From an optimization exercise on the open Yosys and OpenROAD flow, aimed at small area and a short achievable clock period; shortcuts taken in it are not production practice. RTL that was checked went through simulation tests only; none was proved equivalent to the original. The series may have gaps, and a smaller design here may also do less where the tests do not look. Function not checked in runs 10 to 13: the RTL went through the layout flow alone. No activity file was given, so power comes from the tool's default toggle rates.

[flow/config.mk]
export PLATFORM = sky130hd
export DESIGN_NAME = m6502_org
export DESIGN_NICKNAME = m6502_org
export VERILOG_FILES = /design/flow/design.v
export SDC_FILE = /design/flow/constraint.sdc
export NUM_CORES = 4
export LEC_CHECK = 0
export CAP_MARGIN = 20
export CORE_MARGIN = 2
export CORE_UTILIZATION = 40
export PLACE_DENSITY = 0.6
export SLEW_MARGIN = 20
[flow/constraint.sdc]
create_clock -name core_clock -period 10.0 [get_ports {clk}]
set_input_delay 2.0000 -clock core_clock [delete_from_list [all_inputs] [get_ports {clk}]]
set_output_delay 2.0000 -clock core_clock [all_outputs]
set_load 0.01 [all_outputs]
[flow/design.v]
`timescale 1 ns / 1 ns 
module add4rpl (a,
   b,
   cin,
   cout,
   sum);
input   [3:0] a;  
input   [3:0] b;  
input   cin;  
output  cout;  
output  [3:0] sum;  
wire    cout; 
wire    [3:0] sum; 
wire    [3:0] cry;  
assign sum[0] = a[0] ^ b[0] ^ cry[0]; 
assign sum[1] = a[1] ^ b[1] ^ cry[1]; 
assign sum[2] = a[2] ^ b[2] ^ cry[2]; 
assign sum[3] = a[3] ^ b[3] ^ cry[3]; 
assign cry[0] = cin; 
assign cry[1] = a[0] & b[0] | cry[0] & a[0] | cry[0] & b[0]; 
assign cry[2] = a[1] & b[1] | cry[1] & a[1] | cry[1] & b[1]; 
assign cry[3] = a[2] & b[2] | cry[2] & a[2] | cry[2] & b[2]; 
assign cout = a[3] & b[3] | cry[3] & a[3] | cry[3] & b[3]; 
endmodule  
`timescale 1 ns / 1 ns  
module addsub8 (a,
   b,
   cin,
   cout4,
   cout8,
   sub,
   sum);
input   [7:0] a;  
input   [7:0] b;  
input   cin;  
output  cout4;  
output  cout8;  
input   sub;  
output  [7:0] sum;  
wire    cout4; 
wire    cout8; 
wire    [7:0] sum; 
wire    [7:0] b_sub;  
wire    [7:0] sub_v;  
wire    cout4l;  
assign sub_v = {{{{{{{sub , sub} , sub} , sub} , sub} , sub} , sub} , sub}; 
assign b_sub = b ^ sub_v; 
assign cout4 = cout4l; 
add4rpl addh (.a(a[7:4]),
          .b(b_sub[7:4]),
          .cin(cout4l),
          .cout(cout8),
.sum(sum[7:4]));
add4rpl addl (.a(a[3:0]),
          .b(b_sub[3:0]),
          .cin(cin),
          .cout(cout4l),
          .sum(sum[3:0]));
endmodule  
`timescale 1 ns / 1 ns  
module alu_log (a,
   b,
   cin,
   cout,
   ctl,
   y);
input   [7:0] a;  
input   [7:0] b;  
input   cin;  
output  cout;  
input   [2:0] ctl;  
output  [7:0] y;  
wire    cout; 
wire    [7:0] y; 
assign y = ctl == 3'b 010 ? {a[6:0] , cin} : 
	ctl == 3'b 011 ? {cin , a[7:1]} : 
	ctl == 3'b 100 ? a & b : 
	ctl == 3'b 101 ? a | b : 
	ctl == 3'b 110 ? a ^ b : 
	~a & b; 
assign cout = ctl == 3'b 010 ? a[7] : 
	a[0]; 
endmodule  
`timescale 1 ns / 1 ns  
module bcd_adj (datai,
   datao,
   bcd_en,
   cin4,
   cin8,
   cout,
   sub);
input   [7:0] datai;  
output  [7:0] datao;  
input   bcd_en;  
input   cin4;  
input   cin8;  
output  cout;  
input   sub;  
wire    [7:0] datao; 
wire    cout; 
wire    [7:0] b;  
wire    cout4;  
wire    cin4l;  
wire    cout8;  
wire    gnd;  
wire    lo_adj;  
wire    hi_adj;  
wire    lo_adj_sub;  
wire    hi_adj_sub;  
assign lo_adj = bcd_en & ~sub & (cin4 | 
		datai[3] & ~(~datai[2] & ~datai[1])); 
assign lo_adj_sub = bcd_en & sub & ~cin4; 
assign hi_adj = bcd_en & ~sub & (cin8 | 
		datai[7] & ~(~cout4 & 
		~datai[6] & ~datai[5] | cout4 & ~datai[6] & ~datai[5] & ~datai[4])); 
assign hi_adj_sub = bcd_en & sub & ~cin8; 
assign b[7:4] = hi_adj_sub == 1'b 1 ? 4'b 1010 : 
	hi_adj == 1'b 1 ? 4'b 0110 : 
	4'b 0000; 
assign b[3:0] = lo_adj_sub == 1'b 1 ? 4'b 1010 : 
	lo_adj == 1'b 1 ? 4'b 0110 : 
	4'b 0000; 
assign cout = cin8 | cout8 & ~hi_adj_sub; 
assign cin4l = cout4 & ~lo_adj_sub; 
assign gnd = 1'b 0; 
add4rpl addh (.a(datai[7:4]),
          .b(b[7:4]),
          .cin(cin4l),
          .cout(cout8),
.sum(datao[7:4]));
add4rpl addl (.a(datai[3:0]),
          .b(b[3:0]),
.cin(gnd),
          .cout(cout4),
          .sum(datao[3:0]));
endmodule  
`timescale 1 ns / 1 ns  
module mx81_8 (a,
   b,
   c,
   d,
   e,
   f,
   g,
   h,
   s,
   y);
input   [7:0] a;  
input   [7:0] b;  
input   [7:0] c;  
input   [7:0] d;  
input   [7:0] e;  
input   [7:0] f;  
input   [7:0] g;  
input   [7:0] h;  
input   [2:0] s;  
output  [7:0] y;  
reg     [7:0] y; 
always @(a or b or c or d or e
 or f or g or h or s)
   begin
   case (s)
   3'b 000:
      begin
      y <= a;
      end
   3'b 001:
      begin
      y <= b;
      end
   3'b 010:
      begin
      y <= c;
      end
   3'b 011:
      begin
      y <= d;
      end
   3'b 100:
      begin
      y <= e;
      end
   3'b 101:
      begin
      y <= f;
      end
   3'b 110:
      begin
      y <= g;
      end
   3'b 111:
      begin
      y <= h;
      end
   default:
      begin
      y <= {{{{{{{1'b x , 1'b x} , 1'b x} , 1'b x} , 1'b x} , 1'b x} , 1'b x} , 1'b x};
      end
   endcase
   end
endmodule  
`timescale 1 ns / 1 ns  
module rg8l (di,
   ld,
   dout,
   clk);
input   [7:0] di;  
input   ld;  
output  [7:0] dout;  
input   clk;  
wire    [7:0] dout; 
reg     [7:0] ido;  
assign dout = ido; 
always @(posedge clk)
   begin : ff1
   if (ld == 1'b 1)
      begin
      ido <= di;
      end
   end
endmodule  
`timescale 1 ns / 1 ns  
module rg8l2 (dia,
   dib,
   lda,
   ldb,
   dout,
   clk);
input   [7:0] dia;  
input   [7:0] dib;  
input   lda;  
input   ldb;  
output  [7:0] dout;  
input   clk;  
wire    [7:0] dout; 
reg     [7:0] ido; 
wire    [7:0] idi; 
wire    ld; 
assign dout = ido; 
assign ld = lda | ldb; 
assign idi = lda == 1'b 1 ? dia : 
	dib; 
always @(posedge clk)
   begin : ff1
   if (ld == 1'b 1)
      begin
      ido <= idi;
      end
   end
endmodule  
`timescale 1 ns / 1 ns  
module s_reg (clk,
   reset,
   datai,
   datao,
   load,
   up,
   cnt_enb);
input   clk;  
input   reset; 
input   [7:0] datai;  
output  [7:0] datao;  
input   load;  
input   up;  
input   cnt_enb; 
wire    [7:0] datao; 
reg     [7:0] dataol;  
assign datao = dataol; 
always @(posedge clk)
   begin
   if (reset == 1'b 1)
      begin
      dataol <= 8'b 00000000;
      end
   else if (load == 1'b 1 )
      begin
      dataol <= datai;
      end
   else if (cnt_enb == 1'b 1 & up == 1'b 1 )
      begin
      dataol <= dataol + 1;
      end
   else if (cnt_enb == 1'b 1 & up == 1'b 0 )
      begin
      dataol <= dataol - 1;
      end
   else
      begin
      dataol <= dataol;
      end
   end
endmodule  
`timescale 1 ns / 1 ns  
module adl_mux (alu,
   pcl,
   dreg,
   sreg,
   clk,
   lreg_ld,
   sel,
   y);
input   [7:0] alu;  
input   [7:0] pcl;  
input   [7:0] dreg;  
input   [7:0] sreg;  
input   clk;  
input   lreg_ld;  
input   [1:0] sel;  
output  [7:0] y;  
wire    [7:0] y; 
wire    [7:0] lreg;  
assign y = sel == 2'b 00 ? pcl : 
	sel == 2'b 01 ? dreg : 
	sel == 2'b 10 ? sreg : 
	sel == 2'b 11 ? lreg : 
	{{{{{{{1'b x , 1'b x} , 1'b x} , 1'b x} , 1'b x} , 1'b x} , 1'b x} , 1'b x}; 
rg8l lrg (.di(alu),
          .ld(lreg_ld),
          .dout(lreg),
          .clk(clk));
endmodule  
`timescale 1 ns / 1 ns  
module adh_mux (alu,
   pch,
   dreg,
   sel,
   y);
input   [7:0] alu;  
input   [7:0] pch;  
input   [7:0] dreg;  
input   [3:0] sel;  
output  [7:0] y;  
parameter zero = 8'b 00000000;  
parameter one = 8'b 00000001;  
wire    [7:0] y; 
wire    [7:0] pre_y;  
assign y = sel == 4'b 0000 ? pch : 
	pre_y; 
assign pre_y[0] = (alu[0] & sel[3] | dreg[0] & sel[2] | sel[0]) & ~sel[1]; 
assign pre_y[1] = (alu[1] & sel[3] | dreg[1] & sel[2]) & ~(sel[1] | sel[0]); 
assign pre_y[2] = (alu[2] & sel[3] | dreg[2] & sel[2]) & ~(sel[1] | sel[0]); 
assign pre_y[3] = (alu[3] & sel[3] | dreg[3] & sel[2]) & ~(sel[1] | sel[0]); 
assign pre_y[4] = (alu[4] & sel[3] | dreg[4] & sel[2]) & ~(sel[1] | sel[0]); 
assign pre_y[5] = (alu[5] & sel[3] | dreg[5] & sel[2]) & ~(sel[1] | sel[0]); 
assign pre_y[6] = (alu[6] & sel[3] | dreg[6] & sel[2]) & ~(sel[1] | sel[0]); 
assign pre_y[7] = (alu[7] & sel[3] | dreg[7] & sel[2]) & ~(sel[1] | sel[0]); 
endmodule  
`timescale 1 ns / 1 ns  
module prog_cnt (clk,
   reset,
   alu,
   cntoh,
   cntol,
   datai,
   datao,
   prog_ctl);
input   clk;  
input   reset;  
input   [7:0] alu;  
output  [7:0] cntoh;  
output  [7:0] cntol;  
input   [7:0] datai;  
input   [7:0] datao;  
input   [6:0] prog_ctl;  
parameter RST_vec_hi = 8'b 11111111;  
parameter NMI_vec_lo = 8'b 11111010; 
parameter RST_vec_lo = 8'b 11111100; 
parameter IRQ_vec_lo = 8'b 11111110; 
wire    [7:0] cntoh; 
wire    [7:0] cntol; 
wire    [7:0] cntih;  
wire    [7:0] cntil;  
reg     [7:0] hreg;  
wire    [7:0] hreg_in;  
reg     [15:0] pc;  
assign cntoh = pc[15:8]; 
assign cntol = pc[7:0]; 
assign hreg_in = prog_ctl[3] == 1'b 1 ? datai : 
	alu; 
assign cntil = prog_ctl[6:5] == 2'b 10 ? RST_vec_lo : 
	prog_ctl[6:5] == 2'b 01 ? NMI_vec_lo : 
	prog_ctl[6:5] == 2'b 11 ? IRQ_vec_lo : 
	prog_ctl[4] == 1'b 1 ? alu : 
	hreg; 
assign cntih = prog_ctl[6:5] != 2'b 00 ? RST_vec_hi : 
	prog_ctl[3] == 1'b 1 ? datai : 
	datao; 
always @(posedge clk)
   begin : counter
   if (reset == 1'b 1)
      begin
      pc <= {RST_vec_hi , RST_vec_lo};
      end
   else if (prog_ctl[2] == 1'b 1 | prog_ctl[4] == 1'b 1 )
      begin
      pc <= {cntih , cntil};
      end
   else if (prog_ctl[0] == 1'b 1 )
      begin
      pc <= pc + 1;
      end
   else
      begin
      pc <= pc;
      end
   if (reset == 1'b 1)
      begin
      hreg <= RST_vec_lo;
      end
   else if (prog_ctl[1] == 1'b 1 )
      begin
      hreg <= hreg_in;
      end
   else
      begin
      hreg <= hreg;
      end
   end
endmodule  
`timescale 1 ns / 1 ns  
module m6502alu (clk,
   datai,
   datao,
   alu_ctl,
   alu_ld,
   alu2op,
   alu_out);
input   clk;  
input   [7:0] datai;  
input   [7:0] datao;  
input   [11:0] alu_ctl;  
input   [2:0] alu_ld;  
output  [5:0] alu2op;  
output  [7:0] alu_out;  
parameter zero = 8'b 00000000; 
parameter XES = 8'b xxxxxxxx; 
wire    [5:0] alu2op; 
wire    [7:0] alu_out; 
wire    [7:0] jreg;  
wire    [7:0] kreg;  
wire    [7:0] add_b;  
wire    [7:0] log_b_preinv;  
wire    [7:0] log_b;  
wire    [7:0] add_out;  
wire    [7:0] log_out;  
wire    [7:0] bcd_out;  
wire    [7:0] dcd;  
wire    [2:0] log_ctl;  
wire    [7:0] alu_outl;  
wire    add_sub;  
wire    add_cin;  
wire    add_cout4;  
wire    add_cout;  
wire    alu_cout;  
wire    log_cin;  
wire    log_cout;  
wire    bcd_en;  
wire    bcd_cout;  
wire    [7:0] sign_ext;  
wire    z_flag;  
wire    n_flag;  
wire    v_flag;  
wire    bra_carry;  
rg8l2 jrg (.dia(datai),
          .dib(datao),
          .lda(alu_ld[0]),
          .ldb(alu_ld[1]),
          .dout(jreg),
          .clk(clk));
rg8l krg (.di(datai),
          .ld(alu_ld[2]),
          .dout(kreg),
          .clk(clk));
addsub8 adder (.a(jreg),
          .b(add_b),
          .cin(add_cin),
          .cout4(add_cout4),
          .cout8(add_cout),
          .sub(add_sub),
          .sum(add_out));
alu_log logic_r (.a(jreg),
          .b(log_b),
          .cin(log_cin),
          .cout(log_cout),
          .ctl(log_ctl),
          .y(log_out));
bcd_adj bcd (.datai(add_out),
          .datao(bcd_out),
          .bcd_en(bcd_en),
          .cin4(add_cout4),
          .cin8(add_cout),
          .cout(bcd_cout),
          .sub(add_sub));
assign alu_outl = alu_ctl[5] == 1'b 1 ? zero : 
	alu_ctl[2:1] == 2'b 00 ? bcd_out : 
	log_out; 
assign alu_out = alu_outl; 
assign add_b = alu_ctl[7:6] == 2'b 00 ? zero : 
	alu_ctl[7:6] == 2'b 01 ? sign_ext : 
	alu_ctl[7:6] == 2'b 10 ? kreg : 
	alu_ctl[7:6] == 2'b 11 ? kreg : 
	XES; 
assign log_b_preinv = alu_ctl[7:6] == 2'b 00 ? zero : 
	alu_ctl[7:6] == 2'b 01 ? dcd : 
	alu_ctl[7:6] == 2'b 10 ? kreg : 
	alu_ctl[7:6] == 2'b 11 ? kreg : 
	XES; 
assign log_b = alu_ctl[11] == 1'b 1 ? ~log_b_preinv : 
	log_b_preinv; 
assign dcd[0] = alu_ctl[10:8] == 3'b 000 ? 1'b 1 : 
	1'b 0; 
assign dcd[1] = alu_ctl[10:8] == 3'b 001 ? 1'b 1 : 
	1'b 0; 
assign dcd[2] = alu_ctl[10:8] == 3'b 010 ? 1'b 1 : 
	1'b 0; 
assign dcd[3] = alu_ctl[10:8] == 3'b 011 ? 1'b 1 : 
	1'b 0; 
assign dcd[4] = alu_ctl[10:8] == 3'b 100 ? 1'b 1 : 
	1'b 0; 
assign dcd[5] = alu_ctl[10:8] == 3'b 101 ? 1'b 1 : 
	1'b 0; 
assign dcd[6] = alu_ctl[10:8] == 3'b 110 ? 1'b 1 : 
	1'b 0; 
assign dcd[7] = alu_ctl[10:8] == 3'b 111 ? 1'b 1 : 
	1'b 0; 
assign alu2op = {{{{{n_flag , v_flag} , add_cout} , bra_carry} , z_flag} , alu_cout}; 
assign bcd_en = alu_ctl[3]; 
assign sign_ext = {{{{{{{kreg[7] , kreg[7]} , kreg[7]} , kreg[7]} , kreg[7]} , kreg[7]} , kreg[7]} , 1'b 1}; 
assign z_flag = alu_outl == 8'b 00000000 ? 1'b 1 : 
	1'b 0; 
assign n_flag = alu_outl[7]; 
assign v_flag = (~alu_ctl[0] ^ jreg[7] ^ kreg[7]) & (add_out[7] ^ jreg[7]); 
assign add_sub = alu_ctl[0]; 
assign log_cin = add_cin; 
assign log_ctl = alu_ctl[2:0]; 
assign add_cin = alu_ctl[4]; 
assign alu_cout = alu_ctl[2:1] == 2'b 00 ? bcd_cout : 
	log_cout; 
assign bra_carry = add_cout ^ kreg[7] ^ jreg[7] & jreg[6] & jreg[5] & jreg[4] & jreg[3] & jreg[2] & jreg[1] & jreg[0]; 
endmodule  
`timescale 1 ns / 1 ns  
module op_dcd (clk,
   datai,
   irq_n,
   nmi_n,
   res_n,
   rdy,
   sob_n,
   sync,
   vpa,
   we_n,
   dataenb,
   alu_ctl,
   alu_ld,
   sreg_up,
   sreg_cen,
   prog_ctl,
   reset,
   rg_load,
   adl_sel,
   adh_sel,
   domux_sel,
   alu2op,
   psr,
   opcde,
   cycle);
input   clk;  
input   [7:0] datai;  
input   irq_n;  
input   nmi_n;  
input   res_n;  
input   rdy;  
input   sob_n;  
output  sync;  
output  vpa;  
output  we_n;  
output  dataenb;  
output  [11:0] alu_ctl;  
output  [2:0] alu_ld;  
output  sreg_up;  
output  sreg_cen;  
output  [6:0] prog_ctl;  
output  reset;  
output  [6:0] rg_load;  
output  [1:0] adl_sel;  
output  [3:0] adh_sel;  
output  [2:0] domux_sel;  
input   [5:0] alu2op;  
output  [7:0] psr;  
output  [7:0] opcde;  
output  [8:1] cycle;  
parameter BRK = 8'b 00000000; 
parameter ORAINX = 8'b 00000001; 
parameter TSBZPG = 8'b 00000100; 
parameter ORAZPG = 8'b 00000101; 
parameter ASLZPG = 8'b 00000110; 
parameter RMB0 = 8'b 00000111; 
parameter BBR0 = 8'b 00001111; 
parameter PHP = 8'b 00001000; 
parameter ORAIMM = 8'b 00001001; 
parameter ASLACC = 8'b 00001010; 
parameter TSBABS = 8'b 00001100; 
parameter ORAABS = 8'b 00001101; 
parameter ASLABS = 8'b 00001110; 
parameter BPL = 8'b 00010000; 
parameter ORAINY = 8'b 00010001; 
parameter ORAIND = 8'b 00010010; 
parameter TRBZPG = 8'b 00010100; 
parameter ORAZPX = 8'b 00010101; 
parameter ASLZPX = 8'b 00010110; 
parameter RMB1 = 8'b 00010111; 
parameter CLC = 8'b 00011000; 
parameter ORAABY = 8'b 00011001; 
parameter INCA = 8'b 00011010; 
parameter TRBABS = 8'b 00011100; 
parameter ORAABX = 8'b 00011101; 
parameter ASLABX = 8'b 00011110; 
parameter JSR = 8'b 00100000; 
parameter BITZPG = 8'b 00100100; 
parameter ROLZPG = 8'b 00100110; 
parameter RMB2 = 8'b 00100111; 
parameter PLP = 8'b 00101000; 
parameter ANDIMM = 8'b 00101001; 
parameter ROLACC = 8'b 00101010; 
parameter BITABS = 8'b 00101100; 
parameter BMI = 8'b 00110000; 
parameter BITZPX = 8'b 00110100; 
parameter ANDIND = 8'b 00110010; 
parameter RMB3 = 8'b 00110111; 
parameter SEC = 8'b 00111000; 
parameter DECA = 8'b 00111010; 
parameter BITABX = 8'b 00111100; 
parameter RTI = 8'b 01000000; 
parameter LSRZPG = 8'b 01000110; 
parameter RMB4 = 8'b 01000111; 
parameter LSRACC = 8'b 01001010; 
parameter PHA = 8'b 01001000; 
parameter EORIMM = 8'b 01001001; 
parameter JMP = 8'b 01001100; 
parameter BVC = 8'b 01010000; 
parameter EORIND = 8'b 01010010; 
parameter RMB5 = 8'b 01010111; 
parameter CLI = 8'b 01011000; 
parameter PHY = 8'b 01011010; 
parameter RTS = 8'b 01100000; 
parameter ADCINX = 8'b 01100001; 
parameter STZZPG = 8'b 01100100; 
parameter ADCZPG = 8'b 01100101; 
parameter RORZPG = 8'b 01100110; 
parameter RMB6 = 8'b 01100111; 
parameter RORACC = 8'b 01101010; 
parameter JMPIND = 8'b 01101100; 
parameter PLA = 8'b 01101000; 
parameter ADCIMM = 8'b 01101001; 
parameter BVS = 8'b 01110000; 
parameter ADCINY = 8'b 01110001; 
parameter ADCIND = 8'b 01110010; 
parameter STZZPX = 8'b 01110100; 
parameter RMB7 = 8'b 01110111; 
parameter SEI = 8'b 01111000; 
parameter PLY = 8'b 01111010; 
parameter JMPAIX = 8'b 01111100; 
parameter BRA = 8'b 10000000; 
parameter STAINX = 8'b 10000001; 
parameter STYZPG = 8'b 10000100; 
parameter STAZPG = 8'b 10000101; 
parameter STXZPG = 8'b 10000110; 
parameter SMB0 = 8'b 10000111; 
parameter DEY = 8'b 10001000; 
parameter BITIMM = 8'b 10001001; 
parameter TXA = 8'b 10001010; 
parameter STYABS = 8'b 10001100; 
parameter STAABS = 8'b 10001101; 
parameter STXABS = 8'b 10001110; 
parameter BCC = 8'b 10010000; 
parameter STAINY = 8'b 10010001; 
parameter STAIND = 8'b 10010010; 
parameter STYZPX = 8'b 10010100; 
parameter STAZPX = 8'b 10010101; 
parameter STXZPY = 8'b 10010110; 
parameter SMB1 = 8'b 10010111; 
parameter TYA = 8'b 10011000; 
parameter STAABY = 8'b 10011001; 
parameter TXS = 8'b 10011010; 
parameter STZABS = 8'b 10011100; 
parameter STAABX = 8'b 10011101; 
parameter STZABX = 8'b 10011110; 
parameter LDYIMM = 8'b 10100000; 
parameter LDXIMM = 8'b 10100010; 
parameter LDYZPG = 8'b 10100100; 
parameter LDXZPG = 8'b 10100110; 
parameter SMB2 = 8'b 10100111; 
parameter TAY = 8'b 10101000; 
parameter LDAIMM = 8'b 10101001; 
parameter TAX = 8'b 10101010; 
parameter LDYABS = 8'b 10101100; 
parameter LDXABS = 8'b 10101110; 
parameter BCS = 8'b 10110000; 
parameter LDAIND = 8'b 10110010; 
parameter LDYZPX = 8'b 10110100; 
parameter LDXZPY = 8'b 10110110; 
parameter SMB3 = 8'b 10110111; 
parameter CLV = 8'b 10111000; 
parameter TSX = 8'b 10111010; 
parameter LDYABX = 8'b 10111100; 
parameter LDXABY = 8'b 10111110; 
parameter CPYIMM = 8'b 11000000; 
parameter CPYZPG = 8'b 11000100; 
parameter DECZPG = 8'b 11000110; 
parameter SMB4 = 8'b 11000111; 
parameter INY = 8'b 11001000; 
parameter CMPIMM = 8'b 11001001; 
parameter DEX = 8'b 11001010; 
parameter CPYABS = 8'b 11001100; 
parameter DECABS = 8'b 11001110; 
parameter BNE = 8'b 11010000; 
parameter CMPIND = 8'b 11010010; 
parameter DECZPX = 8'b 11010110; 
parameter SMB5 = 8'b 11010111; 
parameter CLD = 8'b 11011000; 
parameter PHX = 8'b 11011010; 
parameter DECABX = 8'b 11011110; 
parameter CPXIMM = 8'b 11100000; 
parameter CPXZPG = 8'b 11100100; 
parameter INCZPG = 8'b 11100110; 
parameter SMB6 = 8'b 11100111; 
parameter CPXABS = 8'b 11101100; 
parameter INX = 8'b 11101000; 
parameter SBCIMM = 8'b 11101001; 
parameter NOP = 8'b 11101010; 
parameter INCABS = 8'b 11101110; 
parameter BEQ = 8'b 11110000; 
parameter SBCIND = 8'b 11110010; 
parameter INCZPX = 8'b 11110110; 
parameter SMB7 = 8'b 11110111; 
parameter SED = 8'b 11111000; 
parameter PLX = 8'b 11111010; 
parameter INCABX = 8'b 11111110; 
wire    sync; 
wire    vpa; 
wire    we_n; 
wire    dataenb; 
reg     [11:0] alu_ctl; 
wire    [2:0] alu_ld; 
wire    sreg_up; 
wire    sreg_cen; 
wire    [6:0] prog_ctl; 
wire    reset; 
wire    [6:0] rg_load; 
wire    [1:0] adl_sel; 
wire    [3:0] adh_sel; 
wire    [2:0] domux_sel; 
wire    [7:0] psr; 
wire    [7:0] opcde; 
wire    [8:1] cycle; 
wire    [7:0] opcode;  
wire    [7:0] opcode_in;  
wire    opcode_ld;  
wire    [8:1] state;  
wire    [8:1] state_in;  
wire    syncl;  
reg     wel_n;  
wire    we_d_n;  
wire    pc_load;  
wire    pc_h_load;  
wire    pc_cen;  
wire    pc_sel_datai;  
wire    [1:0] pc_vec_sel;  
wire    pcl_alu_ld;  
reg     [7:0] psrl;  
reg     sob_n_f;  
wire    aregd_load;  
wire    dregi_load;  
wire    drego_load;  
wire    sreg_load;  
wire    xreg_load;  
wire    yreg_load;  
wire    lreg_load;  
wire    jregi_load;  
wire    jrego_load;  
wire    kregi_load;  
reg     z_flag_f;  
reg     branch_carry_f;  
wire    adh_alu;  
wire    adh_dreg;  
wire    adh_zpg;  
wire    adh_onepg;  
wire    [2:0] domux_001; 
wire    [2:0] domux_010; 
wire    [2:0] domux_011; 
wire    [2:0] domux_100; 
wire    [2:0] domux_101; 
wire    [2:0] domux_110; 
wire    [2:0] domux_111; 
reg     resetl;  
wire    interrupt;  
reg     reset_proc;  
reg     nmi_proc;  
reg     irq_proc;  
reg     irq;  
wire    irq_pend;  
reg     nmi_pend;  
reg     nmi1;  
reg     nmi2;  
reg     addr_carry;  
wire    imp2psr;  
wire    imp2tx;  
wire    imp2inc;  
wire    imm_1_addr;  
wire    rel_addr;  
wire    zpg_1_addr;  
wire    zpx_1_addr;  
wire    abs_1_addr;  
wire    abx_1_addr;  
wire    aby_1_addr;  
wire    inx_1_addr;  
wire    iny_1_addr;  
wire    ind_1_addr;  
wire    imm_3_addr;  
wire    zpg_3_addr;  
wire    zpx_3_addr;  
wire    abs_3_addr;  
wire    abx_3_addr;  
wire    acc_addr;  
wire    zpg_rmw_addr;  
wire    zpx_rmw_addr;  
wire    abs_rmw_addr;  
wire    abx_rmw_addr;  
wire    type1_read;  
reg     type1_calc;  
wire    type2_read;  
reg     type2_calc;  
reg     type2_write;  
reg     type2_done;  
wire    type3_read;  
reg     type3_calc;  
wire    branch_take;  
wire    adc_op;  
wire    lda_op;  
wire    cmp_op;  
wire    cpx_op;  
wire    cpy_op;  
wire    ora_op;  
wire    and_op;  
wire    eor_op;  
wire    sta_op;  
wire    sbc_op;  
wire    asl_op;  
wire    lsr_op;  
wire    rol_op;  
wire    ror_op;  
wire    inc_op;  
wire    dec_op;  
wire    ldx_op;  
wire    ldy_op;  
wire    stx_op;  
wire    sty_op;  
wire    bit_op;  
wire    rmb_op;  
wire    smb_op;  
wire    bbx_op;  
wire    stz_op;  
wire    trb_op;  
wire    tsb_op;  
wire    [11:0] alu_ctl_d;  
wire    [1:0] alu_ctl_bsel;  
wire    alu_ctl_carry;  
wire    alu_ctl_bcd;  
wire    [2:0] alu_ctl_mode;  
wire    log_b_inv;  
assign psr = psrl; 
assign sync = syncl; 
assign we_d_n = opcode == BRK & reset_proc == 1'b 0 & 
		(state[1] == 1'b 1 | state[2] == 1'b 1 | state[3] == 1'b 1) | 
		(opcode == PHA | opcode == PHP | 
		opcode == PHX | opcode == PHY) & 
		state[1] == 1'b 1 | opcode == JSR & 
		(state[2] == 1'b 1 | state[3] == 1'b 1) | opcode == STAZPG & 
		state[1] == 1'b 1 | opcode == STAZPX & 
		state[2] == 1'b 1 | opcode == STAABS & 
		state[2] == 1'b 1 | opcode == STAABX & 
		state[2] == 1'b 1 | opcode == STAABY & 
		state[2] == 1'b 1 | opcode == STAIND & 
		state[3] == 1'b 1 | opcode == STAINX & 
		state[4] == 1'b 1 | opcode == STAINY & 
		state[3] == 1'b 1 | opcode == STXZPG & 
		state[1] == 1'b 1 | opcode == STXZPY & 
		state[2] == 1'b 1 | opcode == STXABS & 
		state[2] == 1'b 1 | opcode == STYZPG & 
		state[1] == 1'b 1 | opcode == STYZPX & 
		state[2] == 1'b 1 | opcode == STYABS & 
		state[2] == 1'b 1 | opcode == STZZPG & 
		state[1] == 1'b 1 | opcode == STZZPX & 
		state[2] == 1'b 1 | opcode == STZABS & 
		state[2] == 1'b 1 | opcode == STZABX & 
		state[3] == 1'b 1 | type2_calc == 1'b 1 ? 1'b 0 : 
	1'b 1; 
assign we_n = wel_n; 
assign dataenb = ~wel_n; 
assign reset = resetl; 
always @(posedge clk)
   begin : elr
   if (resetl == 1'b 1)
      begin
      psrl[7] <= 1'b 0;
      end
   else
      begin
      if (rdy == 1'b 1 & (
		(opcode == PLP | opcode == RTI) & 
		state[2] == 1'b 1 | type3_read == 1'b 1 & 
		bit_op == 1'b 1))
         begin
         psrl[7] <= datai[7];
         end
      else if (rdy == 1'b 1 & (type1_calc == 1'b 1 & 
		(adc_op == 1'b 1 | sbc_op == 1'b 1 | 
		asl_op == 1'b 1 | lsr_op == 1'b 1 | 
		ror_op == 1'b 1 | rol_op == 1'b 1 | 
		cmp_op == 1'b 1 | eor_op == 1'b 1 | 
		and_op == 1'b 1 | ora_op == 1'b 1 | 
		lda_op == 1'b 1) | type3_calc == 1'b 1 & 
		(cpx_op == 1'b 1 | cpy_op == 1'b 1 | 
		ldx_op == 1'b 1 | ldy_op == 1'b 1) | 
		type2_write == 1'b 1 & (asl_op == 1'b 1 | 
		lsr_op == 1'b 1 | ror_op == 1'b 1 | 
		rol_op == 1'b 1 | dec_op == 1'b 1 | 
		inc_op == 1'b 1) | state[2] == 1'b 1 & (imp2inc == 1'b 1 | 
		imp2tx == 1'b 1 & ~(opcode == 
		TXS)) | state[3] == 1'b 1 & (opcode == PLA | 
		opcode == PLX | opcode == PLY)) )
         begin
         psrl[7] <= alu2op[5];
         end
      else
         begin
         psrl[7] <= psrl[7];
         end
      end
   if (resetl == 1'b 1)
      begin
      psrl[6] <= 1'b 0;
      end
   else
      begin
      if (sob_n == 1'b 0 & sob_n_f == 1'b 1)
         begin
         psrl[6] <= 1'b 1;
         end
      else if (rdy == 1'b 1 & (
		(opcode == PLP | opcode == RTI) & 
		state[2] == 1'b 1 | type3_read == 1'b 1 & 
		bit_op == 1'b 1) )
         begin
         psrl[6] <= datai[6];
         end
      else if (rdy == 1'b 1 & opcode == CLV & 
		state[2] == 1'b 1 )
         begin
         psrl[6] <= 1'b 0;
         end
      else if (rdy == 1'b 1 & type1_calc == 1'b 1 & 
		(adc_op == 1'b 1 | sbc_op == 1'b 1) )
         begin
         psrl[6] <= alu2op[4];
         end
      else
         begin
         psrl[6] <= psrl[6];
         end
      end
   if (resetl == 1'b 1)
      begin
      psrl[5] <= 1'b 0;
      end
   else
      begin
      if (rdy == 1'b 1 & (opcode == PLP | 
		opcode == RTI) & state[2] == 1'b 1)
         begin
         psrl[5] <= datai[5];
         end
      else
         begin
         psrl[5] <= psrl[5];
         end
      end
   if (resetl == 1'b 1)
      begin
      psrl[4] <= 1'b 0;
      end
   else
      begin
      if (rdy == 1'b 1 & opcode == RTI & 
		state[2] == 1'b 1)
         begin
         psrl[4] <= 1'b 0;
         end
      else if (rdy == 1'b 1 & opcode == PLP & 
		state[2] == 1'b 1 )
         begin
         psrl[4] <= datai[4];
         end
      else if (rdy == 1'b 1 & opcode == BRK & 
		state[1] == 1'b 1 & interrupt == 1'b 0 )
         begin
         psrl[4] <= 1'b 1;
         end
      else
         begin
         psrl[4] <= psrl[4];
         end
      end
   if (resetl == 1'b 1)
      begin
      psrl[3] <= 1'b 0;
      end
   else
      begin
      if (rdy == 1'b 1 & (opcode == PLP | 
		opcode == RTI) & state[2] == 1'b 1)
         begin
         psrl[3] <= datai[3];
         end
      else if (rdy == 1'b 1 & opcode == CLD & 
		state[2] == 1'b 1 )
         begin
         psrl[3] <= 1'b 0;
         end
      else if (rdy == 1'b 1 & opcode == SED & 
		state[2] == 1'b 1 )
         begin
         psrl[3] <= 1'b 1;
         end
      else
         begin
         psrl[3] <= psrl[3];
         end
      end
   if (resetl == 1'b 1)
      begin
      psrl[2] <= 1'b 1;
      end
   else
      begin
      if (rdy == 1'b 1 & (opcode == PLP | 
		opcode == RTI) & state[2] == 1'b 1)
         begin
         psrl[2] <= datai[2];
         end
      else if (rdy == 1'b 1 & (state[5] == 1'b 1 & opcode == BRK | 
		opcode == SEI & state[2] == 1'b 1) )
         begin
         psrl[2] <= 1'b 1;
         end
      else if (rdy == 1'b 1 & opcode == CLI & 
		state[2] == 1'b 1 )
         begin
         psrl[2] <= 1'b 0;
         end
      else
         begin
         psrl[2] <= psrl[2];
         end
      end
   if (resetl == 1'b 1)
      begin
      psrl[1] <= 1'b 0;
      end
   else
      begin
      if (rdy == 1'b 1 & (opcode == PLP | 
		opcode == RTI) & state[2] == 1'b 1)
         begin
         psrl[1] <= datai[1];
         end
      else if (rdy == 1'b 1 & (type1_calc == 1'b 1 & 
		(adc_op == 1'b 1 | sbc_op == 1'b 1 | 
		asl_op == 1'b 1 | lsr_op == 1'b 1 | 
		ror_op == 1'b 1 | rol_op == 1'b 1 | 
		cmp_op == 1'b 1 | eor_op == 1'b 1 | 
		and_op == 1'b 1 | ora_op == 1'b 1 | 
		lda_op == 1'b 1) | type3_calc == 1'b 1 & 
		(cpx_op == 1'b 1 | cpy_op == 1'b 1 | 
		ldx_op == 1'b 1 | ldy_op == 1'b 1) | 
		type2_write == 1'b 1 & (asl_op == 1'b 1 | 
		lsr_op == 1'b 1 | ror_op == 1'b 1 | 
		rol_op == 1'b 1 | dec_op == 1'b 1 | 
		inc_op == 1'b 1) | state[2] == 1'b 1 & (imp2inc == 1'b 1 | 
		imp2tx == 1'b 1 & ~(opcode == 
		TXS)) | type3_calc == 1'b 1 & bit_op == 
		1'b 1 | type2_done == 1'b 1 & (tsb_op == 
		1'b 1 | trb_op == 1'b 1) | state[3] == 1'b 1 & (opcode == PLA | 
		opcode == PLX | opcode == PLY)) )
         begin
         psrl[1] <= alu2op[1];
         end
      else
         begin
         psrl[1] <= psrl[1];
         end
      end
   if (resetl == 1'b 1)
      begin
      psrl[0] <= 1'b 0;
      end
   else
      begin
      if (rdy == 1'b 1 & opcode == CLC & 
		state[2] == 1'b 1)
         begin
         psrl[0] <= 1'b 0;
         end
      else if (rdy == 1'b 1 & opcode == SEC & 
		state[2] == 1'b 1 )
         begin
         psrl[0] <= 1'b 1;
         end
      else if (rdy == 1'b 1 & (opcode == PLP | 
		opcode == RTI) & state[2] == 1'b 1 )
         begin
         psrl[0] <= datai[0];
         end
      else if (rdy == 1'b 1 & (type1_calc == 1'b 1 & 
		(adc_op == 1'b 1 | sbc_op == 1'b 1 | 
		asl_op == 1'b 1 | lsr_op == 1'b 1 | 
		ror_op == 1'b 1 | rol_op == 1'b 1 | 
		cmp_op == 1'b 1) | type3_calc == 1'b 1 & 
		(cpx_op == 1'b 1 | cpy_op == 1'b 1) | 
		type2_write == 1'b 1 & (asl_op == 1'b 1 | 
		lsr_op == 1'b 1 | ror_op == 1'b 1 | 
		rol_op == 1'b 1)) )
         begin
         psrl[0] <= alu2op[0];
         end
      else
         begin
         psrl[0] <= psrl[0];
         end
      end
   end
assign cycle = state; 
assign opcde = opcode; 
always @(posedge clk)
   begin : misc
   if (resetl == 1'b 1)
      begin
      reset_proc <= 1'b 1;
      end
   else if (state[6] == 1'b 1 )
      begin
      reset_proc <= 1'b 0;
      end
   if (irq_pend == 1'b 1 & syncl == 1'b 1 & 
		rdy == 1'b 1)
      begin
      irq_proc <= 1'b 1;
      end
   else if (state[6] == 1'b 1 | resetl == 1'b 1 )
      begin
      irq_proc <= 1'b 0;
      end
   if (nmi_pend == 1'b 1 & syncl == 1'b 1 & 
		rdy == 1'b 1)
      begin
      nmi_proc <= 1'b 1;
      end
   else if (state[6] == 1'b 1 | resetl == 1'b 1 )
      begin
      nmi_proc <= 1'b 0;
      end
   resetl <= ~res_n;
   irq <= ~irq_n;
   if (nmi2 == 1'b 0 & nmi1 == 1'b 1)
      begin
      nmi_pend <= 1'b 1;
      end
   else if (nmi_proc == 1'b 1 | resetl == 1'b 1 )
      begin
      nmi_pend <= 1'b 0;
      end
   nmi2 <= nmi1;
   nmi1 <= ~nmi_n;
   if (resetl == 1'b 1)
      begin
      addr_carry <= 1'b 0;
      end
   else if (rdy == 1'b 1 & (opcode == JMPAIX & 
		state[1] == 1'b 1 | iny_1_addr == 1'b 1 & 
		state[2] == 1'b 1 | abx_rmw_addr == 1'b 1 & 
		state[1] == 1'b 1 | abx_1_addr == 1'b 1 & 
		state[1] == 1'b 1 | abx_3_addr == 1'b 1 & 
		state[1] == 1'b 1 | aby_1_addr == 1'b 1 & 
		state[1] == 1'b 1) )
      begin
      addr_carry <= alu2op[3];
      end
   else
      begin
      addr_carry <= addr_carry;
      end
   end
always @(posedge clk)
   begin : pipe
   if (rdy == 1'b 1)
      begin
      alu_ctl <= alu_ctl_d;
      wel_n <= we_d_n;
      z_flag_f <= alu2op[1];
      branch_carry_f <= alu2op[2];
      type1_calc <= type1_read;
      type2_done <= type2_write;
      type2_write <= type2_calc;
      type2_calc <= type2_read;
      type3_calc <= type3_read;
      sob_n_f <= sob_n;
      end
   end
rg8l opcd (.di(opcode_in),
          .ld(opcode_ld),
          .dout(opcode),
          .clk(clk));
assign opcode_ld = syncl & rdy | resetl; 
assign opcode_in = resetl == 1'b 1 | nmi_pend == 1'b 1 | 
		irq_pend == 1'b 1 ? BRK : 
	datai; 
assign irq_pend = irq & ~psrl[2] & ~nmi_pend; 
rg8l st ( 
.di(state_in),
.ld(rdy),
.dout(state),
          .clk(clk));
assign state_in = opcode_ld == 1'b 1 ? 8'b 00000001 : 
	{state[7:1] , 1'b 0}; 
assign syncl = opcode == BRK & state[7] == 1'b 1 | opcode == RTI & 
		state[5] == 1'b 1 | opcode == RTS & 
		state[5] == 1'b 1 | opcode == JSR & 
		state[6] == 1'b 1 | opcode == JMPIND & 
		state[5] == 1'b 1 | opcode == JMPAIX & 
		state[6] == 1'b 1 | opcode == STZABX & 
		state[5] == 1'b 1 | state[4] == 1'b 1 & bbx_op == 1'b 1 & 
		branch_take == 1'b 0 | state[5] == 1'b 1 & bbx_op == 1'b 1 & 
		branch_carry_f == 1'b 0 | state[6] == 1'b 1 & bbx_op == 1'b 1 | 
		state[2] == 1'b 1 & rel_addr == 1'b 1 & 
		branch_take == 1'b 0 | state[3] == 1'b 1 & rel_addr == 1'b 1 & 
		branch_carry_f == 1'b 0 | state[4] == 1'b 1 & rel_addr == 1'b 1 | 
		state[3] == 1'b 1 & (opcode == JMP | 
		opcode == PLX | opcode == PLY | 
		opcode == PHX | opcode == PHY | 
		opcode == PLA | opcode == PLP | 
		opcode == PHA | opcode == PHP) | 
		state[2] == 1'b 1 & (opcode == NOP | 
		imp2psr == 1'b 1 | imp2tx == 1'b 1 | 
		imp2inc == 1'b 1) | type3_calc == 1'b 1 | 
		type2_done == 1'b 1 | type1_calc == 1'b 1 | 
		state[8] == 1'b 1 ? 1'b 1 : 
	1'b 0; 
assign domux_001 = opcode == TAY | opcode == TAX | 
		type1_read == 1'b 1 | acc_addr == 1'b 1 & 
		state[1] == 1'b 1 | 
		(tsb_op == 1'b 1 | trb_op == 1'b 1) & 
		type2_read == 1'b 1 | bit_op == 1'b 1 & 
		type3_read == 1'b 1 | 
		(opcode == INCA | opcode == DECA) & 
		state[1] == 1'b 1 | opcode == PHA & 
		state[2] == 1'b 1 ? 3'b 001 : 
	3'b 000; 
assign domux_010 = opcode == PHP & state[2] == 1'b 1 | opcode == BRK & 
		state[4] == 1'b 1 ? 3'b 010 : 
	3'b 000; 
assign domux_011 = opcode == TSX ? 3'b 011 : 
	3'b 000; 
assign domux_101 = opcode == PHY & state[2] == 1'b 1 | opcode == TYA | 
		cpy_op == 1'b 1 & type3_read == 1'b 1 | 
		sty_op == 1'b 1 & type3_read == 1'b 1 | 
		(opcode == INY | opcode == DEY) & 
		state[1] == 1'b 1 | aby_1_addr == 1'b 1 & 
		state[1] == 1'b 1 | iny_1_addr == 1'b 1 & 
		state[2] == 1'b 1 | opcode == TYA | 
		opcode == STXZPY & state[1] == 1'b 1 | opcode == LDXZPY & 
		state[1] == 1'b 1 | opcode == LDXABY & 
		state[1] == 1'b 1 ? 3'b 101 : 
	3'b 000; 
assign domux_100 = opcode == PHX & state[2] == 1'b 1 | cpx_op == 1'b 1 & 
		type3_read == 1'b 1 | stx_op == 1'b 1 & 
		type3_read == 1'b 1 | opcode == TXA | 
		opcode == TXS | 
		(opcode == INX | opcode == DEX) & 
		state[1] == 1'b 1 | opcode == JMPAIX & 
		state[1] == 1'b 1 | opcode == STZABX & 
		state[1] == 1'b 1 | zpx_rmw_addr == 1'b 1 & 
		state[1] == 1'b 1 | abx_rmw_addr == 1'b 1 & 
		state[1] == 1'b 1 | inx_1_addr == 1'b 1 & 
		state[1] == 1'b 1 | abx_1_addr == 1'b 1 & 
		state[1] == 1'b 1 | abx_3_addr == 1'b 1 & 
		state[1] == 1'b 1 | zpx_1_addr == 1'b 1 & 
		state[1] == 1'b 1 | zpx_3_addr == 1'b 1 & 
		state[1] == 1'b 1 ? 3'b 100 : 
	3'b 000; 
assign domux_110 = opcode == BRK & state[2] == 1'b 1 | bbx_op == 1'b 1 & 
		state[4] == 1'b 1 | rel_addr == 1'b 1 & 
		state[2] == 1'b 1 | opcode == JSR & 
		state[3] == 1'b 1 ? 3'b 110 : 
	3'b 000; 
assign domux_111 = opcode == BRK & state[3] == 1'b 1 | bbx_op == 1'b 1 & 
		state[3] == 1'b 1 | rel_addr == 1'b 1 & 
		state[1] == 1'b 1 | opcode == JSR & 
		state[4] == 1'b 1 ? 3'b 111 : 
	3'b 000; 
assign domux_sel = domux_001 | domux_010 | domux_011 | domux_100 | 
		domux_101 | domux_110 | domux_111; 
assign adh_alu = abx_3_addr == 1'b 1 & state[3] == 1'b 1 | 
		(abx_1_addr == 1'b 1 | aby_1_addr == 1'b 1) & 
		state[3] == 1'b 1 | iny_1_addr == 1'b 1 & 
		state[4] == 1'b 1 ? 1'b 1 : 
	1'b 0; 
assign adh_dreg = abs_rmw_addr == 1'b 1 & (state[3] == 1'b 1 | state[4] == 1'b 1 | state[5] == 1'b 1) | abx_rmw_addr == 1'b 1 & 
		(state[4] == 1'b 1 | state[5] == 1'b 1 | state[6] == 1'b 1) | opcode == STZABX & 
		state[4] == 1'b 1 | abs_1_addr == 1'b 1 & 
		state[3] == 1'b 1 | abs_3_addr == 1'b 1 & 
		state[3] == 1'b 1 | ind_1_addr == 1'b 1 & 
		state[4] == 1'b 1 | inx_1_addr == 1'b 1 & 
		state[5] == 1'b 1 ? 1'b 1 : 
	1'b 0; 
assign adh_zpg = zpg_rmw_addr == 1'b 1 & (state[2] == 1'b 1 | state[3] == 1'b 1 | state[4] == 1'b 1) | zpx_rmw_addr == 1'b 1 & 
		(state[3] == 1'b 1 | state[4] == 1'b 1 | state[5] == 1'b 1) | zpg_1_addr == 1'b 1 & 
		state[2] == 1'b 1 | zpg_3_addr == 1'b 1 & 
		state[2] == 1'b 1 | zpx_1_addr == 1'b 1 & 
		state[3] == 1'b 1 | zpx_3_addr == 1'b 1 & 
		state[3] == 1'b 1 | bbx_op == 1'b 1 & 
		state[2] == 1'b 1 | ind_1_addr == 1'b 1 & 
		(state[2] == 1'b 1 | state[3] == 1'b 1) | inx_1_addr == 1'b 1 & 
		(state[3] == 1'b 1 | state[4] == 1'b 1) | iny_1_addr == 1'b 1 & 
		(state[2] == 1'b 1 | state[3] == 1'b 1) ? 1'b 1 : 
	1'b 0; 
assign adh_onepg = opcode == BRK & (state[2] == 1'b 1 | state[3] == 1'b 1 | state[4] == 1'b 1) | 
		(opcode == PHA | opcode == PHP | 
		opcode == PLA | opcode == PLP | 
		opcode == PLX | opcode == PHX | 
		opcode == PLY | opcode == PHY) & 
		state[2] == 1'b 1 | opcode == RTI & 
		~(state[5] == 1'b 1) | opcode == RTS & 
		~(state[5] == 1'b 1) | opcode == JSR & 
		(state[3] == 1'b 1 | state[4] == 1'b 1) ? 1'b 1 : 
	1'b 0; 
assign adh_sel = {{{adh_alu , adh_dreg} , adh_zpg} , adh_onepg}; 
assign adl_sel = bbx_op == 1'b 1 & state[2] == 1'b 1 | zpg_1_addr == 1'b 1 & 
		state[2] == 1'b 1 | zpg_3_addr == 1'b 1 & 
		state[2] == 1'b 1 | iny_1_addr == 1'b 1 & 
		state[2] == 1'b 1 | ind_1_addr == 1'b 1 & 
		state[2] == 1'b 1 | 
		(type2_read == 1'b 1 | type2_calc == 1'b 1 | 
		type2_write == 1'b 1) & zpg_rmw_addr == 1'b 1 ? 2'b 01 : 
	opcode == BITABS & state[3] == 1'b 1 | opcode == STZABX & 
		state[4] == 1'b 1 | zpx_1_addr == 1'b 1 & 
		state[3] == 1'b 1 | zpx_3_addr == 1'b 1 & 
		state[3] == 1'b 1 | abs_1_addr == 1'b 1 & 
		state[3] == 1'b 1 | abs_3_addr == 1'b 1 & 
		state[3] == 1'b 1 | abx_1_addr == 1'b 1 & 
		state[3] == 1'b 1 | abx_3_addr == 1'b 1 & 
		state[3] == 1'b 1 | aby_1_addr == 1'b 1 & 
		state[3] == 1'b 1 | ind_1_addr == 1'b 1 & 
		(state[3] == 1'b 1 | state[4] == 1'b 1) | iny_1_addr == 1'b 1 & 
		(state[3] == 1'b 1 | state[4] == 1'b 1) | inx_1_addr == 1'b 1 & 
		(state[3] == 1'b 1 | state[4] == 1'b 1 | state[5] == 1'b 1) | type2_read == 1'b 1 | 
		type2_calc == 1'b 1 | type2_write == 1'b 1 ? 2'b 11 : 
	opcode == BRK & (state[2] == 1'b 1 | state[3] == 1'b 1 | state[4] == 1'b 1) | 
		(opcode == PHA | opcode == PHP | 
		opcode == PLA | opcode == PLP | 
		opcode == PLX | opcode == PHX | 
		opcode == PLY | opcode == PHY) & 
		state[2] == 1'b 1 | opcode == RTI & 
		~(state[5] == 1'b 1) | opcode == RTS & 
		~(state[5] == 1'b 1) | opcode == JSR & 
		(state[3] == 1'b 1 | state[4] == 1'b 1) ? 2'b 10 : 
	2'b 00; 
assign pc_cen = rdy == 1'b 1 & (syncl == 1'b 1 & 
		nmi_pend == 1'b 0 & irq_pend == 1'b 0 | 
		opcode == BRK & interrupt == 1'b 0 & 
		state[1] == 1'b 1 | opcode == BRK & 
		state[5] == 1'b 1 | imm_1_addr == 1'b 1 & 
		state[1] == 1'b 1 | imm_3_addr == 1'b 1 & 
		state[1] == 1'b 1 | bbx_op == 1'b 1 & 
		state[1] == 1'b 1 | bbx_op == 1'b 1 & 
		state[3] == 1'b 1 | rel_addr == 1'b 1 & 
		state[1] == 1'b 1 | zpg_1_addr == 1'b 1 & 
		state[1] == 1'b 1 | zpg_3_addr == 1'b 1 & 
		state[1] == 1'b 1 | zpg_rmw_addr == 1'b 1 & 
		state[1] == 1'b 1 | zpx_rmw_addr == 1'b 1 & 
		state[1] == 1'b 1 | zpx_1_addr == 1'b 1 & 
		state[1] == 1'b 1 | zpx_3_addr == 1'b 1 & 
		state[1] == 1'b 1 | iny_1_addr == 1'b 1 & 
		state[1] == 1'b 1 | ind_1_addr == 1'b 1 & 
		state[1] == 1'b 1 | 
		(abs_1_addr == 1'b 1 | abx_1_addr == 1'b 1 | 
		aby_1_addr == 1'b 1 | abs_3_addr == 1'b 1 | 
		abx_3_addr == 1'b 1 | opcode == STZABX | 
		abs_rmw_addr == 1'b 1 | abx_rmw_addr == 1'b 1) & 
		(state[1] == 1'b 1 | state[2] == 1'b 1) | inx_1_addr == 1'b 1 & 
		state[1] == 1'b 1 | opcode == JMPAIX & 
		(state[1] == 1'b 1 | state[4] == 1'b 1) | opcode == JSR & 
		state[1] == 1'b 1 | opcode == RTS & 
		state[4] == 1'b 1 | opcode == JMP & 
		state[1] == 1'b 1 | opcode == JMPIND & 
		(state[1] == 1'b 1 | state[3] == 1'b 1)) ? 1'b 1 : 
	1'b 0; 
assign pc_load = resetl == 1'b 1 | rdy == 1'b 1 & 
		(opcode == BRK & state[4] == 1'b 1 | opcode == BRK & 
		state[6] == 1'b 1 | bbx_op == 1'b 1 & 
		state[5] == 1'b 1 & branch_carry_f == 1'b 1 | 
		rel_addr == 1'b 1 & state[3] == 1'b 1 & branch_carry_f == 1'b 1 | 
		opcode == RTI & state[4] == 1'b 1 | opcode == RTS & 
		state[3] == 1'b 1 | opcode == JMP & 
		state[2] == 1'b 1 | opcode == JMPAIX & 
		state[3] == 1'b 1 | opcode == JMPAIX & 
		state[5] == 1'b 1 | opcode == JMPIND & 
		state[2] == 1'b 1 | opcode == JSR & 
		state[5] == 1'b 1 | opcode == JMPIND & 
		state[4] == 1'b 1) ? 1'b 1 : 
	1'b 0; 
assign pc_h_load = resetl == 1'b 1 | bbx_op == 1'b 1 & 
		state[4] == 1'b 1 | rel_addr == 1'b 1 & 
		state[2] == 1'b 1 | opcode == BRK & 
		state[5] == 1'b 1 | opcode == RTI & 
		state[3] == 1'b 1 | opcode == RTS & 
		state[2] == 1'b 1 | opcode == JMP & 
		state[1] == 1'b 1 | opcode == JMPIND & 
		state[1] == 1'b 1 | opcode == JMPAIX & 
		state[2] == 1'b 1 | opcode == JMPAIX & 
		state[4] == 1'b 1 | opcode == JSR & 
		state[1] == 1'b 1 | opcode == JMPIND & 
		state[3] == 1'b 1 ? 1'b 1 : 
	1'b 0; 
assign pc_sel_datai = bbx_op == 1'b 1 & (state[4] == 1'b 1 | state[5] == 1'b 1) | rel_addr == 1'b 1 & 
		(state[2] == 1'b 1 | state[3] == 1'b 1) | opcode == JMPAIX & 
		(state[2] == 1'b 1 | state[3] == 1'b 1) | opcode == JSR & 
		state[5] == 1'b 1 ? 1'b 0 : 
	1'b 1; 
assign pc_vec_sel = resetl == 1'b 1 | opcode == BRK & 
		state[4] == 1'b 1 & reset_proc == 1'b 1 ? 2'b 10 : 
	opcode == BRK & state[4] == 1'b 1 & nmi_proc == 1'b 1 ? 2'b 01 : 
	opcode == BRK & state[4] == 1'b 1 ? 2'b 11 : 
	2'b 00; 
assign vpa = opcode == BRK & (state[5] == 1'b 1 | state[6] == 1'b 1) ? 1'b 1 : 
	1'b 0; 
assign pcl_alu_ld = bbx_op == 1'b 1 & branch_take == 1'b 1 & 
		alu2op[2] == 1'b 0 & state[4] == 1'b 1 | rel_addr == 1'b 1 & 
		branch_take == 1'b 1 & alu2op[2] == 1'b 0 & state[2] == 1'b 1 ? 1'b 1 : 
	1'b 0; 
assign prog_ctl = {{{{{pc_vec_sel , pcl_alu_ld} , pc_sel_datai} , pc_load} , pc_h_load} , pc_cen}; 
assign sreg_cen = rdy == 1'b 1 & (opcode == BRK & 
		state[2] == 1'b 1 | opcode == BRK & 
		state[3] == 1'b 1 | opcode == BRK & 
		state[4] == 1'b 1 | 
		(opcode == PHA | opcode == PHP | 
		opcode == PHX | opcode == PHY) & 
		state[2] == 1'b 1 | opcode == RTI & 
		(state[1] == 1'b 1 | state[2] == 1'b 1 | state[3] == 1'b 1) | opcode == RTS & 
		(state[1] == 1'b 1 | state[2] == 1'b 1) | opcode == JSR & 
		(state[3] == 1'b 1 | state[4] == 1'b 1) | 
		(opcode == PLA | opcode == PLP | 
		opcode == PLX | opcode == PLY) & 
		state[1] == 1'b 1) ? 1'b 1 : 
	1'b 0; 
assign sreg_up = opcode == RTS | opcode == RTI | 
		(opcode == PLA | opcode == PLP | 
		opcode == PLX | opcode == PLY) & 
		state[1] == 1'b 1 ? 1'b 1 : 
	1'b 0; 
assign interrupt = reset_proc | nmi_proc | irq_proc; 
assign aregd_load = resetl == 1'b 1 | type1_calc == 1'b 1 & 
		(adc_op == 1'b 1 | ora_op == 1'b 1 | 
		eor_op == 1'b 1 | and_op == 1'b 1 | 
		sbc_op == 1'b 1 | lda_op == 1'b 1 | 
		acc_addr == 1'b 1) | 
		(opcode == DECA | opcode == INCA) & 
		state[2] == 1'b 1 | 
		(opcode == TXA | opcode == TYA) & 
		state[1] == 1'b 1 | opcode == PLA & 
		state[3] == 1'b 1 ? 1'b 1 : 
	1'b 0; 
assign dregi_load = rdy == 1'b 1 & (bbx_op == 1'b 1 & 
		state[1] == 1'b 1 | zpg_1_addr == 1'b 1 & 
		state[1] == 1'b 1 | zpg_3_addr == 1'b 1 & 
		state[1] == 1'b 1 | abs_1_addr == 1'b 1 & 
		state[2] == 1'b 1 | abs_3_addr == 1'b 1 & 
		state[2] == 1'b 1 | abs_rmw_addr == 1'b 1 & 
		state[2] == 1'b 1 | zpg_rmw_addr == 1'b 1 & 
		state[1] == 1'b 1 | ind_1_addr == 1'b 1 & 
		state[1] == 1'b 1 | ind_1_addr == 1'b 1 & 
		state[3] == 1'b 1 | inx_1_addr == 1'b 1 & 
		state[4] == 1'b 1 | iny_1_addr == 1'b 1 & 
		state[1] == 1'b 1) ? 1'b 1 : 
	1'b 0; 
assign drego_load = resetl == 1'b 1 | rdy == 1'b 1 & 
		(opcode == STZABX & state[3] == 1'b 1 | abx_rmw_addr == 1'b 1 & 
		state[3] == 1'b 1) ? 1'b 1 : 
	1'b 0; 
assign sreg_load = opcode == TXS & state[1] == 1'b 1 ? 1'b 1 : 
	1'b 0; 
assign xreg_load = resetl == 1'b 1 | type3_calc == 1'b 1 & 
		ldx_op == 1'b 1 | opcode == PLX & 
		state[3] == 1'b 1 | 
		(opcode == INX | opcode == DEX) & 
		state[2] == 1'b 1 | 
		(opcode == TAX | opcode == TSX) & 
		state[1] == 1'b 1 ? 1'b 1 : 
	1'b 0; 
assign yreg_load = resetl == 1'b 1 | type3_calc == 1'b 1 & 
		ldy_op == 1'b 1 | 
		(opcode == INY | opcode == DEY) & 
		state[2] == 1'b 1 | opcode == PLY & 
		state[3] == 1'b 1 | opcode == TAY & 
		state[1] == 1'b 1 ? 1'b 1 : 
	1'b 0; 
assign lreg_load = resetl == 1'b 1 | rdy == 1'b 1 & 
		(abs_1_addr == 1'b 1 & state[2] == 1'b 1 | abs_3_addr == 1'b 1 & 
		state[2] == 1'b 1 | zpx_rmw_addr == 1'b 1 & 
		state[2] == 1'b 1 | abs_rmw_addr == 1'b 1 & 
		state[2] == 1'b 1 | abx_rmw_addr == 1'b 1 & 
		state[2] == 1'b 1 | 
		(abx_1_addr == 1'b 1 | aby_1_addr == 1'b 1 | 
		abx_3_addr == 1'b 1 | opcode == STZABX) & 
		state[2] == 1'b 1 | inx_1_addr == 1'b 1 & 
		(state[2] == 1'b 1 | state[3] == 1'b 1 | state[4] == 1'b 1) | iny_1_addr == 1'b 1 & 
		(state[2] == 1'b 1 | state[3] == 1'b 1) | ind_1_addr == 1'b 1 & 
		(state[2] == 1'b 1 | state[3] == 1'b 1) | opcode == BITABS & 
		state[2] == 1'b 1 | zpx_1_addr == 1'b 1 & 
		state[2] == 1'b 1 | zpx_3_addr == 1'b 1 & 
		state[2] == 1'b 1) ? 1'b 1 : 
	1'b 0; 
assign rg_load = {{{{{{lreg_load , yreg_load} , xreg_load} , sreg_load} , drego_load} , dregi_load} , aregd_load}; 
assign alu_ctl_d = {{{{{{log_b_inv , opcode[6:4]} , alu_ctl_bsel} , resetl} , alu_ctl_carry} , alu_ctl_bcd} , alu_ctl_mode}; 
assign alu_ctl_mode = trb_op == 1'b 1 & type2_calc == 1'b 1 ? 3'b 111 : 
	type1_read == 1'b 1 & eor_op == 1'b 1 ? 3'b 110 : 
	opcode == STZZPG & state[1] == 1'b 1 | opcode == STZZPX & 
		state[2] == 1'b 1 | opcode == STZABS & 
		state[2] == 1'b 1 | opcode == STZABX & 
		state[3] == 1'b 1 | bbx_op == 1'b 1 & 
		state[2] == 1'b 1 | type1_read == 1'b 1 & 
		and_op == 1'b 1 | bit_op == 1'b 1 & 
		type3_read == 1'b 1 | trb_op == 1'b 1 & 
		type2_write == 1'b 1 | tsb_op == 1'b 1 & 
		type2_write == 1'b 1 | rmb_op == 1'b 1 & 
		type2_calc == 1'b 1 ? 3'b 100 : 
	(type1_read == 1'b 1 | type2_read == 1'b 1 | 
		type2_calc == 1'b 1) & (asl_op == 1'b 1 | 
		rol_op == 1'b 1) ? 3'b 010 : 
	(type1_read == 1'b 1 | type2_read == 1'b 1 | 
		type2_calc == 1'b 1) & (lsr_op == 1'b 1 | 
		ror_op == 1'b 1) ? 3'b 011 : 
	(type2_read == 1'b 1 | type2_calc == 1'b 1) & 
		dec_op == 1'b 1 | 
		(opcode == DEX | opcode == DEY | 
		opcode == DECA) & state[1] == 1'b 1 | type1_read == 1'b 1 & 
		(sbc_op == 1'b 1 | cmp_op == 1'b 1) | 
		type3_read == 1'b 1 & (cpx_op == 1'b 1 | 
		cpy_op == 1'b 1) ? 3'b 001 : 
	bbx_op == 1'b 1 & (state[3] == 1'b 1 | state[4] == 1'b 1) | rel_addr == 1'b 1 & 
		(state[1] == 1'b 1 | state[2] == 1'b 1) | 
		(opcode == INX | opcode == INY | 
		opcode == INCA) & state[1] == 1'b 1 | opcode == JMPAIX & 
		(state[1] == 1'b 1 | state[2] == 1'b 1) | zpx_1_addr == 1'b 1 & 
		state[1] == 1'b 1 | zpx_3_addr == 1'b 1 & 
		state[1] == 1'b 1 | inx_1_addr == 1'b 1 & 
		(state[1] == 1'b 1 | state[2] == 1'b 1) | 
		(abx_1_addr == 1'b 1 | aby_1_addr == 1'b 1 | 
		abx_3_addr == 1'b 1 | opcode == STZABX) & 
		(state[1] == 1'b 1 | state[2] == 1'b 1) | ind_1_addr == 1'b 1 & 
		state[1] == 1'b 1 | iny_1_addr == 1'b 1 & 
		(state[1] == 1'b 1 | state[2] == 1'b 1 | state[3] == 1'b 1) | zpx_rmw_addr == 1'b 1 & 
		state[1] == 1'b 1 | abx_rmw_addr == 1'b 1 & 
		(state[1] == 1'b 1 | state[2] == 1'b 1) | 
		(type2_read == 1'b 1 | type2_calc == 1'b 1) & 
		inc_op == 1'b 1 | type1_read == 1'b 1 & 
		adc_op == 1'b 1 ? 3'b 000 : 
	3'b 101; 
assign alu_ctl_bcd = psrl[3] == 1'b 1 & type1_read == 1'b 1 & 
		(adc_op == 1'b 1 | sbc_op == 1'b 1) ? 1'b 1 : 
	1'b 0; 
assign alu_ctl_carry = (opcode == INX | opcode == INY | 
		opcode == INCA) & state[1] == 1'b 1 | bbx_op == 1'b 1 & 
		state[3] == 1'b 1 | rel_addr == 1'b 1 & 
		state[1] == 1'b 1 | inx_1_addr == 1'b 1 & 
		state[2] == 1'b 1 | iny_1_addr == 1'b 1 & 
		state[1] == 1'b 1 | ind_1_addr == 1'b 1 & 
		state[1] == 1'b 1 | 
		(type2_read == 1'b 1 | type2_calc == 1'b 1) & 
		inc_op == 1'b 1 | type1_read == 1'b 1 & 
		cmp_op == 1'b 1 | type3_read == 1'b 1 & 
		(cpx_op == 1'b 1 | cpy_op == 1'b 1) ? 1'b 1 : 
	type1_read == 1'b 1 & (adc_op == 1'b 1 | 
		sbc_op == 1'b 1) | 
		(type2_read == 1'b 1 | type2_calc == 1'b 1 | 
		type1_read == 1'b 1) & (ror_op == 1'b 1 | 
		rol_op == 1'b 1) ? psrl[0] : 
	opcode == JMPAIX & state[2] == 1'b 1 | abx_rmw_addr == 1'b 1 & 
		state[2] == 1'b 1 | iny_1_addr == 1'b 1 & 
		state[3] == 1'b 1 | 
		(abx_1_addr == 1'b 1 | aby_1_addr == 1'b 1 | 
		abx_3_addr == 1'b 1 | opcode == STZABX) & 
		state[2] == 1'b 1 ? alu2op[3] : 
	1'b 0; 
assign alu_ctl_bsel = bbx_op == 1'b 1 & state[4] == 1'b 1 | rel_addr == 1'b 1 & 
		state[2] == 1'b 1 | bbx_op == 1'b 1 & 
		state[2] == 1'b 1 | smb_op == 1'b 1 & 
		type2_calc == 1'b 1 | rmb_op == 1'b 1 & 
		type2_calc == 1'b 1 ? 2'b 01 : 
	type1_read == 1'b 1 & ~(lda_op == 
		1'b 1) | type3_read == 1'b 1 & (cpx_op == 
		1'b 1 | cpy_op == 1'b 1 | bit_op == 
		1'b 1) | opcode == JMPAIX & state[1] == 1'b 1 | opcode == STZABX & 
		state[1] == 1'b 1 | bbx_op == 1'b 1 & 
		state[3] == 1'b 1 | trb_op == 1'b 1 & 
		(type2_calc == 1'b 1 | type2_write == 1'b 1) | 
		tsb_op == 1'b 1 & (type2_calc == 1'b 1 | 
		type2_write == 1'b 1) | rel_addr == 1'b 1 & 
		state[1] == 1'b 1 | inx_1_addr == 1'b 1 & 
		(state[1] == 1'b 1 | state[2] == 1'b 1) | abx_3_addr == 1'b 1 & 
		state[1] == 1'b 1 | abx_1_addr == 1'b 1 & 
		state[1] == 1'b 1 | aby_1_addr == 1'b 1 & 
		state[1] == 1'b 1 | iny_1_addr == 1'b 1 & 
		state[2] == 1'b 1 | zpx_rmw_addr == 1'b 1 & 
		state[1] == 1'b 1 | abx_rmw_addr == 1'b 1 & 
		state[1] == 1'b 1 | zpx_3_addr == 1'b 1 & 
		state[1] == 1'b 1 | zpx_1_addr == 1'b 1 & 
		state[1] == 1'b 1 ? 2'b 10 : 
	2'b 00; 
assign log_b_inv = rmb_op == 1'b 1 & type2_calc == 1'b 1 ? 1'b 1 : 
	1'b 0; 
assign jregi_load = rdy == 1'b 1 & (type2_read == 1'b 1 & 
		~(tsb_op == 1'b 1 | trb_op == 
		1'b 1) | opcode == JMPAIX & state[2] == 1'b 1 | opcode == JSR & 
		state[2] == 1'b 1 | 
		(opcode == PLA | opcode == PLX | 
		opcode == PLY) & state[2] == 1'b 1 | opcode == STZABX & 
		state[2] == 1'b 1 | bbx_op == 1'b 1 & 
		state[2] == 1'b 1 | abs_1_addr == 1'b 1 & 
		state[1] == 1'b 1 | abs_3_addr == 1'b 1 & 
		state[1] == 1'b 1 | inx_1_addr == 1'b 1 & 
		state[3] == 1'b 1 | ind_1_addr == 1'b 1 & 
		(state[1] == 1'b 1 | state[2] == 1'b 1) | iny_1_addr == 1'b 1 & 
		(state[1] == 1'b 1 | state[3] == 1'b 1) | 
		(abx_1_addr == 1'b 1 | aby_1_addr == 1'b 1) & 
		state[2] == 1'b 1 | abx_3_addr == 1'b 1 & 
		state[2] == 1'b 1 | abs_rmw_addr == 1'b 1 & 
		state[1] == 1'b 1 | abx_rmw_addr == 1'b 1 & 
		state[2] == 1'b 1 | lda_op == 1'b 1 & 
		type1_read == 1'b 1 | ldx_op == 1'b 1 & 
		type3_read == 1'b 1 | ldy_op == 1'b 1 & 
		type3_read == 1'b 1) ? 1'b 1 : 
	1'b 0; 
assign jrego_load = resetl == 1'b 1 | rdy == 1'b 1 & 
		(state[1] == 1'b 1 & (imp2inc == 1'b 1 | 
		imp2tx == 1'b 1) | opcode == STZABX & 
		state[1] == 1'b 1 | type1_read == 1'b 1 | 
		type3_read == 1'b 1 | type2_read == 1'b 1 & 
		(tsb_op == 1'b 1 | trb_op == 1'b 1) | 
		zpx_1_addr == 1'b 1 & state[1] == 1'b 1 | zpx_3_addr == 1'b 1 & 
		state[1] == 1'b 1 | abx_1_addr == 1'b 1 & 
		state[1] == 1'b 1 | abx_3_addr == 1'b 1 & 
		state[1] == 1'b 1 | aby_1_addr == 1'b 1 & 
		state[1] == 1'b 1 | inx_1_addr == 1'b 1 & 
		state[1] == 1'b 1 | iny_1_addr == 1'b 1 & 
		state[2] == 1'b 1 | zpx_rmw_addr == 1'b 1 & 
		state[1] == 1'b 1 | abx_rmw_addr == 1'b 1 & 
		state[1] == 1'b 1 | opcode == JMPAIX & 
		state[1] == 1'b 1 | bbx_op == 1'b 1 & 
		(state[3] == 1'b 1 | state[4] == 1'b 1) | rel_addr == 1'b 1 & 
		(state[1] == 1'b 1 | state[2] == 1'b 1)) ? 1'b 1 : 
	1'b 0; 
assign kregi_load = resetl == 1'b 1 | rdy == 1'b 1 & 
		(type1_read == 1'b 1 | type3_read == 1'b 1 | 
		opcode == JMPAIX & state[1] == 1'b 1 | opcode == STZABX & 
		state[1] == 1'b 1 | bbx_op == 1'b 1 & 
		state[3] == 1'b 1 | type2_read == 1'b 1 & 
		(tsb_op == 1'b 1 | trb_op == 1'b 1) | 
		rel_addr == 1'b 1 & state[1] == 1'b 1 | zpx_rmw_addr == 1'b 1 & 
		state[1] == 1'b 1 | abx_rmw_addr == 1'b 1 & 
		state[1] == 1'b 1 | zpx_1_addr == 1'b 1 & 
		state[1] == 1'b 1 | zpx_3_addr == 1'b 1 & 
		state[1] == 1'b 1 | abx_1_addr == 1'b 1 & 
		state[1] == 1'b 1 | abx_3_addr == 1'b 1 & 
		state[1] == 1'b 1 | aby_1_addr == 1'b 1 & 
		state[1] == 1'b 1 | iny_1_addr == 1'b 1 & 
		state[2] == 1'b 1 | inx_1_addr == 1'b 1 & 
		state[1] == 1'b 1) ? 1'b 1 : 
	1'b 0; 
assign alu_ld = {{kregi_load , jrego_load} , jregi_load}; 
assign imp2psr = opcode == CLC | opcode == SEC | 
		opcode == CLI | opcode == SEI | 
		opcode == CLV | opcode == CLD | 
		opcode == SED ? 1'b 1 : 
	1'b 0; 
assign imp2tx = opcode == TXA | opcode == TXS | 
		opcode == TAX | opcode == TSX | 
		opcode == TYA | opcode == TAY ? 1'b 1 : 
	1'b 0; 
assign imp2inc = opcode == DECA | opcode == INCA | 
		opcode == DEX | opcode == DEY | 
		opcode == INX | opcode == INY ? 1'b 1 : 
	1'b 0; 
assign imm_1_addr = opcode[4:0] == 5'b 01001 ? 1'b 1 : 
	1'b 0; 
assign rel_addr = opcode[4:0] == BPL[4:0] | opcode == BRA ? 1'b 1 : 
	1'b 0; 
assign branch_take = opcode[3] == BPL[3] & (opcode[7:5] == BPL[7:5] & psrl[7] == 1'b 0 | opcode[7:5] == BMI[7:5] & psrl[7] == 1'b 1 | opcode[7:5] == BVC[7:5] & psrl[6] == 1'b 0 | opcode[7:5] == BVS[7:5] & psrl[6] == 1'b 1 | opcode[7:5] == BCC[7:5] & psrl[0] == 1'b 0 | opcode[7:5] == BCS[7:5] & psrl[0] == 1'b 1 | opcode[7:5] == BNE[7:5] & psrl[1] == 1'b 0 | opcode[7:5] == BEQ[7:5] & psrl[1] == 1'b 1 | opcode[7:4] == BRA[7:4]) | opcode[3] == BBR0[3] & ~z_flag_f == opcode[7] ? 1'b 1 : 
	1'b 0; 
assign zpg_1_addr = opcode[4:0] == ADCZPG[4:0] ? 1'b 1 : 
	1'b 0; 
assign zpx_1_addr = opcode[4:0] == ORAZPX[4:0] ? 1'b 1 : 
	1'b 0; 
assign abs_1_addr = opcode[4:0] == ORAABS[4:0] ? 1'b 1 : 
	1'b 0; 
assign abx_1_addr = opcode[4:0] == ORAABX[4:0] ? 1'b 1 : 
	1'b 0; 
assign aby_1_addr = opcode[4:0] == ORAABY[4:0] ? 1'b 1 : 
	1'b 0; 
assign inx_1_addr = opcode[4:0] == ADCINX[4:0] ? 1'b 1 : 
	1'b 0; 
assign iny_1_addr = opcode[4:0] == ADCINY[4:0] ? 1'b 1 : 
	1'b 0; 
assign ind_1_addr = opcode[4:0] == ADCIND[4:0] ? 1'b 1 : 
	1'b 0; 
assign acc_addr = opcode[7] == ASLACC[7] & opcode[4:0] == ASLACC[4:0] ? 1'b 1 : 
	1'b 0; 
assign zpg_rmw_addr = opcode[7] == ASLZPG[7] & opcode[4:0] == ASLZPG[4:0] | opcode == DECZPG | opcode == 
		INCZPG | rmb_op == 1'b 1 | smb_op == 
		1'b 1 | opcode == TRBZPG | opcode == 
		TSBZPG ? 1'b 1 : 
	1'b 0; 
assign zpx_rmw_addr = opcode[7] == ASLZPX[7] & opcode[4:0] == ASLZPX[4:0] | opcode == DECZPX | opcode == 
		INCZPX ? 1'b 1 : 
	1'b 0; 
assign abs_rmw_addr = opcode[7] == ASLABS[7] & opcode[4:0] == ASLABS[4:0] | opcode == DECABS | opcode == 
		INCABS | opcode == TRBABS | opcode == 
		TSBABS ? 1'b 1 : 
	1'b 0; 
assign abx_rmw_addr = opcode[7] == ASLABX[7] & opcode[4:0] == ASLABX[4:0] | opcode == DECABX | opcode == 
		INCABX ? 1'b 1 : 
	1'b 0; 
assign imm_3_addr = opcode == LDYIMM | opcode == LDXIMM | 
		opcode == CPXIMM | opcode == CPYIMM | 
		opcode == BITIMM ? 1'b 1 : 
	1'b 0; 
assign zpg_3_addr = opcode == BITZPG | opcode == STYZPG | 
		opcode == LDYZPG | opcode == CPYZPG | 
		opcode == CPXZPG | opcode == LDXZPG | 
		opcode == STXZPG | opcode == STZZPG ? 1'b 1 : 
	1'b 0; 
assign zpx_3_addr = opcode == LDXZPY | opcode == LDYZPX | 
		opcode == STXZPY | opcode == STYZPX | 
		opcode == BITZPX | opcode == STZZPX ? 1'b 1 : 
	1'b 0; 
assign abs_3_addr = opcode == STYABS | opcode == STXABS | 
		opcode == CPXABS | opcode == CPYABS | 
		opcode == BITABS | opcode == LDXABS | 
		opcode == LDYABS | opcode == STZABS ? 1'b 1 : 
	1'b 0; 
assign abx_3_addr = opcode == LDYABX | opcode == LDXABY | 
		opcode == BITABX ? 1'b 1 : 
	1'b 0; 
assign type1_read = imm_1_addr == 1'b 1 & state[1] == 1'b 1 | acc_addr == 1'b 1 & 
		state[1] == 1'b 1 | inx_1_addr == 1'b 1 & 
		state[5] == 1'b 1 | iny_1_addr == 1'b 1 & 
		state[4] == 1'b 1 | ind_1_addr == 1'b 1 & 
		state[4] == 1'b 1 | zpx_1_addr == 1'b 1 & 
		state[3] == 1'b 1 | abs_1_addr == 1'b 1 & 
		state[3] == 1'b 1 | abx_1_addr == 1'b 1 & 
		state[3] == 1'b 1 | aby_1_addr == 1'b 1 & 
		state[3] == 1'b 1 | zpg_1_addr == 1'b 1 & 
		state[2] == 1'b 1 ? 1'b 1 : 
	1'b 0; 
assign type2_read = zpg_rmw_addr == 1'b 1 & state[2] == 1'b 1 | zpx_rmw_addr == 1'b 1 & 
		state[3] == 1'b 1 | abs_rmw_addr == 1'b 1 & 
		state[3] == 1'b 1 | abx_rmw_addr == 1'b 1 & 
		state[4] == 1'b 1 ? 1'b 1 : 
	1'b 0; 
assign type3_read = imm_3_addr & state[1] | zpg_3_addr & state[2] | zpx_3_addr & state[3] | abs_3_addr & state[3] | abx_3_addr & state[3]; 
assign adc_op = opcode[7:5] == ADCIMM[7:5] & opcode[1:0] == ADCIMM[1:0] | opcode == ADCIND ? 1'b 1 : 
	1'b 0; 
assign sbc_op = opcode[7:5] == SBCIMM[7:5] & opcode[1:0] == SBCIMM[1:0] | opcode == SBCIND ? 1'b 1 : 
	1'b 0; 
assign ora_op = opcode[7:5] == ORAIMM[7:5] & opcode[1:0] == ORAIMM[1:0] | opcode == ORAIND ? 1'b 1 : 
	1'b 0; 
assign and_op = opcode[7:5] == ANDIMM[7:5] & opcode[1:0] == ANDIMM[1:0] | opcode == ANDIND ? 1'b 1 : 
	1'b 0; 
assign eor_op = opcode[7:5] == EORIMM[7:5] & opcode[1:0] == EORIMM[1:0] | opcode == EORIND ? 1'b 1 : 
	1'b 0; 
assign sta_op = opcode[7:5] == STAZPG[7:5] & opcode[1:0] == STAZPG[1:0] | opcode == STAIND ? 1'b 1 : 
	1'b 0; 
assign lda_op = opcode[7:5] == LDAIMM[7:5] & opcode[1:0] == LDAIMM[1:0] | opcode == LDAIND ? 1'b 1 : 
	1'b 0; 
assign cmp_op = opcode[7:5] == CMPIMM[7:5] & opcode[1:0] == CMPIMM[1:0] | opcode == CMPIND ? 1'b 1 : 
	1'b 0; 
assign asl_op = opcode[7:5] == ASLZPG[7:5] & opcode[2:0] == ASLZPG[2:0] | opcode == ASLACC ? 1'b 1 : 
	1'b 0; 
assign lsr_op = opcode[7:5] == LSRZPG[7:5] & opcode[2:0] == LSRZPG[2:0] | opcode == LSRACC ? 1'b 1 : 
	1'b 0; 
assign ror_op = opcode[7:5] == RORZPG[7:5] & opcode[2:0] == RORZPG[2:0] | opcode == RORACC ? 1'b 1 : 
	1'b 0; 
assign rol_op = opcode[7:5] == ROLZPG[7:5] & opcode[2:0] == ROLZPG[2:0] | opcode == ROLACC ? 1'b 1 : 
	1'b 0; 
assign inc_op = opcode[7:5] == INCZPG[7:5] & opcode[2:0] == INCZPG[2:0] ? 1'b 1 : 
	1'b 0; 
assign dec_op = opcode[7:5] == DECZPG[7:5] & opcode[2:0] == DECZPG[2:0] ? 1'b 1 : 
	1'b 0; 
assign cpx_op = opcode == CPXIMM | opcode == CPXZPG | 
		opcode == CPXABS ? 1'b 1 : 
	1'b 0; 
assign cpy_op = opcode == CPYIMM | opcode == CPYZPG | 
		opcode == CPYABS ? 1'b 1 : 
	1'b 0; 
assign ldx_op = opcode == LDXIMM | opcode == LDXZPG | 
		opcode == LDXZPY | opcode == LDXABS | 
		opcode == LDXABY ? 1'b 1 : 
	1'b 0; 
assign ldy_op = opcode == LDYIMM | opcode == LDYZPG | 
		opcode == LDYZPX | opcode == LDYABS | 
		opcode == LDYABX ? 1'b 1 : 
	1'b 0; 
assign stx_op = opcode == STXZPG | opcode == STXZPY | 
		opcode == STXABS ? 1'b 1 : 
	1'b 0; 
assign sty_op = opcode == STYZPG | opcode == STYZPX | 
		opcode == STYABS ? 1'b 1 : 
	1'b 0; 
assign bit_op = opcode == BITZPG | opcode == BITABS | 
		opcode == BITIMM | opcode == BITZPX | 
		opcode == BITABX ? 1'b 1 : 
	1'b 0; 
assign rmb_op = opcode == RMB0 | opcode == RMB1 | 
		opcode == RMB2 | opcode == RMB3 | 
		opcode == RMB4 | opcode == RMB5 | 
		opcode == RMB6 | opcode == RMB7 ? 1'b 1 : 
	1'b 0; 
assign smb_op = opcode == SMB0 | opcode == SMB1 | 
		opcode == SMB2 | opcode == SMB3 | 
		opcode == SMB4 | opcode == SMB5 | 
		opcode == SMB6 | opcode == SMB7 ? 1'b 1 : 
	1'b 0; 
assign bbx_op = opcode[3:0] == BBR0[3:0] ? 1'b 1 : 
	1'b 0; 
assign stz_op = opcode == STZZPG | opcode == STZZPX | 
		opcode == STZABS | opcode == STZABX ? 1'b 1 : 
	1'b 0; 
assign trb_op = opcode == TRBZPG | opcode == TRBABS ? 1'b 1 : 
	1'b 0; 
assign tsb_op = opcode == TSBZPG | opcode == TSBABS ? 1'b 1 : 
	1'b 0; 
endmodule  
`timescale 1 ns / 1 ns  
module m6502_org (clk,
   addr,
   dataenb,
   datai,
   datao,
   irq_n,
   nmi_n,
   sob_n,
   res_n,
   rdy,
   vpa,
   sync,
   we_n
   );
parameter LEFT = 0;
parameter RIGHT = 1;
input   clk;  
output  [15:0] addr;  
output  dataenb;  
input   [7:0] datai;  
output  [7:0] datao;  
input   irq_n;  
input   nmi_n;  
input   sob_n;  
input   res_n;  
input   rdy;  
output  vpa;  
output  sync;  
output  we_n;  
wire    [15:0] addr; 
wire    dataenb; 
wire    [7:0] datao; 
wire    vpa; 
wire    sync; 
wire    we_n; 
wire    [7:0] areg; 
wire    [7:0] sreg; 
wire    [7:0] xreg; 
wire    [7:0] yreg; 
wire    [7:0] pch; 
wire    [7:0] pcl; 
wire    [7:0] alu_out; 
wire    [7:0] dreg; 
wire    [7:0] psr; 
wire    [7:0] addrh;  
wire    [7:0] addrl;  
wire    [7:0] dataol;  
wire    [7:0] xregl;  
wire    [7:0] yregl;  
wire    [7:0] sregl;  
wire    [7:0] aregl;  
wire    [7:0] dregl;  
wire    [7:0] alu_outl;  
wire    [7:0] pchl;  
wire    [7:0] pcll;  
wire    [7:0] psrl;  
wire    [11:0] alu_ctl;  
wire    [5:0] alu2op;  
wire    [2:0] alu_ld;  
wire    [6:0] rg_load;  
wire    sreg_up;  
wire    sreg_cen;  
wire    [6:0] pc_ctl;  
wire    [1:0] adl_sel;  
wire    [3:0] adh_sel;  
wire    [2:0] domux_sel;  
wire    reset;  
wire    [7:0] opcde;  
wire    [8:1] cycle;  
assign areg = aregl; 
assign xreg = xregl; 
assign yreg = yregl; 
assign sreg = sregl; 
assign dreg = dregl; 
assign pch = pchl; 
assign pcl = pcll; 
assign psr = psrl; 
assign alu_out = alu_outl; 
assign datao = dataol; 
assign addr = {addrh , addrl}; 
op_dcd sm (.clk(clk),
          .datai(datai),
          .irq_n(irq_n),
          .nmi_n(nmi_n),
          .res_n(res_n),
          .rdy(rdy),
          .sob_n(sob_n),
          .sync(sync),
          .vpa(vpa),
.we_n(we_n),
          .dataenb(dataenb),
          .alu_ctl(alu_ctl),
          .alu_ld(alu_ld),
          .sreg_up(sreg_up),
          .sreg_cen(sreg_cen),
          .prog_ctl(pc_ctl),
          .reset(reset),
          .rg_load(rg_load),
          .adl_sel(adl_sel),
          .adh_sel(adh_sel),
          .domux_sel(domux_sel),
          .alu2op(alu2op),
          .psr(psrl),
          .opcde(opcde),
.cycle(cycle));
m6502alu alu (.clk(clk),
          .datai(datai),
          .datao(dataol),
          .alu_ctl(alu_ctl),
          .alu_ld(alu_ld),
          .alu2op(alu2op),
.alu_out(alu_outl));
rg8l arg (.di(dataol),
          .ld(rg_load[0]),
          .dout(aregl),
.clk(clk));
rg8l2 drg (.dia(datai),
          .dib(dataol),
          .lda(rg_load[1]),
          .ldb(rg_load[2]),
          .dout(dregl),
.clk(clk));
s_reg srg (.datai(dataol),
          .datao(sregl),
          .load(rg_load[3]),
          .up(sreg_up),
          .cnt_enb(sreg_cen),
          .reset(reset),
.clk(clk));
rg8l xrg (.di(dataol),
          .ld(rg_load[4]),
          .dout(xregl),
.clk(clk));
rg8l yrg (.di(dataol),
          .ld(rg_load[5]),
          .dout(yregl),
.clk(clk));
prog_cnt pc (.clk(clk),
          .reset(reset),
          .alu(alu_outl),
          .cntoh(pchl),
          .cntol(pcll),
          .datai(datai),
          .datao(dataol),
.prog_ctl(pc_ctl));
mx81_8 domx ( 
.a(alu_outl),
.b(aregl),
.c(psrl),
          .d(sregl),
          .e(xregl),
          .f(yregl),
          .g(pchl),
          .h(pcll),
          .s(domux_sel),
.y(dataol));
adl_mux adlmx (.alu(alu_outl),
          .pcl(pcll),
          .dreg(dregl),
          .sreg(sregl),
          .clk(clk),
          .lreg_ld(rg_load[6]),
          .sel(adl_sel),
.y(addrl));
adh_mux adhmx (.alu(alu_outl),
          .pch(pchl),
          .dreg(dregl),
          .sel(adh_sel),
          .y(addrh));
endmodule  
[flow/run.sh]
#!/bin/bash
# synth_recipe.tcl (not shown) runs the flow's synth.tcl, then flattens the netlist and writes it again
# the make line also repeats each setting of config.mk as NAME=value (left out here)
make -C /OpenROAD-flow-scripts/flow DESIGN_CONFIG=/design/flow/config.mk WORK_HOME=/design/flow/orfs CLKGATE_MAP_FILE= SYNTH_SCRIPT=/design/flow/synth_recipe.tcl finish
### A small window of the routed layout, run 1

Window x 34 to 54, y 122 to 142 um. Cells in gray, sequential cells in the stronger gray; small squares are vias.
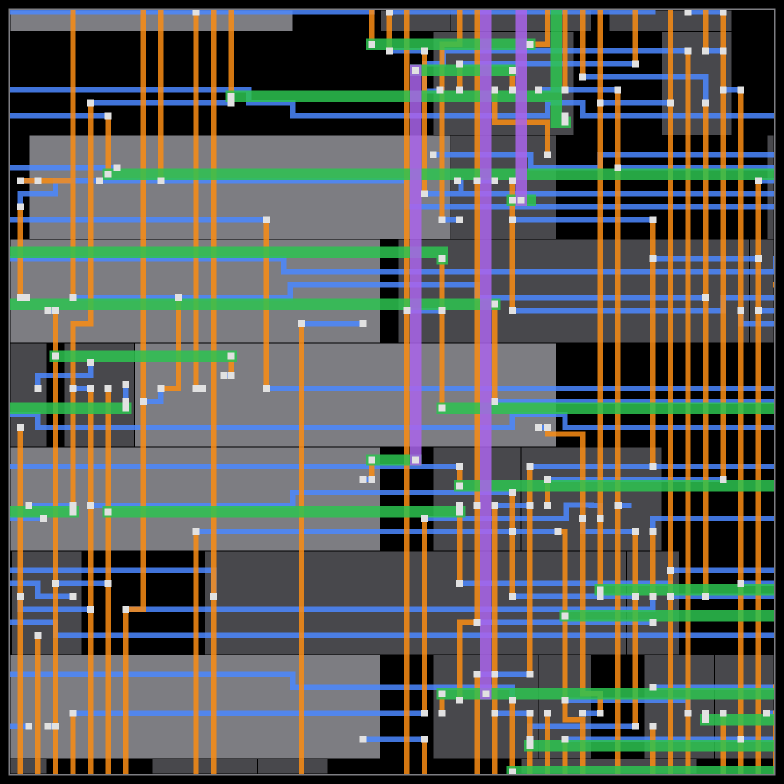
layer	color
M3	green
M1	blue
M4	purple
M2	orange
most frequent	edfxtp_1 (5), nand3_1 (3)
netlist names of flops here include	xrg.ido (3), yrg.ido (2)
sequential cells in the window	5
cells with their middle in the window	19

### Clock nets, run 1

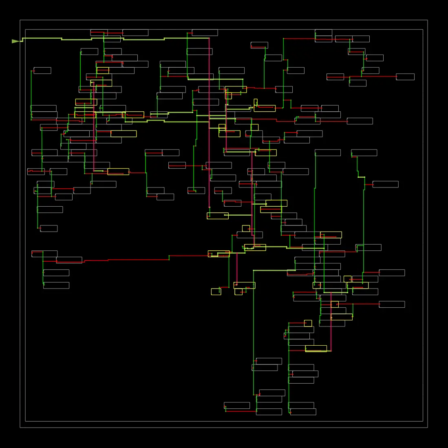
insertion delay to the later sink of the worst-skew pair: 440 ps
Clk power: 678 uW
CTS buffer count: 17

==> results_dict.tcl, run 1 <==
set metrics [dict create \
    rr_startpoint "sm.alu_ctl[7]" \
    synth_common_cells "176 x nand2_1, 114 x nor2_1, 97 x a21oi_1, 93 x edfxtp_1, 87 x o21ai_0" \
    ys_warn_count 6 \
    hold_path_depth 0 \
    hold_path_class "reg2reg" \
    buffer_area_frac 0.0574 \
    slew_headroom 0.232 \
    dominant-cell-class "multi-input gates" \
    post-route-period-util 0.944 \
    hpwl_um 36100 \
    inverters 61 \
    synth_area_um2 11800 \
    grt_pass1_vias 11300 \
    p_int_mw 1.60 \
    tapCellCount 384 \
    grt-ovfl-total 0 \
    synth_mux_area_frac 0.0431 \
    maxCapViolCount 0 \
    postCtsResizedCells 0 \
    synth_top_family_by_area "simple AND/OR/NAND/NOR gates" \
    ys_async_sr_fraction 0 \
    wl_per_cell_um 27.1 \
    p_seq_frac 0.325 \
    yosys.area_share.adder 0.0590 \
    grtUsageTotal 0.323 \
    crit_path_end "datao[6]" \
    start_util 0.407 \
    multi_input_gates 1128 \
    crit_path_start_kind "register" \
    drc 0 \
    regMostFlops "pc.pc" \
    seq_area_um2 3750 \
    yosysMostFrequentCell "nand2_1" \
    die_w_um 175 \
    die_area_um2 30800 \
    cts_tree "done" \
    top_power_group "combinational logic" \
    gp_congestion 1.02 \
    cp.depth 29 \
    antenna_found_initial 1 \
    worstPathArrival_ps 7440 \
    avgViaCountPerCell 6.67 \
    finalMaxSlewViolations 0 \
    core_region_area_um2 28900 \
    die_h_um 175 \
    via_count 12200 \
    drive_gt1_frac 0.0897 \
    run_status "finished clean" \
    reg2reg_slack_ps 2830 \
    regToRegEndpoint "sm.psrl[1]" \
    synth_compound_area_frac 0.244 \
    max_freq_ghz 0.106 \
    crit_slowest_cell "clkdlybuf4s50_1" \
    use_met2 0.477 \
    critical_path_required_ps 8000 \
    switching_share 0.411 \
]
### Register map, names as in the netlist, run 1

Drawn at 3 px/um.
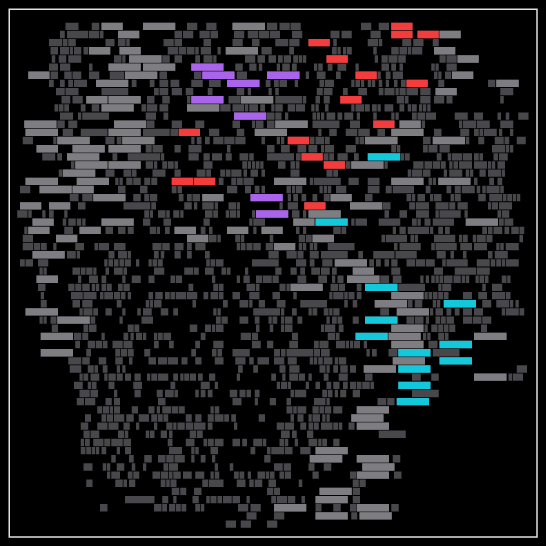
netlist name	color	sequential cells
sm.alu_ctl	cyan	12
pc.pc	red	16
drg.ido	purple	8
not colored	105

--- run 2 (diff from run 1) ---
--- a/flow/design.v
+++ b/flow/design.v
@@ -418,124 +418,108 @@
    end
 endmodule  
-`timescale 1 ns / 1 ns  
+`timescale 1 ns / 1 ns
 module m6502alu (clk,
    datai,
    datao,
    alu_ctl,
+   alu_ctl_nx,
    alu_ld,
    alu2op,
    alu_out);
-input   clk;  
-input   [7:0] datai;  
-input   [7:0] datao;  
-input   [11:0] alu_ctl;  
-input   [2:0] alu_ld;  
-output  [5:0] alu2op;  
-output  [7:0] alu_out;  
-parameter zero = 8'b 00000000; 
-parameter XES = 8'b xxxxxxxx; 
-wire    [5:0] alu2op; 
-wire    [7:0] alu_out; 
-wire    [7:0] jreg;  
-wire    [7:0] kreg;  
-wire    [7:0] add_b;  
-wire    [7:0] log_b_preinv;  
-wire    [7:0] log_b;  
-wire    [7:0] add_out;  
-wire    [7:0] log_out;  
-wire    [7:0] bcd_out;  
-wire    [7:0] dcd;  
-wire    [2:0] log_ctl;  
-wire    [7:0] alu_outl;  
-wire    add_sub;  
-wire    add_cin;  
-wire    add_cout4;  
-wire    add_cout;  
-wire    alu_cout;  
-wire    log_cin;  
-wire    log_cout;  
-wire    bcd_en;  
-wire    bcd_cout;  
-wire    [7:0] sign_ext;  
-wire    z_flag;  
-wire    n_flag;  
-wire    v_flag;  
-wire    bra_carry;  
-rg8l2 jrg (.dia(datai),
-          .dib(datao),
-          .lda(alu_ld[0]),
-          .ldb(alu_ld[1]),
-          .dout(jreg),
-          .clk(clk));
-rg8l krg (.di(datai),
-          .ld(alu_ld[2]),
-          .dout(kreg),
-          .clk(clk));
-addsub8 adder (.a(jreg),
-          .b(add_b),
-          .cin(add_cin),
-          .cout4(add_cout4),
-          .cout8(add_cout),
-          .sub(add_sub),
-          .sum(add_out));
-alu_log logic_r (.a(jreg),
-          .b(log_b),
-          .cin(log_cin),
-          .cout(log_cout),
-          .ctl(log_ctl),
-          .y(log_out));
-bcd_adj bcd (.datai(add_out),
-          .datao(bcd_out),
-          .bcd_en(bcd_en),
-          .cin4(add_cout4),
-          .cin8(add_cout),
-          .cout(bcd_cout),
-          .sub(add_sub));
-assign alu_outl = alu_ctl[5] == 1'b 1 ? zero : 
-	alu_ctl[2:1] == 2'b 00 ? bcd_out : 
-	log_out; 
-assign alu_out = alu_outl; 
-assign add_b = alu_ctl[7:6] == 2'b 00 ? zero : 
-	alu_ctl[7:6] == 2'b 01 ? sign_ext : 
-	alu_ctl[7:6] == 2'b 10 ? kreg : 
-	alu_ctl[7:6] == 2'b 11 ? kreg : 
-	XES; 
-assign log_b_preinv = alu_ctl[7:6] == 2'b 00 ? zero : 
-	alu_ctl[7:6] == 2'b 01 ? dcd : 
-	alu_ctl[7:6] == 2'b 10 ? kreg : 
-	alu_ctl[7:6] == 2'b 11 ? kreg : 
-	XES; 
-assign log_b = alu_ctl[11] == 1'b 1 ? ~log_b_preinv : 
-	log_b_preinv; 
-assign dcd[0] = alu_ctl[10:8] == 3'b 000 ? 1'b 1 : 
-	1'b 0; 
-assign dcd[1] = alu_ctl[10:8] == 3'b 001 ? 1'b 1 : 
-	1'b 0; 
-assign dcd[2] = alu_ctl[10:8] == 3'b 010 ? 1'b 1 : 
-	1'b 0; 
-assign dcd[3] = alu_ctl[10:8] == 3'b 011 ? 1'b 1 : 
-	1'b 0; 
-assign dcd[4] = alu_ctl[10:8] == 3'b 100 ? 1'b 1 : 
-	1'b 0; 
-assign dcd[5] = alu_ctl[10:8] == 3'b 101 ? 1'b 1 : 
-	1'b 0; 
-assign dcd[6] = alu_ctl[10:8] == 3'b 110 ? 1'b 1 : 
-	1'b 0; 
-assign dcd[7] = alu_ctl[10:8] == 3'b 111 ? 1'b 1 : 
-	1'b 0; 
-assign alu2op = {{{{{n_flag , v_flag} , add_cout} , bra_carry} , z_flag} , alu_cout}; 
-assign bcd_en = alu_ctl[3]; 
-assign sign_ext = {{{{{{{kreg[7] , kreg[7]} , kreg[7]} , kreg[7]} , kreg[7]} , kreg[7]} , kreg[7]} , 1'b 1}; 
-assign z_flag = alu_outl == 8'b 00000000 ? 1'b 1 : 
-	1'b 0; 
-assign n_flag = alu_outl[7]; 
-assign v_flag = (~alu_ctl[0] ^ jreg[7] ^ kreg[7]) & (add_out[7] ^ jreg[7]); 
-assign add_sub = alu_ctl[0]; 
-assign log_cin = add_cin; 
-assign log_ctl = alu_ctl[2:0]; 
-assign add_cin = alu_ctl[4]; 
-assign alu_cout = alu_ctl[2:1] == 2'b 00 ? bcd_cout : 
-	log_cout; 
-assign bra_carry = add_cout ^ kreg[7] ^ jreg[7] & jreg[6] & jreg[5] & jreg[4] & jreg[3] & jreg[2] & jreg[1] & jreg[0]; 
+input   clk;
+input   [7:0] datai;
+input   [7:0] datao;
+input   [11:0] alu_ctl;
+input   [11:0] alu_ctl_nx;    
+input   [2:0] alu_ld;
+output  [5:0] alu2op;
+output  [7:0] alu_out;
+reg     [7:0] jreg;
+reg     [7:0] kreg;
+reg     [7:0] bx;      
+function [7:0] addb;
+   input [11:0] ctl;
+   input [7:0]  k;
+   reg   [7:0]  b;
+   begin
+      b = ctl[7:6] == 2'b00 ? 8'h00 :
+          ctl[7:6] == 2'b01 ? {{7{k[7]}}, 1'b1} : k;
+      addb = b ^ {8{ctl[0]}};
+   end
+endfunction
+wire [7:0] kreg_nx = alu_ld[2] ? datai : kreg;
+always @(posedge clk) begin
+   if (alu_ld[0] | alu_ld[1])
+      jreg <= alu_ld[0] ? datai : datao;
+   kreg <= kreg_nx;
+   bx   <= addb(alu_ctl_nx, kreg_nx);
+end
+wire       sub    = alu_ctl[0];
+wire       cin    = alu_ctl[4];
+wire       bcd_en = alu_ctl[3];
+wire [1:0] bsel   = alu_ctl[7:6];
+wire       addbcd = bcd_en & ~sub;
+wire       subbcd = bcd_en & sub;
+wire [4:0] lo_sum = {1'b0, jreg[3:0]} + {1'b0, bx[3:0]} + {4'b0, cin};
+wire [3:0] sl = lo_sum[3:0];
+wire       c4 = lo_sum[4];           
+wire       sl_ge10 = sl[3] & (sl[2] | sl[1]);
+wire [3:0] lo_b = subbcd & ~c4 ? 4'b1010 :
+                  addbcd & (c4 | sl_ge10) ? 4'b0110 : 4'b0000;
+wire [3:0] out_lo = sl + lo_b;
+wire       cin4l = addbcd & sl_ge10;
+function [5:0] hi_bcd;    
+   input [3:0] j;
+   input [3:0] b;
+   input       k;         
+   input       m;         
+   input       aen;       
+   input       sen;       
+   reg   [4:0] hs;
+   reg         hadj, hadj_sub;
+   reg   [3:0] hb;
+   reg   [4:0] hf;
+   begin
+      hs       = {1'b0, j} + {1'b0, b} + {4'b0, k};
+      hadj     = aen & (hs[4] | hs[3] & (hs[2] | hs[1] | m & hs[0]));
+      hadj_sub = sen & ~hs[4];
+      hb       = hadj_sub ? 4'b1010 : hadj ? 4'b0110 : 4'b0000;
+      hf       = {1'b0, hs[3:0]} + {1'b0, hb} + {4'b0, m};
+      hi_bcd   = {hs[4], hs[4] | hf[4] & ~hadj_sub, hf[3:0]};
+   end
+endfunction
+wire [5:0] h00 = hi_bcd(jreg[7:4], bx[7:4], 1'b0, 1'b0, addbcd, subbcd);
+wire [5:0] h01 = hi_bcd(jreg[7:4], bx[7:4], 1'b0, 1'b1, addbcd, subbcd);
+wire [5:0] h10 = hi_bcd(jreg[7:4], bx[7:4], 1'b1, 1'b0, addbcd, subbcd);
+wire [5:0] h11 = hi_bcd(jreg[7:4], bx[7:4], 1'b1, 1'b1, addbcd, subbcd);
+wire [5:0] hsel = c4 ? (cin4l ? h11 : h10) : (cin4l ? h01 : h00);
+wire [3:0] out_hi   = hsel[3:0];
+wire       bcd_cout = hsel[4];
+wire [4:0] hb0 = {1'b0, jreg[7:4]} + {1'b0, bx[7:4]};
+wire [4:0] hb1 = {1'b0, jreg[7:4]} + {1'b0, bx[7:4]} + 5'd1;
+wire       add_cout = c4 ? hb1[4] : hb0[4];
+wire       add_out7 = c4 ? hb1[3] : hb0[3];
+wire [7:0] dcd = 8'b1 << alu_ctl[10:8];
+wire [7:0] log_b_preinv = bsel == 2'b00 ? 8'h00 :
+                          bsel == 2'b01 ? dcd : kreg;
+wire [7:0] log_b = alu_ctl[11] ? ~log_b_preinv : log_b_preinv;
+wire [2:0] log_ctl = alu_ctl[2:0];
+wire [7:0] log_out = log_ctl == 3'b010 ? {jreg[6:0], cin} :
+                     log_ctl == 3'b011 ? {cin, jreg[7:1]} :
+                     log_ctl == 3'b100 ? jreg & log_b :
+                     log_ctl == 3'b101 ? jreg | log_b :
+                     log_ctl == 3'b110 ? jreg ^ log_b :
+                     ~jreg & log_b;
+wire log_cout = log_ctl == 3'b010 ? jreg[7] : jreg[0];
+wire arith = alu_ctl[2:1] == 2'b00;
+wire [7:0] alu_outl = alu_ctl[5] ? 8'h00 :
+                      arith ? {out_hi, out_lo} : log_out;
+assign alu_out = alu_outl;
+wire alu_cout  = arith ? bcd_cout : log_cout;
+wire z_flag    = alu_outl == 8'h00;
+wire n_flag    = alu_outl[7];
+wire v_flag    = (~sub ^ jreg[7] ^ kreg[7]) & (add_out7 ^ jreg[7]);
+wire bra_carry = add_cout ^ kreg[7] ^ (&jreg);
+assign alu2op = {n_flag, v_flag, add_cout, bra_carry, z_flag, alu_cout};
 endmodule  
 `timescale 1 ns / 1 ns  
@@ -564,5 +548,6 @@
    psr,
    opcde,
-   cycle);
+   cycle,
+   alu_ctl_nx);
 input   clk;  
 input   [7:0] datai;  
@@ -577,4 +562,5 @@
 output  dataenb;  
 output  [11:0] alu_ctl;  
+output  [11:0] alu_ctl_nx;  
 output  [2:0] alu_ld;  
 output  sreg_up;  
@@ -869,4 +855,5 @@
 wire    [2:0] alu_ctl_mode;  
 wire    log_b_inv;  
+assign alu_ctl_nx = rdy ? alu_ctl_d : alu_ctl;
 assign psr = psrl; 
 assign sync = syncl; 
@@ -1908,4 +1895,5 @@
 wire    [7:0] psrl;  
 wire    [11:0] alu_ctl;  
+wire    [11:0] alu_ctl_nx;  
 wire    [5:0] alu2op;  
 wire    [2:0] alu_ld;  
@@ -1943,4 +1931,5 @@
           .dataenb(dataenb),
           .alu_ctl(alu_ctl),
+          .alu_ctl_nx(alu_ctl_nx),
           .alu_ld(alu_ld),
           .sreg_up(sreg_up),
@@ -1960,4 +1949,5 @@
           .datao(dataol),
           .alu_ctl(alu_ctl),
+          .alu_ctl_nx(alu_ctl_nx),
           .alu_ld(alu_ld),
           .alu2op(alu2op),
--- a/flow/config.mk
+++ b/flow/config.mk
@@ -6,7 +6,9 @@
 export NUM_CORES = 4
 export LEC_CHECK = 0
+export ABC_AREA = 1
 export CAP_MARGIN = 20
 export CORE_MARGIN = 2
 export CORE_UTILIZATION = 40
 export PLACE_DENSITY = 0.6
+export SETUP_SLACK_MARGIN = 4
 export SLEW_MARGIN = 20
### The metal 2 layer, run 2

Drawn at 2 px/um.
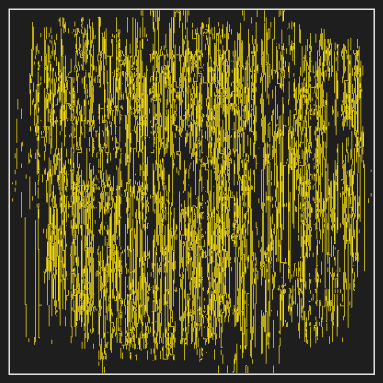
nets with wire on the layer	1678
main direction	vertical

### A small window of the routed layout, run 2

Window x 35 to 55, y 126 to 146 um. Cells in gray, sequential cells in the stronger gray; small squares are vias.
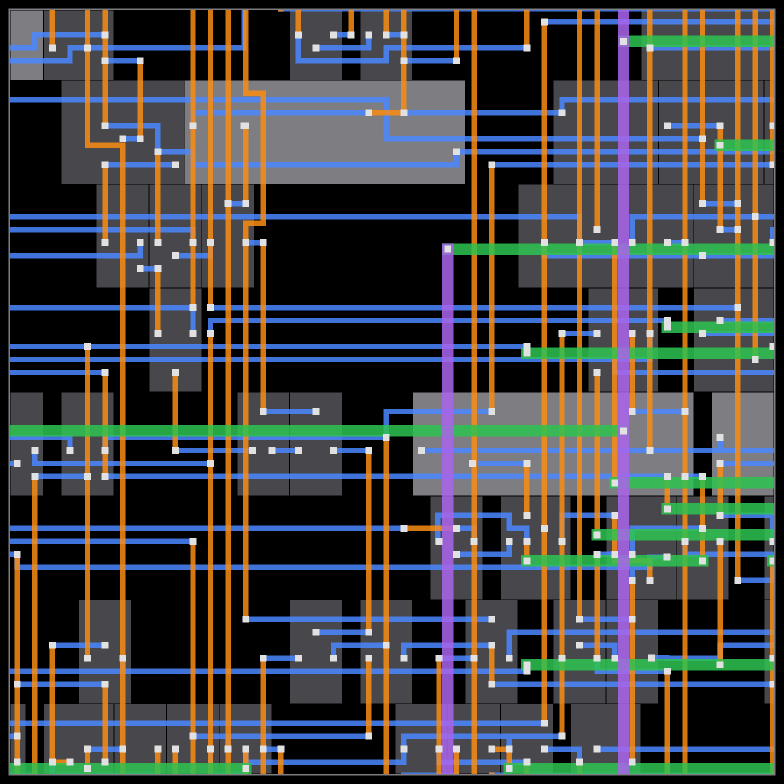
layer	color
M4	purple
M3	green
M2	orange
M1	blue
netlist names of flops here include	pc.hreg (1), pc.pc (1)
cells with their middle in the window	38
most frequent	nand2_1 (17), nor2_1 (6), o21ai_0 (3)
sequential cells in the window	2

### Clock nets, run 2

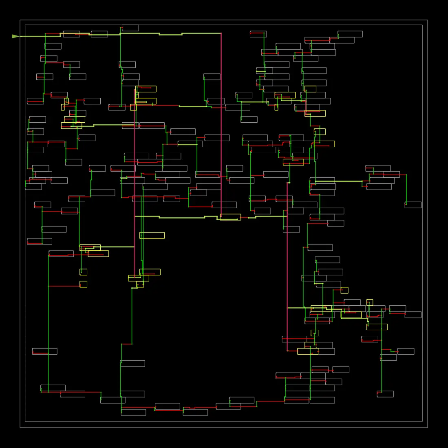
Clk power: 651 uW
insertion delay to the later sink of the worst-skew pair: 450 ps
Clock Buffer Count: 23
Max Clock Skew: 14.5 ps

### Gate-type map, run 2

Drawn at 3 px/um.
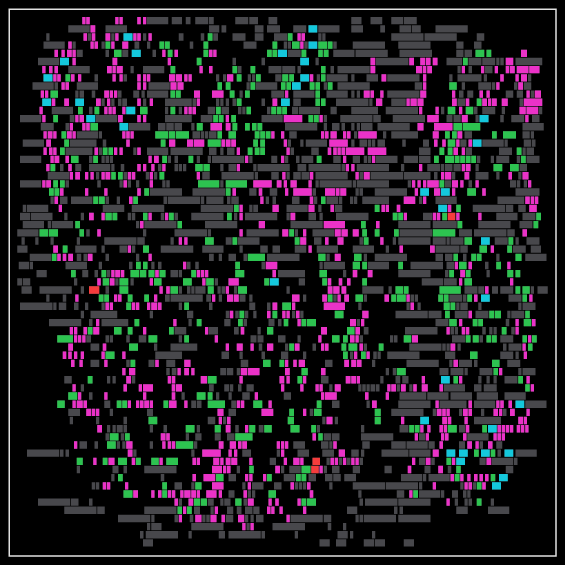
family	color	cells	most used
xor and xnor cells	cyan	35	xor2_1
non-inverting ao/oa cells	red	4	o21a_1
aoi and oai cells	green	362	o21ai_0
nand cells	magenta	697	nand2_1

==> results_dict.tcl, run 2 <==
set metrics [dict create \
    buffer_area_frac 0.0752 \
    hold_path_class "reg2reg" \
    grtUsageTotal 0.329 \
    tapCellCount 402 \
    regMostFlops "pc.pc" \
    fin_ws_ps 3800 \
    gp_congestion 1.01 \
    dominant-cell-class "multi-input gates" \
    avgViaCountPerCell 5.82 \
    use_met2 0.534 \
    critical_path_required_ps 8000 \
    cp.depth 23 \
    yosys.area_share.adder 0.0622 \
    cts_tree "done" \
    post-route-period-util 0.620 \
    drive_gt1_frac 0.160 \
    synth_top_family_by_area "simple AND/OR/NAND/NOR gates" \
    maxCapViolCount 0 \
    grt-ovfl-total 0 \
    rr_startpoint "alu.jreg[4]" \
    p_int_mw 2.00 \
    core_region_area_um2 31300 \
    crit_path_start_kind "register" \
    switching_share 0.471 \
    hpwl_um 40600 \
    synth_area_um2 12600 \
    ys_async_sr_fraction 0 \
    crit_path_end "datao[7]" \
    run_status "finished clean" \
    postCtsResizedCells 148 \
    die_w_um 182 \
    reg2reg_slack_ps 4540 \
    p_seq_frac 0.253 \
    wl_per_cell_um 22.3 \
    crit_slowest_cell "fa_2" \
    slew_headroom 0.219 \
    drc 0 \
    ys_warn_count 7 \
    synth_mux_area_frac 0 \
    worstPathArrival_ps 4200 \
    die_area_um2 33000 \
    regToRegEndpoint "pc.pc[7]" \
    multi_input_gates 1450 \
    max_freq_ghz 0.161 \
    seq_area_um2 3800 \
    inverters 260 \
    synth_compound_area_frac 0.172 \
    finalMaxSlewViolations 0 \
    antenna_found_initial 1 \
]
--- run 3 (diff from run 2) ---
--- a/flow/design.v
+++ b/flow/design.v
@@ -461,43 +461,54 @@
 wire       addbcd = bcd_en & ~sub;
 wire       subbcd = bcd_en & sub;
-wire [4:0] lo_sum = {1'b0, jreg[3:0]} + {1'b0, bx[3:0]} + {4'b0, cin};
-wire [3:0] sl = lo_sum[3:0];
-wire       c4 = lo_sum[4];           
+wire [7:0] p = jreg ^ bx;
+wire [7:0] g = jreg & bx;
+wire c1 = g[0] | p[0] & cin;
+wire c2 = g[1] | p[1] & g[0] | p[1] & p[0] & cin;
+wire c3 = g[2] | p[2] & g[1] | p[2] & p[1] & g[0] | p[2] & p[1] & p[0] & cin;
+wire c4 = g[3] | p[3] & g[2] | p[3] & p[2] & g[1] | p[3] & p[2] & p[1] & g[0] |
+          p[3] & p[2] & p[1] & p[0] & cin;           
+wire [3:0] sl = p[3:0] ^ {c3, c2, c1, cin};
 wire       sl_ge10 = sl[3] & (sl[2] | sl[1]);
-wire [3:0] lo_b = subbcd & ~c4 ? 4'b1010 :
-                  addbcd & (c4 | sl_ge10) ? 4'b0110 : 4'b0000;
-wire [3:0] out_lo = sl + lo_b;
+wire lo_a6 = addbcd & (c4 | sl_ge10);
+wire lo_aa = subbcd & ~c4;
+wire [3:0] lo6 = {sl[3] ^ (sl[2] | sl[1]), ~(sl[2] ^ sl[1]), ~sl[1], sl[0]};
+wire [3:0] loa = {~(sl[3] ^ (sl[2] & sl[1])), sl[2] ^ sl[1], ~sl[1], sl[0]};
+wire [3:0] out_lo = lo_aa ? loa : lo_a6 ? lo6 : sl;
 wire       cin4l = addbcd & sl_ge10;
-function [5:0] hi_bcd;    
-   input [3:0] j;
-   input [3:0] b;
-   input       k;         
-   input       m;         
-   input       aen;       
-   input       sen;       
-   reg   [4:0] hs;
+wire h5g = g[4];
+wire h5p = p[4];
+wire h6g = g[5] | p[5] & g[4];
+wire h6p = p[5] & p[4];
+wire h7g = g[6] | p[6] & g[5] | p[6] & p[5] & g[4];
+wire h7p = p[6] & p[5] & p[4];
+wire h8g = g[7] | p[7] & g[6] | p[7] & p[6] & g[5] | p[7] & p[6] & p[5] & g[4];
+wire h8p = p[7] & p[6] & p[5] & p[4];
+wire [4:0] hs0 = {h8g,       p[7:4] ^ {h7g, h6g, h5g, 1'b0}};
+wire [4:0] hs1 = {h8g | h8p, p[7:4] ^ {h7g | h7p, h6g | h6p, h5g | h5p, 1'b1}};
+function [4:0] hi_bcd;    
+   input [4:0] hs;
+   input       m;
+   input       aen;
+   input       sen;
    reg         hadj, hadj_sub;
    reg   [3:0] hb;
    reg   [4:0] hf;
    begin
-      hs       = {1'b0, j} + {1'b0, b} + {4'b0, k};
       hadj     = aen & (hs[4] | hs[3] & (hs[2] | hs[1] | m & hs[0]));
       hadj_sub = sen & ~hs[4];
       hb       = hadj_sub ? 4'b1010 : hadj ? 4'b0110 : 4'b0000;
       hf       = {1'b0, hs[3:0]} + {1'b0, hb} + {4'b0, m};
-      hi_bcd   = {hs[4], hs[4] | hf[4] & ~hadj_sub, hf[3:0]};
+      hi_bcd   = {hs[4] | hf[4] & ~hadj_sub, hf[3:0]};
    end
 endfunction
-wire [5:0] h00 = hi_bcd(jreg[7:4], bx[7:4], 1'b0, 1'b0, addbcd, subbcd);
-wire [5:0] h01 = hi_bcd(jreg[7:4], bx[7:4], 1'b0, 1'b1, addbcd, subbcd);
-wire [5:0] h10 = hi_bcd(jreg[7:4], bx[7:4], 1'b1, 1'b0, addbcd, subbcd);
-wire [5:0] h11 = hi_bcd(jreg[7:4], bx[7:4], 1'b1, 1'b1, addbcd, subbcd);
-wire [5:0] hsel = c4 ? (cin4l ? h11 : h10) : (cin4l ? h01 : h00);
+wire [4:0] h00 = hi_bcd(hs0, 1'b0, addbcd, subbcd);
+wire [4:0] h01 = hi_bcd(hs0, 1'b1, addbcd, subbcd);
+wire [4:0] h10 = hi_bcd(hs1, 1'b0, addbcd, subbcd);
+wire [4:0] h11 = hi_bcd(hs1, 1'b1, addbcd, subbcd);
+wire [4:0] hsel = c4 ? (cin4l ? h11 : h10) : (cin4l ? h01 : h00);
 wire [3:0] out_hi   = hsel[3:0];
 wire       bcd_cout = hsel[4];
-wire [4:0] hb0 = {1'b0, jreg[7:4]} + {1'b0, bx[7:4]};
-wire [4:0] hb1 = {1'b0, jreg[7:4]} + {1'b0, bx[7:4]} + 5'd1;
-wire       add_cout = c4 ? hb1[4] : hb0[4];
-wire       add_out7 = c4 ? hb1[3] : hb0[3];
+wire       add_cout = c4 ? hs1[4] : hs0[4];
+wire       add_out7 = c4 ? hs1[3] : hs0[3];
 wire [7:0] dcd = 8'b1 << alu_ctl[10:8];
 wire [7:0] log_b_preinv = bsel == 2'b00 ? 8'h00 :
### Clock nets, run 3

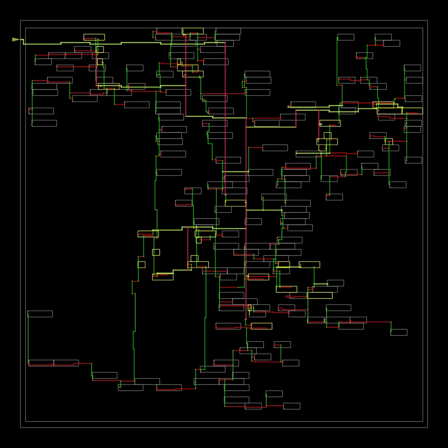
Clk power: 692 uW
num sequential: 149
insertion delay to the later sink of the worst-skew pair: 460 ps
Max Clock Skew: 15.0 ps

### Met3 routing, run 3

Drawn at 4 px/um.
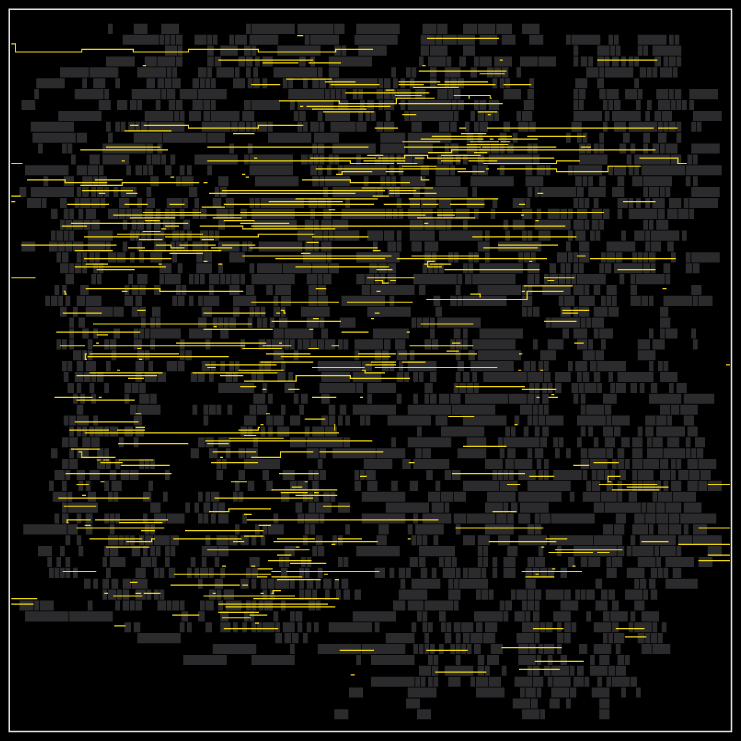
wire length on this layer	4640 um
longest straight run	90.6 um

### Gate-type map, run 3

Drawn at 3 px/um.
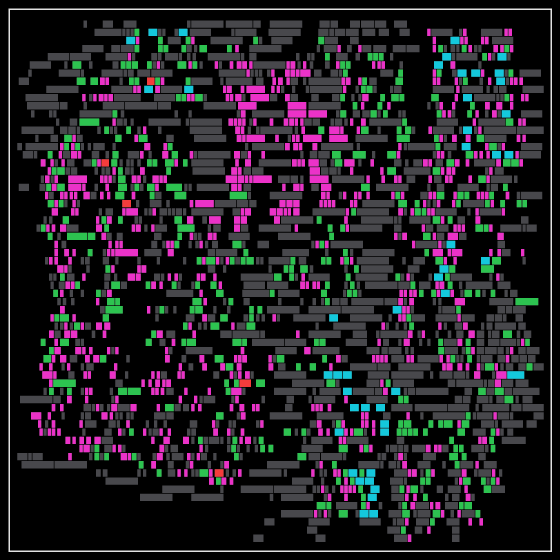
family	color	cells	most used
aoi and oai cells	green	353	o21ai_0
non-inverting ao/oa cells	red	5	a211o_1
nand cells	magenta	665	nand2_1
xor and xnor cells	cyan	46	xor2_1

### A small window of the routed layout, run 3

Window x 35 to 55, y 125 to 145 um. Cells in gray, sequential cells in the stronger gray; small squares are vias.
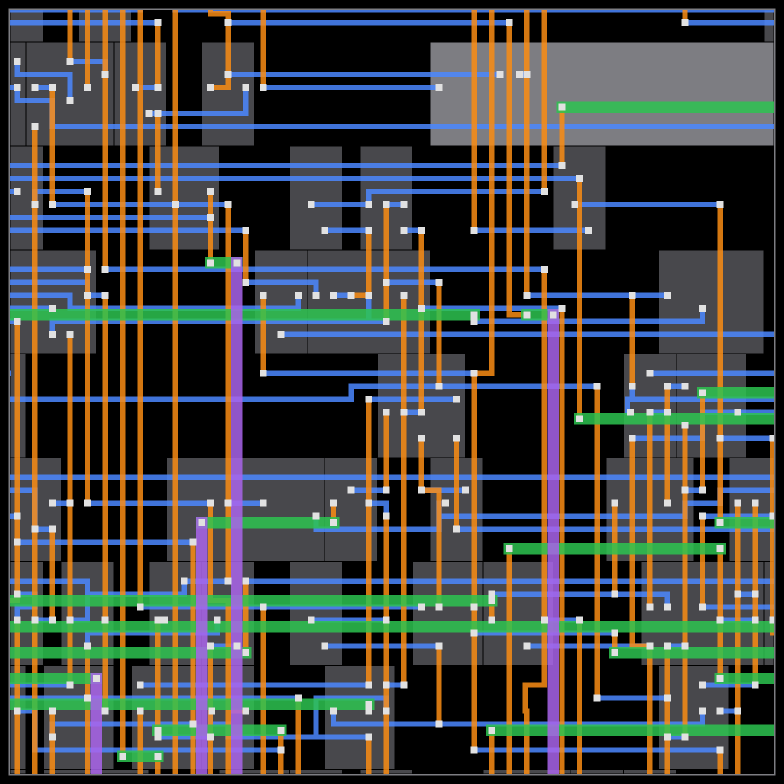
layer	color
M3	green
M4	purple
M1	blue
M2	orange
cells with their middle in the window	34
netlist names of flops here include	sm.st.ido (1)
sequential cells in the window	1
most frequent	inv_1 (7)

==> results_dict.tcl, run 3 <==
set metrics [dict create \
    run_status "finished clean" \
    fin_cells 2391 \
    setup-tns-final_ps 0 \
    post_cts_buffers 59 \
    slowest_delay_ps 470 \
    maxCapViolCount 0 \
    sh_seq_area 0.250 \
    worstPathArrival_ps 4200 \
    synthCells 1853 \
    synth_mux_area_frac 0 \
    hpwl_um 40400 \
    firstDrtPassIters 8 \
    regMostFlops "pc.pc" \
    regToRegEndpoint "srg.dataol[7]" \
    grtUsageTotal 0.326 \
    die_area_um2 32500 \
    crit_path_start_kind "register" \
    synth_compound_area_frac 0.172 \
    fin_ws_ps 3800 \
    clock_buffers 21 \
    hold_path_depth 0 \
    n_antenna_cell 0 \
    ys_types 64 \
    cts_sinks 149 \
    reg2reg_slack_ps 5080 \
    yosys.area_share.adder 0.0647 \
    total_leakage_power_nw 7.22 \
    grt-ovfl-total 0 \
    synth-simple-area-share 0.331 \
    drc 0 \
    max_freq_ghz 0.161 \
    fin_crit_ps 6200 \
    crit_path_end "addr[15]" \
    core_region_area_um2 30600 \
    yosysMostFrequentCell "nand2_1" \
    top_power_group "combinational logic" \
    vdd_ir_drop_max_uv 159 \
    dp_slack_ps 3170 \
    via_count 14100 \
    buffer_area_frac 0.0862 \
    port_buffers 41 \
    synth_area_um2 12400 \
    gp_congestion 1.02 \
    multi_input_gates 1406 \
    start_util 0.406 \
    hold_path_class "reg2reg" \
    synth_area_leaders "edfxtp_1 20%, nand2_1 15%, dfxtp_1 11%" \
    ff2ff_path_depth 28 \
    finalMaxSlewViolations 0 \
    crit_slowest_cell "edfxtp_1" \
    cp.depth 27 \
    switching_share 0.452 \
    p_total_mw 3.79 \
    synth_top_family_by_area "simple AND/OR/NAND/NOR gates" \
    die_h_um 180 \
    layout_commonest_cell "nand2_1" \
    cts-root-buf "clkbuf_16" \
    grt_max_degree 30 \
    hold_path_end "sm.nmi2" \
    tapCellCount 396 \
    p_int_mw 2.08 \
    powerDensity_nw_per_um2 248 \
    grt_pass1_vias 13200 \
    seq_area_frac_synth 0.306 \
    cts_tree "done" \
    antenna_left 0 \
    synth-seq-cells 149 \
    use_met2 0.525 \
    ys_async_sr_fraction 0 \
    synth_xor_area_frac 0.0325 \
    seq_area_um2 3800 \
    comb_power_mw 2.15 \
    holdBufCountCts 0 \
    p_clk_frac 0.183 \
    path_delay_family "compound AO/OA/AOI/OAI gates" \
    slew_headroom 0.281 \
    wl_per_cell_um 22.6 \
    dominant-cell-class "multi-input gates" \
    use_met1 0.425 \
    rr_startpoint "sm.opcd.ido[3]" \
    area_growth_pct 22.8 \
    grt.busiest_layer "met2" \
    cts_made_buffers 17 \
    synth_edf_count 82 \
    ys_warn_count 7 \
    met2_length_um 24700 \
    nNonClkBuffers 157 \
    synth_common_cells "487 x nand2_1, 234 x inv_1, 208 x nor2_1, 152 x o21ai_0, 115 x nand3_1" \
    p_seq_frac 0.248 \
    postCtsResizedCells 125 \
    critical_path_required_ps 8000 \
    cts.htree.levels 4 \
    drt_wl_total_um 54000 \
    worstPathMaxFanout 3 \
    p_comb_frac 0.569 \
    holdWs_ps 351 \
    tightest_slew_ps 1080 \
    worst_setup_path_end_kind "output port" \
    post-route-period-util 0.620 \
    avgViaCountPerCell 5.88 \
    synth_top_area_share 0.198 \
    dp_cells 2254 \
    hold_viol_final 0 \
    die_w_um 180 \
    antenna_found_initial 0 \
    inverters 251 \
    rows 64 \
    drive_gt1_frac 0.173 \
]
--- run 4: outline of the changes from run 3 ---
flow/design.v: 2023 -> 2655 lines; modules unchanged: 10
  s_reg: edited, 41 -> 51 lines
  m6502alu: edited, 115 -> 125 lines
  op_dcd: edited, 1313 -> 1209 lines
  op_sel: new, 501 lines
  op_sync: new, 208 lines
  m6502_org: edited, 173 -> 178 lines
==> module m6502_org as of run 4 <==
module m6502_org (clk,
   addr,
   dataenb,
   datai,
   datao,
   irq_n,
   nmi_n,
   sob_n,
   res_n,
   rdy,
   vpa,
   sync,
   we_n
   );
parameter LEFT = 0;
parameter RIGHT = 1;
input   clk;  
output  [15:0] addr;  
output  dataenb;  
input   [7:0] datai;  
output  [7:0] datao;  
input   irq_n;  
input   nmi_n;  
input   sob_n;  
input   res_n;  
input   rdy;  
output  vpa;  
output  sync;  
output  we_n;  
wire    [15:0] addr; 
wire    dataenb; 
wire    [7:0] datao; 
wire    vpa; 
wire    sync; 
wire    we_n; 
wire    [7:0] areg; 
wire    [7:0] sreg; 
wire    [7:0] xreg; 
wire    [7:0] yreg; 
wire    [7:0] pch; 
wire    [7:0] pcl; 
wire    [7:0] alu_out; 
wire    [7:0] dreg; 
wire    [7:0] psr; 
wire    [7:0] addrh;  
wire    [7:0] addrl;  
wire    [7:0] dataol;  
wire    [7:0] xregl;  
wire    [7:0] yregl;  
wire    [7:0] sregl;  
wire    [7:0] aregl;  
wire    [7:0] dregl;  
wire    [7:0] alu_outl;  
wire    [7:0] alu_binl;  
wire    [7:0] dataop;  
wire    [7:0] pchl;  
wire    [7:0] pcll;  
wire    [7:0] psrl;  
wire    [11:0] alu_ctl;  
wire    [11:0] alu_ctl_nx;  
wire    [5:0] alu2op;  
wire    [2:0] alu_ld;  
wire    [6:0] rg_load;  
wire    sreg_up;  
wire    sreg_cen;  
wire    [6:0] pc_ctl;  
wire    [1:0] adl_sel;  
wire    [3:0] adh_sel;  
wire    [2:0] domux_sel;  
wire    reset;  
wire    [7:0] opcde;  
wire    [8:1] cycle;  
assign areg = aregl; 
assign xreg = xregl; 
assign yreg = yregl; 
assign sreg = sregl; 
assign dreg = dregl; 
assign pch = pchl; 
assign pcl = pcll; 
assign psr = psrl; 
assign alu_out = alu_outl; 
assign datao = dataop; 
assign addr = {addrh , addrl}; 
op_dcd sm (.clk(clk),
          .datai(datai),
          .irq_n(irq_n),
          .nmi_n(nmi_n),
          .res_n(res_n),
          .rdy(rdy),
          .sob_n(sob_n),
          .sync(sync),
          .vpa(vpa),
.we_n(we_n),
          .dataenb(dataenb),
          .alu_ctl(alu_ctl),
          .alu_ctl_nx(alu_ctl_nx),
          .alu_ld(alu_ld),
          .sreg_up(sreg_up),
          .sreg_cen(sreg_cen),
          .prog_ctl(pc_ctl),
          .reset(reset),
          .rg_load(rg_load),
          .adl_sel(adl_sel),
          .adh_sel(adh_sel),
          .domux_sel(domux_sel),
          .alu2op(alu2op),
          .psr(psrl),
          .opcde(opcde),
.cycle(cycle));
m6502alu alu (.clk(clk),
          .datai(datai),
          .datao(dataol),
          .alu_ctl(alu_ctl),
          .alu_ctl_nx(alu_ctl_nx),
          .alu_ld(alu_ld),
          .alu2op(alu2op),
          .alu_bin(alu_binl),
.alu_out(alu_outl));
rg8l arg (.di(dataol),
          .ld(rg_load[0]),
          .dout(aregl),
.clk(clk));
rg8l2 drg (.dia(datai),
          .dib(dataol),
          .lda(rg_load[1]),
          .ldb(rg_load[2]),
          .dout(dregl),
.clk(clk));
s_reg srg (.datai(dataol),
          .datao(sregl),
          .load(rg_load[3]),
          .up(sreg_up),
          .cnt_enb(sreg_cen),
          .reset(reset),
.clk(clk));
rg8l xrg (.di(dataol),
          .ld(rg_load[4]),
          .dout(xregl),
.clk(clk));
rg8l yrg (.di(dataol),
          .ld(rg_load[5]),
          .dout(yregl),
.clk(clk));
prog_cnt pc (.clk(clk),
          .reset(reset),
          .alu(alu_outl),
          .cntoh(pchl),
          .cntol(pcll),
          .datai(datai),
          .datao(dataol),
.prog_ctl(pc_ctl));
wire    [7:0] dataor;  
mx81_8 domr (.a(8'h 00),
          .b(aregl),
          .c(psrl),
          .d(sregl),
          .e(xregl),
          .f(yregl),
          .g(pchl),
          .h(pcll),
          .s(domux_sel),
          .y(dataor));
assign dataol = domux_sel == 3'b 000 ? alu_outl : dataor;
assign dataop = domux_sel == 3'b 000 ? alu_binl : dataor;
adl_mux adlmx (.alu(alu_outl),
          .pcl(pcll),
          .dreg(dregl),
          .sreg(sregl),
          .clk(clk),
          .lreg_ld(rg_load[6]),
          .sel(adl_sel),
.y(addrl));
adh_mux adhmx (.alu(alu_binl),
          .pch(pchl),
          .dreg(dregl),
          .sel(adh_sel),
          .y(addrh));
endmodule  
==> module m6502alu as of run 4 <==
module m6502alu (clk,
   datai,
   datao,
   alu_ctl,
   alu_ctl_nx,
   alu_ld,
   alu2op,
   alu_out,
   alu_bin);
input   clk;
input   [7:0] datai;
input   [7:0] datao;
input   [11:0] alu_ctl;
input   [11:0] alu_ctl_nx;    
input   [2:0] alu_ld;
output  [5:0] alu2op;
output  [7:0] alu_out;
output  [7:0] alu_bin;       
reg     [7:0] jreg;
reg     [7:0] kreg;
reg     [7:0] bx;      
reg     [7:0] log_b;   
function [7:0] addb;
   input [11:0] ctl;
   input [7:0]  k;
   reg   [7:0]  b;
   begin
      b = ctl[7:6] == 2'b00 ? 8'h00 :
          ctl[7:6] == 2'b01 ? {{7{k[7]}}, 1'b1} : k;
      addb = b ^ {8{ctl[0]}};
   end
endfunction
function [7:0] logb;
   input [11:0] ctl;
   input [7:0]  k;
   reg   [7:0]  b;
   begin
      b = ctl[7:6] == 2'b00 ? 8'h00 :
          ctl[7:6] == 2'b01 ? 8'b1 << ctl[10:8] : k;
      logb = ctl[11] ? ~b : b;
   end
endfunction
wire [7:0] kreg_nx = alu_ld[2] ? datai : kreg;
always @(posedge clk) begin
   if (alu_ld[0] | alu_ld[1])
      jreg <= alu_ld[0] ? datai : datao;
   kreg <= kreg_nx;
   bx   <= addb(alu_ctl_nx, kreg_nx);
   log_b <= logb(alu_ctl_nx, kreg_nx);
end
wire       sub    = alu_ctl[0];
wire       cin    = alu_ctl[4];
wire       bcd_en = alu_ctl[3];
wire [1:0] bsel   = alu_ctl[7:6];
wire       addbcd = bcd_en & ~sub;
wire       subbcd = bcd_en & sub;
wire [7:0] p = jreg ^ bx;
wire [7:0] g = jreg & bx;
wire c1 = g[0] | p[0] & cin;
wire c2 = g[1] | p[1] & g[0] | p[1] & p[0] & cin;
wire c3 = g[2] | p[2] & g[1] | p[2] & p[1] & g[0] | p[2] & p[1] & p[0] & cin;
wire c4 = g[3] | p[3] & g[2] | p[3] & p[2] & g[1] | p[3] & p[2] & p[1] & g[0] |
          p[3] & p[2] & p[1] & p[0] & cin;           
wire [3:0] sl = p[3:0] ^ {c3, c2, c1, cin};
wire       sl_ge10 = sl[3] & (sl[2] | sl[1]);
wire lo_a6 = addbcd & (c4 | sl_ge10);
wire lo_aa = subbcd & ~c4;
wire [3:0] lo6 = {sl[3] ^ (sl[2] | sl[1]), ~(sl[2] ^ sl[1]), ~sl[1], sl[0]};
wire [3:0] loa = {~(sl[3] ^ (sl[2] & sl[1])), sl[2] ^ sl[1], ~sl[1], sl[0]};
wire [3:0] out_lo = lo_aa ? loa : lo_a6 ? lo6 : sl;
wire       cin4l = addbcd & sl_ge10;
wire h5g = g[4];
wire h5p = p[4];
wire h6g = g[5] | p[5] & g[4];
wire h6p = p[5] & p[4];
wire h7g = g[6] | p[6] & g[5] | p[6] & p[5] & g[4];
wire h7p = p[6] & p[5] & p[4];
wire h8g = g[7] | p[7] & g[6] | p[7] & p[6] & g[5] | p[7] & p[6] & p[5] & g[4];
wire h8p = p[7] & p[6] & p[5] & p[4];
wire [4:0] hs0 = {h8g,       p[7:4] ^ {h7g, h6g, h5g, 1'b0}};
wire [4:0] hs1 = {h8g | h8p, p[7:4] ^ {h7g | h7p, h6g | h6p, h5g | h5p, 1'b1}};
function [4:0] hi_bcd;    
   input [4:0] hs;
   input       m;
   input       aen;
   input       sen;
   reg         hadj, hadj_sub;
   reg   [3:0] hb;
   reg   [4:0] hf;
   begin
      hadj     = aen & (hs[4] | hs[3] & (hs[2] | hs[1] | m & hs[0]));
      hadj_sub = sen & ~hs[4];
      hb       = hadj_sub ? 4'b1010 : hadj ? 4'b0110 : 4'b0000;
      hf       = {1'b0, hs[3:0]} + {1'b0, hb} + {4'b0, m};
      hi_bcd   = {hs[4] | hf[4] & ~hadj_sub, hf[3:0]};
   end
endfunction
wire [4:0] hs  = c4 ? hs1 : hs0;
wire [4:0] hsel = hi_bcd(hs, cin4l, addbcd, subbcd);
wire [3:0] out_hi   = hsel[3:0];
wire       bcd_cout = hsel[4];
wire       add_cout = c4 ? hs1[4] : hs0[4];
wire       add_out7 = c4 ? hs1[3] : hs0[3];
wire [2:0] log_ctl = alu_ctl[2:0];
wire [7:0] log_out = log_ctl == 3'b010 ? {jreg[6:0], cin} :
                     log_ctl == 3'b011 ? {cin, jreg[7:1]} :
                     log_ctl == 3'b100 ? jreg & log_b :
                     log_ctl == 3'b101 ? jreg | log_b :
                     log_ctl == 3'b110 ? jreg ^ log_b :
                     ~jreg & log_b;
wire log_cout = log_ctl == 3'b010 ? jreg[7] : jreg[0];
wire arith = alu_ctl[2:1] == 2'b00;
wire [7:0] alu_outl = alu_ctl[5] ? 8'h00 :
                      arith ? {out_hi, out_lo} : log_out;
assign alu_out = alu_outl;
wire [3:0] hbin_s = c4 ? hs1[3:0] : hs0[3:0];
assign alu_bin = alu_ctl[5] ? 8'h00 :
                 arith ? {hbin_s, sl} : log_out;
wire alu_cout  = arith ? bcd_cout : log_cout;
wire z_flag    = alu_outl == 8'h00;
wire n_flag    = alu_outl[7];
wire v_flag    = (~sub ^ jreg[7] ^ kreg[7]) & (add_out7 ^ jreg[7]);
wire bra_carry = add_cout ^ kreg[7] ^ (&jreg);
assign alu2op = {n_flag, v_flag, add_cout, bra_carry, z_flag, alu_cout};
endmodule  
==> module s_reg as of run 4 <==
module s_reg (clk,
   reset,
   datai,
   datao,
   load,
   up,
   cnt_enb);
input   clk;  
input   reset; 
input   [7:0] datai;  
output  [7:0] datao;  
input   load;  
input   up;  
input   cnt_enb; 
wire    [7:0] datao; 
reg     [7:0] dataol;  
assign datao = dataol; 
wire    [7:0] s_inc; 
wire    [7:0] s_dec; 
genvar  gi;
generate
   for (gi = 0; gi < 8; gi = gi + 1)
      begin : incdec
      if (gi == 0)
         begin : b0
         assign s_inc[0] = ~dataol[0];
         assign s_dec[0] = ~dataol[0];
         end
      else
         begin : bn
         assign s_inc[gi] = dataol[gi] ^ (&dataol[gi - 1:0]);
         assign s_dec[gi] = dataol[gi] ^ ~(|dataol[gi - 1:0]);
         end
      end
endgenerate
always @(posedge clk)
   begin
   if (reset == 1'b 1)
      begin
      dataol <= 8'b 00000000;
      end
   else if (load == 1'b 1 )
      begin
      dataol <= datai;
      end
   else if (cnt_enb == 1'b 1 )
      begin
      dataol <= up == 1'b 1 ? s_inc : s_dec;
      end
   end
endmodule  
==> flow/flow/run.sh (new file) <==
#!/bin/bash
set -e
export BUFFER_PORTS_ARGS="-buffer_cell sky130_fd_sc_hd__buf_1"
bash standard.sh > standard.log 2>&1
==> flow/standard.sh (new file) <==
#!/bin/bash
# synth_recipe.tcl (not shown) runs the flow's synth.tcl, then flattens the netlist and writes it again
# the make line also repeats each setting of config.mk as NAME=value (left out here)
make -C /OpenROAD-flow-scripts/flow DESIGN_CONFIG=/design/flow/config.mk WORK_HOME=/design/flow/orfs CLKGATE_MAP_FILE= SYNTH_SCRIPT=/design/flow/synth_recipe.tcl "${@:-finish}"
--- a/flow/config.mk
+++ b/flow/config.mk
@@ -11,4 +11,4 @@
 export CORE_UTILIZATION = 40
 export PLACE_DENSITY = 0.6
-export SETUP_SLACK_MARGIN = 4
+export SETUP_SLACK_MARGIN = 5
 export SLEW_MARGIN = 20
removed: flow/run.sh
### Register map, names as in the netlist, run 4

Drawn at 2 px/um.
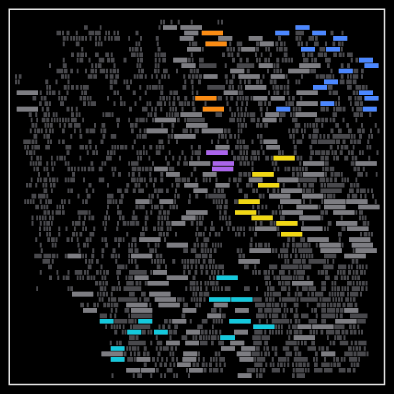
netlist name	color	sequential cells
sm.alu_ctl	cyan	12
drg.ido	yellow	8
sm.domux_sel	purple	3
pc.pc	blue	16
sm.adh_sel	orange	4

### A small window of the routed layout, run 4

Window x 37 to 57, y 130 to 150 um. Cells in gray, sequential cells in the stronger gray; small squares are vias.
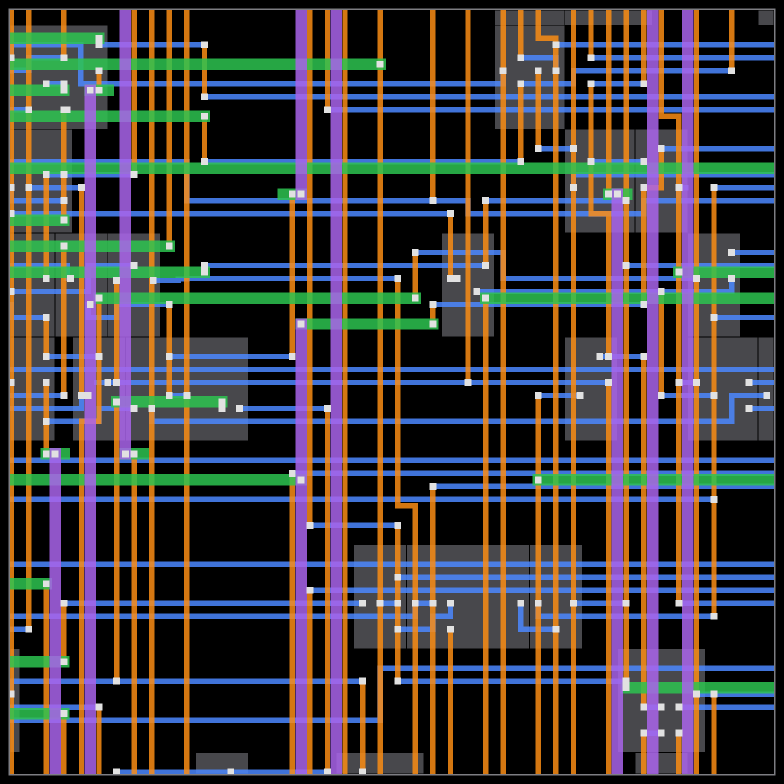
layer	color
M1	blue
M2	orange
M4	purple
M3	green
cells with their middle in the window	19
sequential cells in the window	0
most frequent	inv_1 (4), nand2_1 (3), nor3_1 (3)

### Met3 routing, run 4

Drawn at 4 px/um.
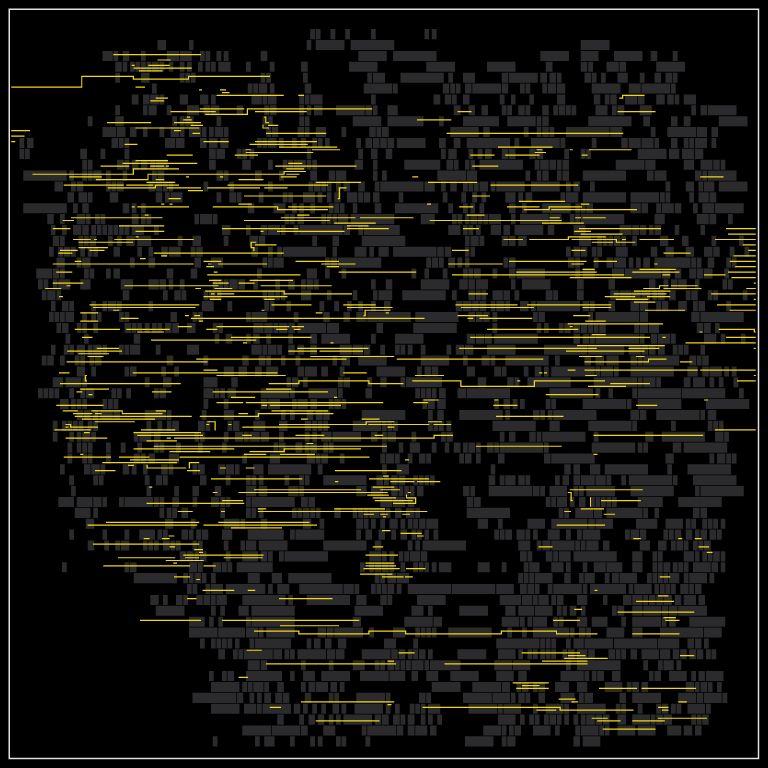
share of all routed wire	8.7%
nets with wire on the layer	337
wire length on this layer	5100 um

### Clock nets, run 4

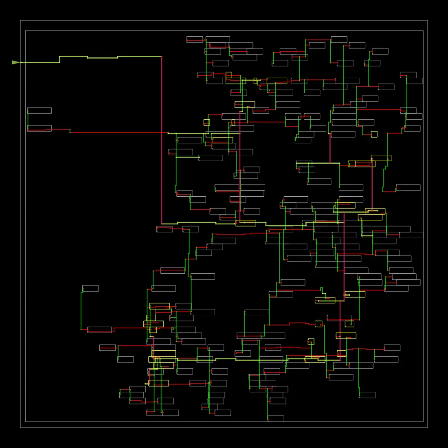
num sequential: 168
Clk power: 706 uW
Max Clock Skew: 21.6 ps

==> results_dict.tcl, run 4 <==
set metrics [dict create \
    tightest_slew_ps 927 \
    synth_common_cells "460 x nand2_1, 292 x inv_1, 228 x nor2_1, 159 x o21ai_0, 158 x nand3_1" \
    postCtsResizedCells 6 \
    die_w_um 187 \
    hold_path_end "sm.nmi2" \
    synth_top_family_by_area "simple AND/OR/NAND/NOR gates" \
    comb_power_mw 1.48 \
    p_comb_frac 0.463 \
    yosys.area_share.adder 0.0438 \
    synth-seq-cells 168 \
    firstDrtPassIters 6 \
    grt_max_degree 50 \
    slowest_delay_ps 400 \
    synth_area_um2 13400 \
    dp_slack_ps 4800 \
    p_clk_frac 0.221 \
    synth_xor_area_frac 0.0236 \
    dominant-cell-class "multi-input gates" \
    run_status "finished clean" \
    ys_async_sr_fraction 0 \
    area_growth_pct 10.7 \
    drt_wl_total_um 58300 \
    grt_pass1_vias 14100 \
    grtUsageTotal 0.329 \
    setup-tns-final_ps 0 \
    port_buffers 41 \
    cts_sinks 168 \
    wl_per_cell_um 23.1 \
    drc 0 \
    worst_setup_path_end_kind "output port" \
    n_antenna_cell 0 \
    holdBufCountCts 0 \
    synth-simple-area-share 0.323 \
    seq_area_frac_synth 0.313 \
    multi_input_gates 1491 \
    synth_compound_area_frac 0.191 \
    p_int_mw 1.73 \
    ys_types 67 \
    synthCells 2020 \
    hold_viol_final 0 \
]
--- run 5 (diff from run 4) ---
==> flow/flow/run.sh (replaced) <==
#!/bin/bash
set -e
export BUFFER_PORTS_ARGS="-buffer_cell sky130_fd_sc_hd__buf_2"
bash standard.sh > standard.log 2>&1
### Gate-type map, run 5

Drawn at 3 px/um.
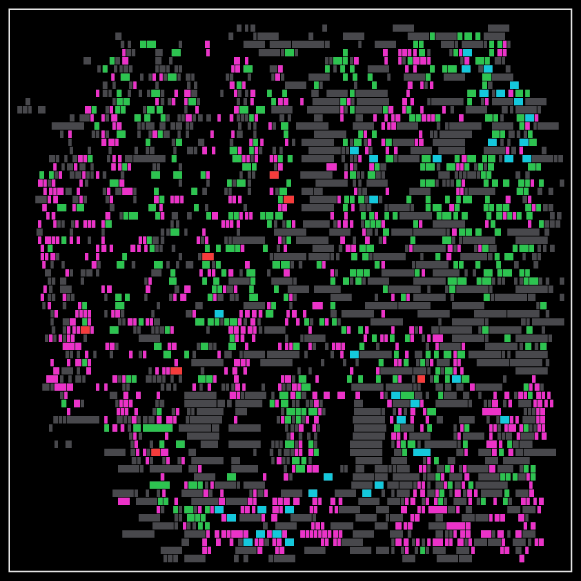
family	color	cells	most used
nand cells	magenta	672	nand2_1
aoi and oai cells	green	410	o21ai_0
non-inverting ao/oa cells	red	7	a31o_2
xor and xnor cells	cyan	36	xor2_1

### Clock nets, run 5

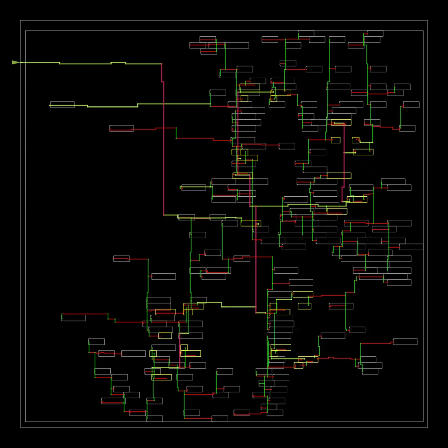
Clk power: 697 uW
CTS Sinks: 168
Max Clock Skew: 15.6 ps
insertion delay to the later sink of the worst-skew pair: 450 ps
Clock Buffer Count: 17

### Met3 routing, run 5

Drawn at 4 px/um.
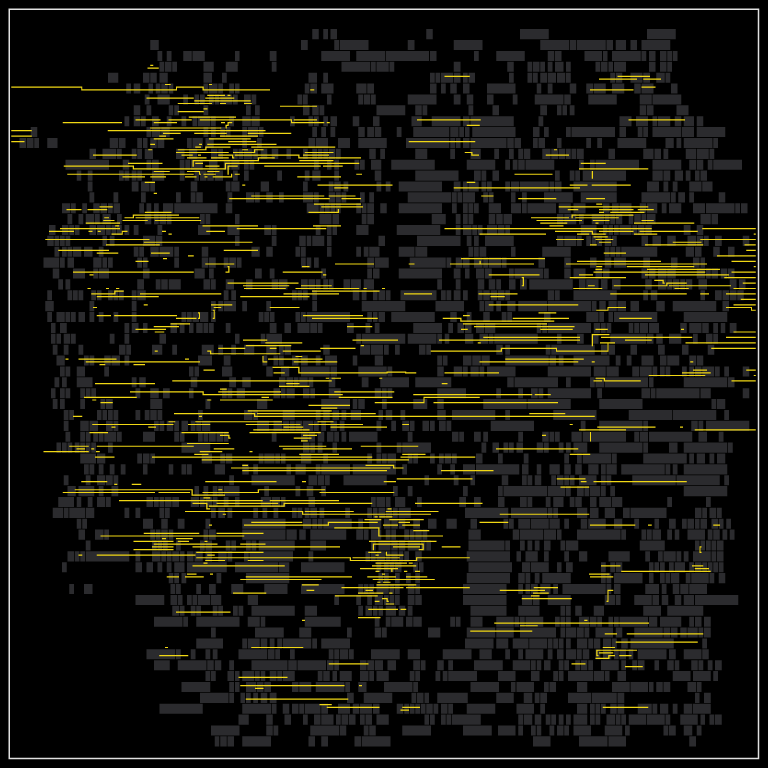
longest straight run	84.9 um
nets with wire on the layer	363
main direction	horizontal
wire length on this layer	5420 um
share of all routed wire	9.3%

### A small window of the routed layout, run 5

Window x 37 to 57, y 130 to 150 um. Cells in gray, sequential cells in the stronger gray; small squares are vias.
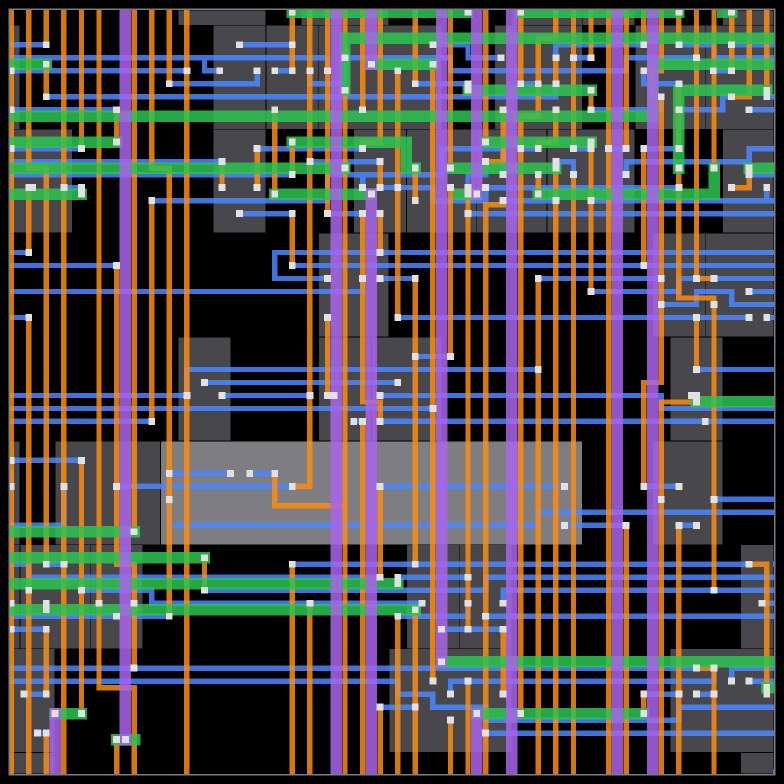
layer	color
M1	blue
M4	purple
M2	orange
M3	green
cells with their middle in the window	31
sequential cells in the window	1
most frequent	nor2_1 (8), inv_1 (5)
netlist names of flops here include	sm.type2_calc (1)

==> results_dict.tcl, run 5 <==
set metrics [dict create \
    run_status "finished clean" \
    slew_headroom 0.318 \
    max_freq_ghz 0.204 \
    nNonClkBuffers 76 \
    die_h_um 187 \
    synth_edf_count 83 \
    layout_commonest_cell "nand2_1" \
    synth-seq-cells 168 \
    tapCellCount 442 \
    synth_compound_area_frac 0.191 \
    use_met1 0.428 \
    cts_made_buffers 17 \
    p_clk_frac 0.217 \
    total_leakage_power_nw 6.81 \
    yosysMostFrequentCell "nand2_1" \
    start_util 0.408 \
    firstDrtPassIters 7 \
    ff2ff_path_depth 28 \
    hold_path_class "reg2reg" \
    p_total_mw 3.21 \
    via_count 15100 \
    cts.htree.levels 4 \
    core_region_area_um2 32800 \
    ys_types 67 \
    cp.depth 12 \
    dp_cells 2467 \
    die_w_um 187 \
    synth_area_leaders "edfxtp_1 19%, nand2_1 13%, dfxtp_1 13%" \
    ys_async_sr_fraction 0 \
    cts-root-buf "clkbuf_16" \
    post_cts_buffers 5 \
    worstPathMaxFanout 16 \
    synth_mux_area_frac 0 \
    switching_share 0.460 \
    postCtsResizedCells 7 \
    dp_slack_ps 4950 \
    tightest_slew_ps 1010 \
    drt_wl_total_um 58400 \
    critical_path_required_ps 8000 \
    hold_path_end "sm.nmi2" \
    top_power_group "combinational logic" \
    fin_ws_ps 5110 \
    gp_congestion 1.04 \
    clkSlewWorstSetupHoldPaths_ps 90 \
    antenna_found_initial 0 \
    ys_warn_count 7 \
    synth_xor_area_frac 0.0236 \
    reg2reg_slack_ps 5180 \
    p_seq_frac 0.316 \
    hold_viol_final 0 \
    n_antenna_cell 0 \
    inverters 308 \
    grt.busiest_layer "met2" \
    drive_gt1_frac 0.0988 \
    comb_power_mw 1.50 \
    seq_area_frac_synth 0.313 \
    post-route-period-util 0.489 \
    hold_path_depth 0 \
    hpwl_um 45200 \
    synth_area_um2 13400 \
    die_area_um2 34900 \
    rows 66 \
    fin_cells 2517 \
    use_met2 0.513 \
    seq_cells 168 \
    setup-tns-final_ps 0 \
    finalMaxSlewViolations 0 \
    worstPathArrival_ps 2890 \
    vdd_ir_drop_max_uv 112 \
    crit_slowest_cell "edfxtp_1" \
    crit_path_start_kind "register" \
    rr_startpoint "sm.alu_ctl[4]" \
    p_comb_frac 0.467 \
    drc 0 \
    p_int_mw 1.74 \
    holdWs_ps 358 \
    path_delay_family "buffers and inverters" \
    holdBufCountCts 0 \
    grtUsageTotal 0.328 \
    worst_setup_path_end_kind "output port" \
    synth-simple-area-share 0.323 \
    antenna_left 0 \
    multi_input_gates 1491 \
    met2_length_um 25600 \
    area_growth_pct 11.1 \
    sh_seq_area 0.282 \
    wl_per_cell_um 23.2 \
    seq_area_um2 4200 \
    synth_common_cells "460 x nand2_1, 292 x inv_1, 228 x nor2_1, 159 x o21ai_0, 158 x nand3_1" \
    port_buffers 41 \
    regToRegEndpoint "sm.syncl" \
    yosys.area_share.adder 0.0438 \
    powerDensity_nw_per_um2 216 \
]
--- run 6 (diff from run 5) ---
--- a/flow/config.mk
+++ b/flow/config.mk
@@ -10,5 +10,5 @@
 export CORE_MARGIN = 2
 export CORE_UTILIZATION = 40
-export PLACE_DENSITY = 0.6
+export PLACE_DENSITY = 0.5
 export SETUP_SLACK_MARGIN = 5
 export SLEW_MARGIN = 20
### A small window of the routed layout, run 6

Window x 37 to 57, y 130 to 150 um. Cells in gray, sequential cells in the stronger gray; small squares are vias.
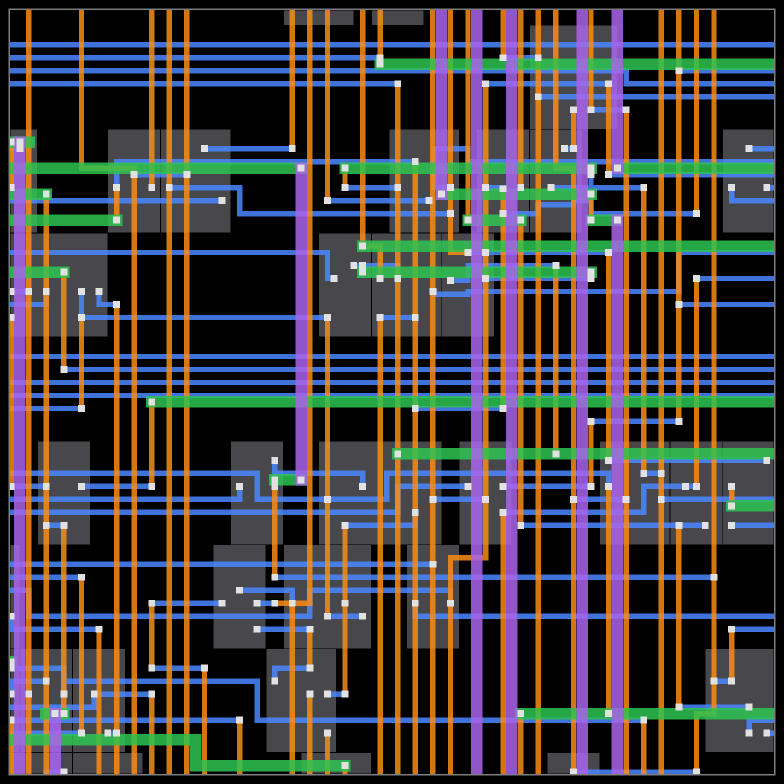
layer	color
M1	blue
M4	purple
M2	orange
M3	green
most frequent	nand2_1 (5), nor2_1 (5), inv_1 (5)
cells with their middle in the window	26
sequential cells in the window	0

### Met3 routing, run 6

Drawn at 4 px/um.
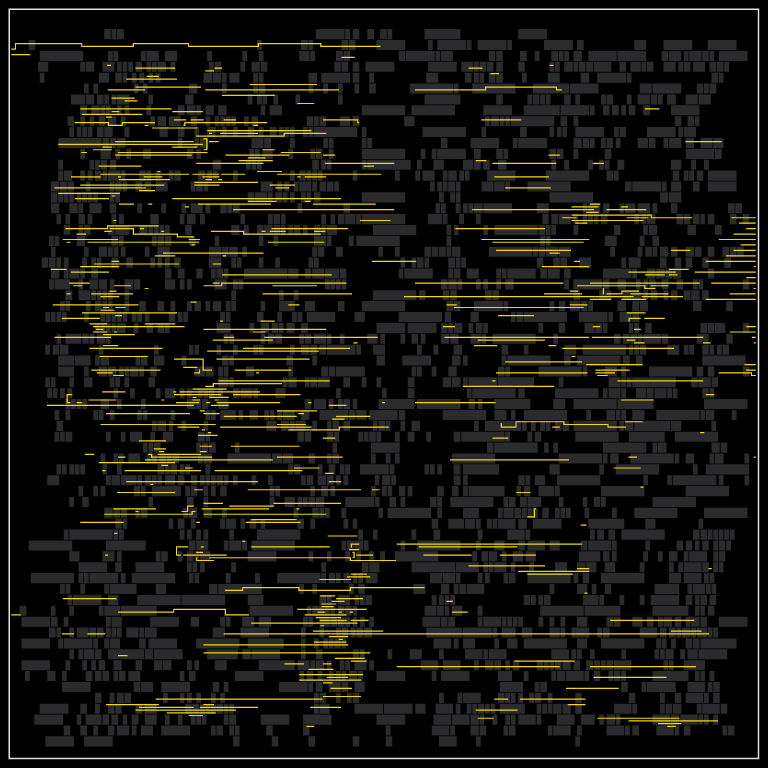
wire length on this layer	4720 um
nets with wire on the layer	311

### Register map, names as in the netlist, run 6

Drawn at 2 px/um.
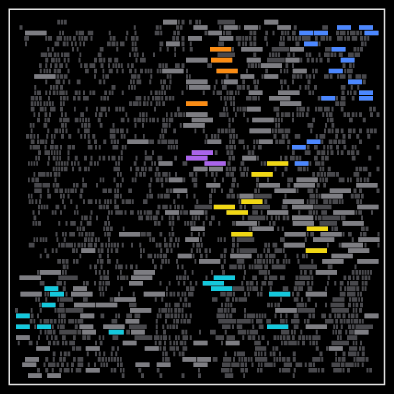
netlist name	color	sequential cells
pc.pc	blue	16
drg.ido	yellow	8
sm.alu_ctl	cyan	12
sm.domux_sel	purple	3
sm.adh_sel	orange	4

### Gate-type map, run 6

Drawn at 3 px/um.
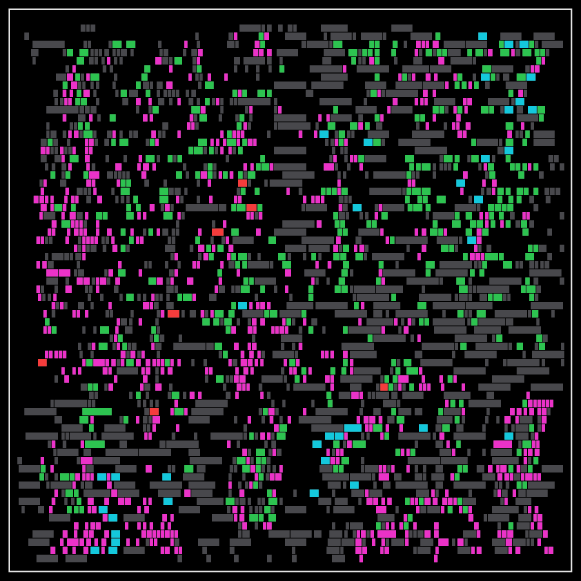
family	color	cells	most used
aoi and oai cells	green	410	o21ai_0
nand cells	magenta	672	nand2_1
xor and xnor cells	cyan	36	xor2_1
non-inverting ao/oa cells	red	7	a31o_2

==> results_dict.tcl, run 6 <==
set metrics [dict create \
    seq_cells 168 \
    hold_path_class "reg2reg" \
    slowest_delay_ps 510 \
    grt-ovfl-total 0 \
    cts_made_buffers 17 \
    dp_cells 2466 \
    worstPathArrival_ps 2910 \
    regToRegEndpoint "sm.syncl" \
    die_area_um2 34900 \
    p_clk_frac 0.216 \
    avgViaCountPerCell 5.92 \
    fin_ws_ps 5090 \
    multi_input_gates 1491 \
    hpwl_um 47000 \
    antenna_found_initial 1 \
    ff2ff_path_depth 30 \
    synth_edf_count 83 \
    core_region_area_um2 32800 \
    top_power_group "combinational logic" \
    grt_pass1_vias 13800 \
    holdWs_ps 352 \
    met2_length_um 26400 \
    layout_commonest_cell "nand2_1" \
    comb_power_mw 1.51 \
    post-route-period-util 0.491 \
    slew_headroom 0.250 \
    p_total_mw 3.24 \
    vdd_ir_drop_max_uv 150 \
    synth_area_um2 13400 \
    port_buffers 41 \
    die_w_um 187 \
    tightest_slew_ps 1110 \
    reg2reg_slack_ps 5210 \
    buffer_area_frac 0.0300 \
    synth-simple-area-share 0.323 \
    grt_max_degree 59 \
    worstPathMaxFanout 6 \
    fin_cells 2514 \
    run_status "finished clean" \
    p_int_mw 1.74 \
    cp.depth 15 \
    crit_path_start_kind "register" \
    synth_xor_area_frac 0.0236 \
    cts_tree "done" \
    postCtsResizedCells 6 \
    worst_setup_path_end_kind "output port" \
    grtUsageTotal 0.340 \
    nNonClkBuffers 73 \
    regMostFlops "pc.pc" \
    rr_startpoint "alu.jreg[0]" \
    ys_types 67 \
    n_antenna_cell 0 \
    finalMaxSlewViolations 0 \
    dominant-cell-class "multi-input gates" \
    p_comb_frac 0.467 \
    use_met2 0.532 \
]
--- run 7 (diff from run 6) ---
--- a/flow/config.mk
+++ b/flow/config.mk
@@ -10,5 +10,6 @@
 export CORE_MARGIN = 2
 export CORE_UTILIZATION = 40
-export PLACE_DENSITY = 0.5
+export GPL_ROUTABILITY_DRIVEN = 0
+export PLACE_DENSITY = 0.7
 export SETUP_SLACK_MARGIN = 5
 export SLEW_MARGIN = 20
### A small window of the routed layout, run 7

Window x 37 to 57, y 130 to 150 um. Cells in gray, sequential cells in the stronger gray; small squares are vias.
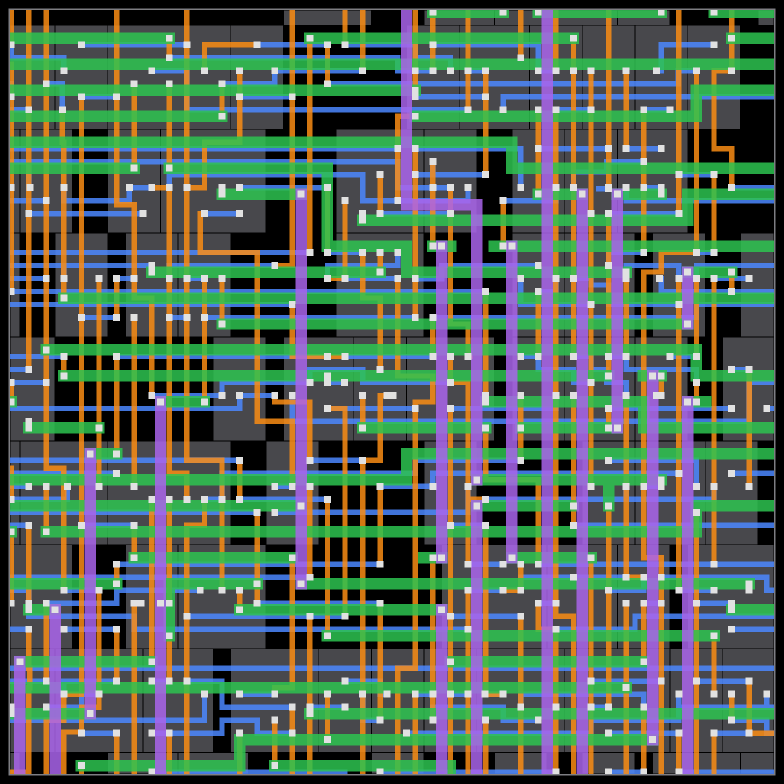
layer	color
M2	orange
M1	blue
M4	purple
M3	green
cells with their middle in the window	58
most frequent	nor2_1 (17), nand2_1 (8), inv_1 (5)
sequential cells in the window	0

### Gate-type map, run 7

Drawn at 3 px/um.
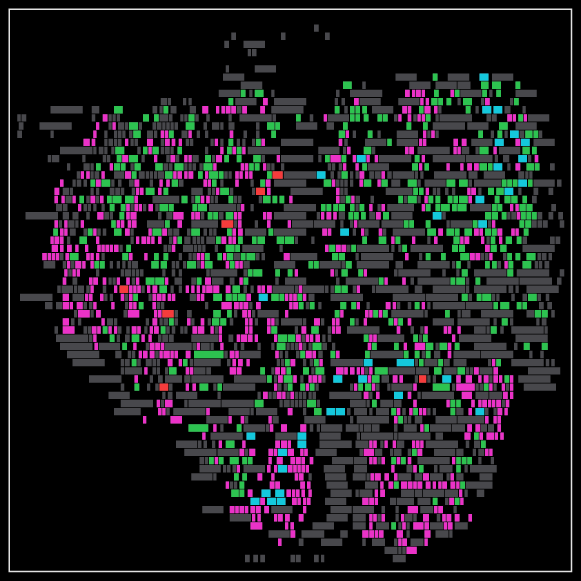
family	color	cells	most used
nand cells	magenta	672	nand2_1
xor and xnor cells	cyan	36	xor2_1
non-inverting ao/oa cells	red	7	a31o_2
aoi and oai cells	green	410	o21ai_0

### Met3 routing, run 7

Drawn at 4 px/um.
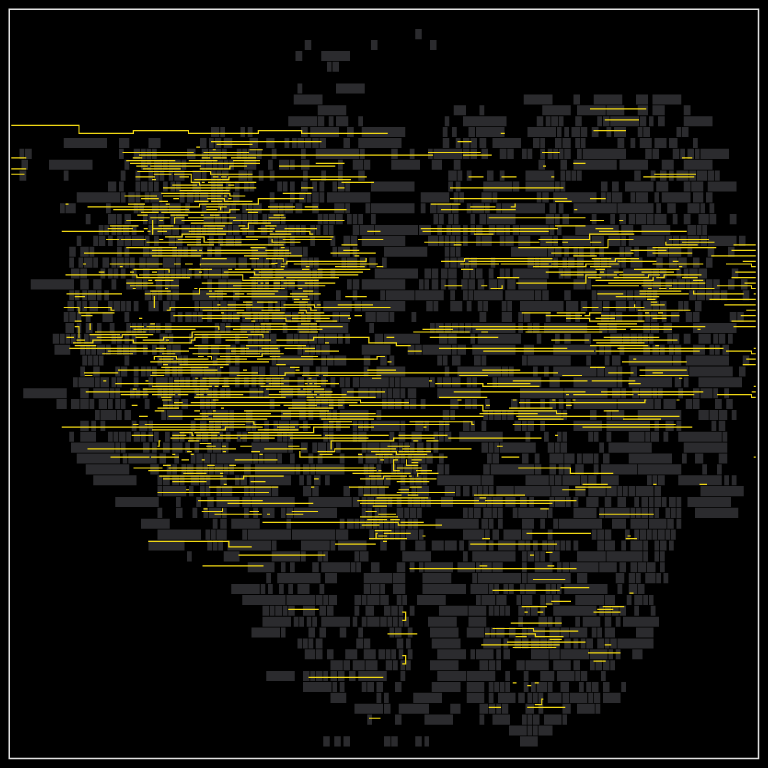
longest straight run	73.1 um
wire length on this layer	7100 um
nets with wire on the layer	425

### Register map, names as in the netlist, run 7

Drawn at 2 px/um.
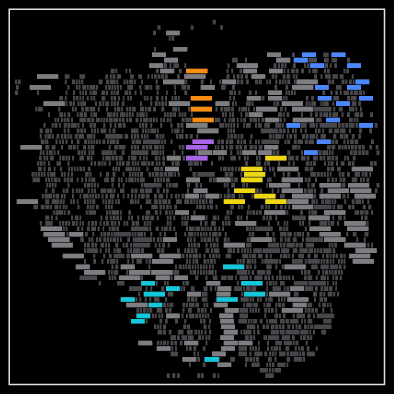
netlist name	color	sequential cells
sm.alu_ctl	cyan	12
sm.adh_sel	orange	4
sm.domux_sel	purple	3
drg.ido	yellow	8
pc.pc	blue	16
not colored	125

==> results_dict.tcl, run 7 <==
set metrics [dict create \
    run_status "finished clean" \
    synth_area_um2 13400 \
    firstDrtPassIters 14 \
    synthCells 2020 \
    synth-seq-cells 168 \
    crit_slowest_cell "edfxtp_1" \
    regMostFlops "pc.pc" \
    ff2ff_path_depth 30 \
    postCtsResizedCells 3 \
    antenna_left 0 \
    holdBufCountCts 0 \
    synth_compound_area_frac 0.191 \
    fin_cells 2508 \
    p_seq_frac 0.323 \
    die_w_um 187 \
    cts_sinks 168 \
    antenna_found_initial 1 \
    rr_startpoint "alu.jreg[1]" \
    ys_warn_count 7 \
    slew_headroom 0.314 \
    seq_area_frac_synth 0.313 \
    clk-power_uw 676 \
    comb_power_mw 1.45 \
    tapCellCount 442 \
    synth_mux_area_frac 0 \
    dp_cells 2460 \
    start_util 0.408 \
    synth_common_cells "460 x nand2_1, 292 x inv_1, 228 x nor2_1, 159 x o21ai_0, 158 x nand3_1" \
    holdWs_ps 354 \
    crit_path_cell_trace "ha_1 -> nand2_1 -> nor2_2 -> nand3_2 -> nand3_4 -> inv_1 -> nand2_1 -> nand2_1 -> o211ai_1 -> o22ai_1 -> nand2_1 -> o21ai_0 -> buf_2" \
    met2_length_um 21300 \
    hold_viol_final 0 \
    clk_latency_ps 450 \
    synth-simple-area-share 0.323 \
    nNonClkBuffers 67 \
    port_buffers 41 \
    yosys.area_share.adder 0.0438 \
    worstPathMaxFanout 8 \
    total_leakage_power_nw 6.76 \
    fin_ws_ps 5120 \
    switching_share 0.462 \
    ys_async_sr_fraction 0 \
    setup-tns-final_ps 0 \
    cp.depth 13 \
    top_power_group "combinational logic" \
    hold_path_class "reg2reg" \
    regToRegEndpoint "sm.syncl" \
    hpwl_um 39100 \
    cts-root-buf "clkbuf_16" \
    cts.htree.levels 4 \
    synth_top_area_share 0.186 \
    hold_path_end "sm.nmi2" \
    clock_buffers 17 \
    powerDensity_nw_per_um2 213 \
    grt-ovfl-total 0 \
    worst_setup_path_end_kind "output port" \
    ys_types 67 \
    layout_commonest_cell "nand2_1" \
    max_freq_ghz 0.205 \
    path_buf_inv 2 \
    die_area_um2 34900 \
    crit_path_end "addr[15]" \
    cts_made_buffers 17 \
    slowest_delay_ps 440 \
    vdd_ir_drop_max_uv 142 \
    synth_xor_area_frac 0.0236 \
    use_met1 0.377 \
    dominant-cell-class "multi-input gates" \
    drive_gt1_frac 0.0929 \
    hold_path_depth 0 \
    seq_cells 168 \
    drc 0 \
    area_growth_pct 10.4 \
    wl_per_cell_um 20.6 \
    via_count 15200 \
    clkSlewWorstSetupHoldPaths_ps 80 \
    use_met2 0.426 \
    path_delay_family "simple AND/OR/NAND/NOR gates" \
    sh_seq_area 0.284 \
    grt_max_degree 58 \
    critical_path_required_ps 8000 \
    synth_top_family_by_area "simple AND/OR/NAND/NOR gates" \
    crit_path_start_kind "register" \
    clock-skew-final_ps 17.1 \
    buffer_area_frac 0.0279 \
    grtUsageTotal 0.288 \
    grt.busiest_layer "met2" \
    drt_wl_total_um 51800 \
    core_region_area_um2 32800 \
    seq_area_um2 4200 \
    cts_tree "done" \
    n_antenna_cell 0 \
    grt_pass1_vias 13900 \
    fin_crit_ps 4880 \
    synth_area_leaders "edfxtp_1 19%, nand2_1 13%, dfxtp_1 13%" \
    reg2reg_slack_ps 5150 \
    die_h_um 187 \
    p_int_mw 1.69 \
]
--- run 8 (diff from run 7) ---
--- a/flow/config.mk
+++ b/flow/config.mk
@@ -10,5 +10,4 @@
 export CORE_MARGIN = 2
 export CORE_UTILIZATION = 40
-export GPL_ROUTABILITY_DRIVEN = 0
 export PLACE_DENSITY = 0.7
 export SETUP_SLACK_MARGIN = 5
### Gate-type map, run 8

Drawn at 3 px/um.
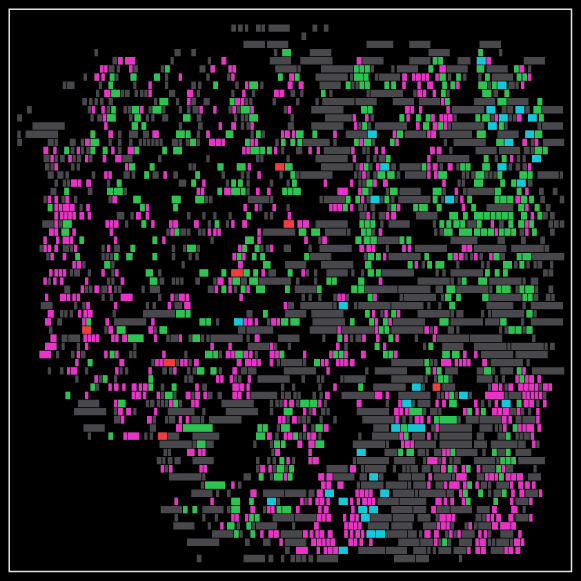
family	color	cells	most used
nand cells	magenta	672	nand2_1
aoi and oai cells	green	410	o21ai_0
xor and xnor cells	cyan	36	xor2_1
non-inverting ao/oa cells	red	7	a31o_2

### Register map, names as in the netlist, run 8

Drawn at 2 px/um.
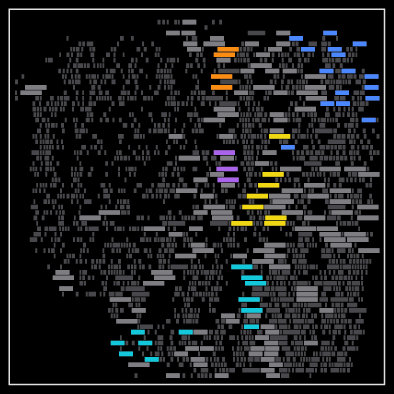
netlist name	color	sequential cells
pc.pc	blue	16
drg.ido	yellow	8
sm.domux_sel	purple	3
sm.adh_sel	orange	4
sm.alu_ctl	cyan	12

### A small window of the routed layout, run 8

Window x 37 to 57, y 130 to 150 um. Cells in gray, sequential cells in the stronger gray; small squares are vias.
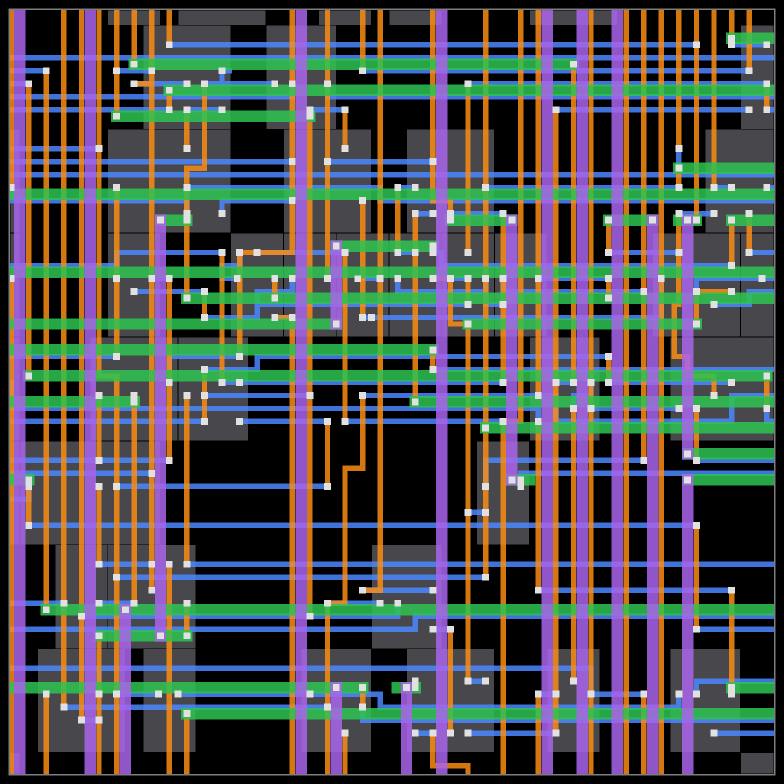
layer	color
M2	orange
M4	purple
M3	green
M1	blue
most frequent	nor2_1 (8), o21ai_0 (5)
sequential cells in the window	0
cells with their middle in the window	31

### Met3 routing, run 8

Drawn at 4 px/um.
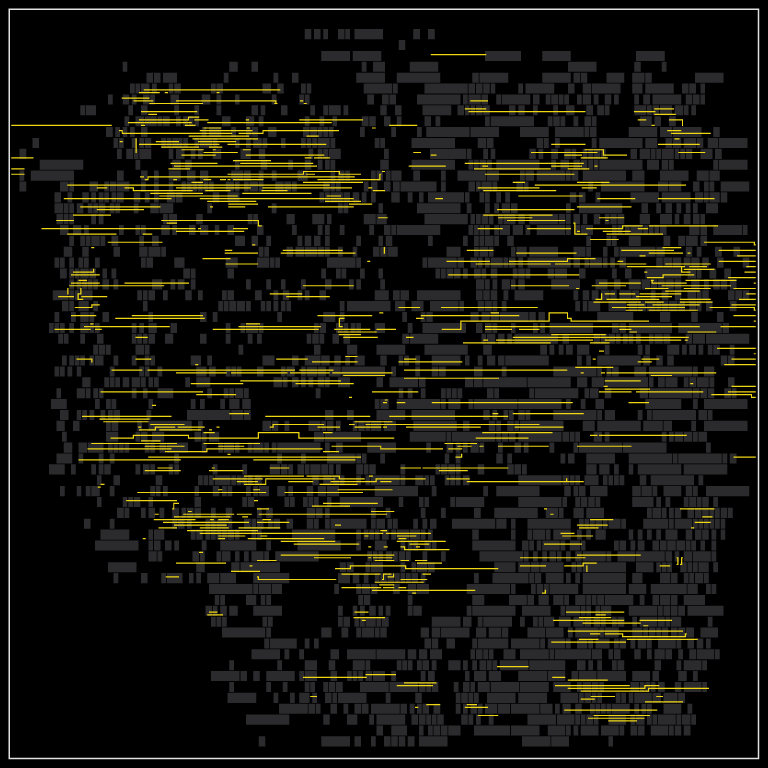
nets with wire on the layer	366
wire length on this layer	5460 um

==> results_dict.tcl, run 8 <==
set metrics [dict create \
    wl_per_cell_um 22.8 \
    regMostFlops "pc.pc" \
    hold_path_end "sm.nmi2" \
    maxCapViolCount 0 \
    crit_path_end "addr[14]" \
    switching_share 0.455 \
    cts-root-buf "clkbuf_16" \
    crit_slowest_cell "edfxtp_1" \
    grt_max_degree 49 \
    p_clk_frac 0.210 \
    clkSlewWorstSetupHoldPaths_ps 60 \
    path_buf_inv 1 \
    hold_path_depth 0 \
    rows 66 \
    clk-power_uw 665 \
    ys_warn_count 7 \
    n_antenna_cell 0 \
    firstDrtPassIters 6 \
    cts.htree.levels 4 \
    grt_pass1_vias 13800 \
    holdBufCountCts 0 \
    powerDensity_nw_per_um2 213 \
    die_h_um 187 \
    met2_length_um 25000 \
    reg2reg_slack_ps 5220 \
    buffer_area_frac 0.0313 \
    postCtsResizedCells 6 \
    synth_top_area_share 0.186 \
    setup-tns-final_ps 0 \
    inverters 308 \
    fin_cells 2513 \
    via_count 15000 \
    antenna_found_initial 1 \
    total_leakage_power_nw 6.78 \
    die_w_um 187 \
    grt.busiest_layer "met2" \
    drc 0 \
    die_area_um2 34900 \
    rr_startpoint "alu.jreg[0]" \
    critical_path_required_ps 8000 \
    run_status "finished clean" \
    sh_seq_area 0.283 \
    finalMaxSlewViolations 0 \
    ys_async_sr_fraction 0 \
    max_freq_ghz 0.206 \
    hpwl_um 44900 \
    ys_types 67 \
    seq_area_um2 4200 \
    tapCellCount 442 \
    clock-skew-final_ps 24.3 \
    synth-simple-area-share 0.323 \
    dp_cells 2463 \
    core_region_area_um2 32800 \
    worstPathMaxFanout 8 \
    gp_congestion 1.10 \
    synth_area_leaders "edfxtp_1 19%, nand2_1 13%, dfxtp_1 13%" \
    start_util 0.408 \
    p_int_mw 1.72 \
    synth_area_um2 13400 \
    dominant-cell-class "multi-input gates" \
    use_met1 0.424 \
    p_total_mw 3.16 \
    dp_slack_ps 4610 \
    synth_edf_count 83 \
    p_seq_frac 0.321 \
    tightest_slew_ps 923 \
    seq_cells 168 \
    regToRegEndpoint "sm.syncl" \
    grtUsageTotal 0.322 \
    clk_latency_ps 470 \
    cts_sinks 168 \
    fin_crit_ps 4860 \
    post_cts_buffers 0 \
    cts_made_buffers 17 \
    ff2ff_path_depth 29 \
    synth_top_family_by_area "simple AND/OR/NAND/NOR gates" \
    yosysMostFrequentCell "nand2_1" \
    synth_common_cells "460 x nand2_1, 292 x inv_1, 228 x nor2_1, 159 x o21ai_0, 158 x nand3_1" \
    worst_setup_path_end_kind "output port" \
    synthCells 2020 \
    cp.depth 13 \
]
--- run 9 (diff from run 8) ---
--- a/flow/config.mk
+++ b/flow/config.mk
@@ -13,2 +13,3 @@
 export SETUP_SLACK_MARGIN = 5
 export SLEW_MARGIN = 20
+export SYNTH_HIERARCHICAL = 1
### Clock nets, run 9

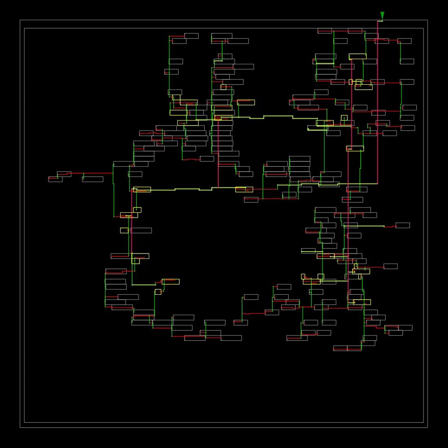
Max Clock Skew: 23.6 ps
Clk power: 691 uW
Clock Buffer Count: 18
insertion delay to the later sink of the worst-skew pair: 470 ps

### Gate-type map, run 9

Drawn at 3 px/um.
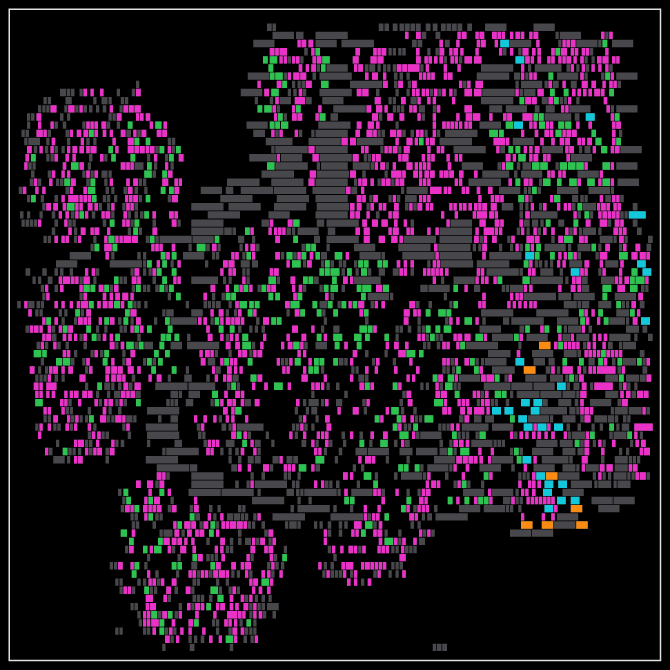
family	color	cells	most used
nand cells	magenta	1430	nand2_1
aoi and oai cells	green	380	o21ai_0
xor and xnor cells	cyan	29	xor2_1
mux cells	orange	7	mux2_2

### Register map, names as in the netlist, run 9

Drawn at 2 px/um.
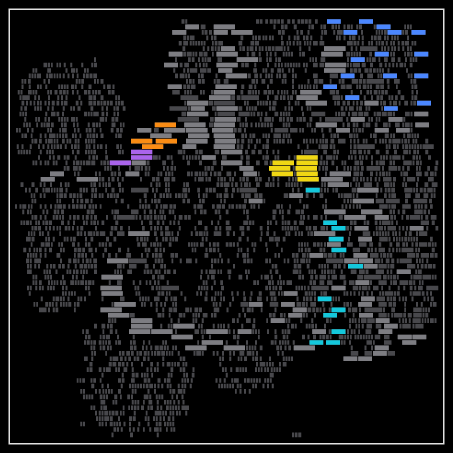
netlist name	color	sequential cells
sm.adh_sel	orange	4
drg.ido	yellow	8
sm.alu_ctl	cyan	12
pc.pc	blue	16
sm.domux_sel	purple	3

### A small window of the routed layout, run 9

Window x 44 to 64, y 152 to 172 um. Cells in gray, sequential cells in the stronger gray; small squares are vias.
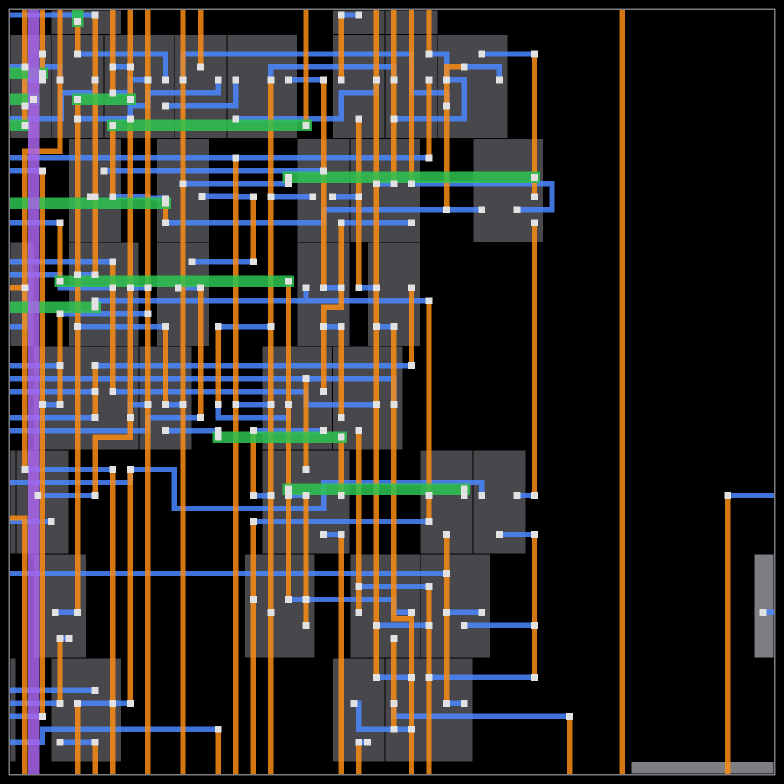
layer	color
M4	purple
M3	green
M2	orange
M1	blue
cells with their middle in the window	32
most frequent	nand2_1 (6), inv_1 (6)
sequential cells in the window	0

==> results_dict.tcl, run 9 <==
set metrics [dict create \
    run_status "finished clean" \
    crit_path_start_kind "register" \
    synthCells 3133 \
    met2_length_um 30700 \
    wl_per_cell_um 18.7 \
    post-route-period-util 0.492 \
    n_antenna_cell 1 \
    buffer_area_frac 0.0193 \
    comb_power_mw 1.83 \
    layout_commonest_cell "nand2_1" \
    worst_setup_path_end_kind "register" \
    p_comb_frac 0.507 \
    use_met2 0.469 \
    regToRegEndpoint "sm.syncl" \
    path_delay_family "simple AND/OR/NAND/NOR gates" \
    holdWs_ps 402 \
    die_h_um 217 \
    max_freq_ghz 0.203 \
    postCtsResizedCells 3 \
    avgViaCountPerCell 5.58 \
    cts_sinks 168 \
    path_buf_inv 5 \
    setup-tns-final_ps 0 \
    cts_tree "done" \
    die_w_um 217 \
    post_cts_buffers 1 \
    cts_made_buffers 17 \
    gp_congestion 1.04 \
    area_growth_pct 6.31 \
    sh_seq_area 0.216 \
    regMostFlops "pc.pc" \
    start_util 0.407 \
    grt-ovfl-total 0 \
    hold_path_end "sm.nmi2" \
    grt_pass1_vias 19000 \
    nNonClkBuffers 63 \
    drc 0 \
    worstPathArrival_ps 5320 \
    synth_area_um2 18100 \
    port_buffers 41 \
    reg2reg_slack_ps 5080 \
    tightest_slew_ps 1070 \
    p_clk_frac 0.191 \
    worstPathMaxFanout 7 \
    antenna_found_initial 2 \
    top_power_group "combinational logic" \
    fin_ws_ps 5080 \
    total_leakage_power_nw 9.63 \
    grtUsageTotal 0.293 \
    p_int_mw 1.84 \
    crit_slowest_cell "edfxtp_1" \
    drt_wl_total_um 70000 \
    seq_cells 168 \
    hpwl_um 54200 \
    cts.htree.levels 4 \
    hold_viol_final 0 \
    inverters 380 \
    rows 77 \
    drive_gt1_frac 0.0774 \
    multi_input_gates 2509 \
    clkSlewWorstSetupHoldPaths_ps 80 \
    holdBufCountCts 0 \
    cts-root-buf "clkbuf_16" \
    dp_cells 3708 \
    finalMaxSlewViolations 0 \
    maxCapViolCount 0 \
]
--- run 10 (diff from run 9) ---
--- a/flow/design.v
+++ b/flow/design.v
@@ -449,5 +449,6 @@
 reg     [7:0] jreg;
 reg     [7:0] kreg;
-reg     [7:0] bx;      
+reg     [7:0] p;       
+reg     [7:0] g;       
 reg     [7:0] log_b;   
 function [7:0] addb;
@@ -472,9 +473,12 @@
 endfunction
 wire [7:0] kreg_nx = alu_ld[2] ? datai : kreg;
+wire [7:0] jreg_nx = alu_ld[0] | alu_ld[1] ? (alu_ld[0] ? datai : datao) : jreg;
+wire [7:0] bx_nx = addb(alu_ctl_nx, kreg_nx);
 always @(posedge clk) begin
    if (alu_ld[0] | alu_ld[1])
       jreg <= alu_ld[0] ? datai : datao;
    kreg <= kreg_nx;
-   bx   <= addb(alu_ctl_nx, kreg_nx);
+   p    <= jreg_nx ^ bx_nx;
+   g    <= jreg_nx & bx_nx;
    log_b <= logb(alu_ctl_nx, kreg_nx);
 end
@@ -485,6 +489,4 @@
 wire       addbcd = bcd_en & ~sub;
 wire       subbcd = bcd_en & sub;
-wire [7:0] p = jreg ^ bx;
-wire [7:0] g = jreg & bx;
 wire c1 = g[0] | p[0] & cin;
 wire c2 = g[1] | p[1] & g[0] | p[1] & p[0] & cin;
--- a/flow/config.mk
+++ b/flow/config.mk
@@ -10,6 +10,5 @@
 export CORE_MARGIN = 2
 export CORE_UTILIZATION = 40
-export PLACE_DENSITY = 0.7
+export PLACE_DENSITY = 0.6
 export SETUP_SLACK_MARGIN = 5
 export SLEW_MARGIN = 20
-export SYNTH_HIERARCHICAL = 1
### Met3 routing, run 10

Drawn at 4 px/um.
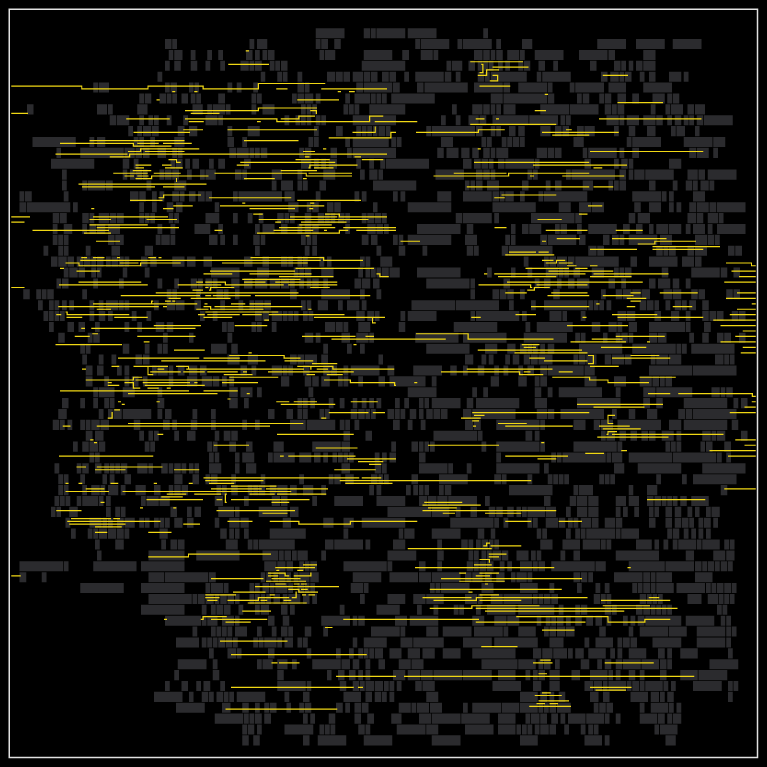
wire length on this layer	5530 um
longest straight run	72.2 um
share of all routed wire	9.2%
main direction	horizontal

### Gate-type map, run 10

Drawn at 3 px/um.
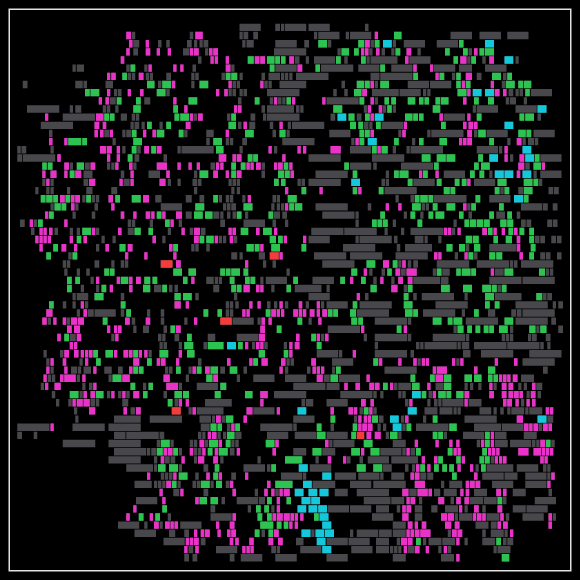
family	color	cells
non-inverting ao/oa cells	red	5
aoi and oai cells	green	465
xor and xnor cells	cyan	43
nand cells	magenta	609

### Clock nets, run 10

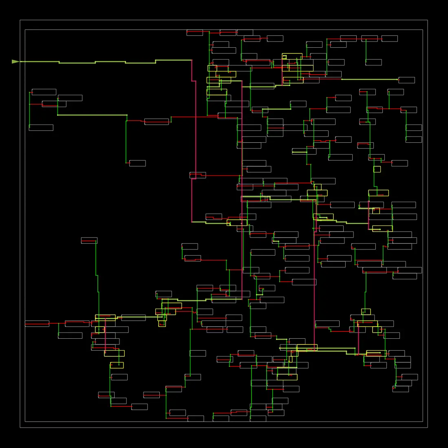
insertion delay to the later sink of the worst-skew pair: 480 ps
num sequential: 176
CTS Sinks: 176
Clk power: 732 uW
Max Clock Skew: 25.2 ps

### A small window of the routed layout, run 10

Window x 37 to 57, y 130 to 150 um. Cells in gray, sequential cells in the stronger gray; small squares are vias.
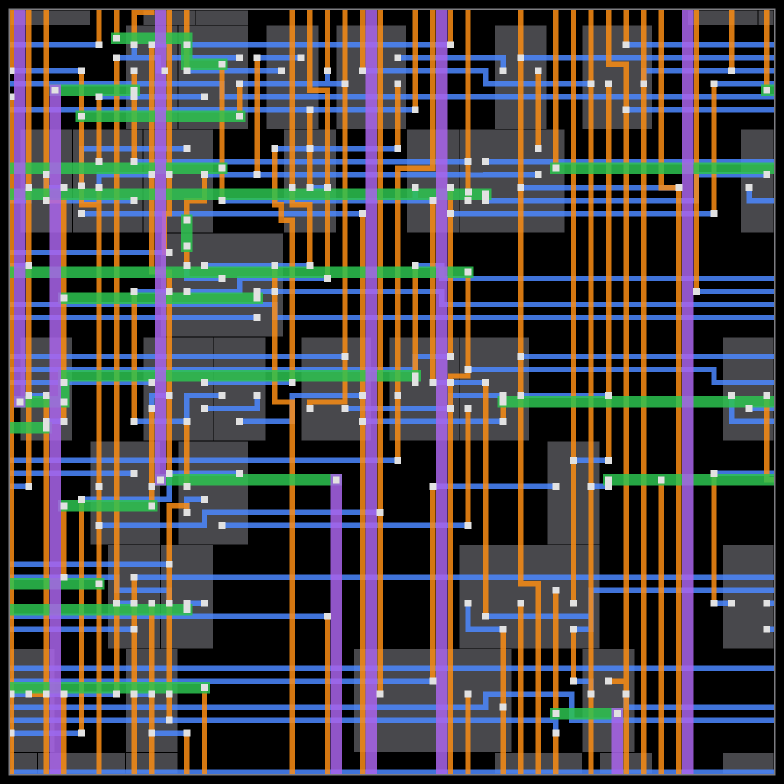
layer	color
M4	purple
M1	blue
M3	green
M2	orange
sequential cells in the window	0
cells with their middle in the window	31
most frequent	nor2_1 (8), nand2_1 (6), o21ai_0 (5)

==> results_dict.tcl, run 10 <==
set metrics [dict create \
    hold_path_depth 0 \
    worstPathMaxFanout 16 \
    hold_path_end "sm.nmi2" \
    crit_path_cell_trace "buf_4 -> nor2_2 -> inv_1 -> nor2_1 -> nor2_1 -> nand2_1 -> inv_1 -> nand2_1 -> o21ai_0 -> buf_4 -> buf_2" \
    max_freq_ghz 0.206 \
    nNonClkBuffers 62 \
    multi_input_area_share 0.526 \
    synth_top_area_share 0.169 \
    n_antenna_cell 0 \
    drc 0 \
    fin_cells 2477 \
    holdBufCountCts 0 \
    grt-ovfl-total 0 \
    area_growth_pct 10.0 \
    synth_mux_area_frac 0 \
    port_buffers 41 \
    path_delay_family "simple AND/OR/NAND/NOR gates" \
    synth_area_um2 13300 \
    gp_congestion 1.02 \
    die_h_um 187 \
    worstPathArrival_ps 2860 \
    antenna_left 0 \
    via_count 15000 \
    inverters 305 \
    powerDensity_nw_per_um2 221 \
    critical_path_required_ps 8000 \
    run_status "finished clean" \
    firstDrtPassIters 6 \
    clkSlewWorstSetupHoldPaths_ps 70 \
    slew_headroom 0.277 \
    synth_area_leaders "edfxtp_1 17%, dfxtp_1 15%, nand2_1 12%" \
    crit_path_end "datao[0]" \
    grt.busiest_layer "met2" \
    met2_length_um 26000 \
    slowest_delay_ps 490 \
    regToRegEndpoint "alu.p[3]" \
    ff2ff_path_depth 17 \
    pin_count 42 \
    seq_area_frac_synth 0.320 \
    ys_async_sr_fraction 0 \
    die_area_um2 34800 \
    fin_crit_ps 4860 \
    p_total_mw 3.24 \
    grtUsageTotal 0.339 \
    switching_share 0.462 \
    yosysTopAreaCell "edfxtp_1" \
    hpwl_um 46700 \
    drt_wl_total_um 60000 \
    synth_common_cells "423 x nand2_1, 273 x inv_1, 212 x nor2_1, 190 x o21ai_0, 133 x nand3_1" \
    fin_ws_ps 5140 \
    rows 66 \
    grt_max_degree 63 \
    hold_path_class "reg2reg" \
    buffer_area_frac 0.0247 \
    rr_startpoint "sm.opcd.ido[4]" \
    antenna_found_initial 1 \
    use_met1 0.452 \
    post-route-period-util 0.486 \
    synth_compound_area_frac 0.216 \
    clock_buffers 17 \
    multi_input_gates 1460 \
    yosysMostFrequentCell "nand2_1" \
    cts.htree.levels 4 \
    cp.depth 11 \
    ys_types 63 \
    layout_commonest_cell "nand2_1" \
    grt_pass1_vias 14000 \
    synth-seq-cells 176 \
    crit_slowest_cell "nor2_2" \
    post_cts_buffers 0 \
    vdd_ir_drop_max_uv 136 \
    hold_viol_final 0 \
    reg2reg_slack_ps 5150 \
    use_met2 0.525 \
    synthCells 1993 \
    synth-simple-area-share 0.291 \
    p_comb_frac 0.437 \
    synth_xor_area_frac 0.0282 \
    p_int_mw 1.74 \
    cts_tree "done" \
    seq_area_um2 4280 \
    dp_cells 2438 \
    maxCapViolCount 0 \
    avgViaCountPerCell 6.06 \
    die_w_um 187 \
    p_seq_frac 0.337 \
    synth_top_family_by_area "simple AND/OR/NAND/NOR gates" \
    worst_setup_path_end_kind "output port" \
    ys_warn_count 7 \
    total_leakage_power_nw 6.53 \
    comb_power_mw 1.42 \
    crit_path_start_kind "register" \
    use_met3 0.0557 \
    wl_per_cell_um 24.2 \
    holdWs_ps 352 \
    tapCellCount 442 \
    start_util 0.408 \
    cts_made_buffers 17 \
    p_clk_frac 0.226 \
    sh_seq_area 0.291 \
    synth_edf_count 75 \
    postCtsResizedCells 5 \
    dp_slack_ps 4940 \
    top_power_group "combinational logic" \
    dominant-cell-class "multi-input gates" \
    drive_gt1_frac 0.0865 \
    finalMaxSlewViolations 0 \
]
--- run 11 (diff from run 10) ---
--- a/flow/config.mk
+++ b/flow/config.mk
@@ -10,5 +10,5 @@
 export CORE_MARGIN = 2
 export CORE_UTILIZATION = 40
-export PLACE_DENSITY = 0.6
+export PLACE_DENSITY = 0.7
 export SETUP_SLACK_MARGIN = 5
 export SLEW_MARGIN = 20
### Gate-type map, run 11

Drawn at 3 px/um.
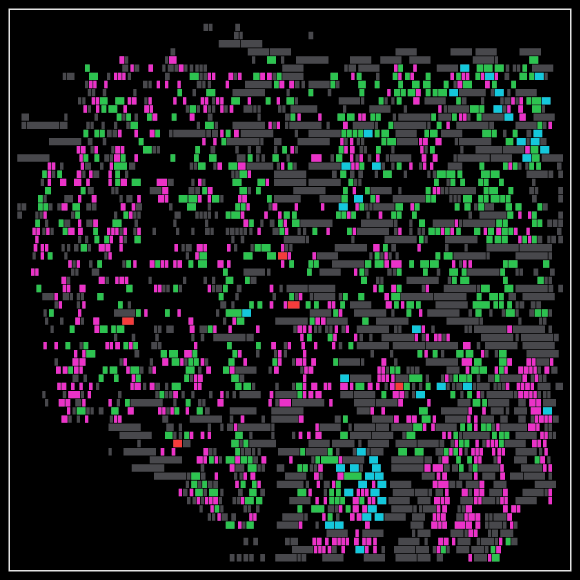
family	color	cells
nand cells	magenta	609
non-inverting ao/oa cells	red	5
xor and xnor cells	cyan	43
aoi and oai cells	green	465

### The metal 2 layer, run 11

Drawn at 2 px/um.
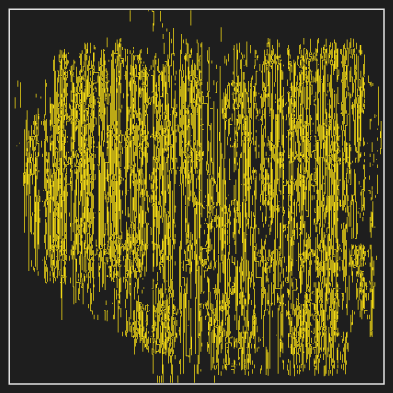
wire length on this layer	25.6 mm
main direction	vertical

### Clock nets, run 11

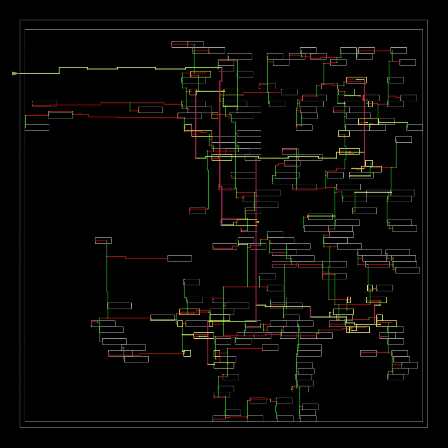
Clk power: 647 uW
Max Clock Skew: 14.6 ps
Clock Buffer Count: 21
insertion delay to the later sink of the worst-skew pair: 460 ps

### A small window of the routed layout, run 11

Window x 37 to 57, y 130 to 150 um. Cells in gray, sequential cells in the stronger gray; small squares are vias.
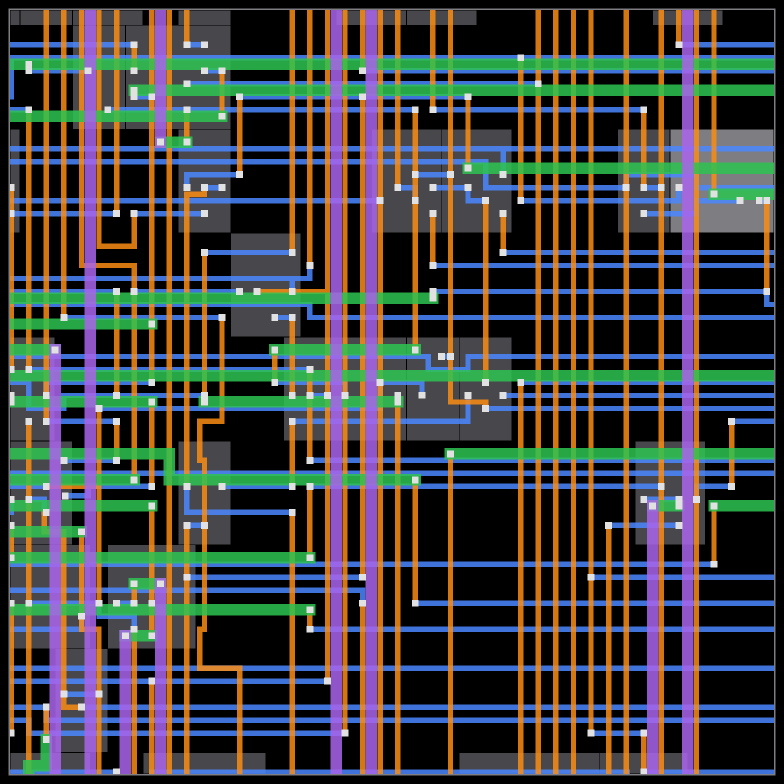
layer	color
M3	green
M4	purple
M2	orange
M1	blue
sequential cells in the window	0
cells with their middle in the window	16
most frequent	o21ai_0 (4), nand2_1 (3)

==> results_dict.tcl, run 11 <==
set metrics [dict create \
    fin_cells 2476 \
    rr_startpoint "sm.alu_ctl[4]" \
    finalMaxSlewViolations 0 \
    synthCells 1993 \
    die_h_um 187 \
    ff2ff_path_depth 27 \
    reg2reg_slack_ps 5230 \
    use_met1 0.429 \
    run_status "finished clean" \
    gp_congestion 1.05 \
    fin_crit_ps 4950 \
    hold_path_end "sm.nmi2" \
    p_total_mw 3.15 \
    multi_input_area_share 0.530 \
    n_antenna_cell 1 \
    holdWs_ps 355 \
    ys_warn_count 7 \
    buffer_area_frac 0.0238 \
    dp_cells 2435 \
    via_count 15100 \
    synth-simple-area-share 0.291 \
    port_buffers 41 \
    hold_viol_final 0 \
    synth_common_cells "423 x nand2_1, 273 x inv_1, 212 x nor2_1, 190 x o21ai_0, 133 x nand3_1" \
    seq_area_frac_synth 0.320 \
    regToRegEndpoint "pc.pc[15]" \
    seq_cells 176 \
    drc 0 \
    grtUsageTotal 0.330 \
    powerDensity_nw_per_um2 216 \
    tapCellCount 442 \
    area_growth_pct 9.46 \
    synth_top_area_share 0.169 \
    layout_commonest_cell "nand2_1" \
    synth_area_um2 13300 \
    synth_compound_area_frac 0.216 \
    p_clk_frac 0.205 \
    dominant-cell-class "multi-input gates" \
    sh_seq_area 0.293 \
    drt_wl_total_um 58700 \
]
--- run 12 (diff from run 11) ---
--- a/flow/design.v
+++ b/flow/design.v
@@ -449,6 +449,5 @@
 reg     [7:0] jreg;
 reg     [7:0] kreg;
-reg     [7:0] p;       
-reg     [7:0] g;       
+reg     [7:0] bx;      
 reg     [7:0] log_b;   
 function [7:0] addb;
@@ -473,12 +472,9 @@
 endfunction
 wire [7:0] kreg_nx = alu_ld[2] ? datai : kreg;
-wire [7:0] jreg_nx = alu_ld[0] | alu_ld[1] ? (alu_ld[0] ? datai : datao) : jreg;
-wire [7:0] bx_nx = addb(alu_ctl_nx, kreg_nx);
 always @(posedge clk) begin
    if (alu_ld[0] | alu_ld[1])
       jreg <= alu_ld[0] ? datai : datao;
    kreg <= kreg_nx;
-   p    <= jreg_nx ^ bx_nx;
-   g    <= jreg_nx & bx_nx;
+   bx   <= addb(alu_ctl_nx, kreg_nx);
    log_b <= logb(alu_ctl_nx, kreg_nx);
 end
@@ -489,4 +485,6 @@
 wire       addbcd = bcd_en & ~sub;
 wire       subbcd = bcd_en & sub;
+wire [7:0] p = jreg ^ bx;
+wire [7:0] g = jreg & bx;
 wire c1 = g[0] | p[0] & cin;
 wire c2 = g[1] | p[1] & g[0] | p[1] & p[0] & cin;
@@ -769,5 +767,5 @@
 reg     [1:0] adl_sel; 
 reg     [3:0] adh_sel; 
-reg     [2:0] domux_sel; 
+wire    [2:0] domux_sel; 
 wire    [7:0] psr; 
 wire    [7:0] opcde; 
@@ -1730,4 +1728,7 @@
           .type2_calc(type2_calc), .type2_write(type2_write),
           .adl_sel(adl_sel_c), .adh_sel(adh_sel_c), .domux_sel(domux_sel_c), .vpa(vpa_c));
+op_sel sel_d (.opcode(opcode), .state(state),
+          .type2_calc(type2_calc), .type2_write(type2_write),
+          .adl_sel(), .adh_sel(), .domux_sel(domux_sel), .vpa());
 always @(posedge clk)
    begin : selr
@@ -1736,14 +1737,14 @@
       if (opcode_ld == 1'b 1)
          begin
-         adl_sel <= adl_sel_a; adh_sel <= adh_sel_a; domux_sel <= domux_sel_a; vpa <= vpa_a;
+         adl_sel <= adl_sel_a; adh_sel <= adh_sel_a; vpa <= vpa_a;
          end
       else
          begin
-         adl_sel <= adl_sel_b; adh_sel <= adh_sel_b; domux_sel <= domux_sel_b; vpa <= vpa_b;
+         adl_sel <= adl_sel_b; adh_sel <= adh_sel_b; vpa <= vpa_b;
          end
       end
    else if (opcode_ld == 1'b 1)
       begin
-      adl_sel <= adl_sel_c; adh_sel <= adh_sel_c; domux_sel <= domux_sel_c; vpa <= vpa_c;
+      adl_sel <= adl_sel_c; adh_sel <= adh_sel_c; vpa <= vpa_c;
       end
    end
--- a/flow/config.mk
+++ b/flow/config.mk
@@ -10,5 +10,5 @@
 export CORE_MARGIN = 2
 export CORE_UTILIZATION = 40
-export PLACE_DENSITY = 0.7
+export PLACE_DENSITY = 0.6
 export SETUP_SLACK_MARGIN = 5
 export SLEW_MARGIN = 20
### A small window of the routed layout, run 12

Window x 37 to 57, y 130 to 150 um. Cells in gray, sequential cells in the stronger gray; small squares are vias.
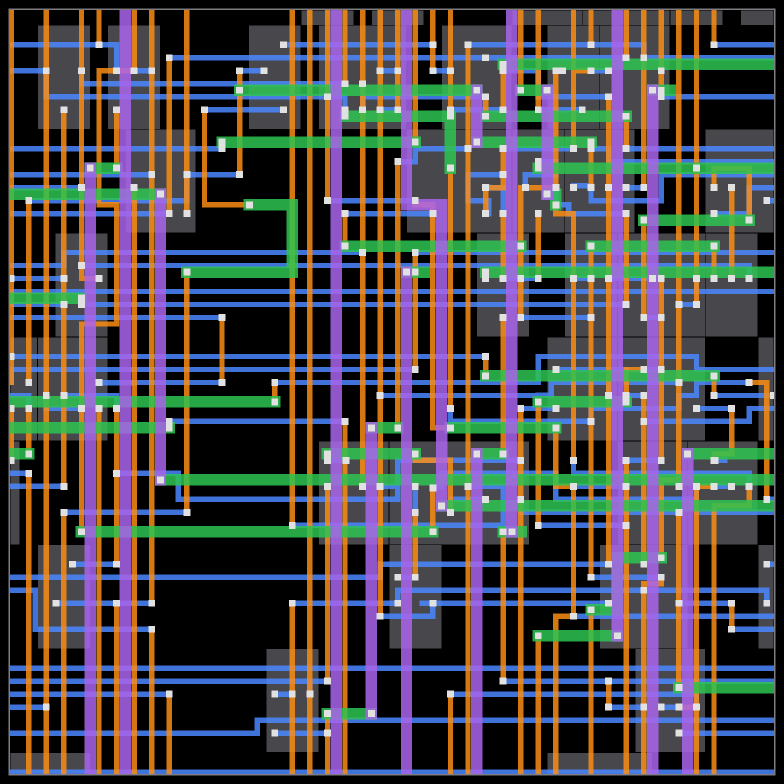
layer	color
M1	blue
M2	orange
M4	purple
M3	green
cells with their middle in the window	29
sequential cells in the window	0
most frequent	nor2_1 (6), a21oi_1 (5)

### Gate-type map, run 12

Drawn at 3 px/um.
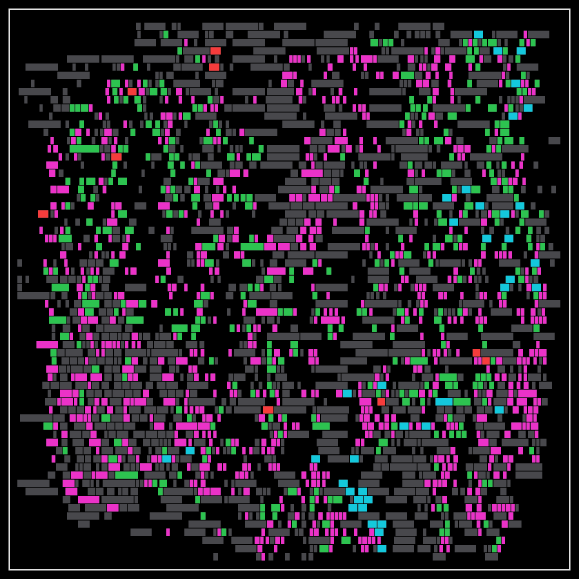
family	color	cells
xor and xnor cells	cyan	39
aoi and oai cells	green	362
nand cells	magenta	781
non-inverting ao/oa cells	red	9

### Clock nets, run 12

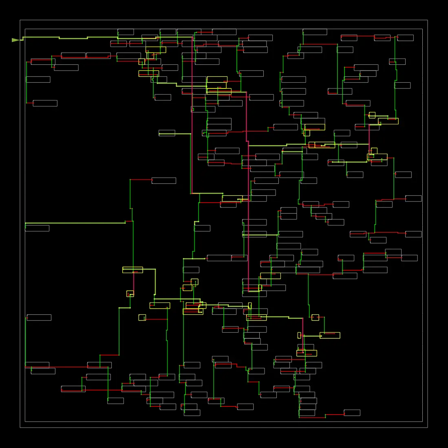
Clk power: 667 uW
Clock Buffer Count: 19
insertion delay to the later sink of the worst-skew pair: 470 ps
num sequential: 165

### Met3 routing, run 12

Drawn at 4 px/um.
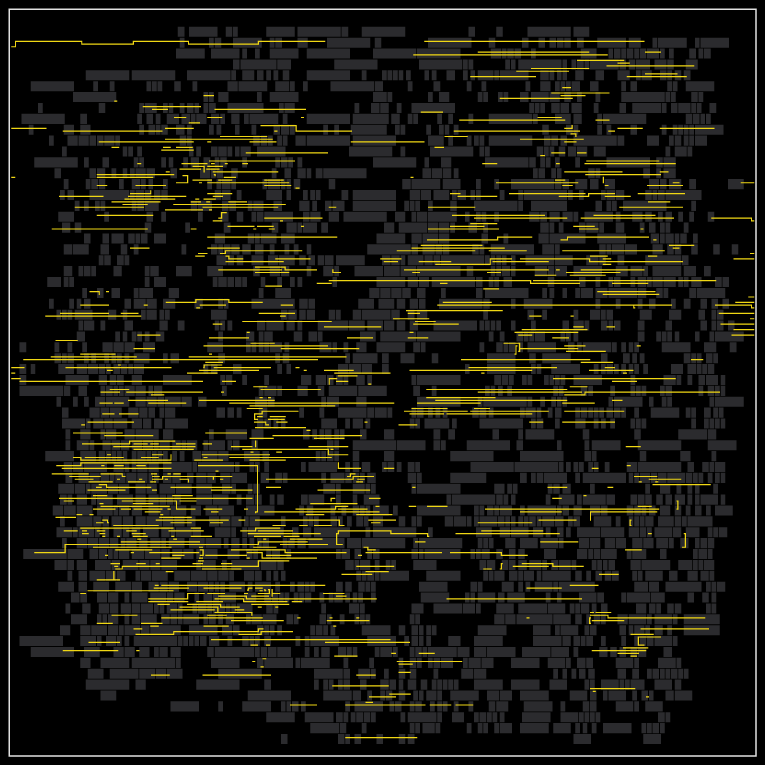
longest straight run	73.4 um
share of all routed wire	9.2%
main direction	horizontal

==> results_dict.tcl, run 12 <==
set metrics [dict create \
    hpwl_um 46500 \
    cts-root-buf "clkbuf_16" \
    drive_gt1_frac 0.241 \
    worstPathArrival_ps 3500 \
    reg2reg_slack_ps 4630 \
    tightest_slew_ps 1000 \
    synth_xor_area_frac 0.0257 \
    synth_area_leaders "edfxtp_1 18%, nand2_1 16%, dfxtp_1 13%" \
    switching_share 0.476 \
    powerDensity_nw_per_um2 228 \
    synthCells 2039 \
    yosysTopAreaCell "edfxtp_1" \
    post_cts_buffers 131 \
    clock-skew-final_ps 30.1 \
    post-route-period-util 0.550 \
    antenna_found_initial 0 \
    synth-seq-cells 165 \
    firstDrtPassIters 8 \
    multi_input_gates 1562 \
    grt_max_degree 36 \
    inverters 259 \
    crit_path_end "datao[3]" \
    dp_slack_ps 4100 \
    seq_area_frac_synth 0.309 \
    synth_compound_area_frac 0.163 \
    synth_area_um2 13300 \
    cts_tree "done" \
    cp.depth 20 \
    fin_cells 2705 \
    n_antenna_cell 0 \
    yosys.area_share.adder 0.0440 \
    postCtsResizedCells 173 \
    synth-simple-area-share 0.365 \
    rows 66 \
    critical_path_required_ps 8000 \
    cts.htree.levels 4 \
    grt-ovfl-total 0 \
    met2_length_um 28400 \
    multi_input_area_share 0.521 \
    finalMaxSlewViolations 0 \
    run_status "finished clean" \
]
--- run 13 (diff from run 12) ---
--- a/flow/design.v
+++ b/flow/design.v
@@ -755,5 +755,5 @@
 parameter INCABX = 8'b 11111110; 
 wire    sync; 
-reg     vpa; 
+wire    vpa; 
 wire    we_n; 
 wire    dataenb; 
@@ -766,6 +766,6 @@
 wire    [6:0] rg_load; 
 reg     [1:0] adl_sel; 
-reg     [3:0] adh_sel; 
-wire    [2:0] domux_sel; 
+wire    [3:0] adh_sel; 
+reg     [2:0] domux_sel; 
 wire    [7:0] psr; 
 wire    [7:0] opcde; 
@@ -1730,5 +1730,5 @@
 op_sel sel_d (.opcode(opcode), .state(state),
           .type2_calc(type2_calc), .type2_write(type2_write),
-          .adl_sel(), .adh_sel(), .domux_sel(domux_sel), .vpa());
+          .adl_sel(), .adh_sel(adh_sel), .domux_sel(), .vpa(vpa));
 always @(posedge clk)
    begin : selr
@@ -1737,14 +1737,14 @@
       if (opcode_ld == 1'b 1)
          begin
-         adl_sel <= adl_sel_a; adh_sel <= adh_sel_a; vpa <= vpa_a;
+         adl_sel <= adl_sel_a; domux_sel <= domux_sel_a;
          end
       else
          begin
-         adl_sel <= adl_sel_b; adh_sel <= adh_sel_b; vpa <= vpa_b;
+         adl_sel <= adl_sel_b; domux_sel <= domux_sel_b;
          end
       end
    else if (opcode_ld == 1'b 1)
       begin
-      adl_sel <= adl_sel_c; adh_sel <= adh_sel_c; vpa <= vpa_c;
+      adl_sel <= adl_sel_c; domux_sel <= domux_sel_c;
       end
    end
--- a/flow/config.mk
+++ b/flow/config.mk
@@ -10,5 +10,5 @@
 export CORE_MARGIN = 2
 export CORE_UTILIZATION = 40
-export PLACE_DENSITY = 0.6
+export PLACE_DENSITY = 0.7
 export SETUP_SLACK_MARGIN = 5
 export SLEW_MARGIN = 20
### Clock nets, run 13

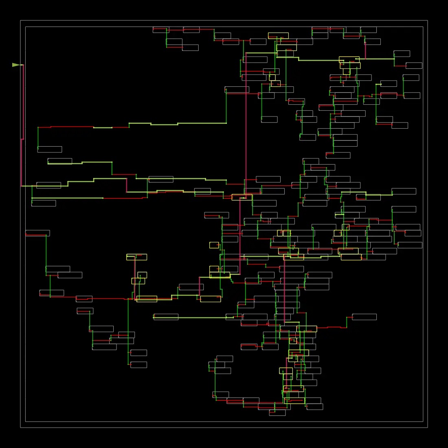
num sequential: 163
CTS Sinks: 163
insertion delay to the later sink of the worst-skew pair: 460 ps

### Gate-type map, run 13

Drawn at 3 px/um.
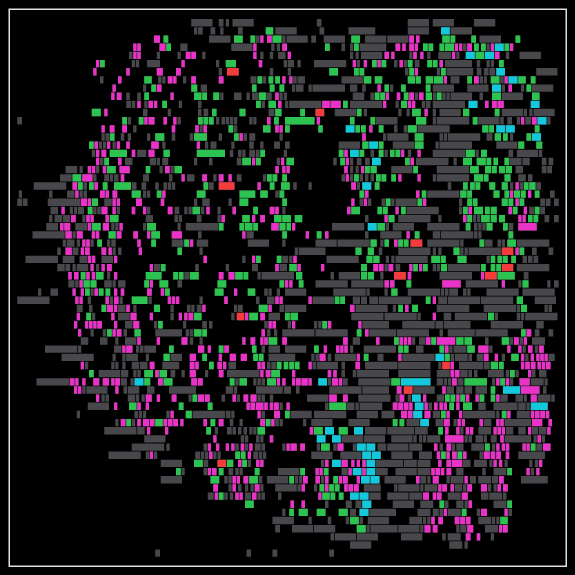
family	color	cells	most used
nand cells	magenta	608	nand2_1
non-inverting ao/oa cells	red	12	a2111o_1
aoi and oai cells	green	440	o21ai_0
xor and xnor cells	cyan	47	xor2_1

### Register map, names as in the netlist, run 13

Drawn at 2 px/um.
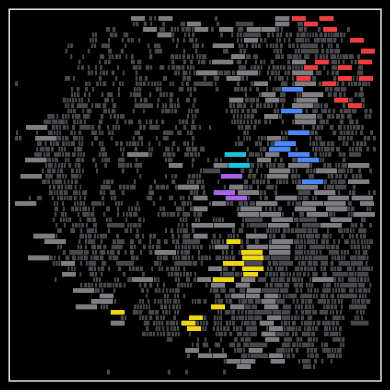
netlist name	color	sequential cells
sm.adl_sel	cyan	2
sm.domux_sel	purple	3
pc.pc	red	16
sm.alu_ctl	yellow	12
drg.ido	blue	8
not colored	122

### Met3 routing, run 13

Drawn at 4 px/um.
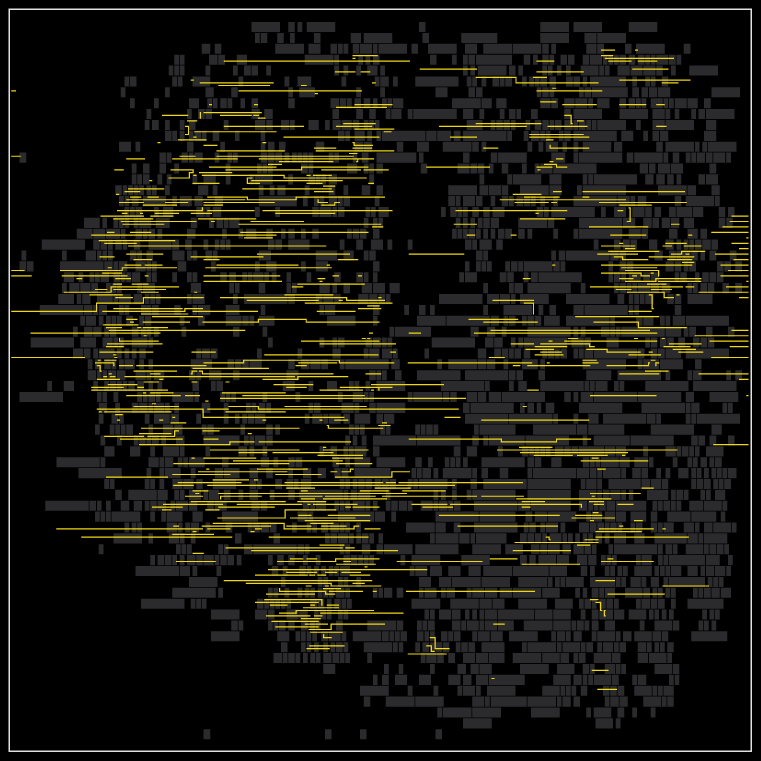
longest straight run	61.6 um
main direction	horizontal
wire length on this layer	6200 um
nets with wire on the layer	382
share of all routed wire	11%

==> results_dict.tcl, run 13 <==
set metrics [dict create \
    synth_top_family_by_area "simple AND/OR/NAND/NOR gates" \
    ff2ff_path_depth 21 \
    sh_seq_area 0.266 \
    synth_common_cells "423 x nand2_1, 279 x inv_1, 218 x nor2_1, 168 x o21ai_0, 142 x nand3_1" \
    regMostFlops "pc.pc" \
    synth_area_leaders "edfxtp_1 18%, dfxtp_1 13%, nand2_1 12%" \
    gp_congestion 1.09 \
    grt_max_degree 49 \
    p_int_mw 1.79 \
    seq_area_um2 4050 \
    postCtsResizedCells 27 \
    grt.busiest_layer "met2" \
    yosys.area_share.adder 0.0446 \
    hold_viol_final 0 \
    regToRegEndpoint "pc.pc[13]" \
    finalMaxSlewViolations 0 \
    clock-skew-final_ps 22.3 \
    via_count 15100 \
    antenna_left 0 \
    clkSlewWorstSetupHoldPaths_ps 90 \
    inverters 307 \
    pin_count 42 \
    run_status "finished clean" \
    fin_cells 2508 \
    antenna_found_initial 1 \
    worst_setup_path_end_kind "output port" \
    die_h_um 185 \
    crit_path_start_kind "register" \
    holdWs_ps 354 \
    top_power_group "combinational logic" \
    post_cts_buffers 27 \
    p_comb_frac 0.501 \
    max_freq_ghz 0.201 \
    yosysTopAreaCell "edfxtp_1" \
    slowest_delay_ps 500 \
    area_growth_pct 16.0 \
    n_antenna_cell 1 \
    die_area_um2 34300 \
    synth-seq-cells 163 \
    multi_input_area_share 0.532 \
    tightest_slew_ps 1090 \
    grtUsageTotal 0.332 \
    critical_path_required_ps 8000 \
    comb_power_mw 1.68 \
    synth_compound_area_frac 0.212 \
    reg2reg_slack_ps 5240 \
    cts_tree "done" \
    crit_slowest_cell "edfxtp_1" \
    hold_path_class "reg2reg" \
    port_buffers 41 \
    path_delay_family "simple AND/OR/NAND/NOR gates" \
    crit_path_end "addr[9]" \
    drc 0 \
    met2_length_um 24900 \
    synth_top_area_share 0.178 \
    cp.depth 11 \
    total_leakage_power_nw 6.80 \
    synth_edf_count 78 \
    buffer_area_frac 0.0499 \
    multi_input_gates 1450 \
    tapCellCount 442 \
    hold_path_depth 0 \
    core_region_area_um2 32500 \
    synthCells 1982 \
    synth_mux_area_frac 0 \
    holdBufCountCts 0 \
    cts_made_buffers 17 \
    clock_buffers 17 \
    ys_types 55 \
]

-- separate check: timing with driven ports --
No port has a modelled driver above. Below, the same layouts with a new extraction and two added sets of constraints.
Step 1: set_driving_cell puts a clkbuf_16 on clk and a buf_2 on each other input, an assumption about the parent block.
Step 2 times the ports against the registers' clock, not the clock port: input delays grow and output delays shrink by t, the midpoint of the rising clock arrivals with the driver on.
a / b / c = ideal / step 1 / step 2; a / b = the first two.
| run | t (ns) | setup WS [ns] | clock arrival spread, ns |
|---|---|---|---|
| run 1 | 0.487 | 0.557 / 0.506 / 0.994 | 0.018 / 0.017 |
| run 2 | 0.490 | 3.795 / 3.743 / 4.234 | 0.015 / 0.015 |
| run 3 | 0.501 | 3.803 / 3.751 / 4.252 | 0.016 / 0.016 |
| run 4 | 0.506 | 5.129 / 5.072 / 4.821 | 0.022 / 0.021 |
| run 5 | 0.499 | 5.107 / 5.051 / 4.883 | 0.018 / 0.018 |
| run 6 | 0.511 | 5.095 / 5.041 / 4.735 | 0.033 / 0.034 |
| run 7 | 0.492 | 5.124 / 5.077 / 5.014 | 0.017 / 0.017 |
| run 8 | 0.511 | 5.136 / 5.078 / 4.757 | 0.024 / 0.024 |
| run 9 | 0.512 | 5.078 / 5.026 / 4.807 | 0.024 / 0.024 |
| run 10 | 0.520 | 5.141 / 5.085 / 5.067 | 0.025 / 0.025 |
| run 11 | 0.508 | 5.049 / 4.992 / 4.985 | 0.015 / 0.014 |
| run 12 | 0.504 | 4.497 / 4.446 / 4.630 | 0.030 / 0.030 |
| run 13 | 0.500 | 5.018 / 4.967 / 5.061 | 0.023 / 0.024 |
After both steps setup and hold are still met in every run listed. The setup slack of run 8, which loses most, moves by -0.058 ns with the drivers and by -0.379 ns with both steps.
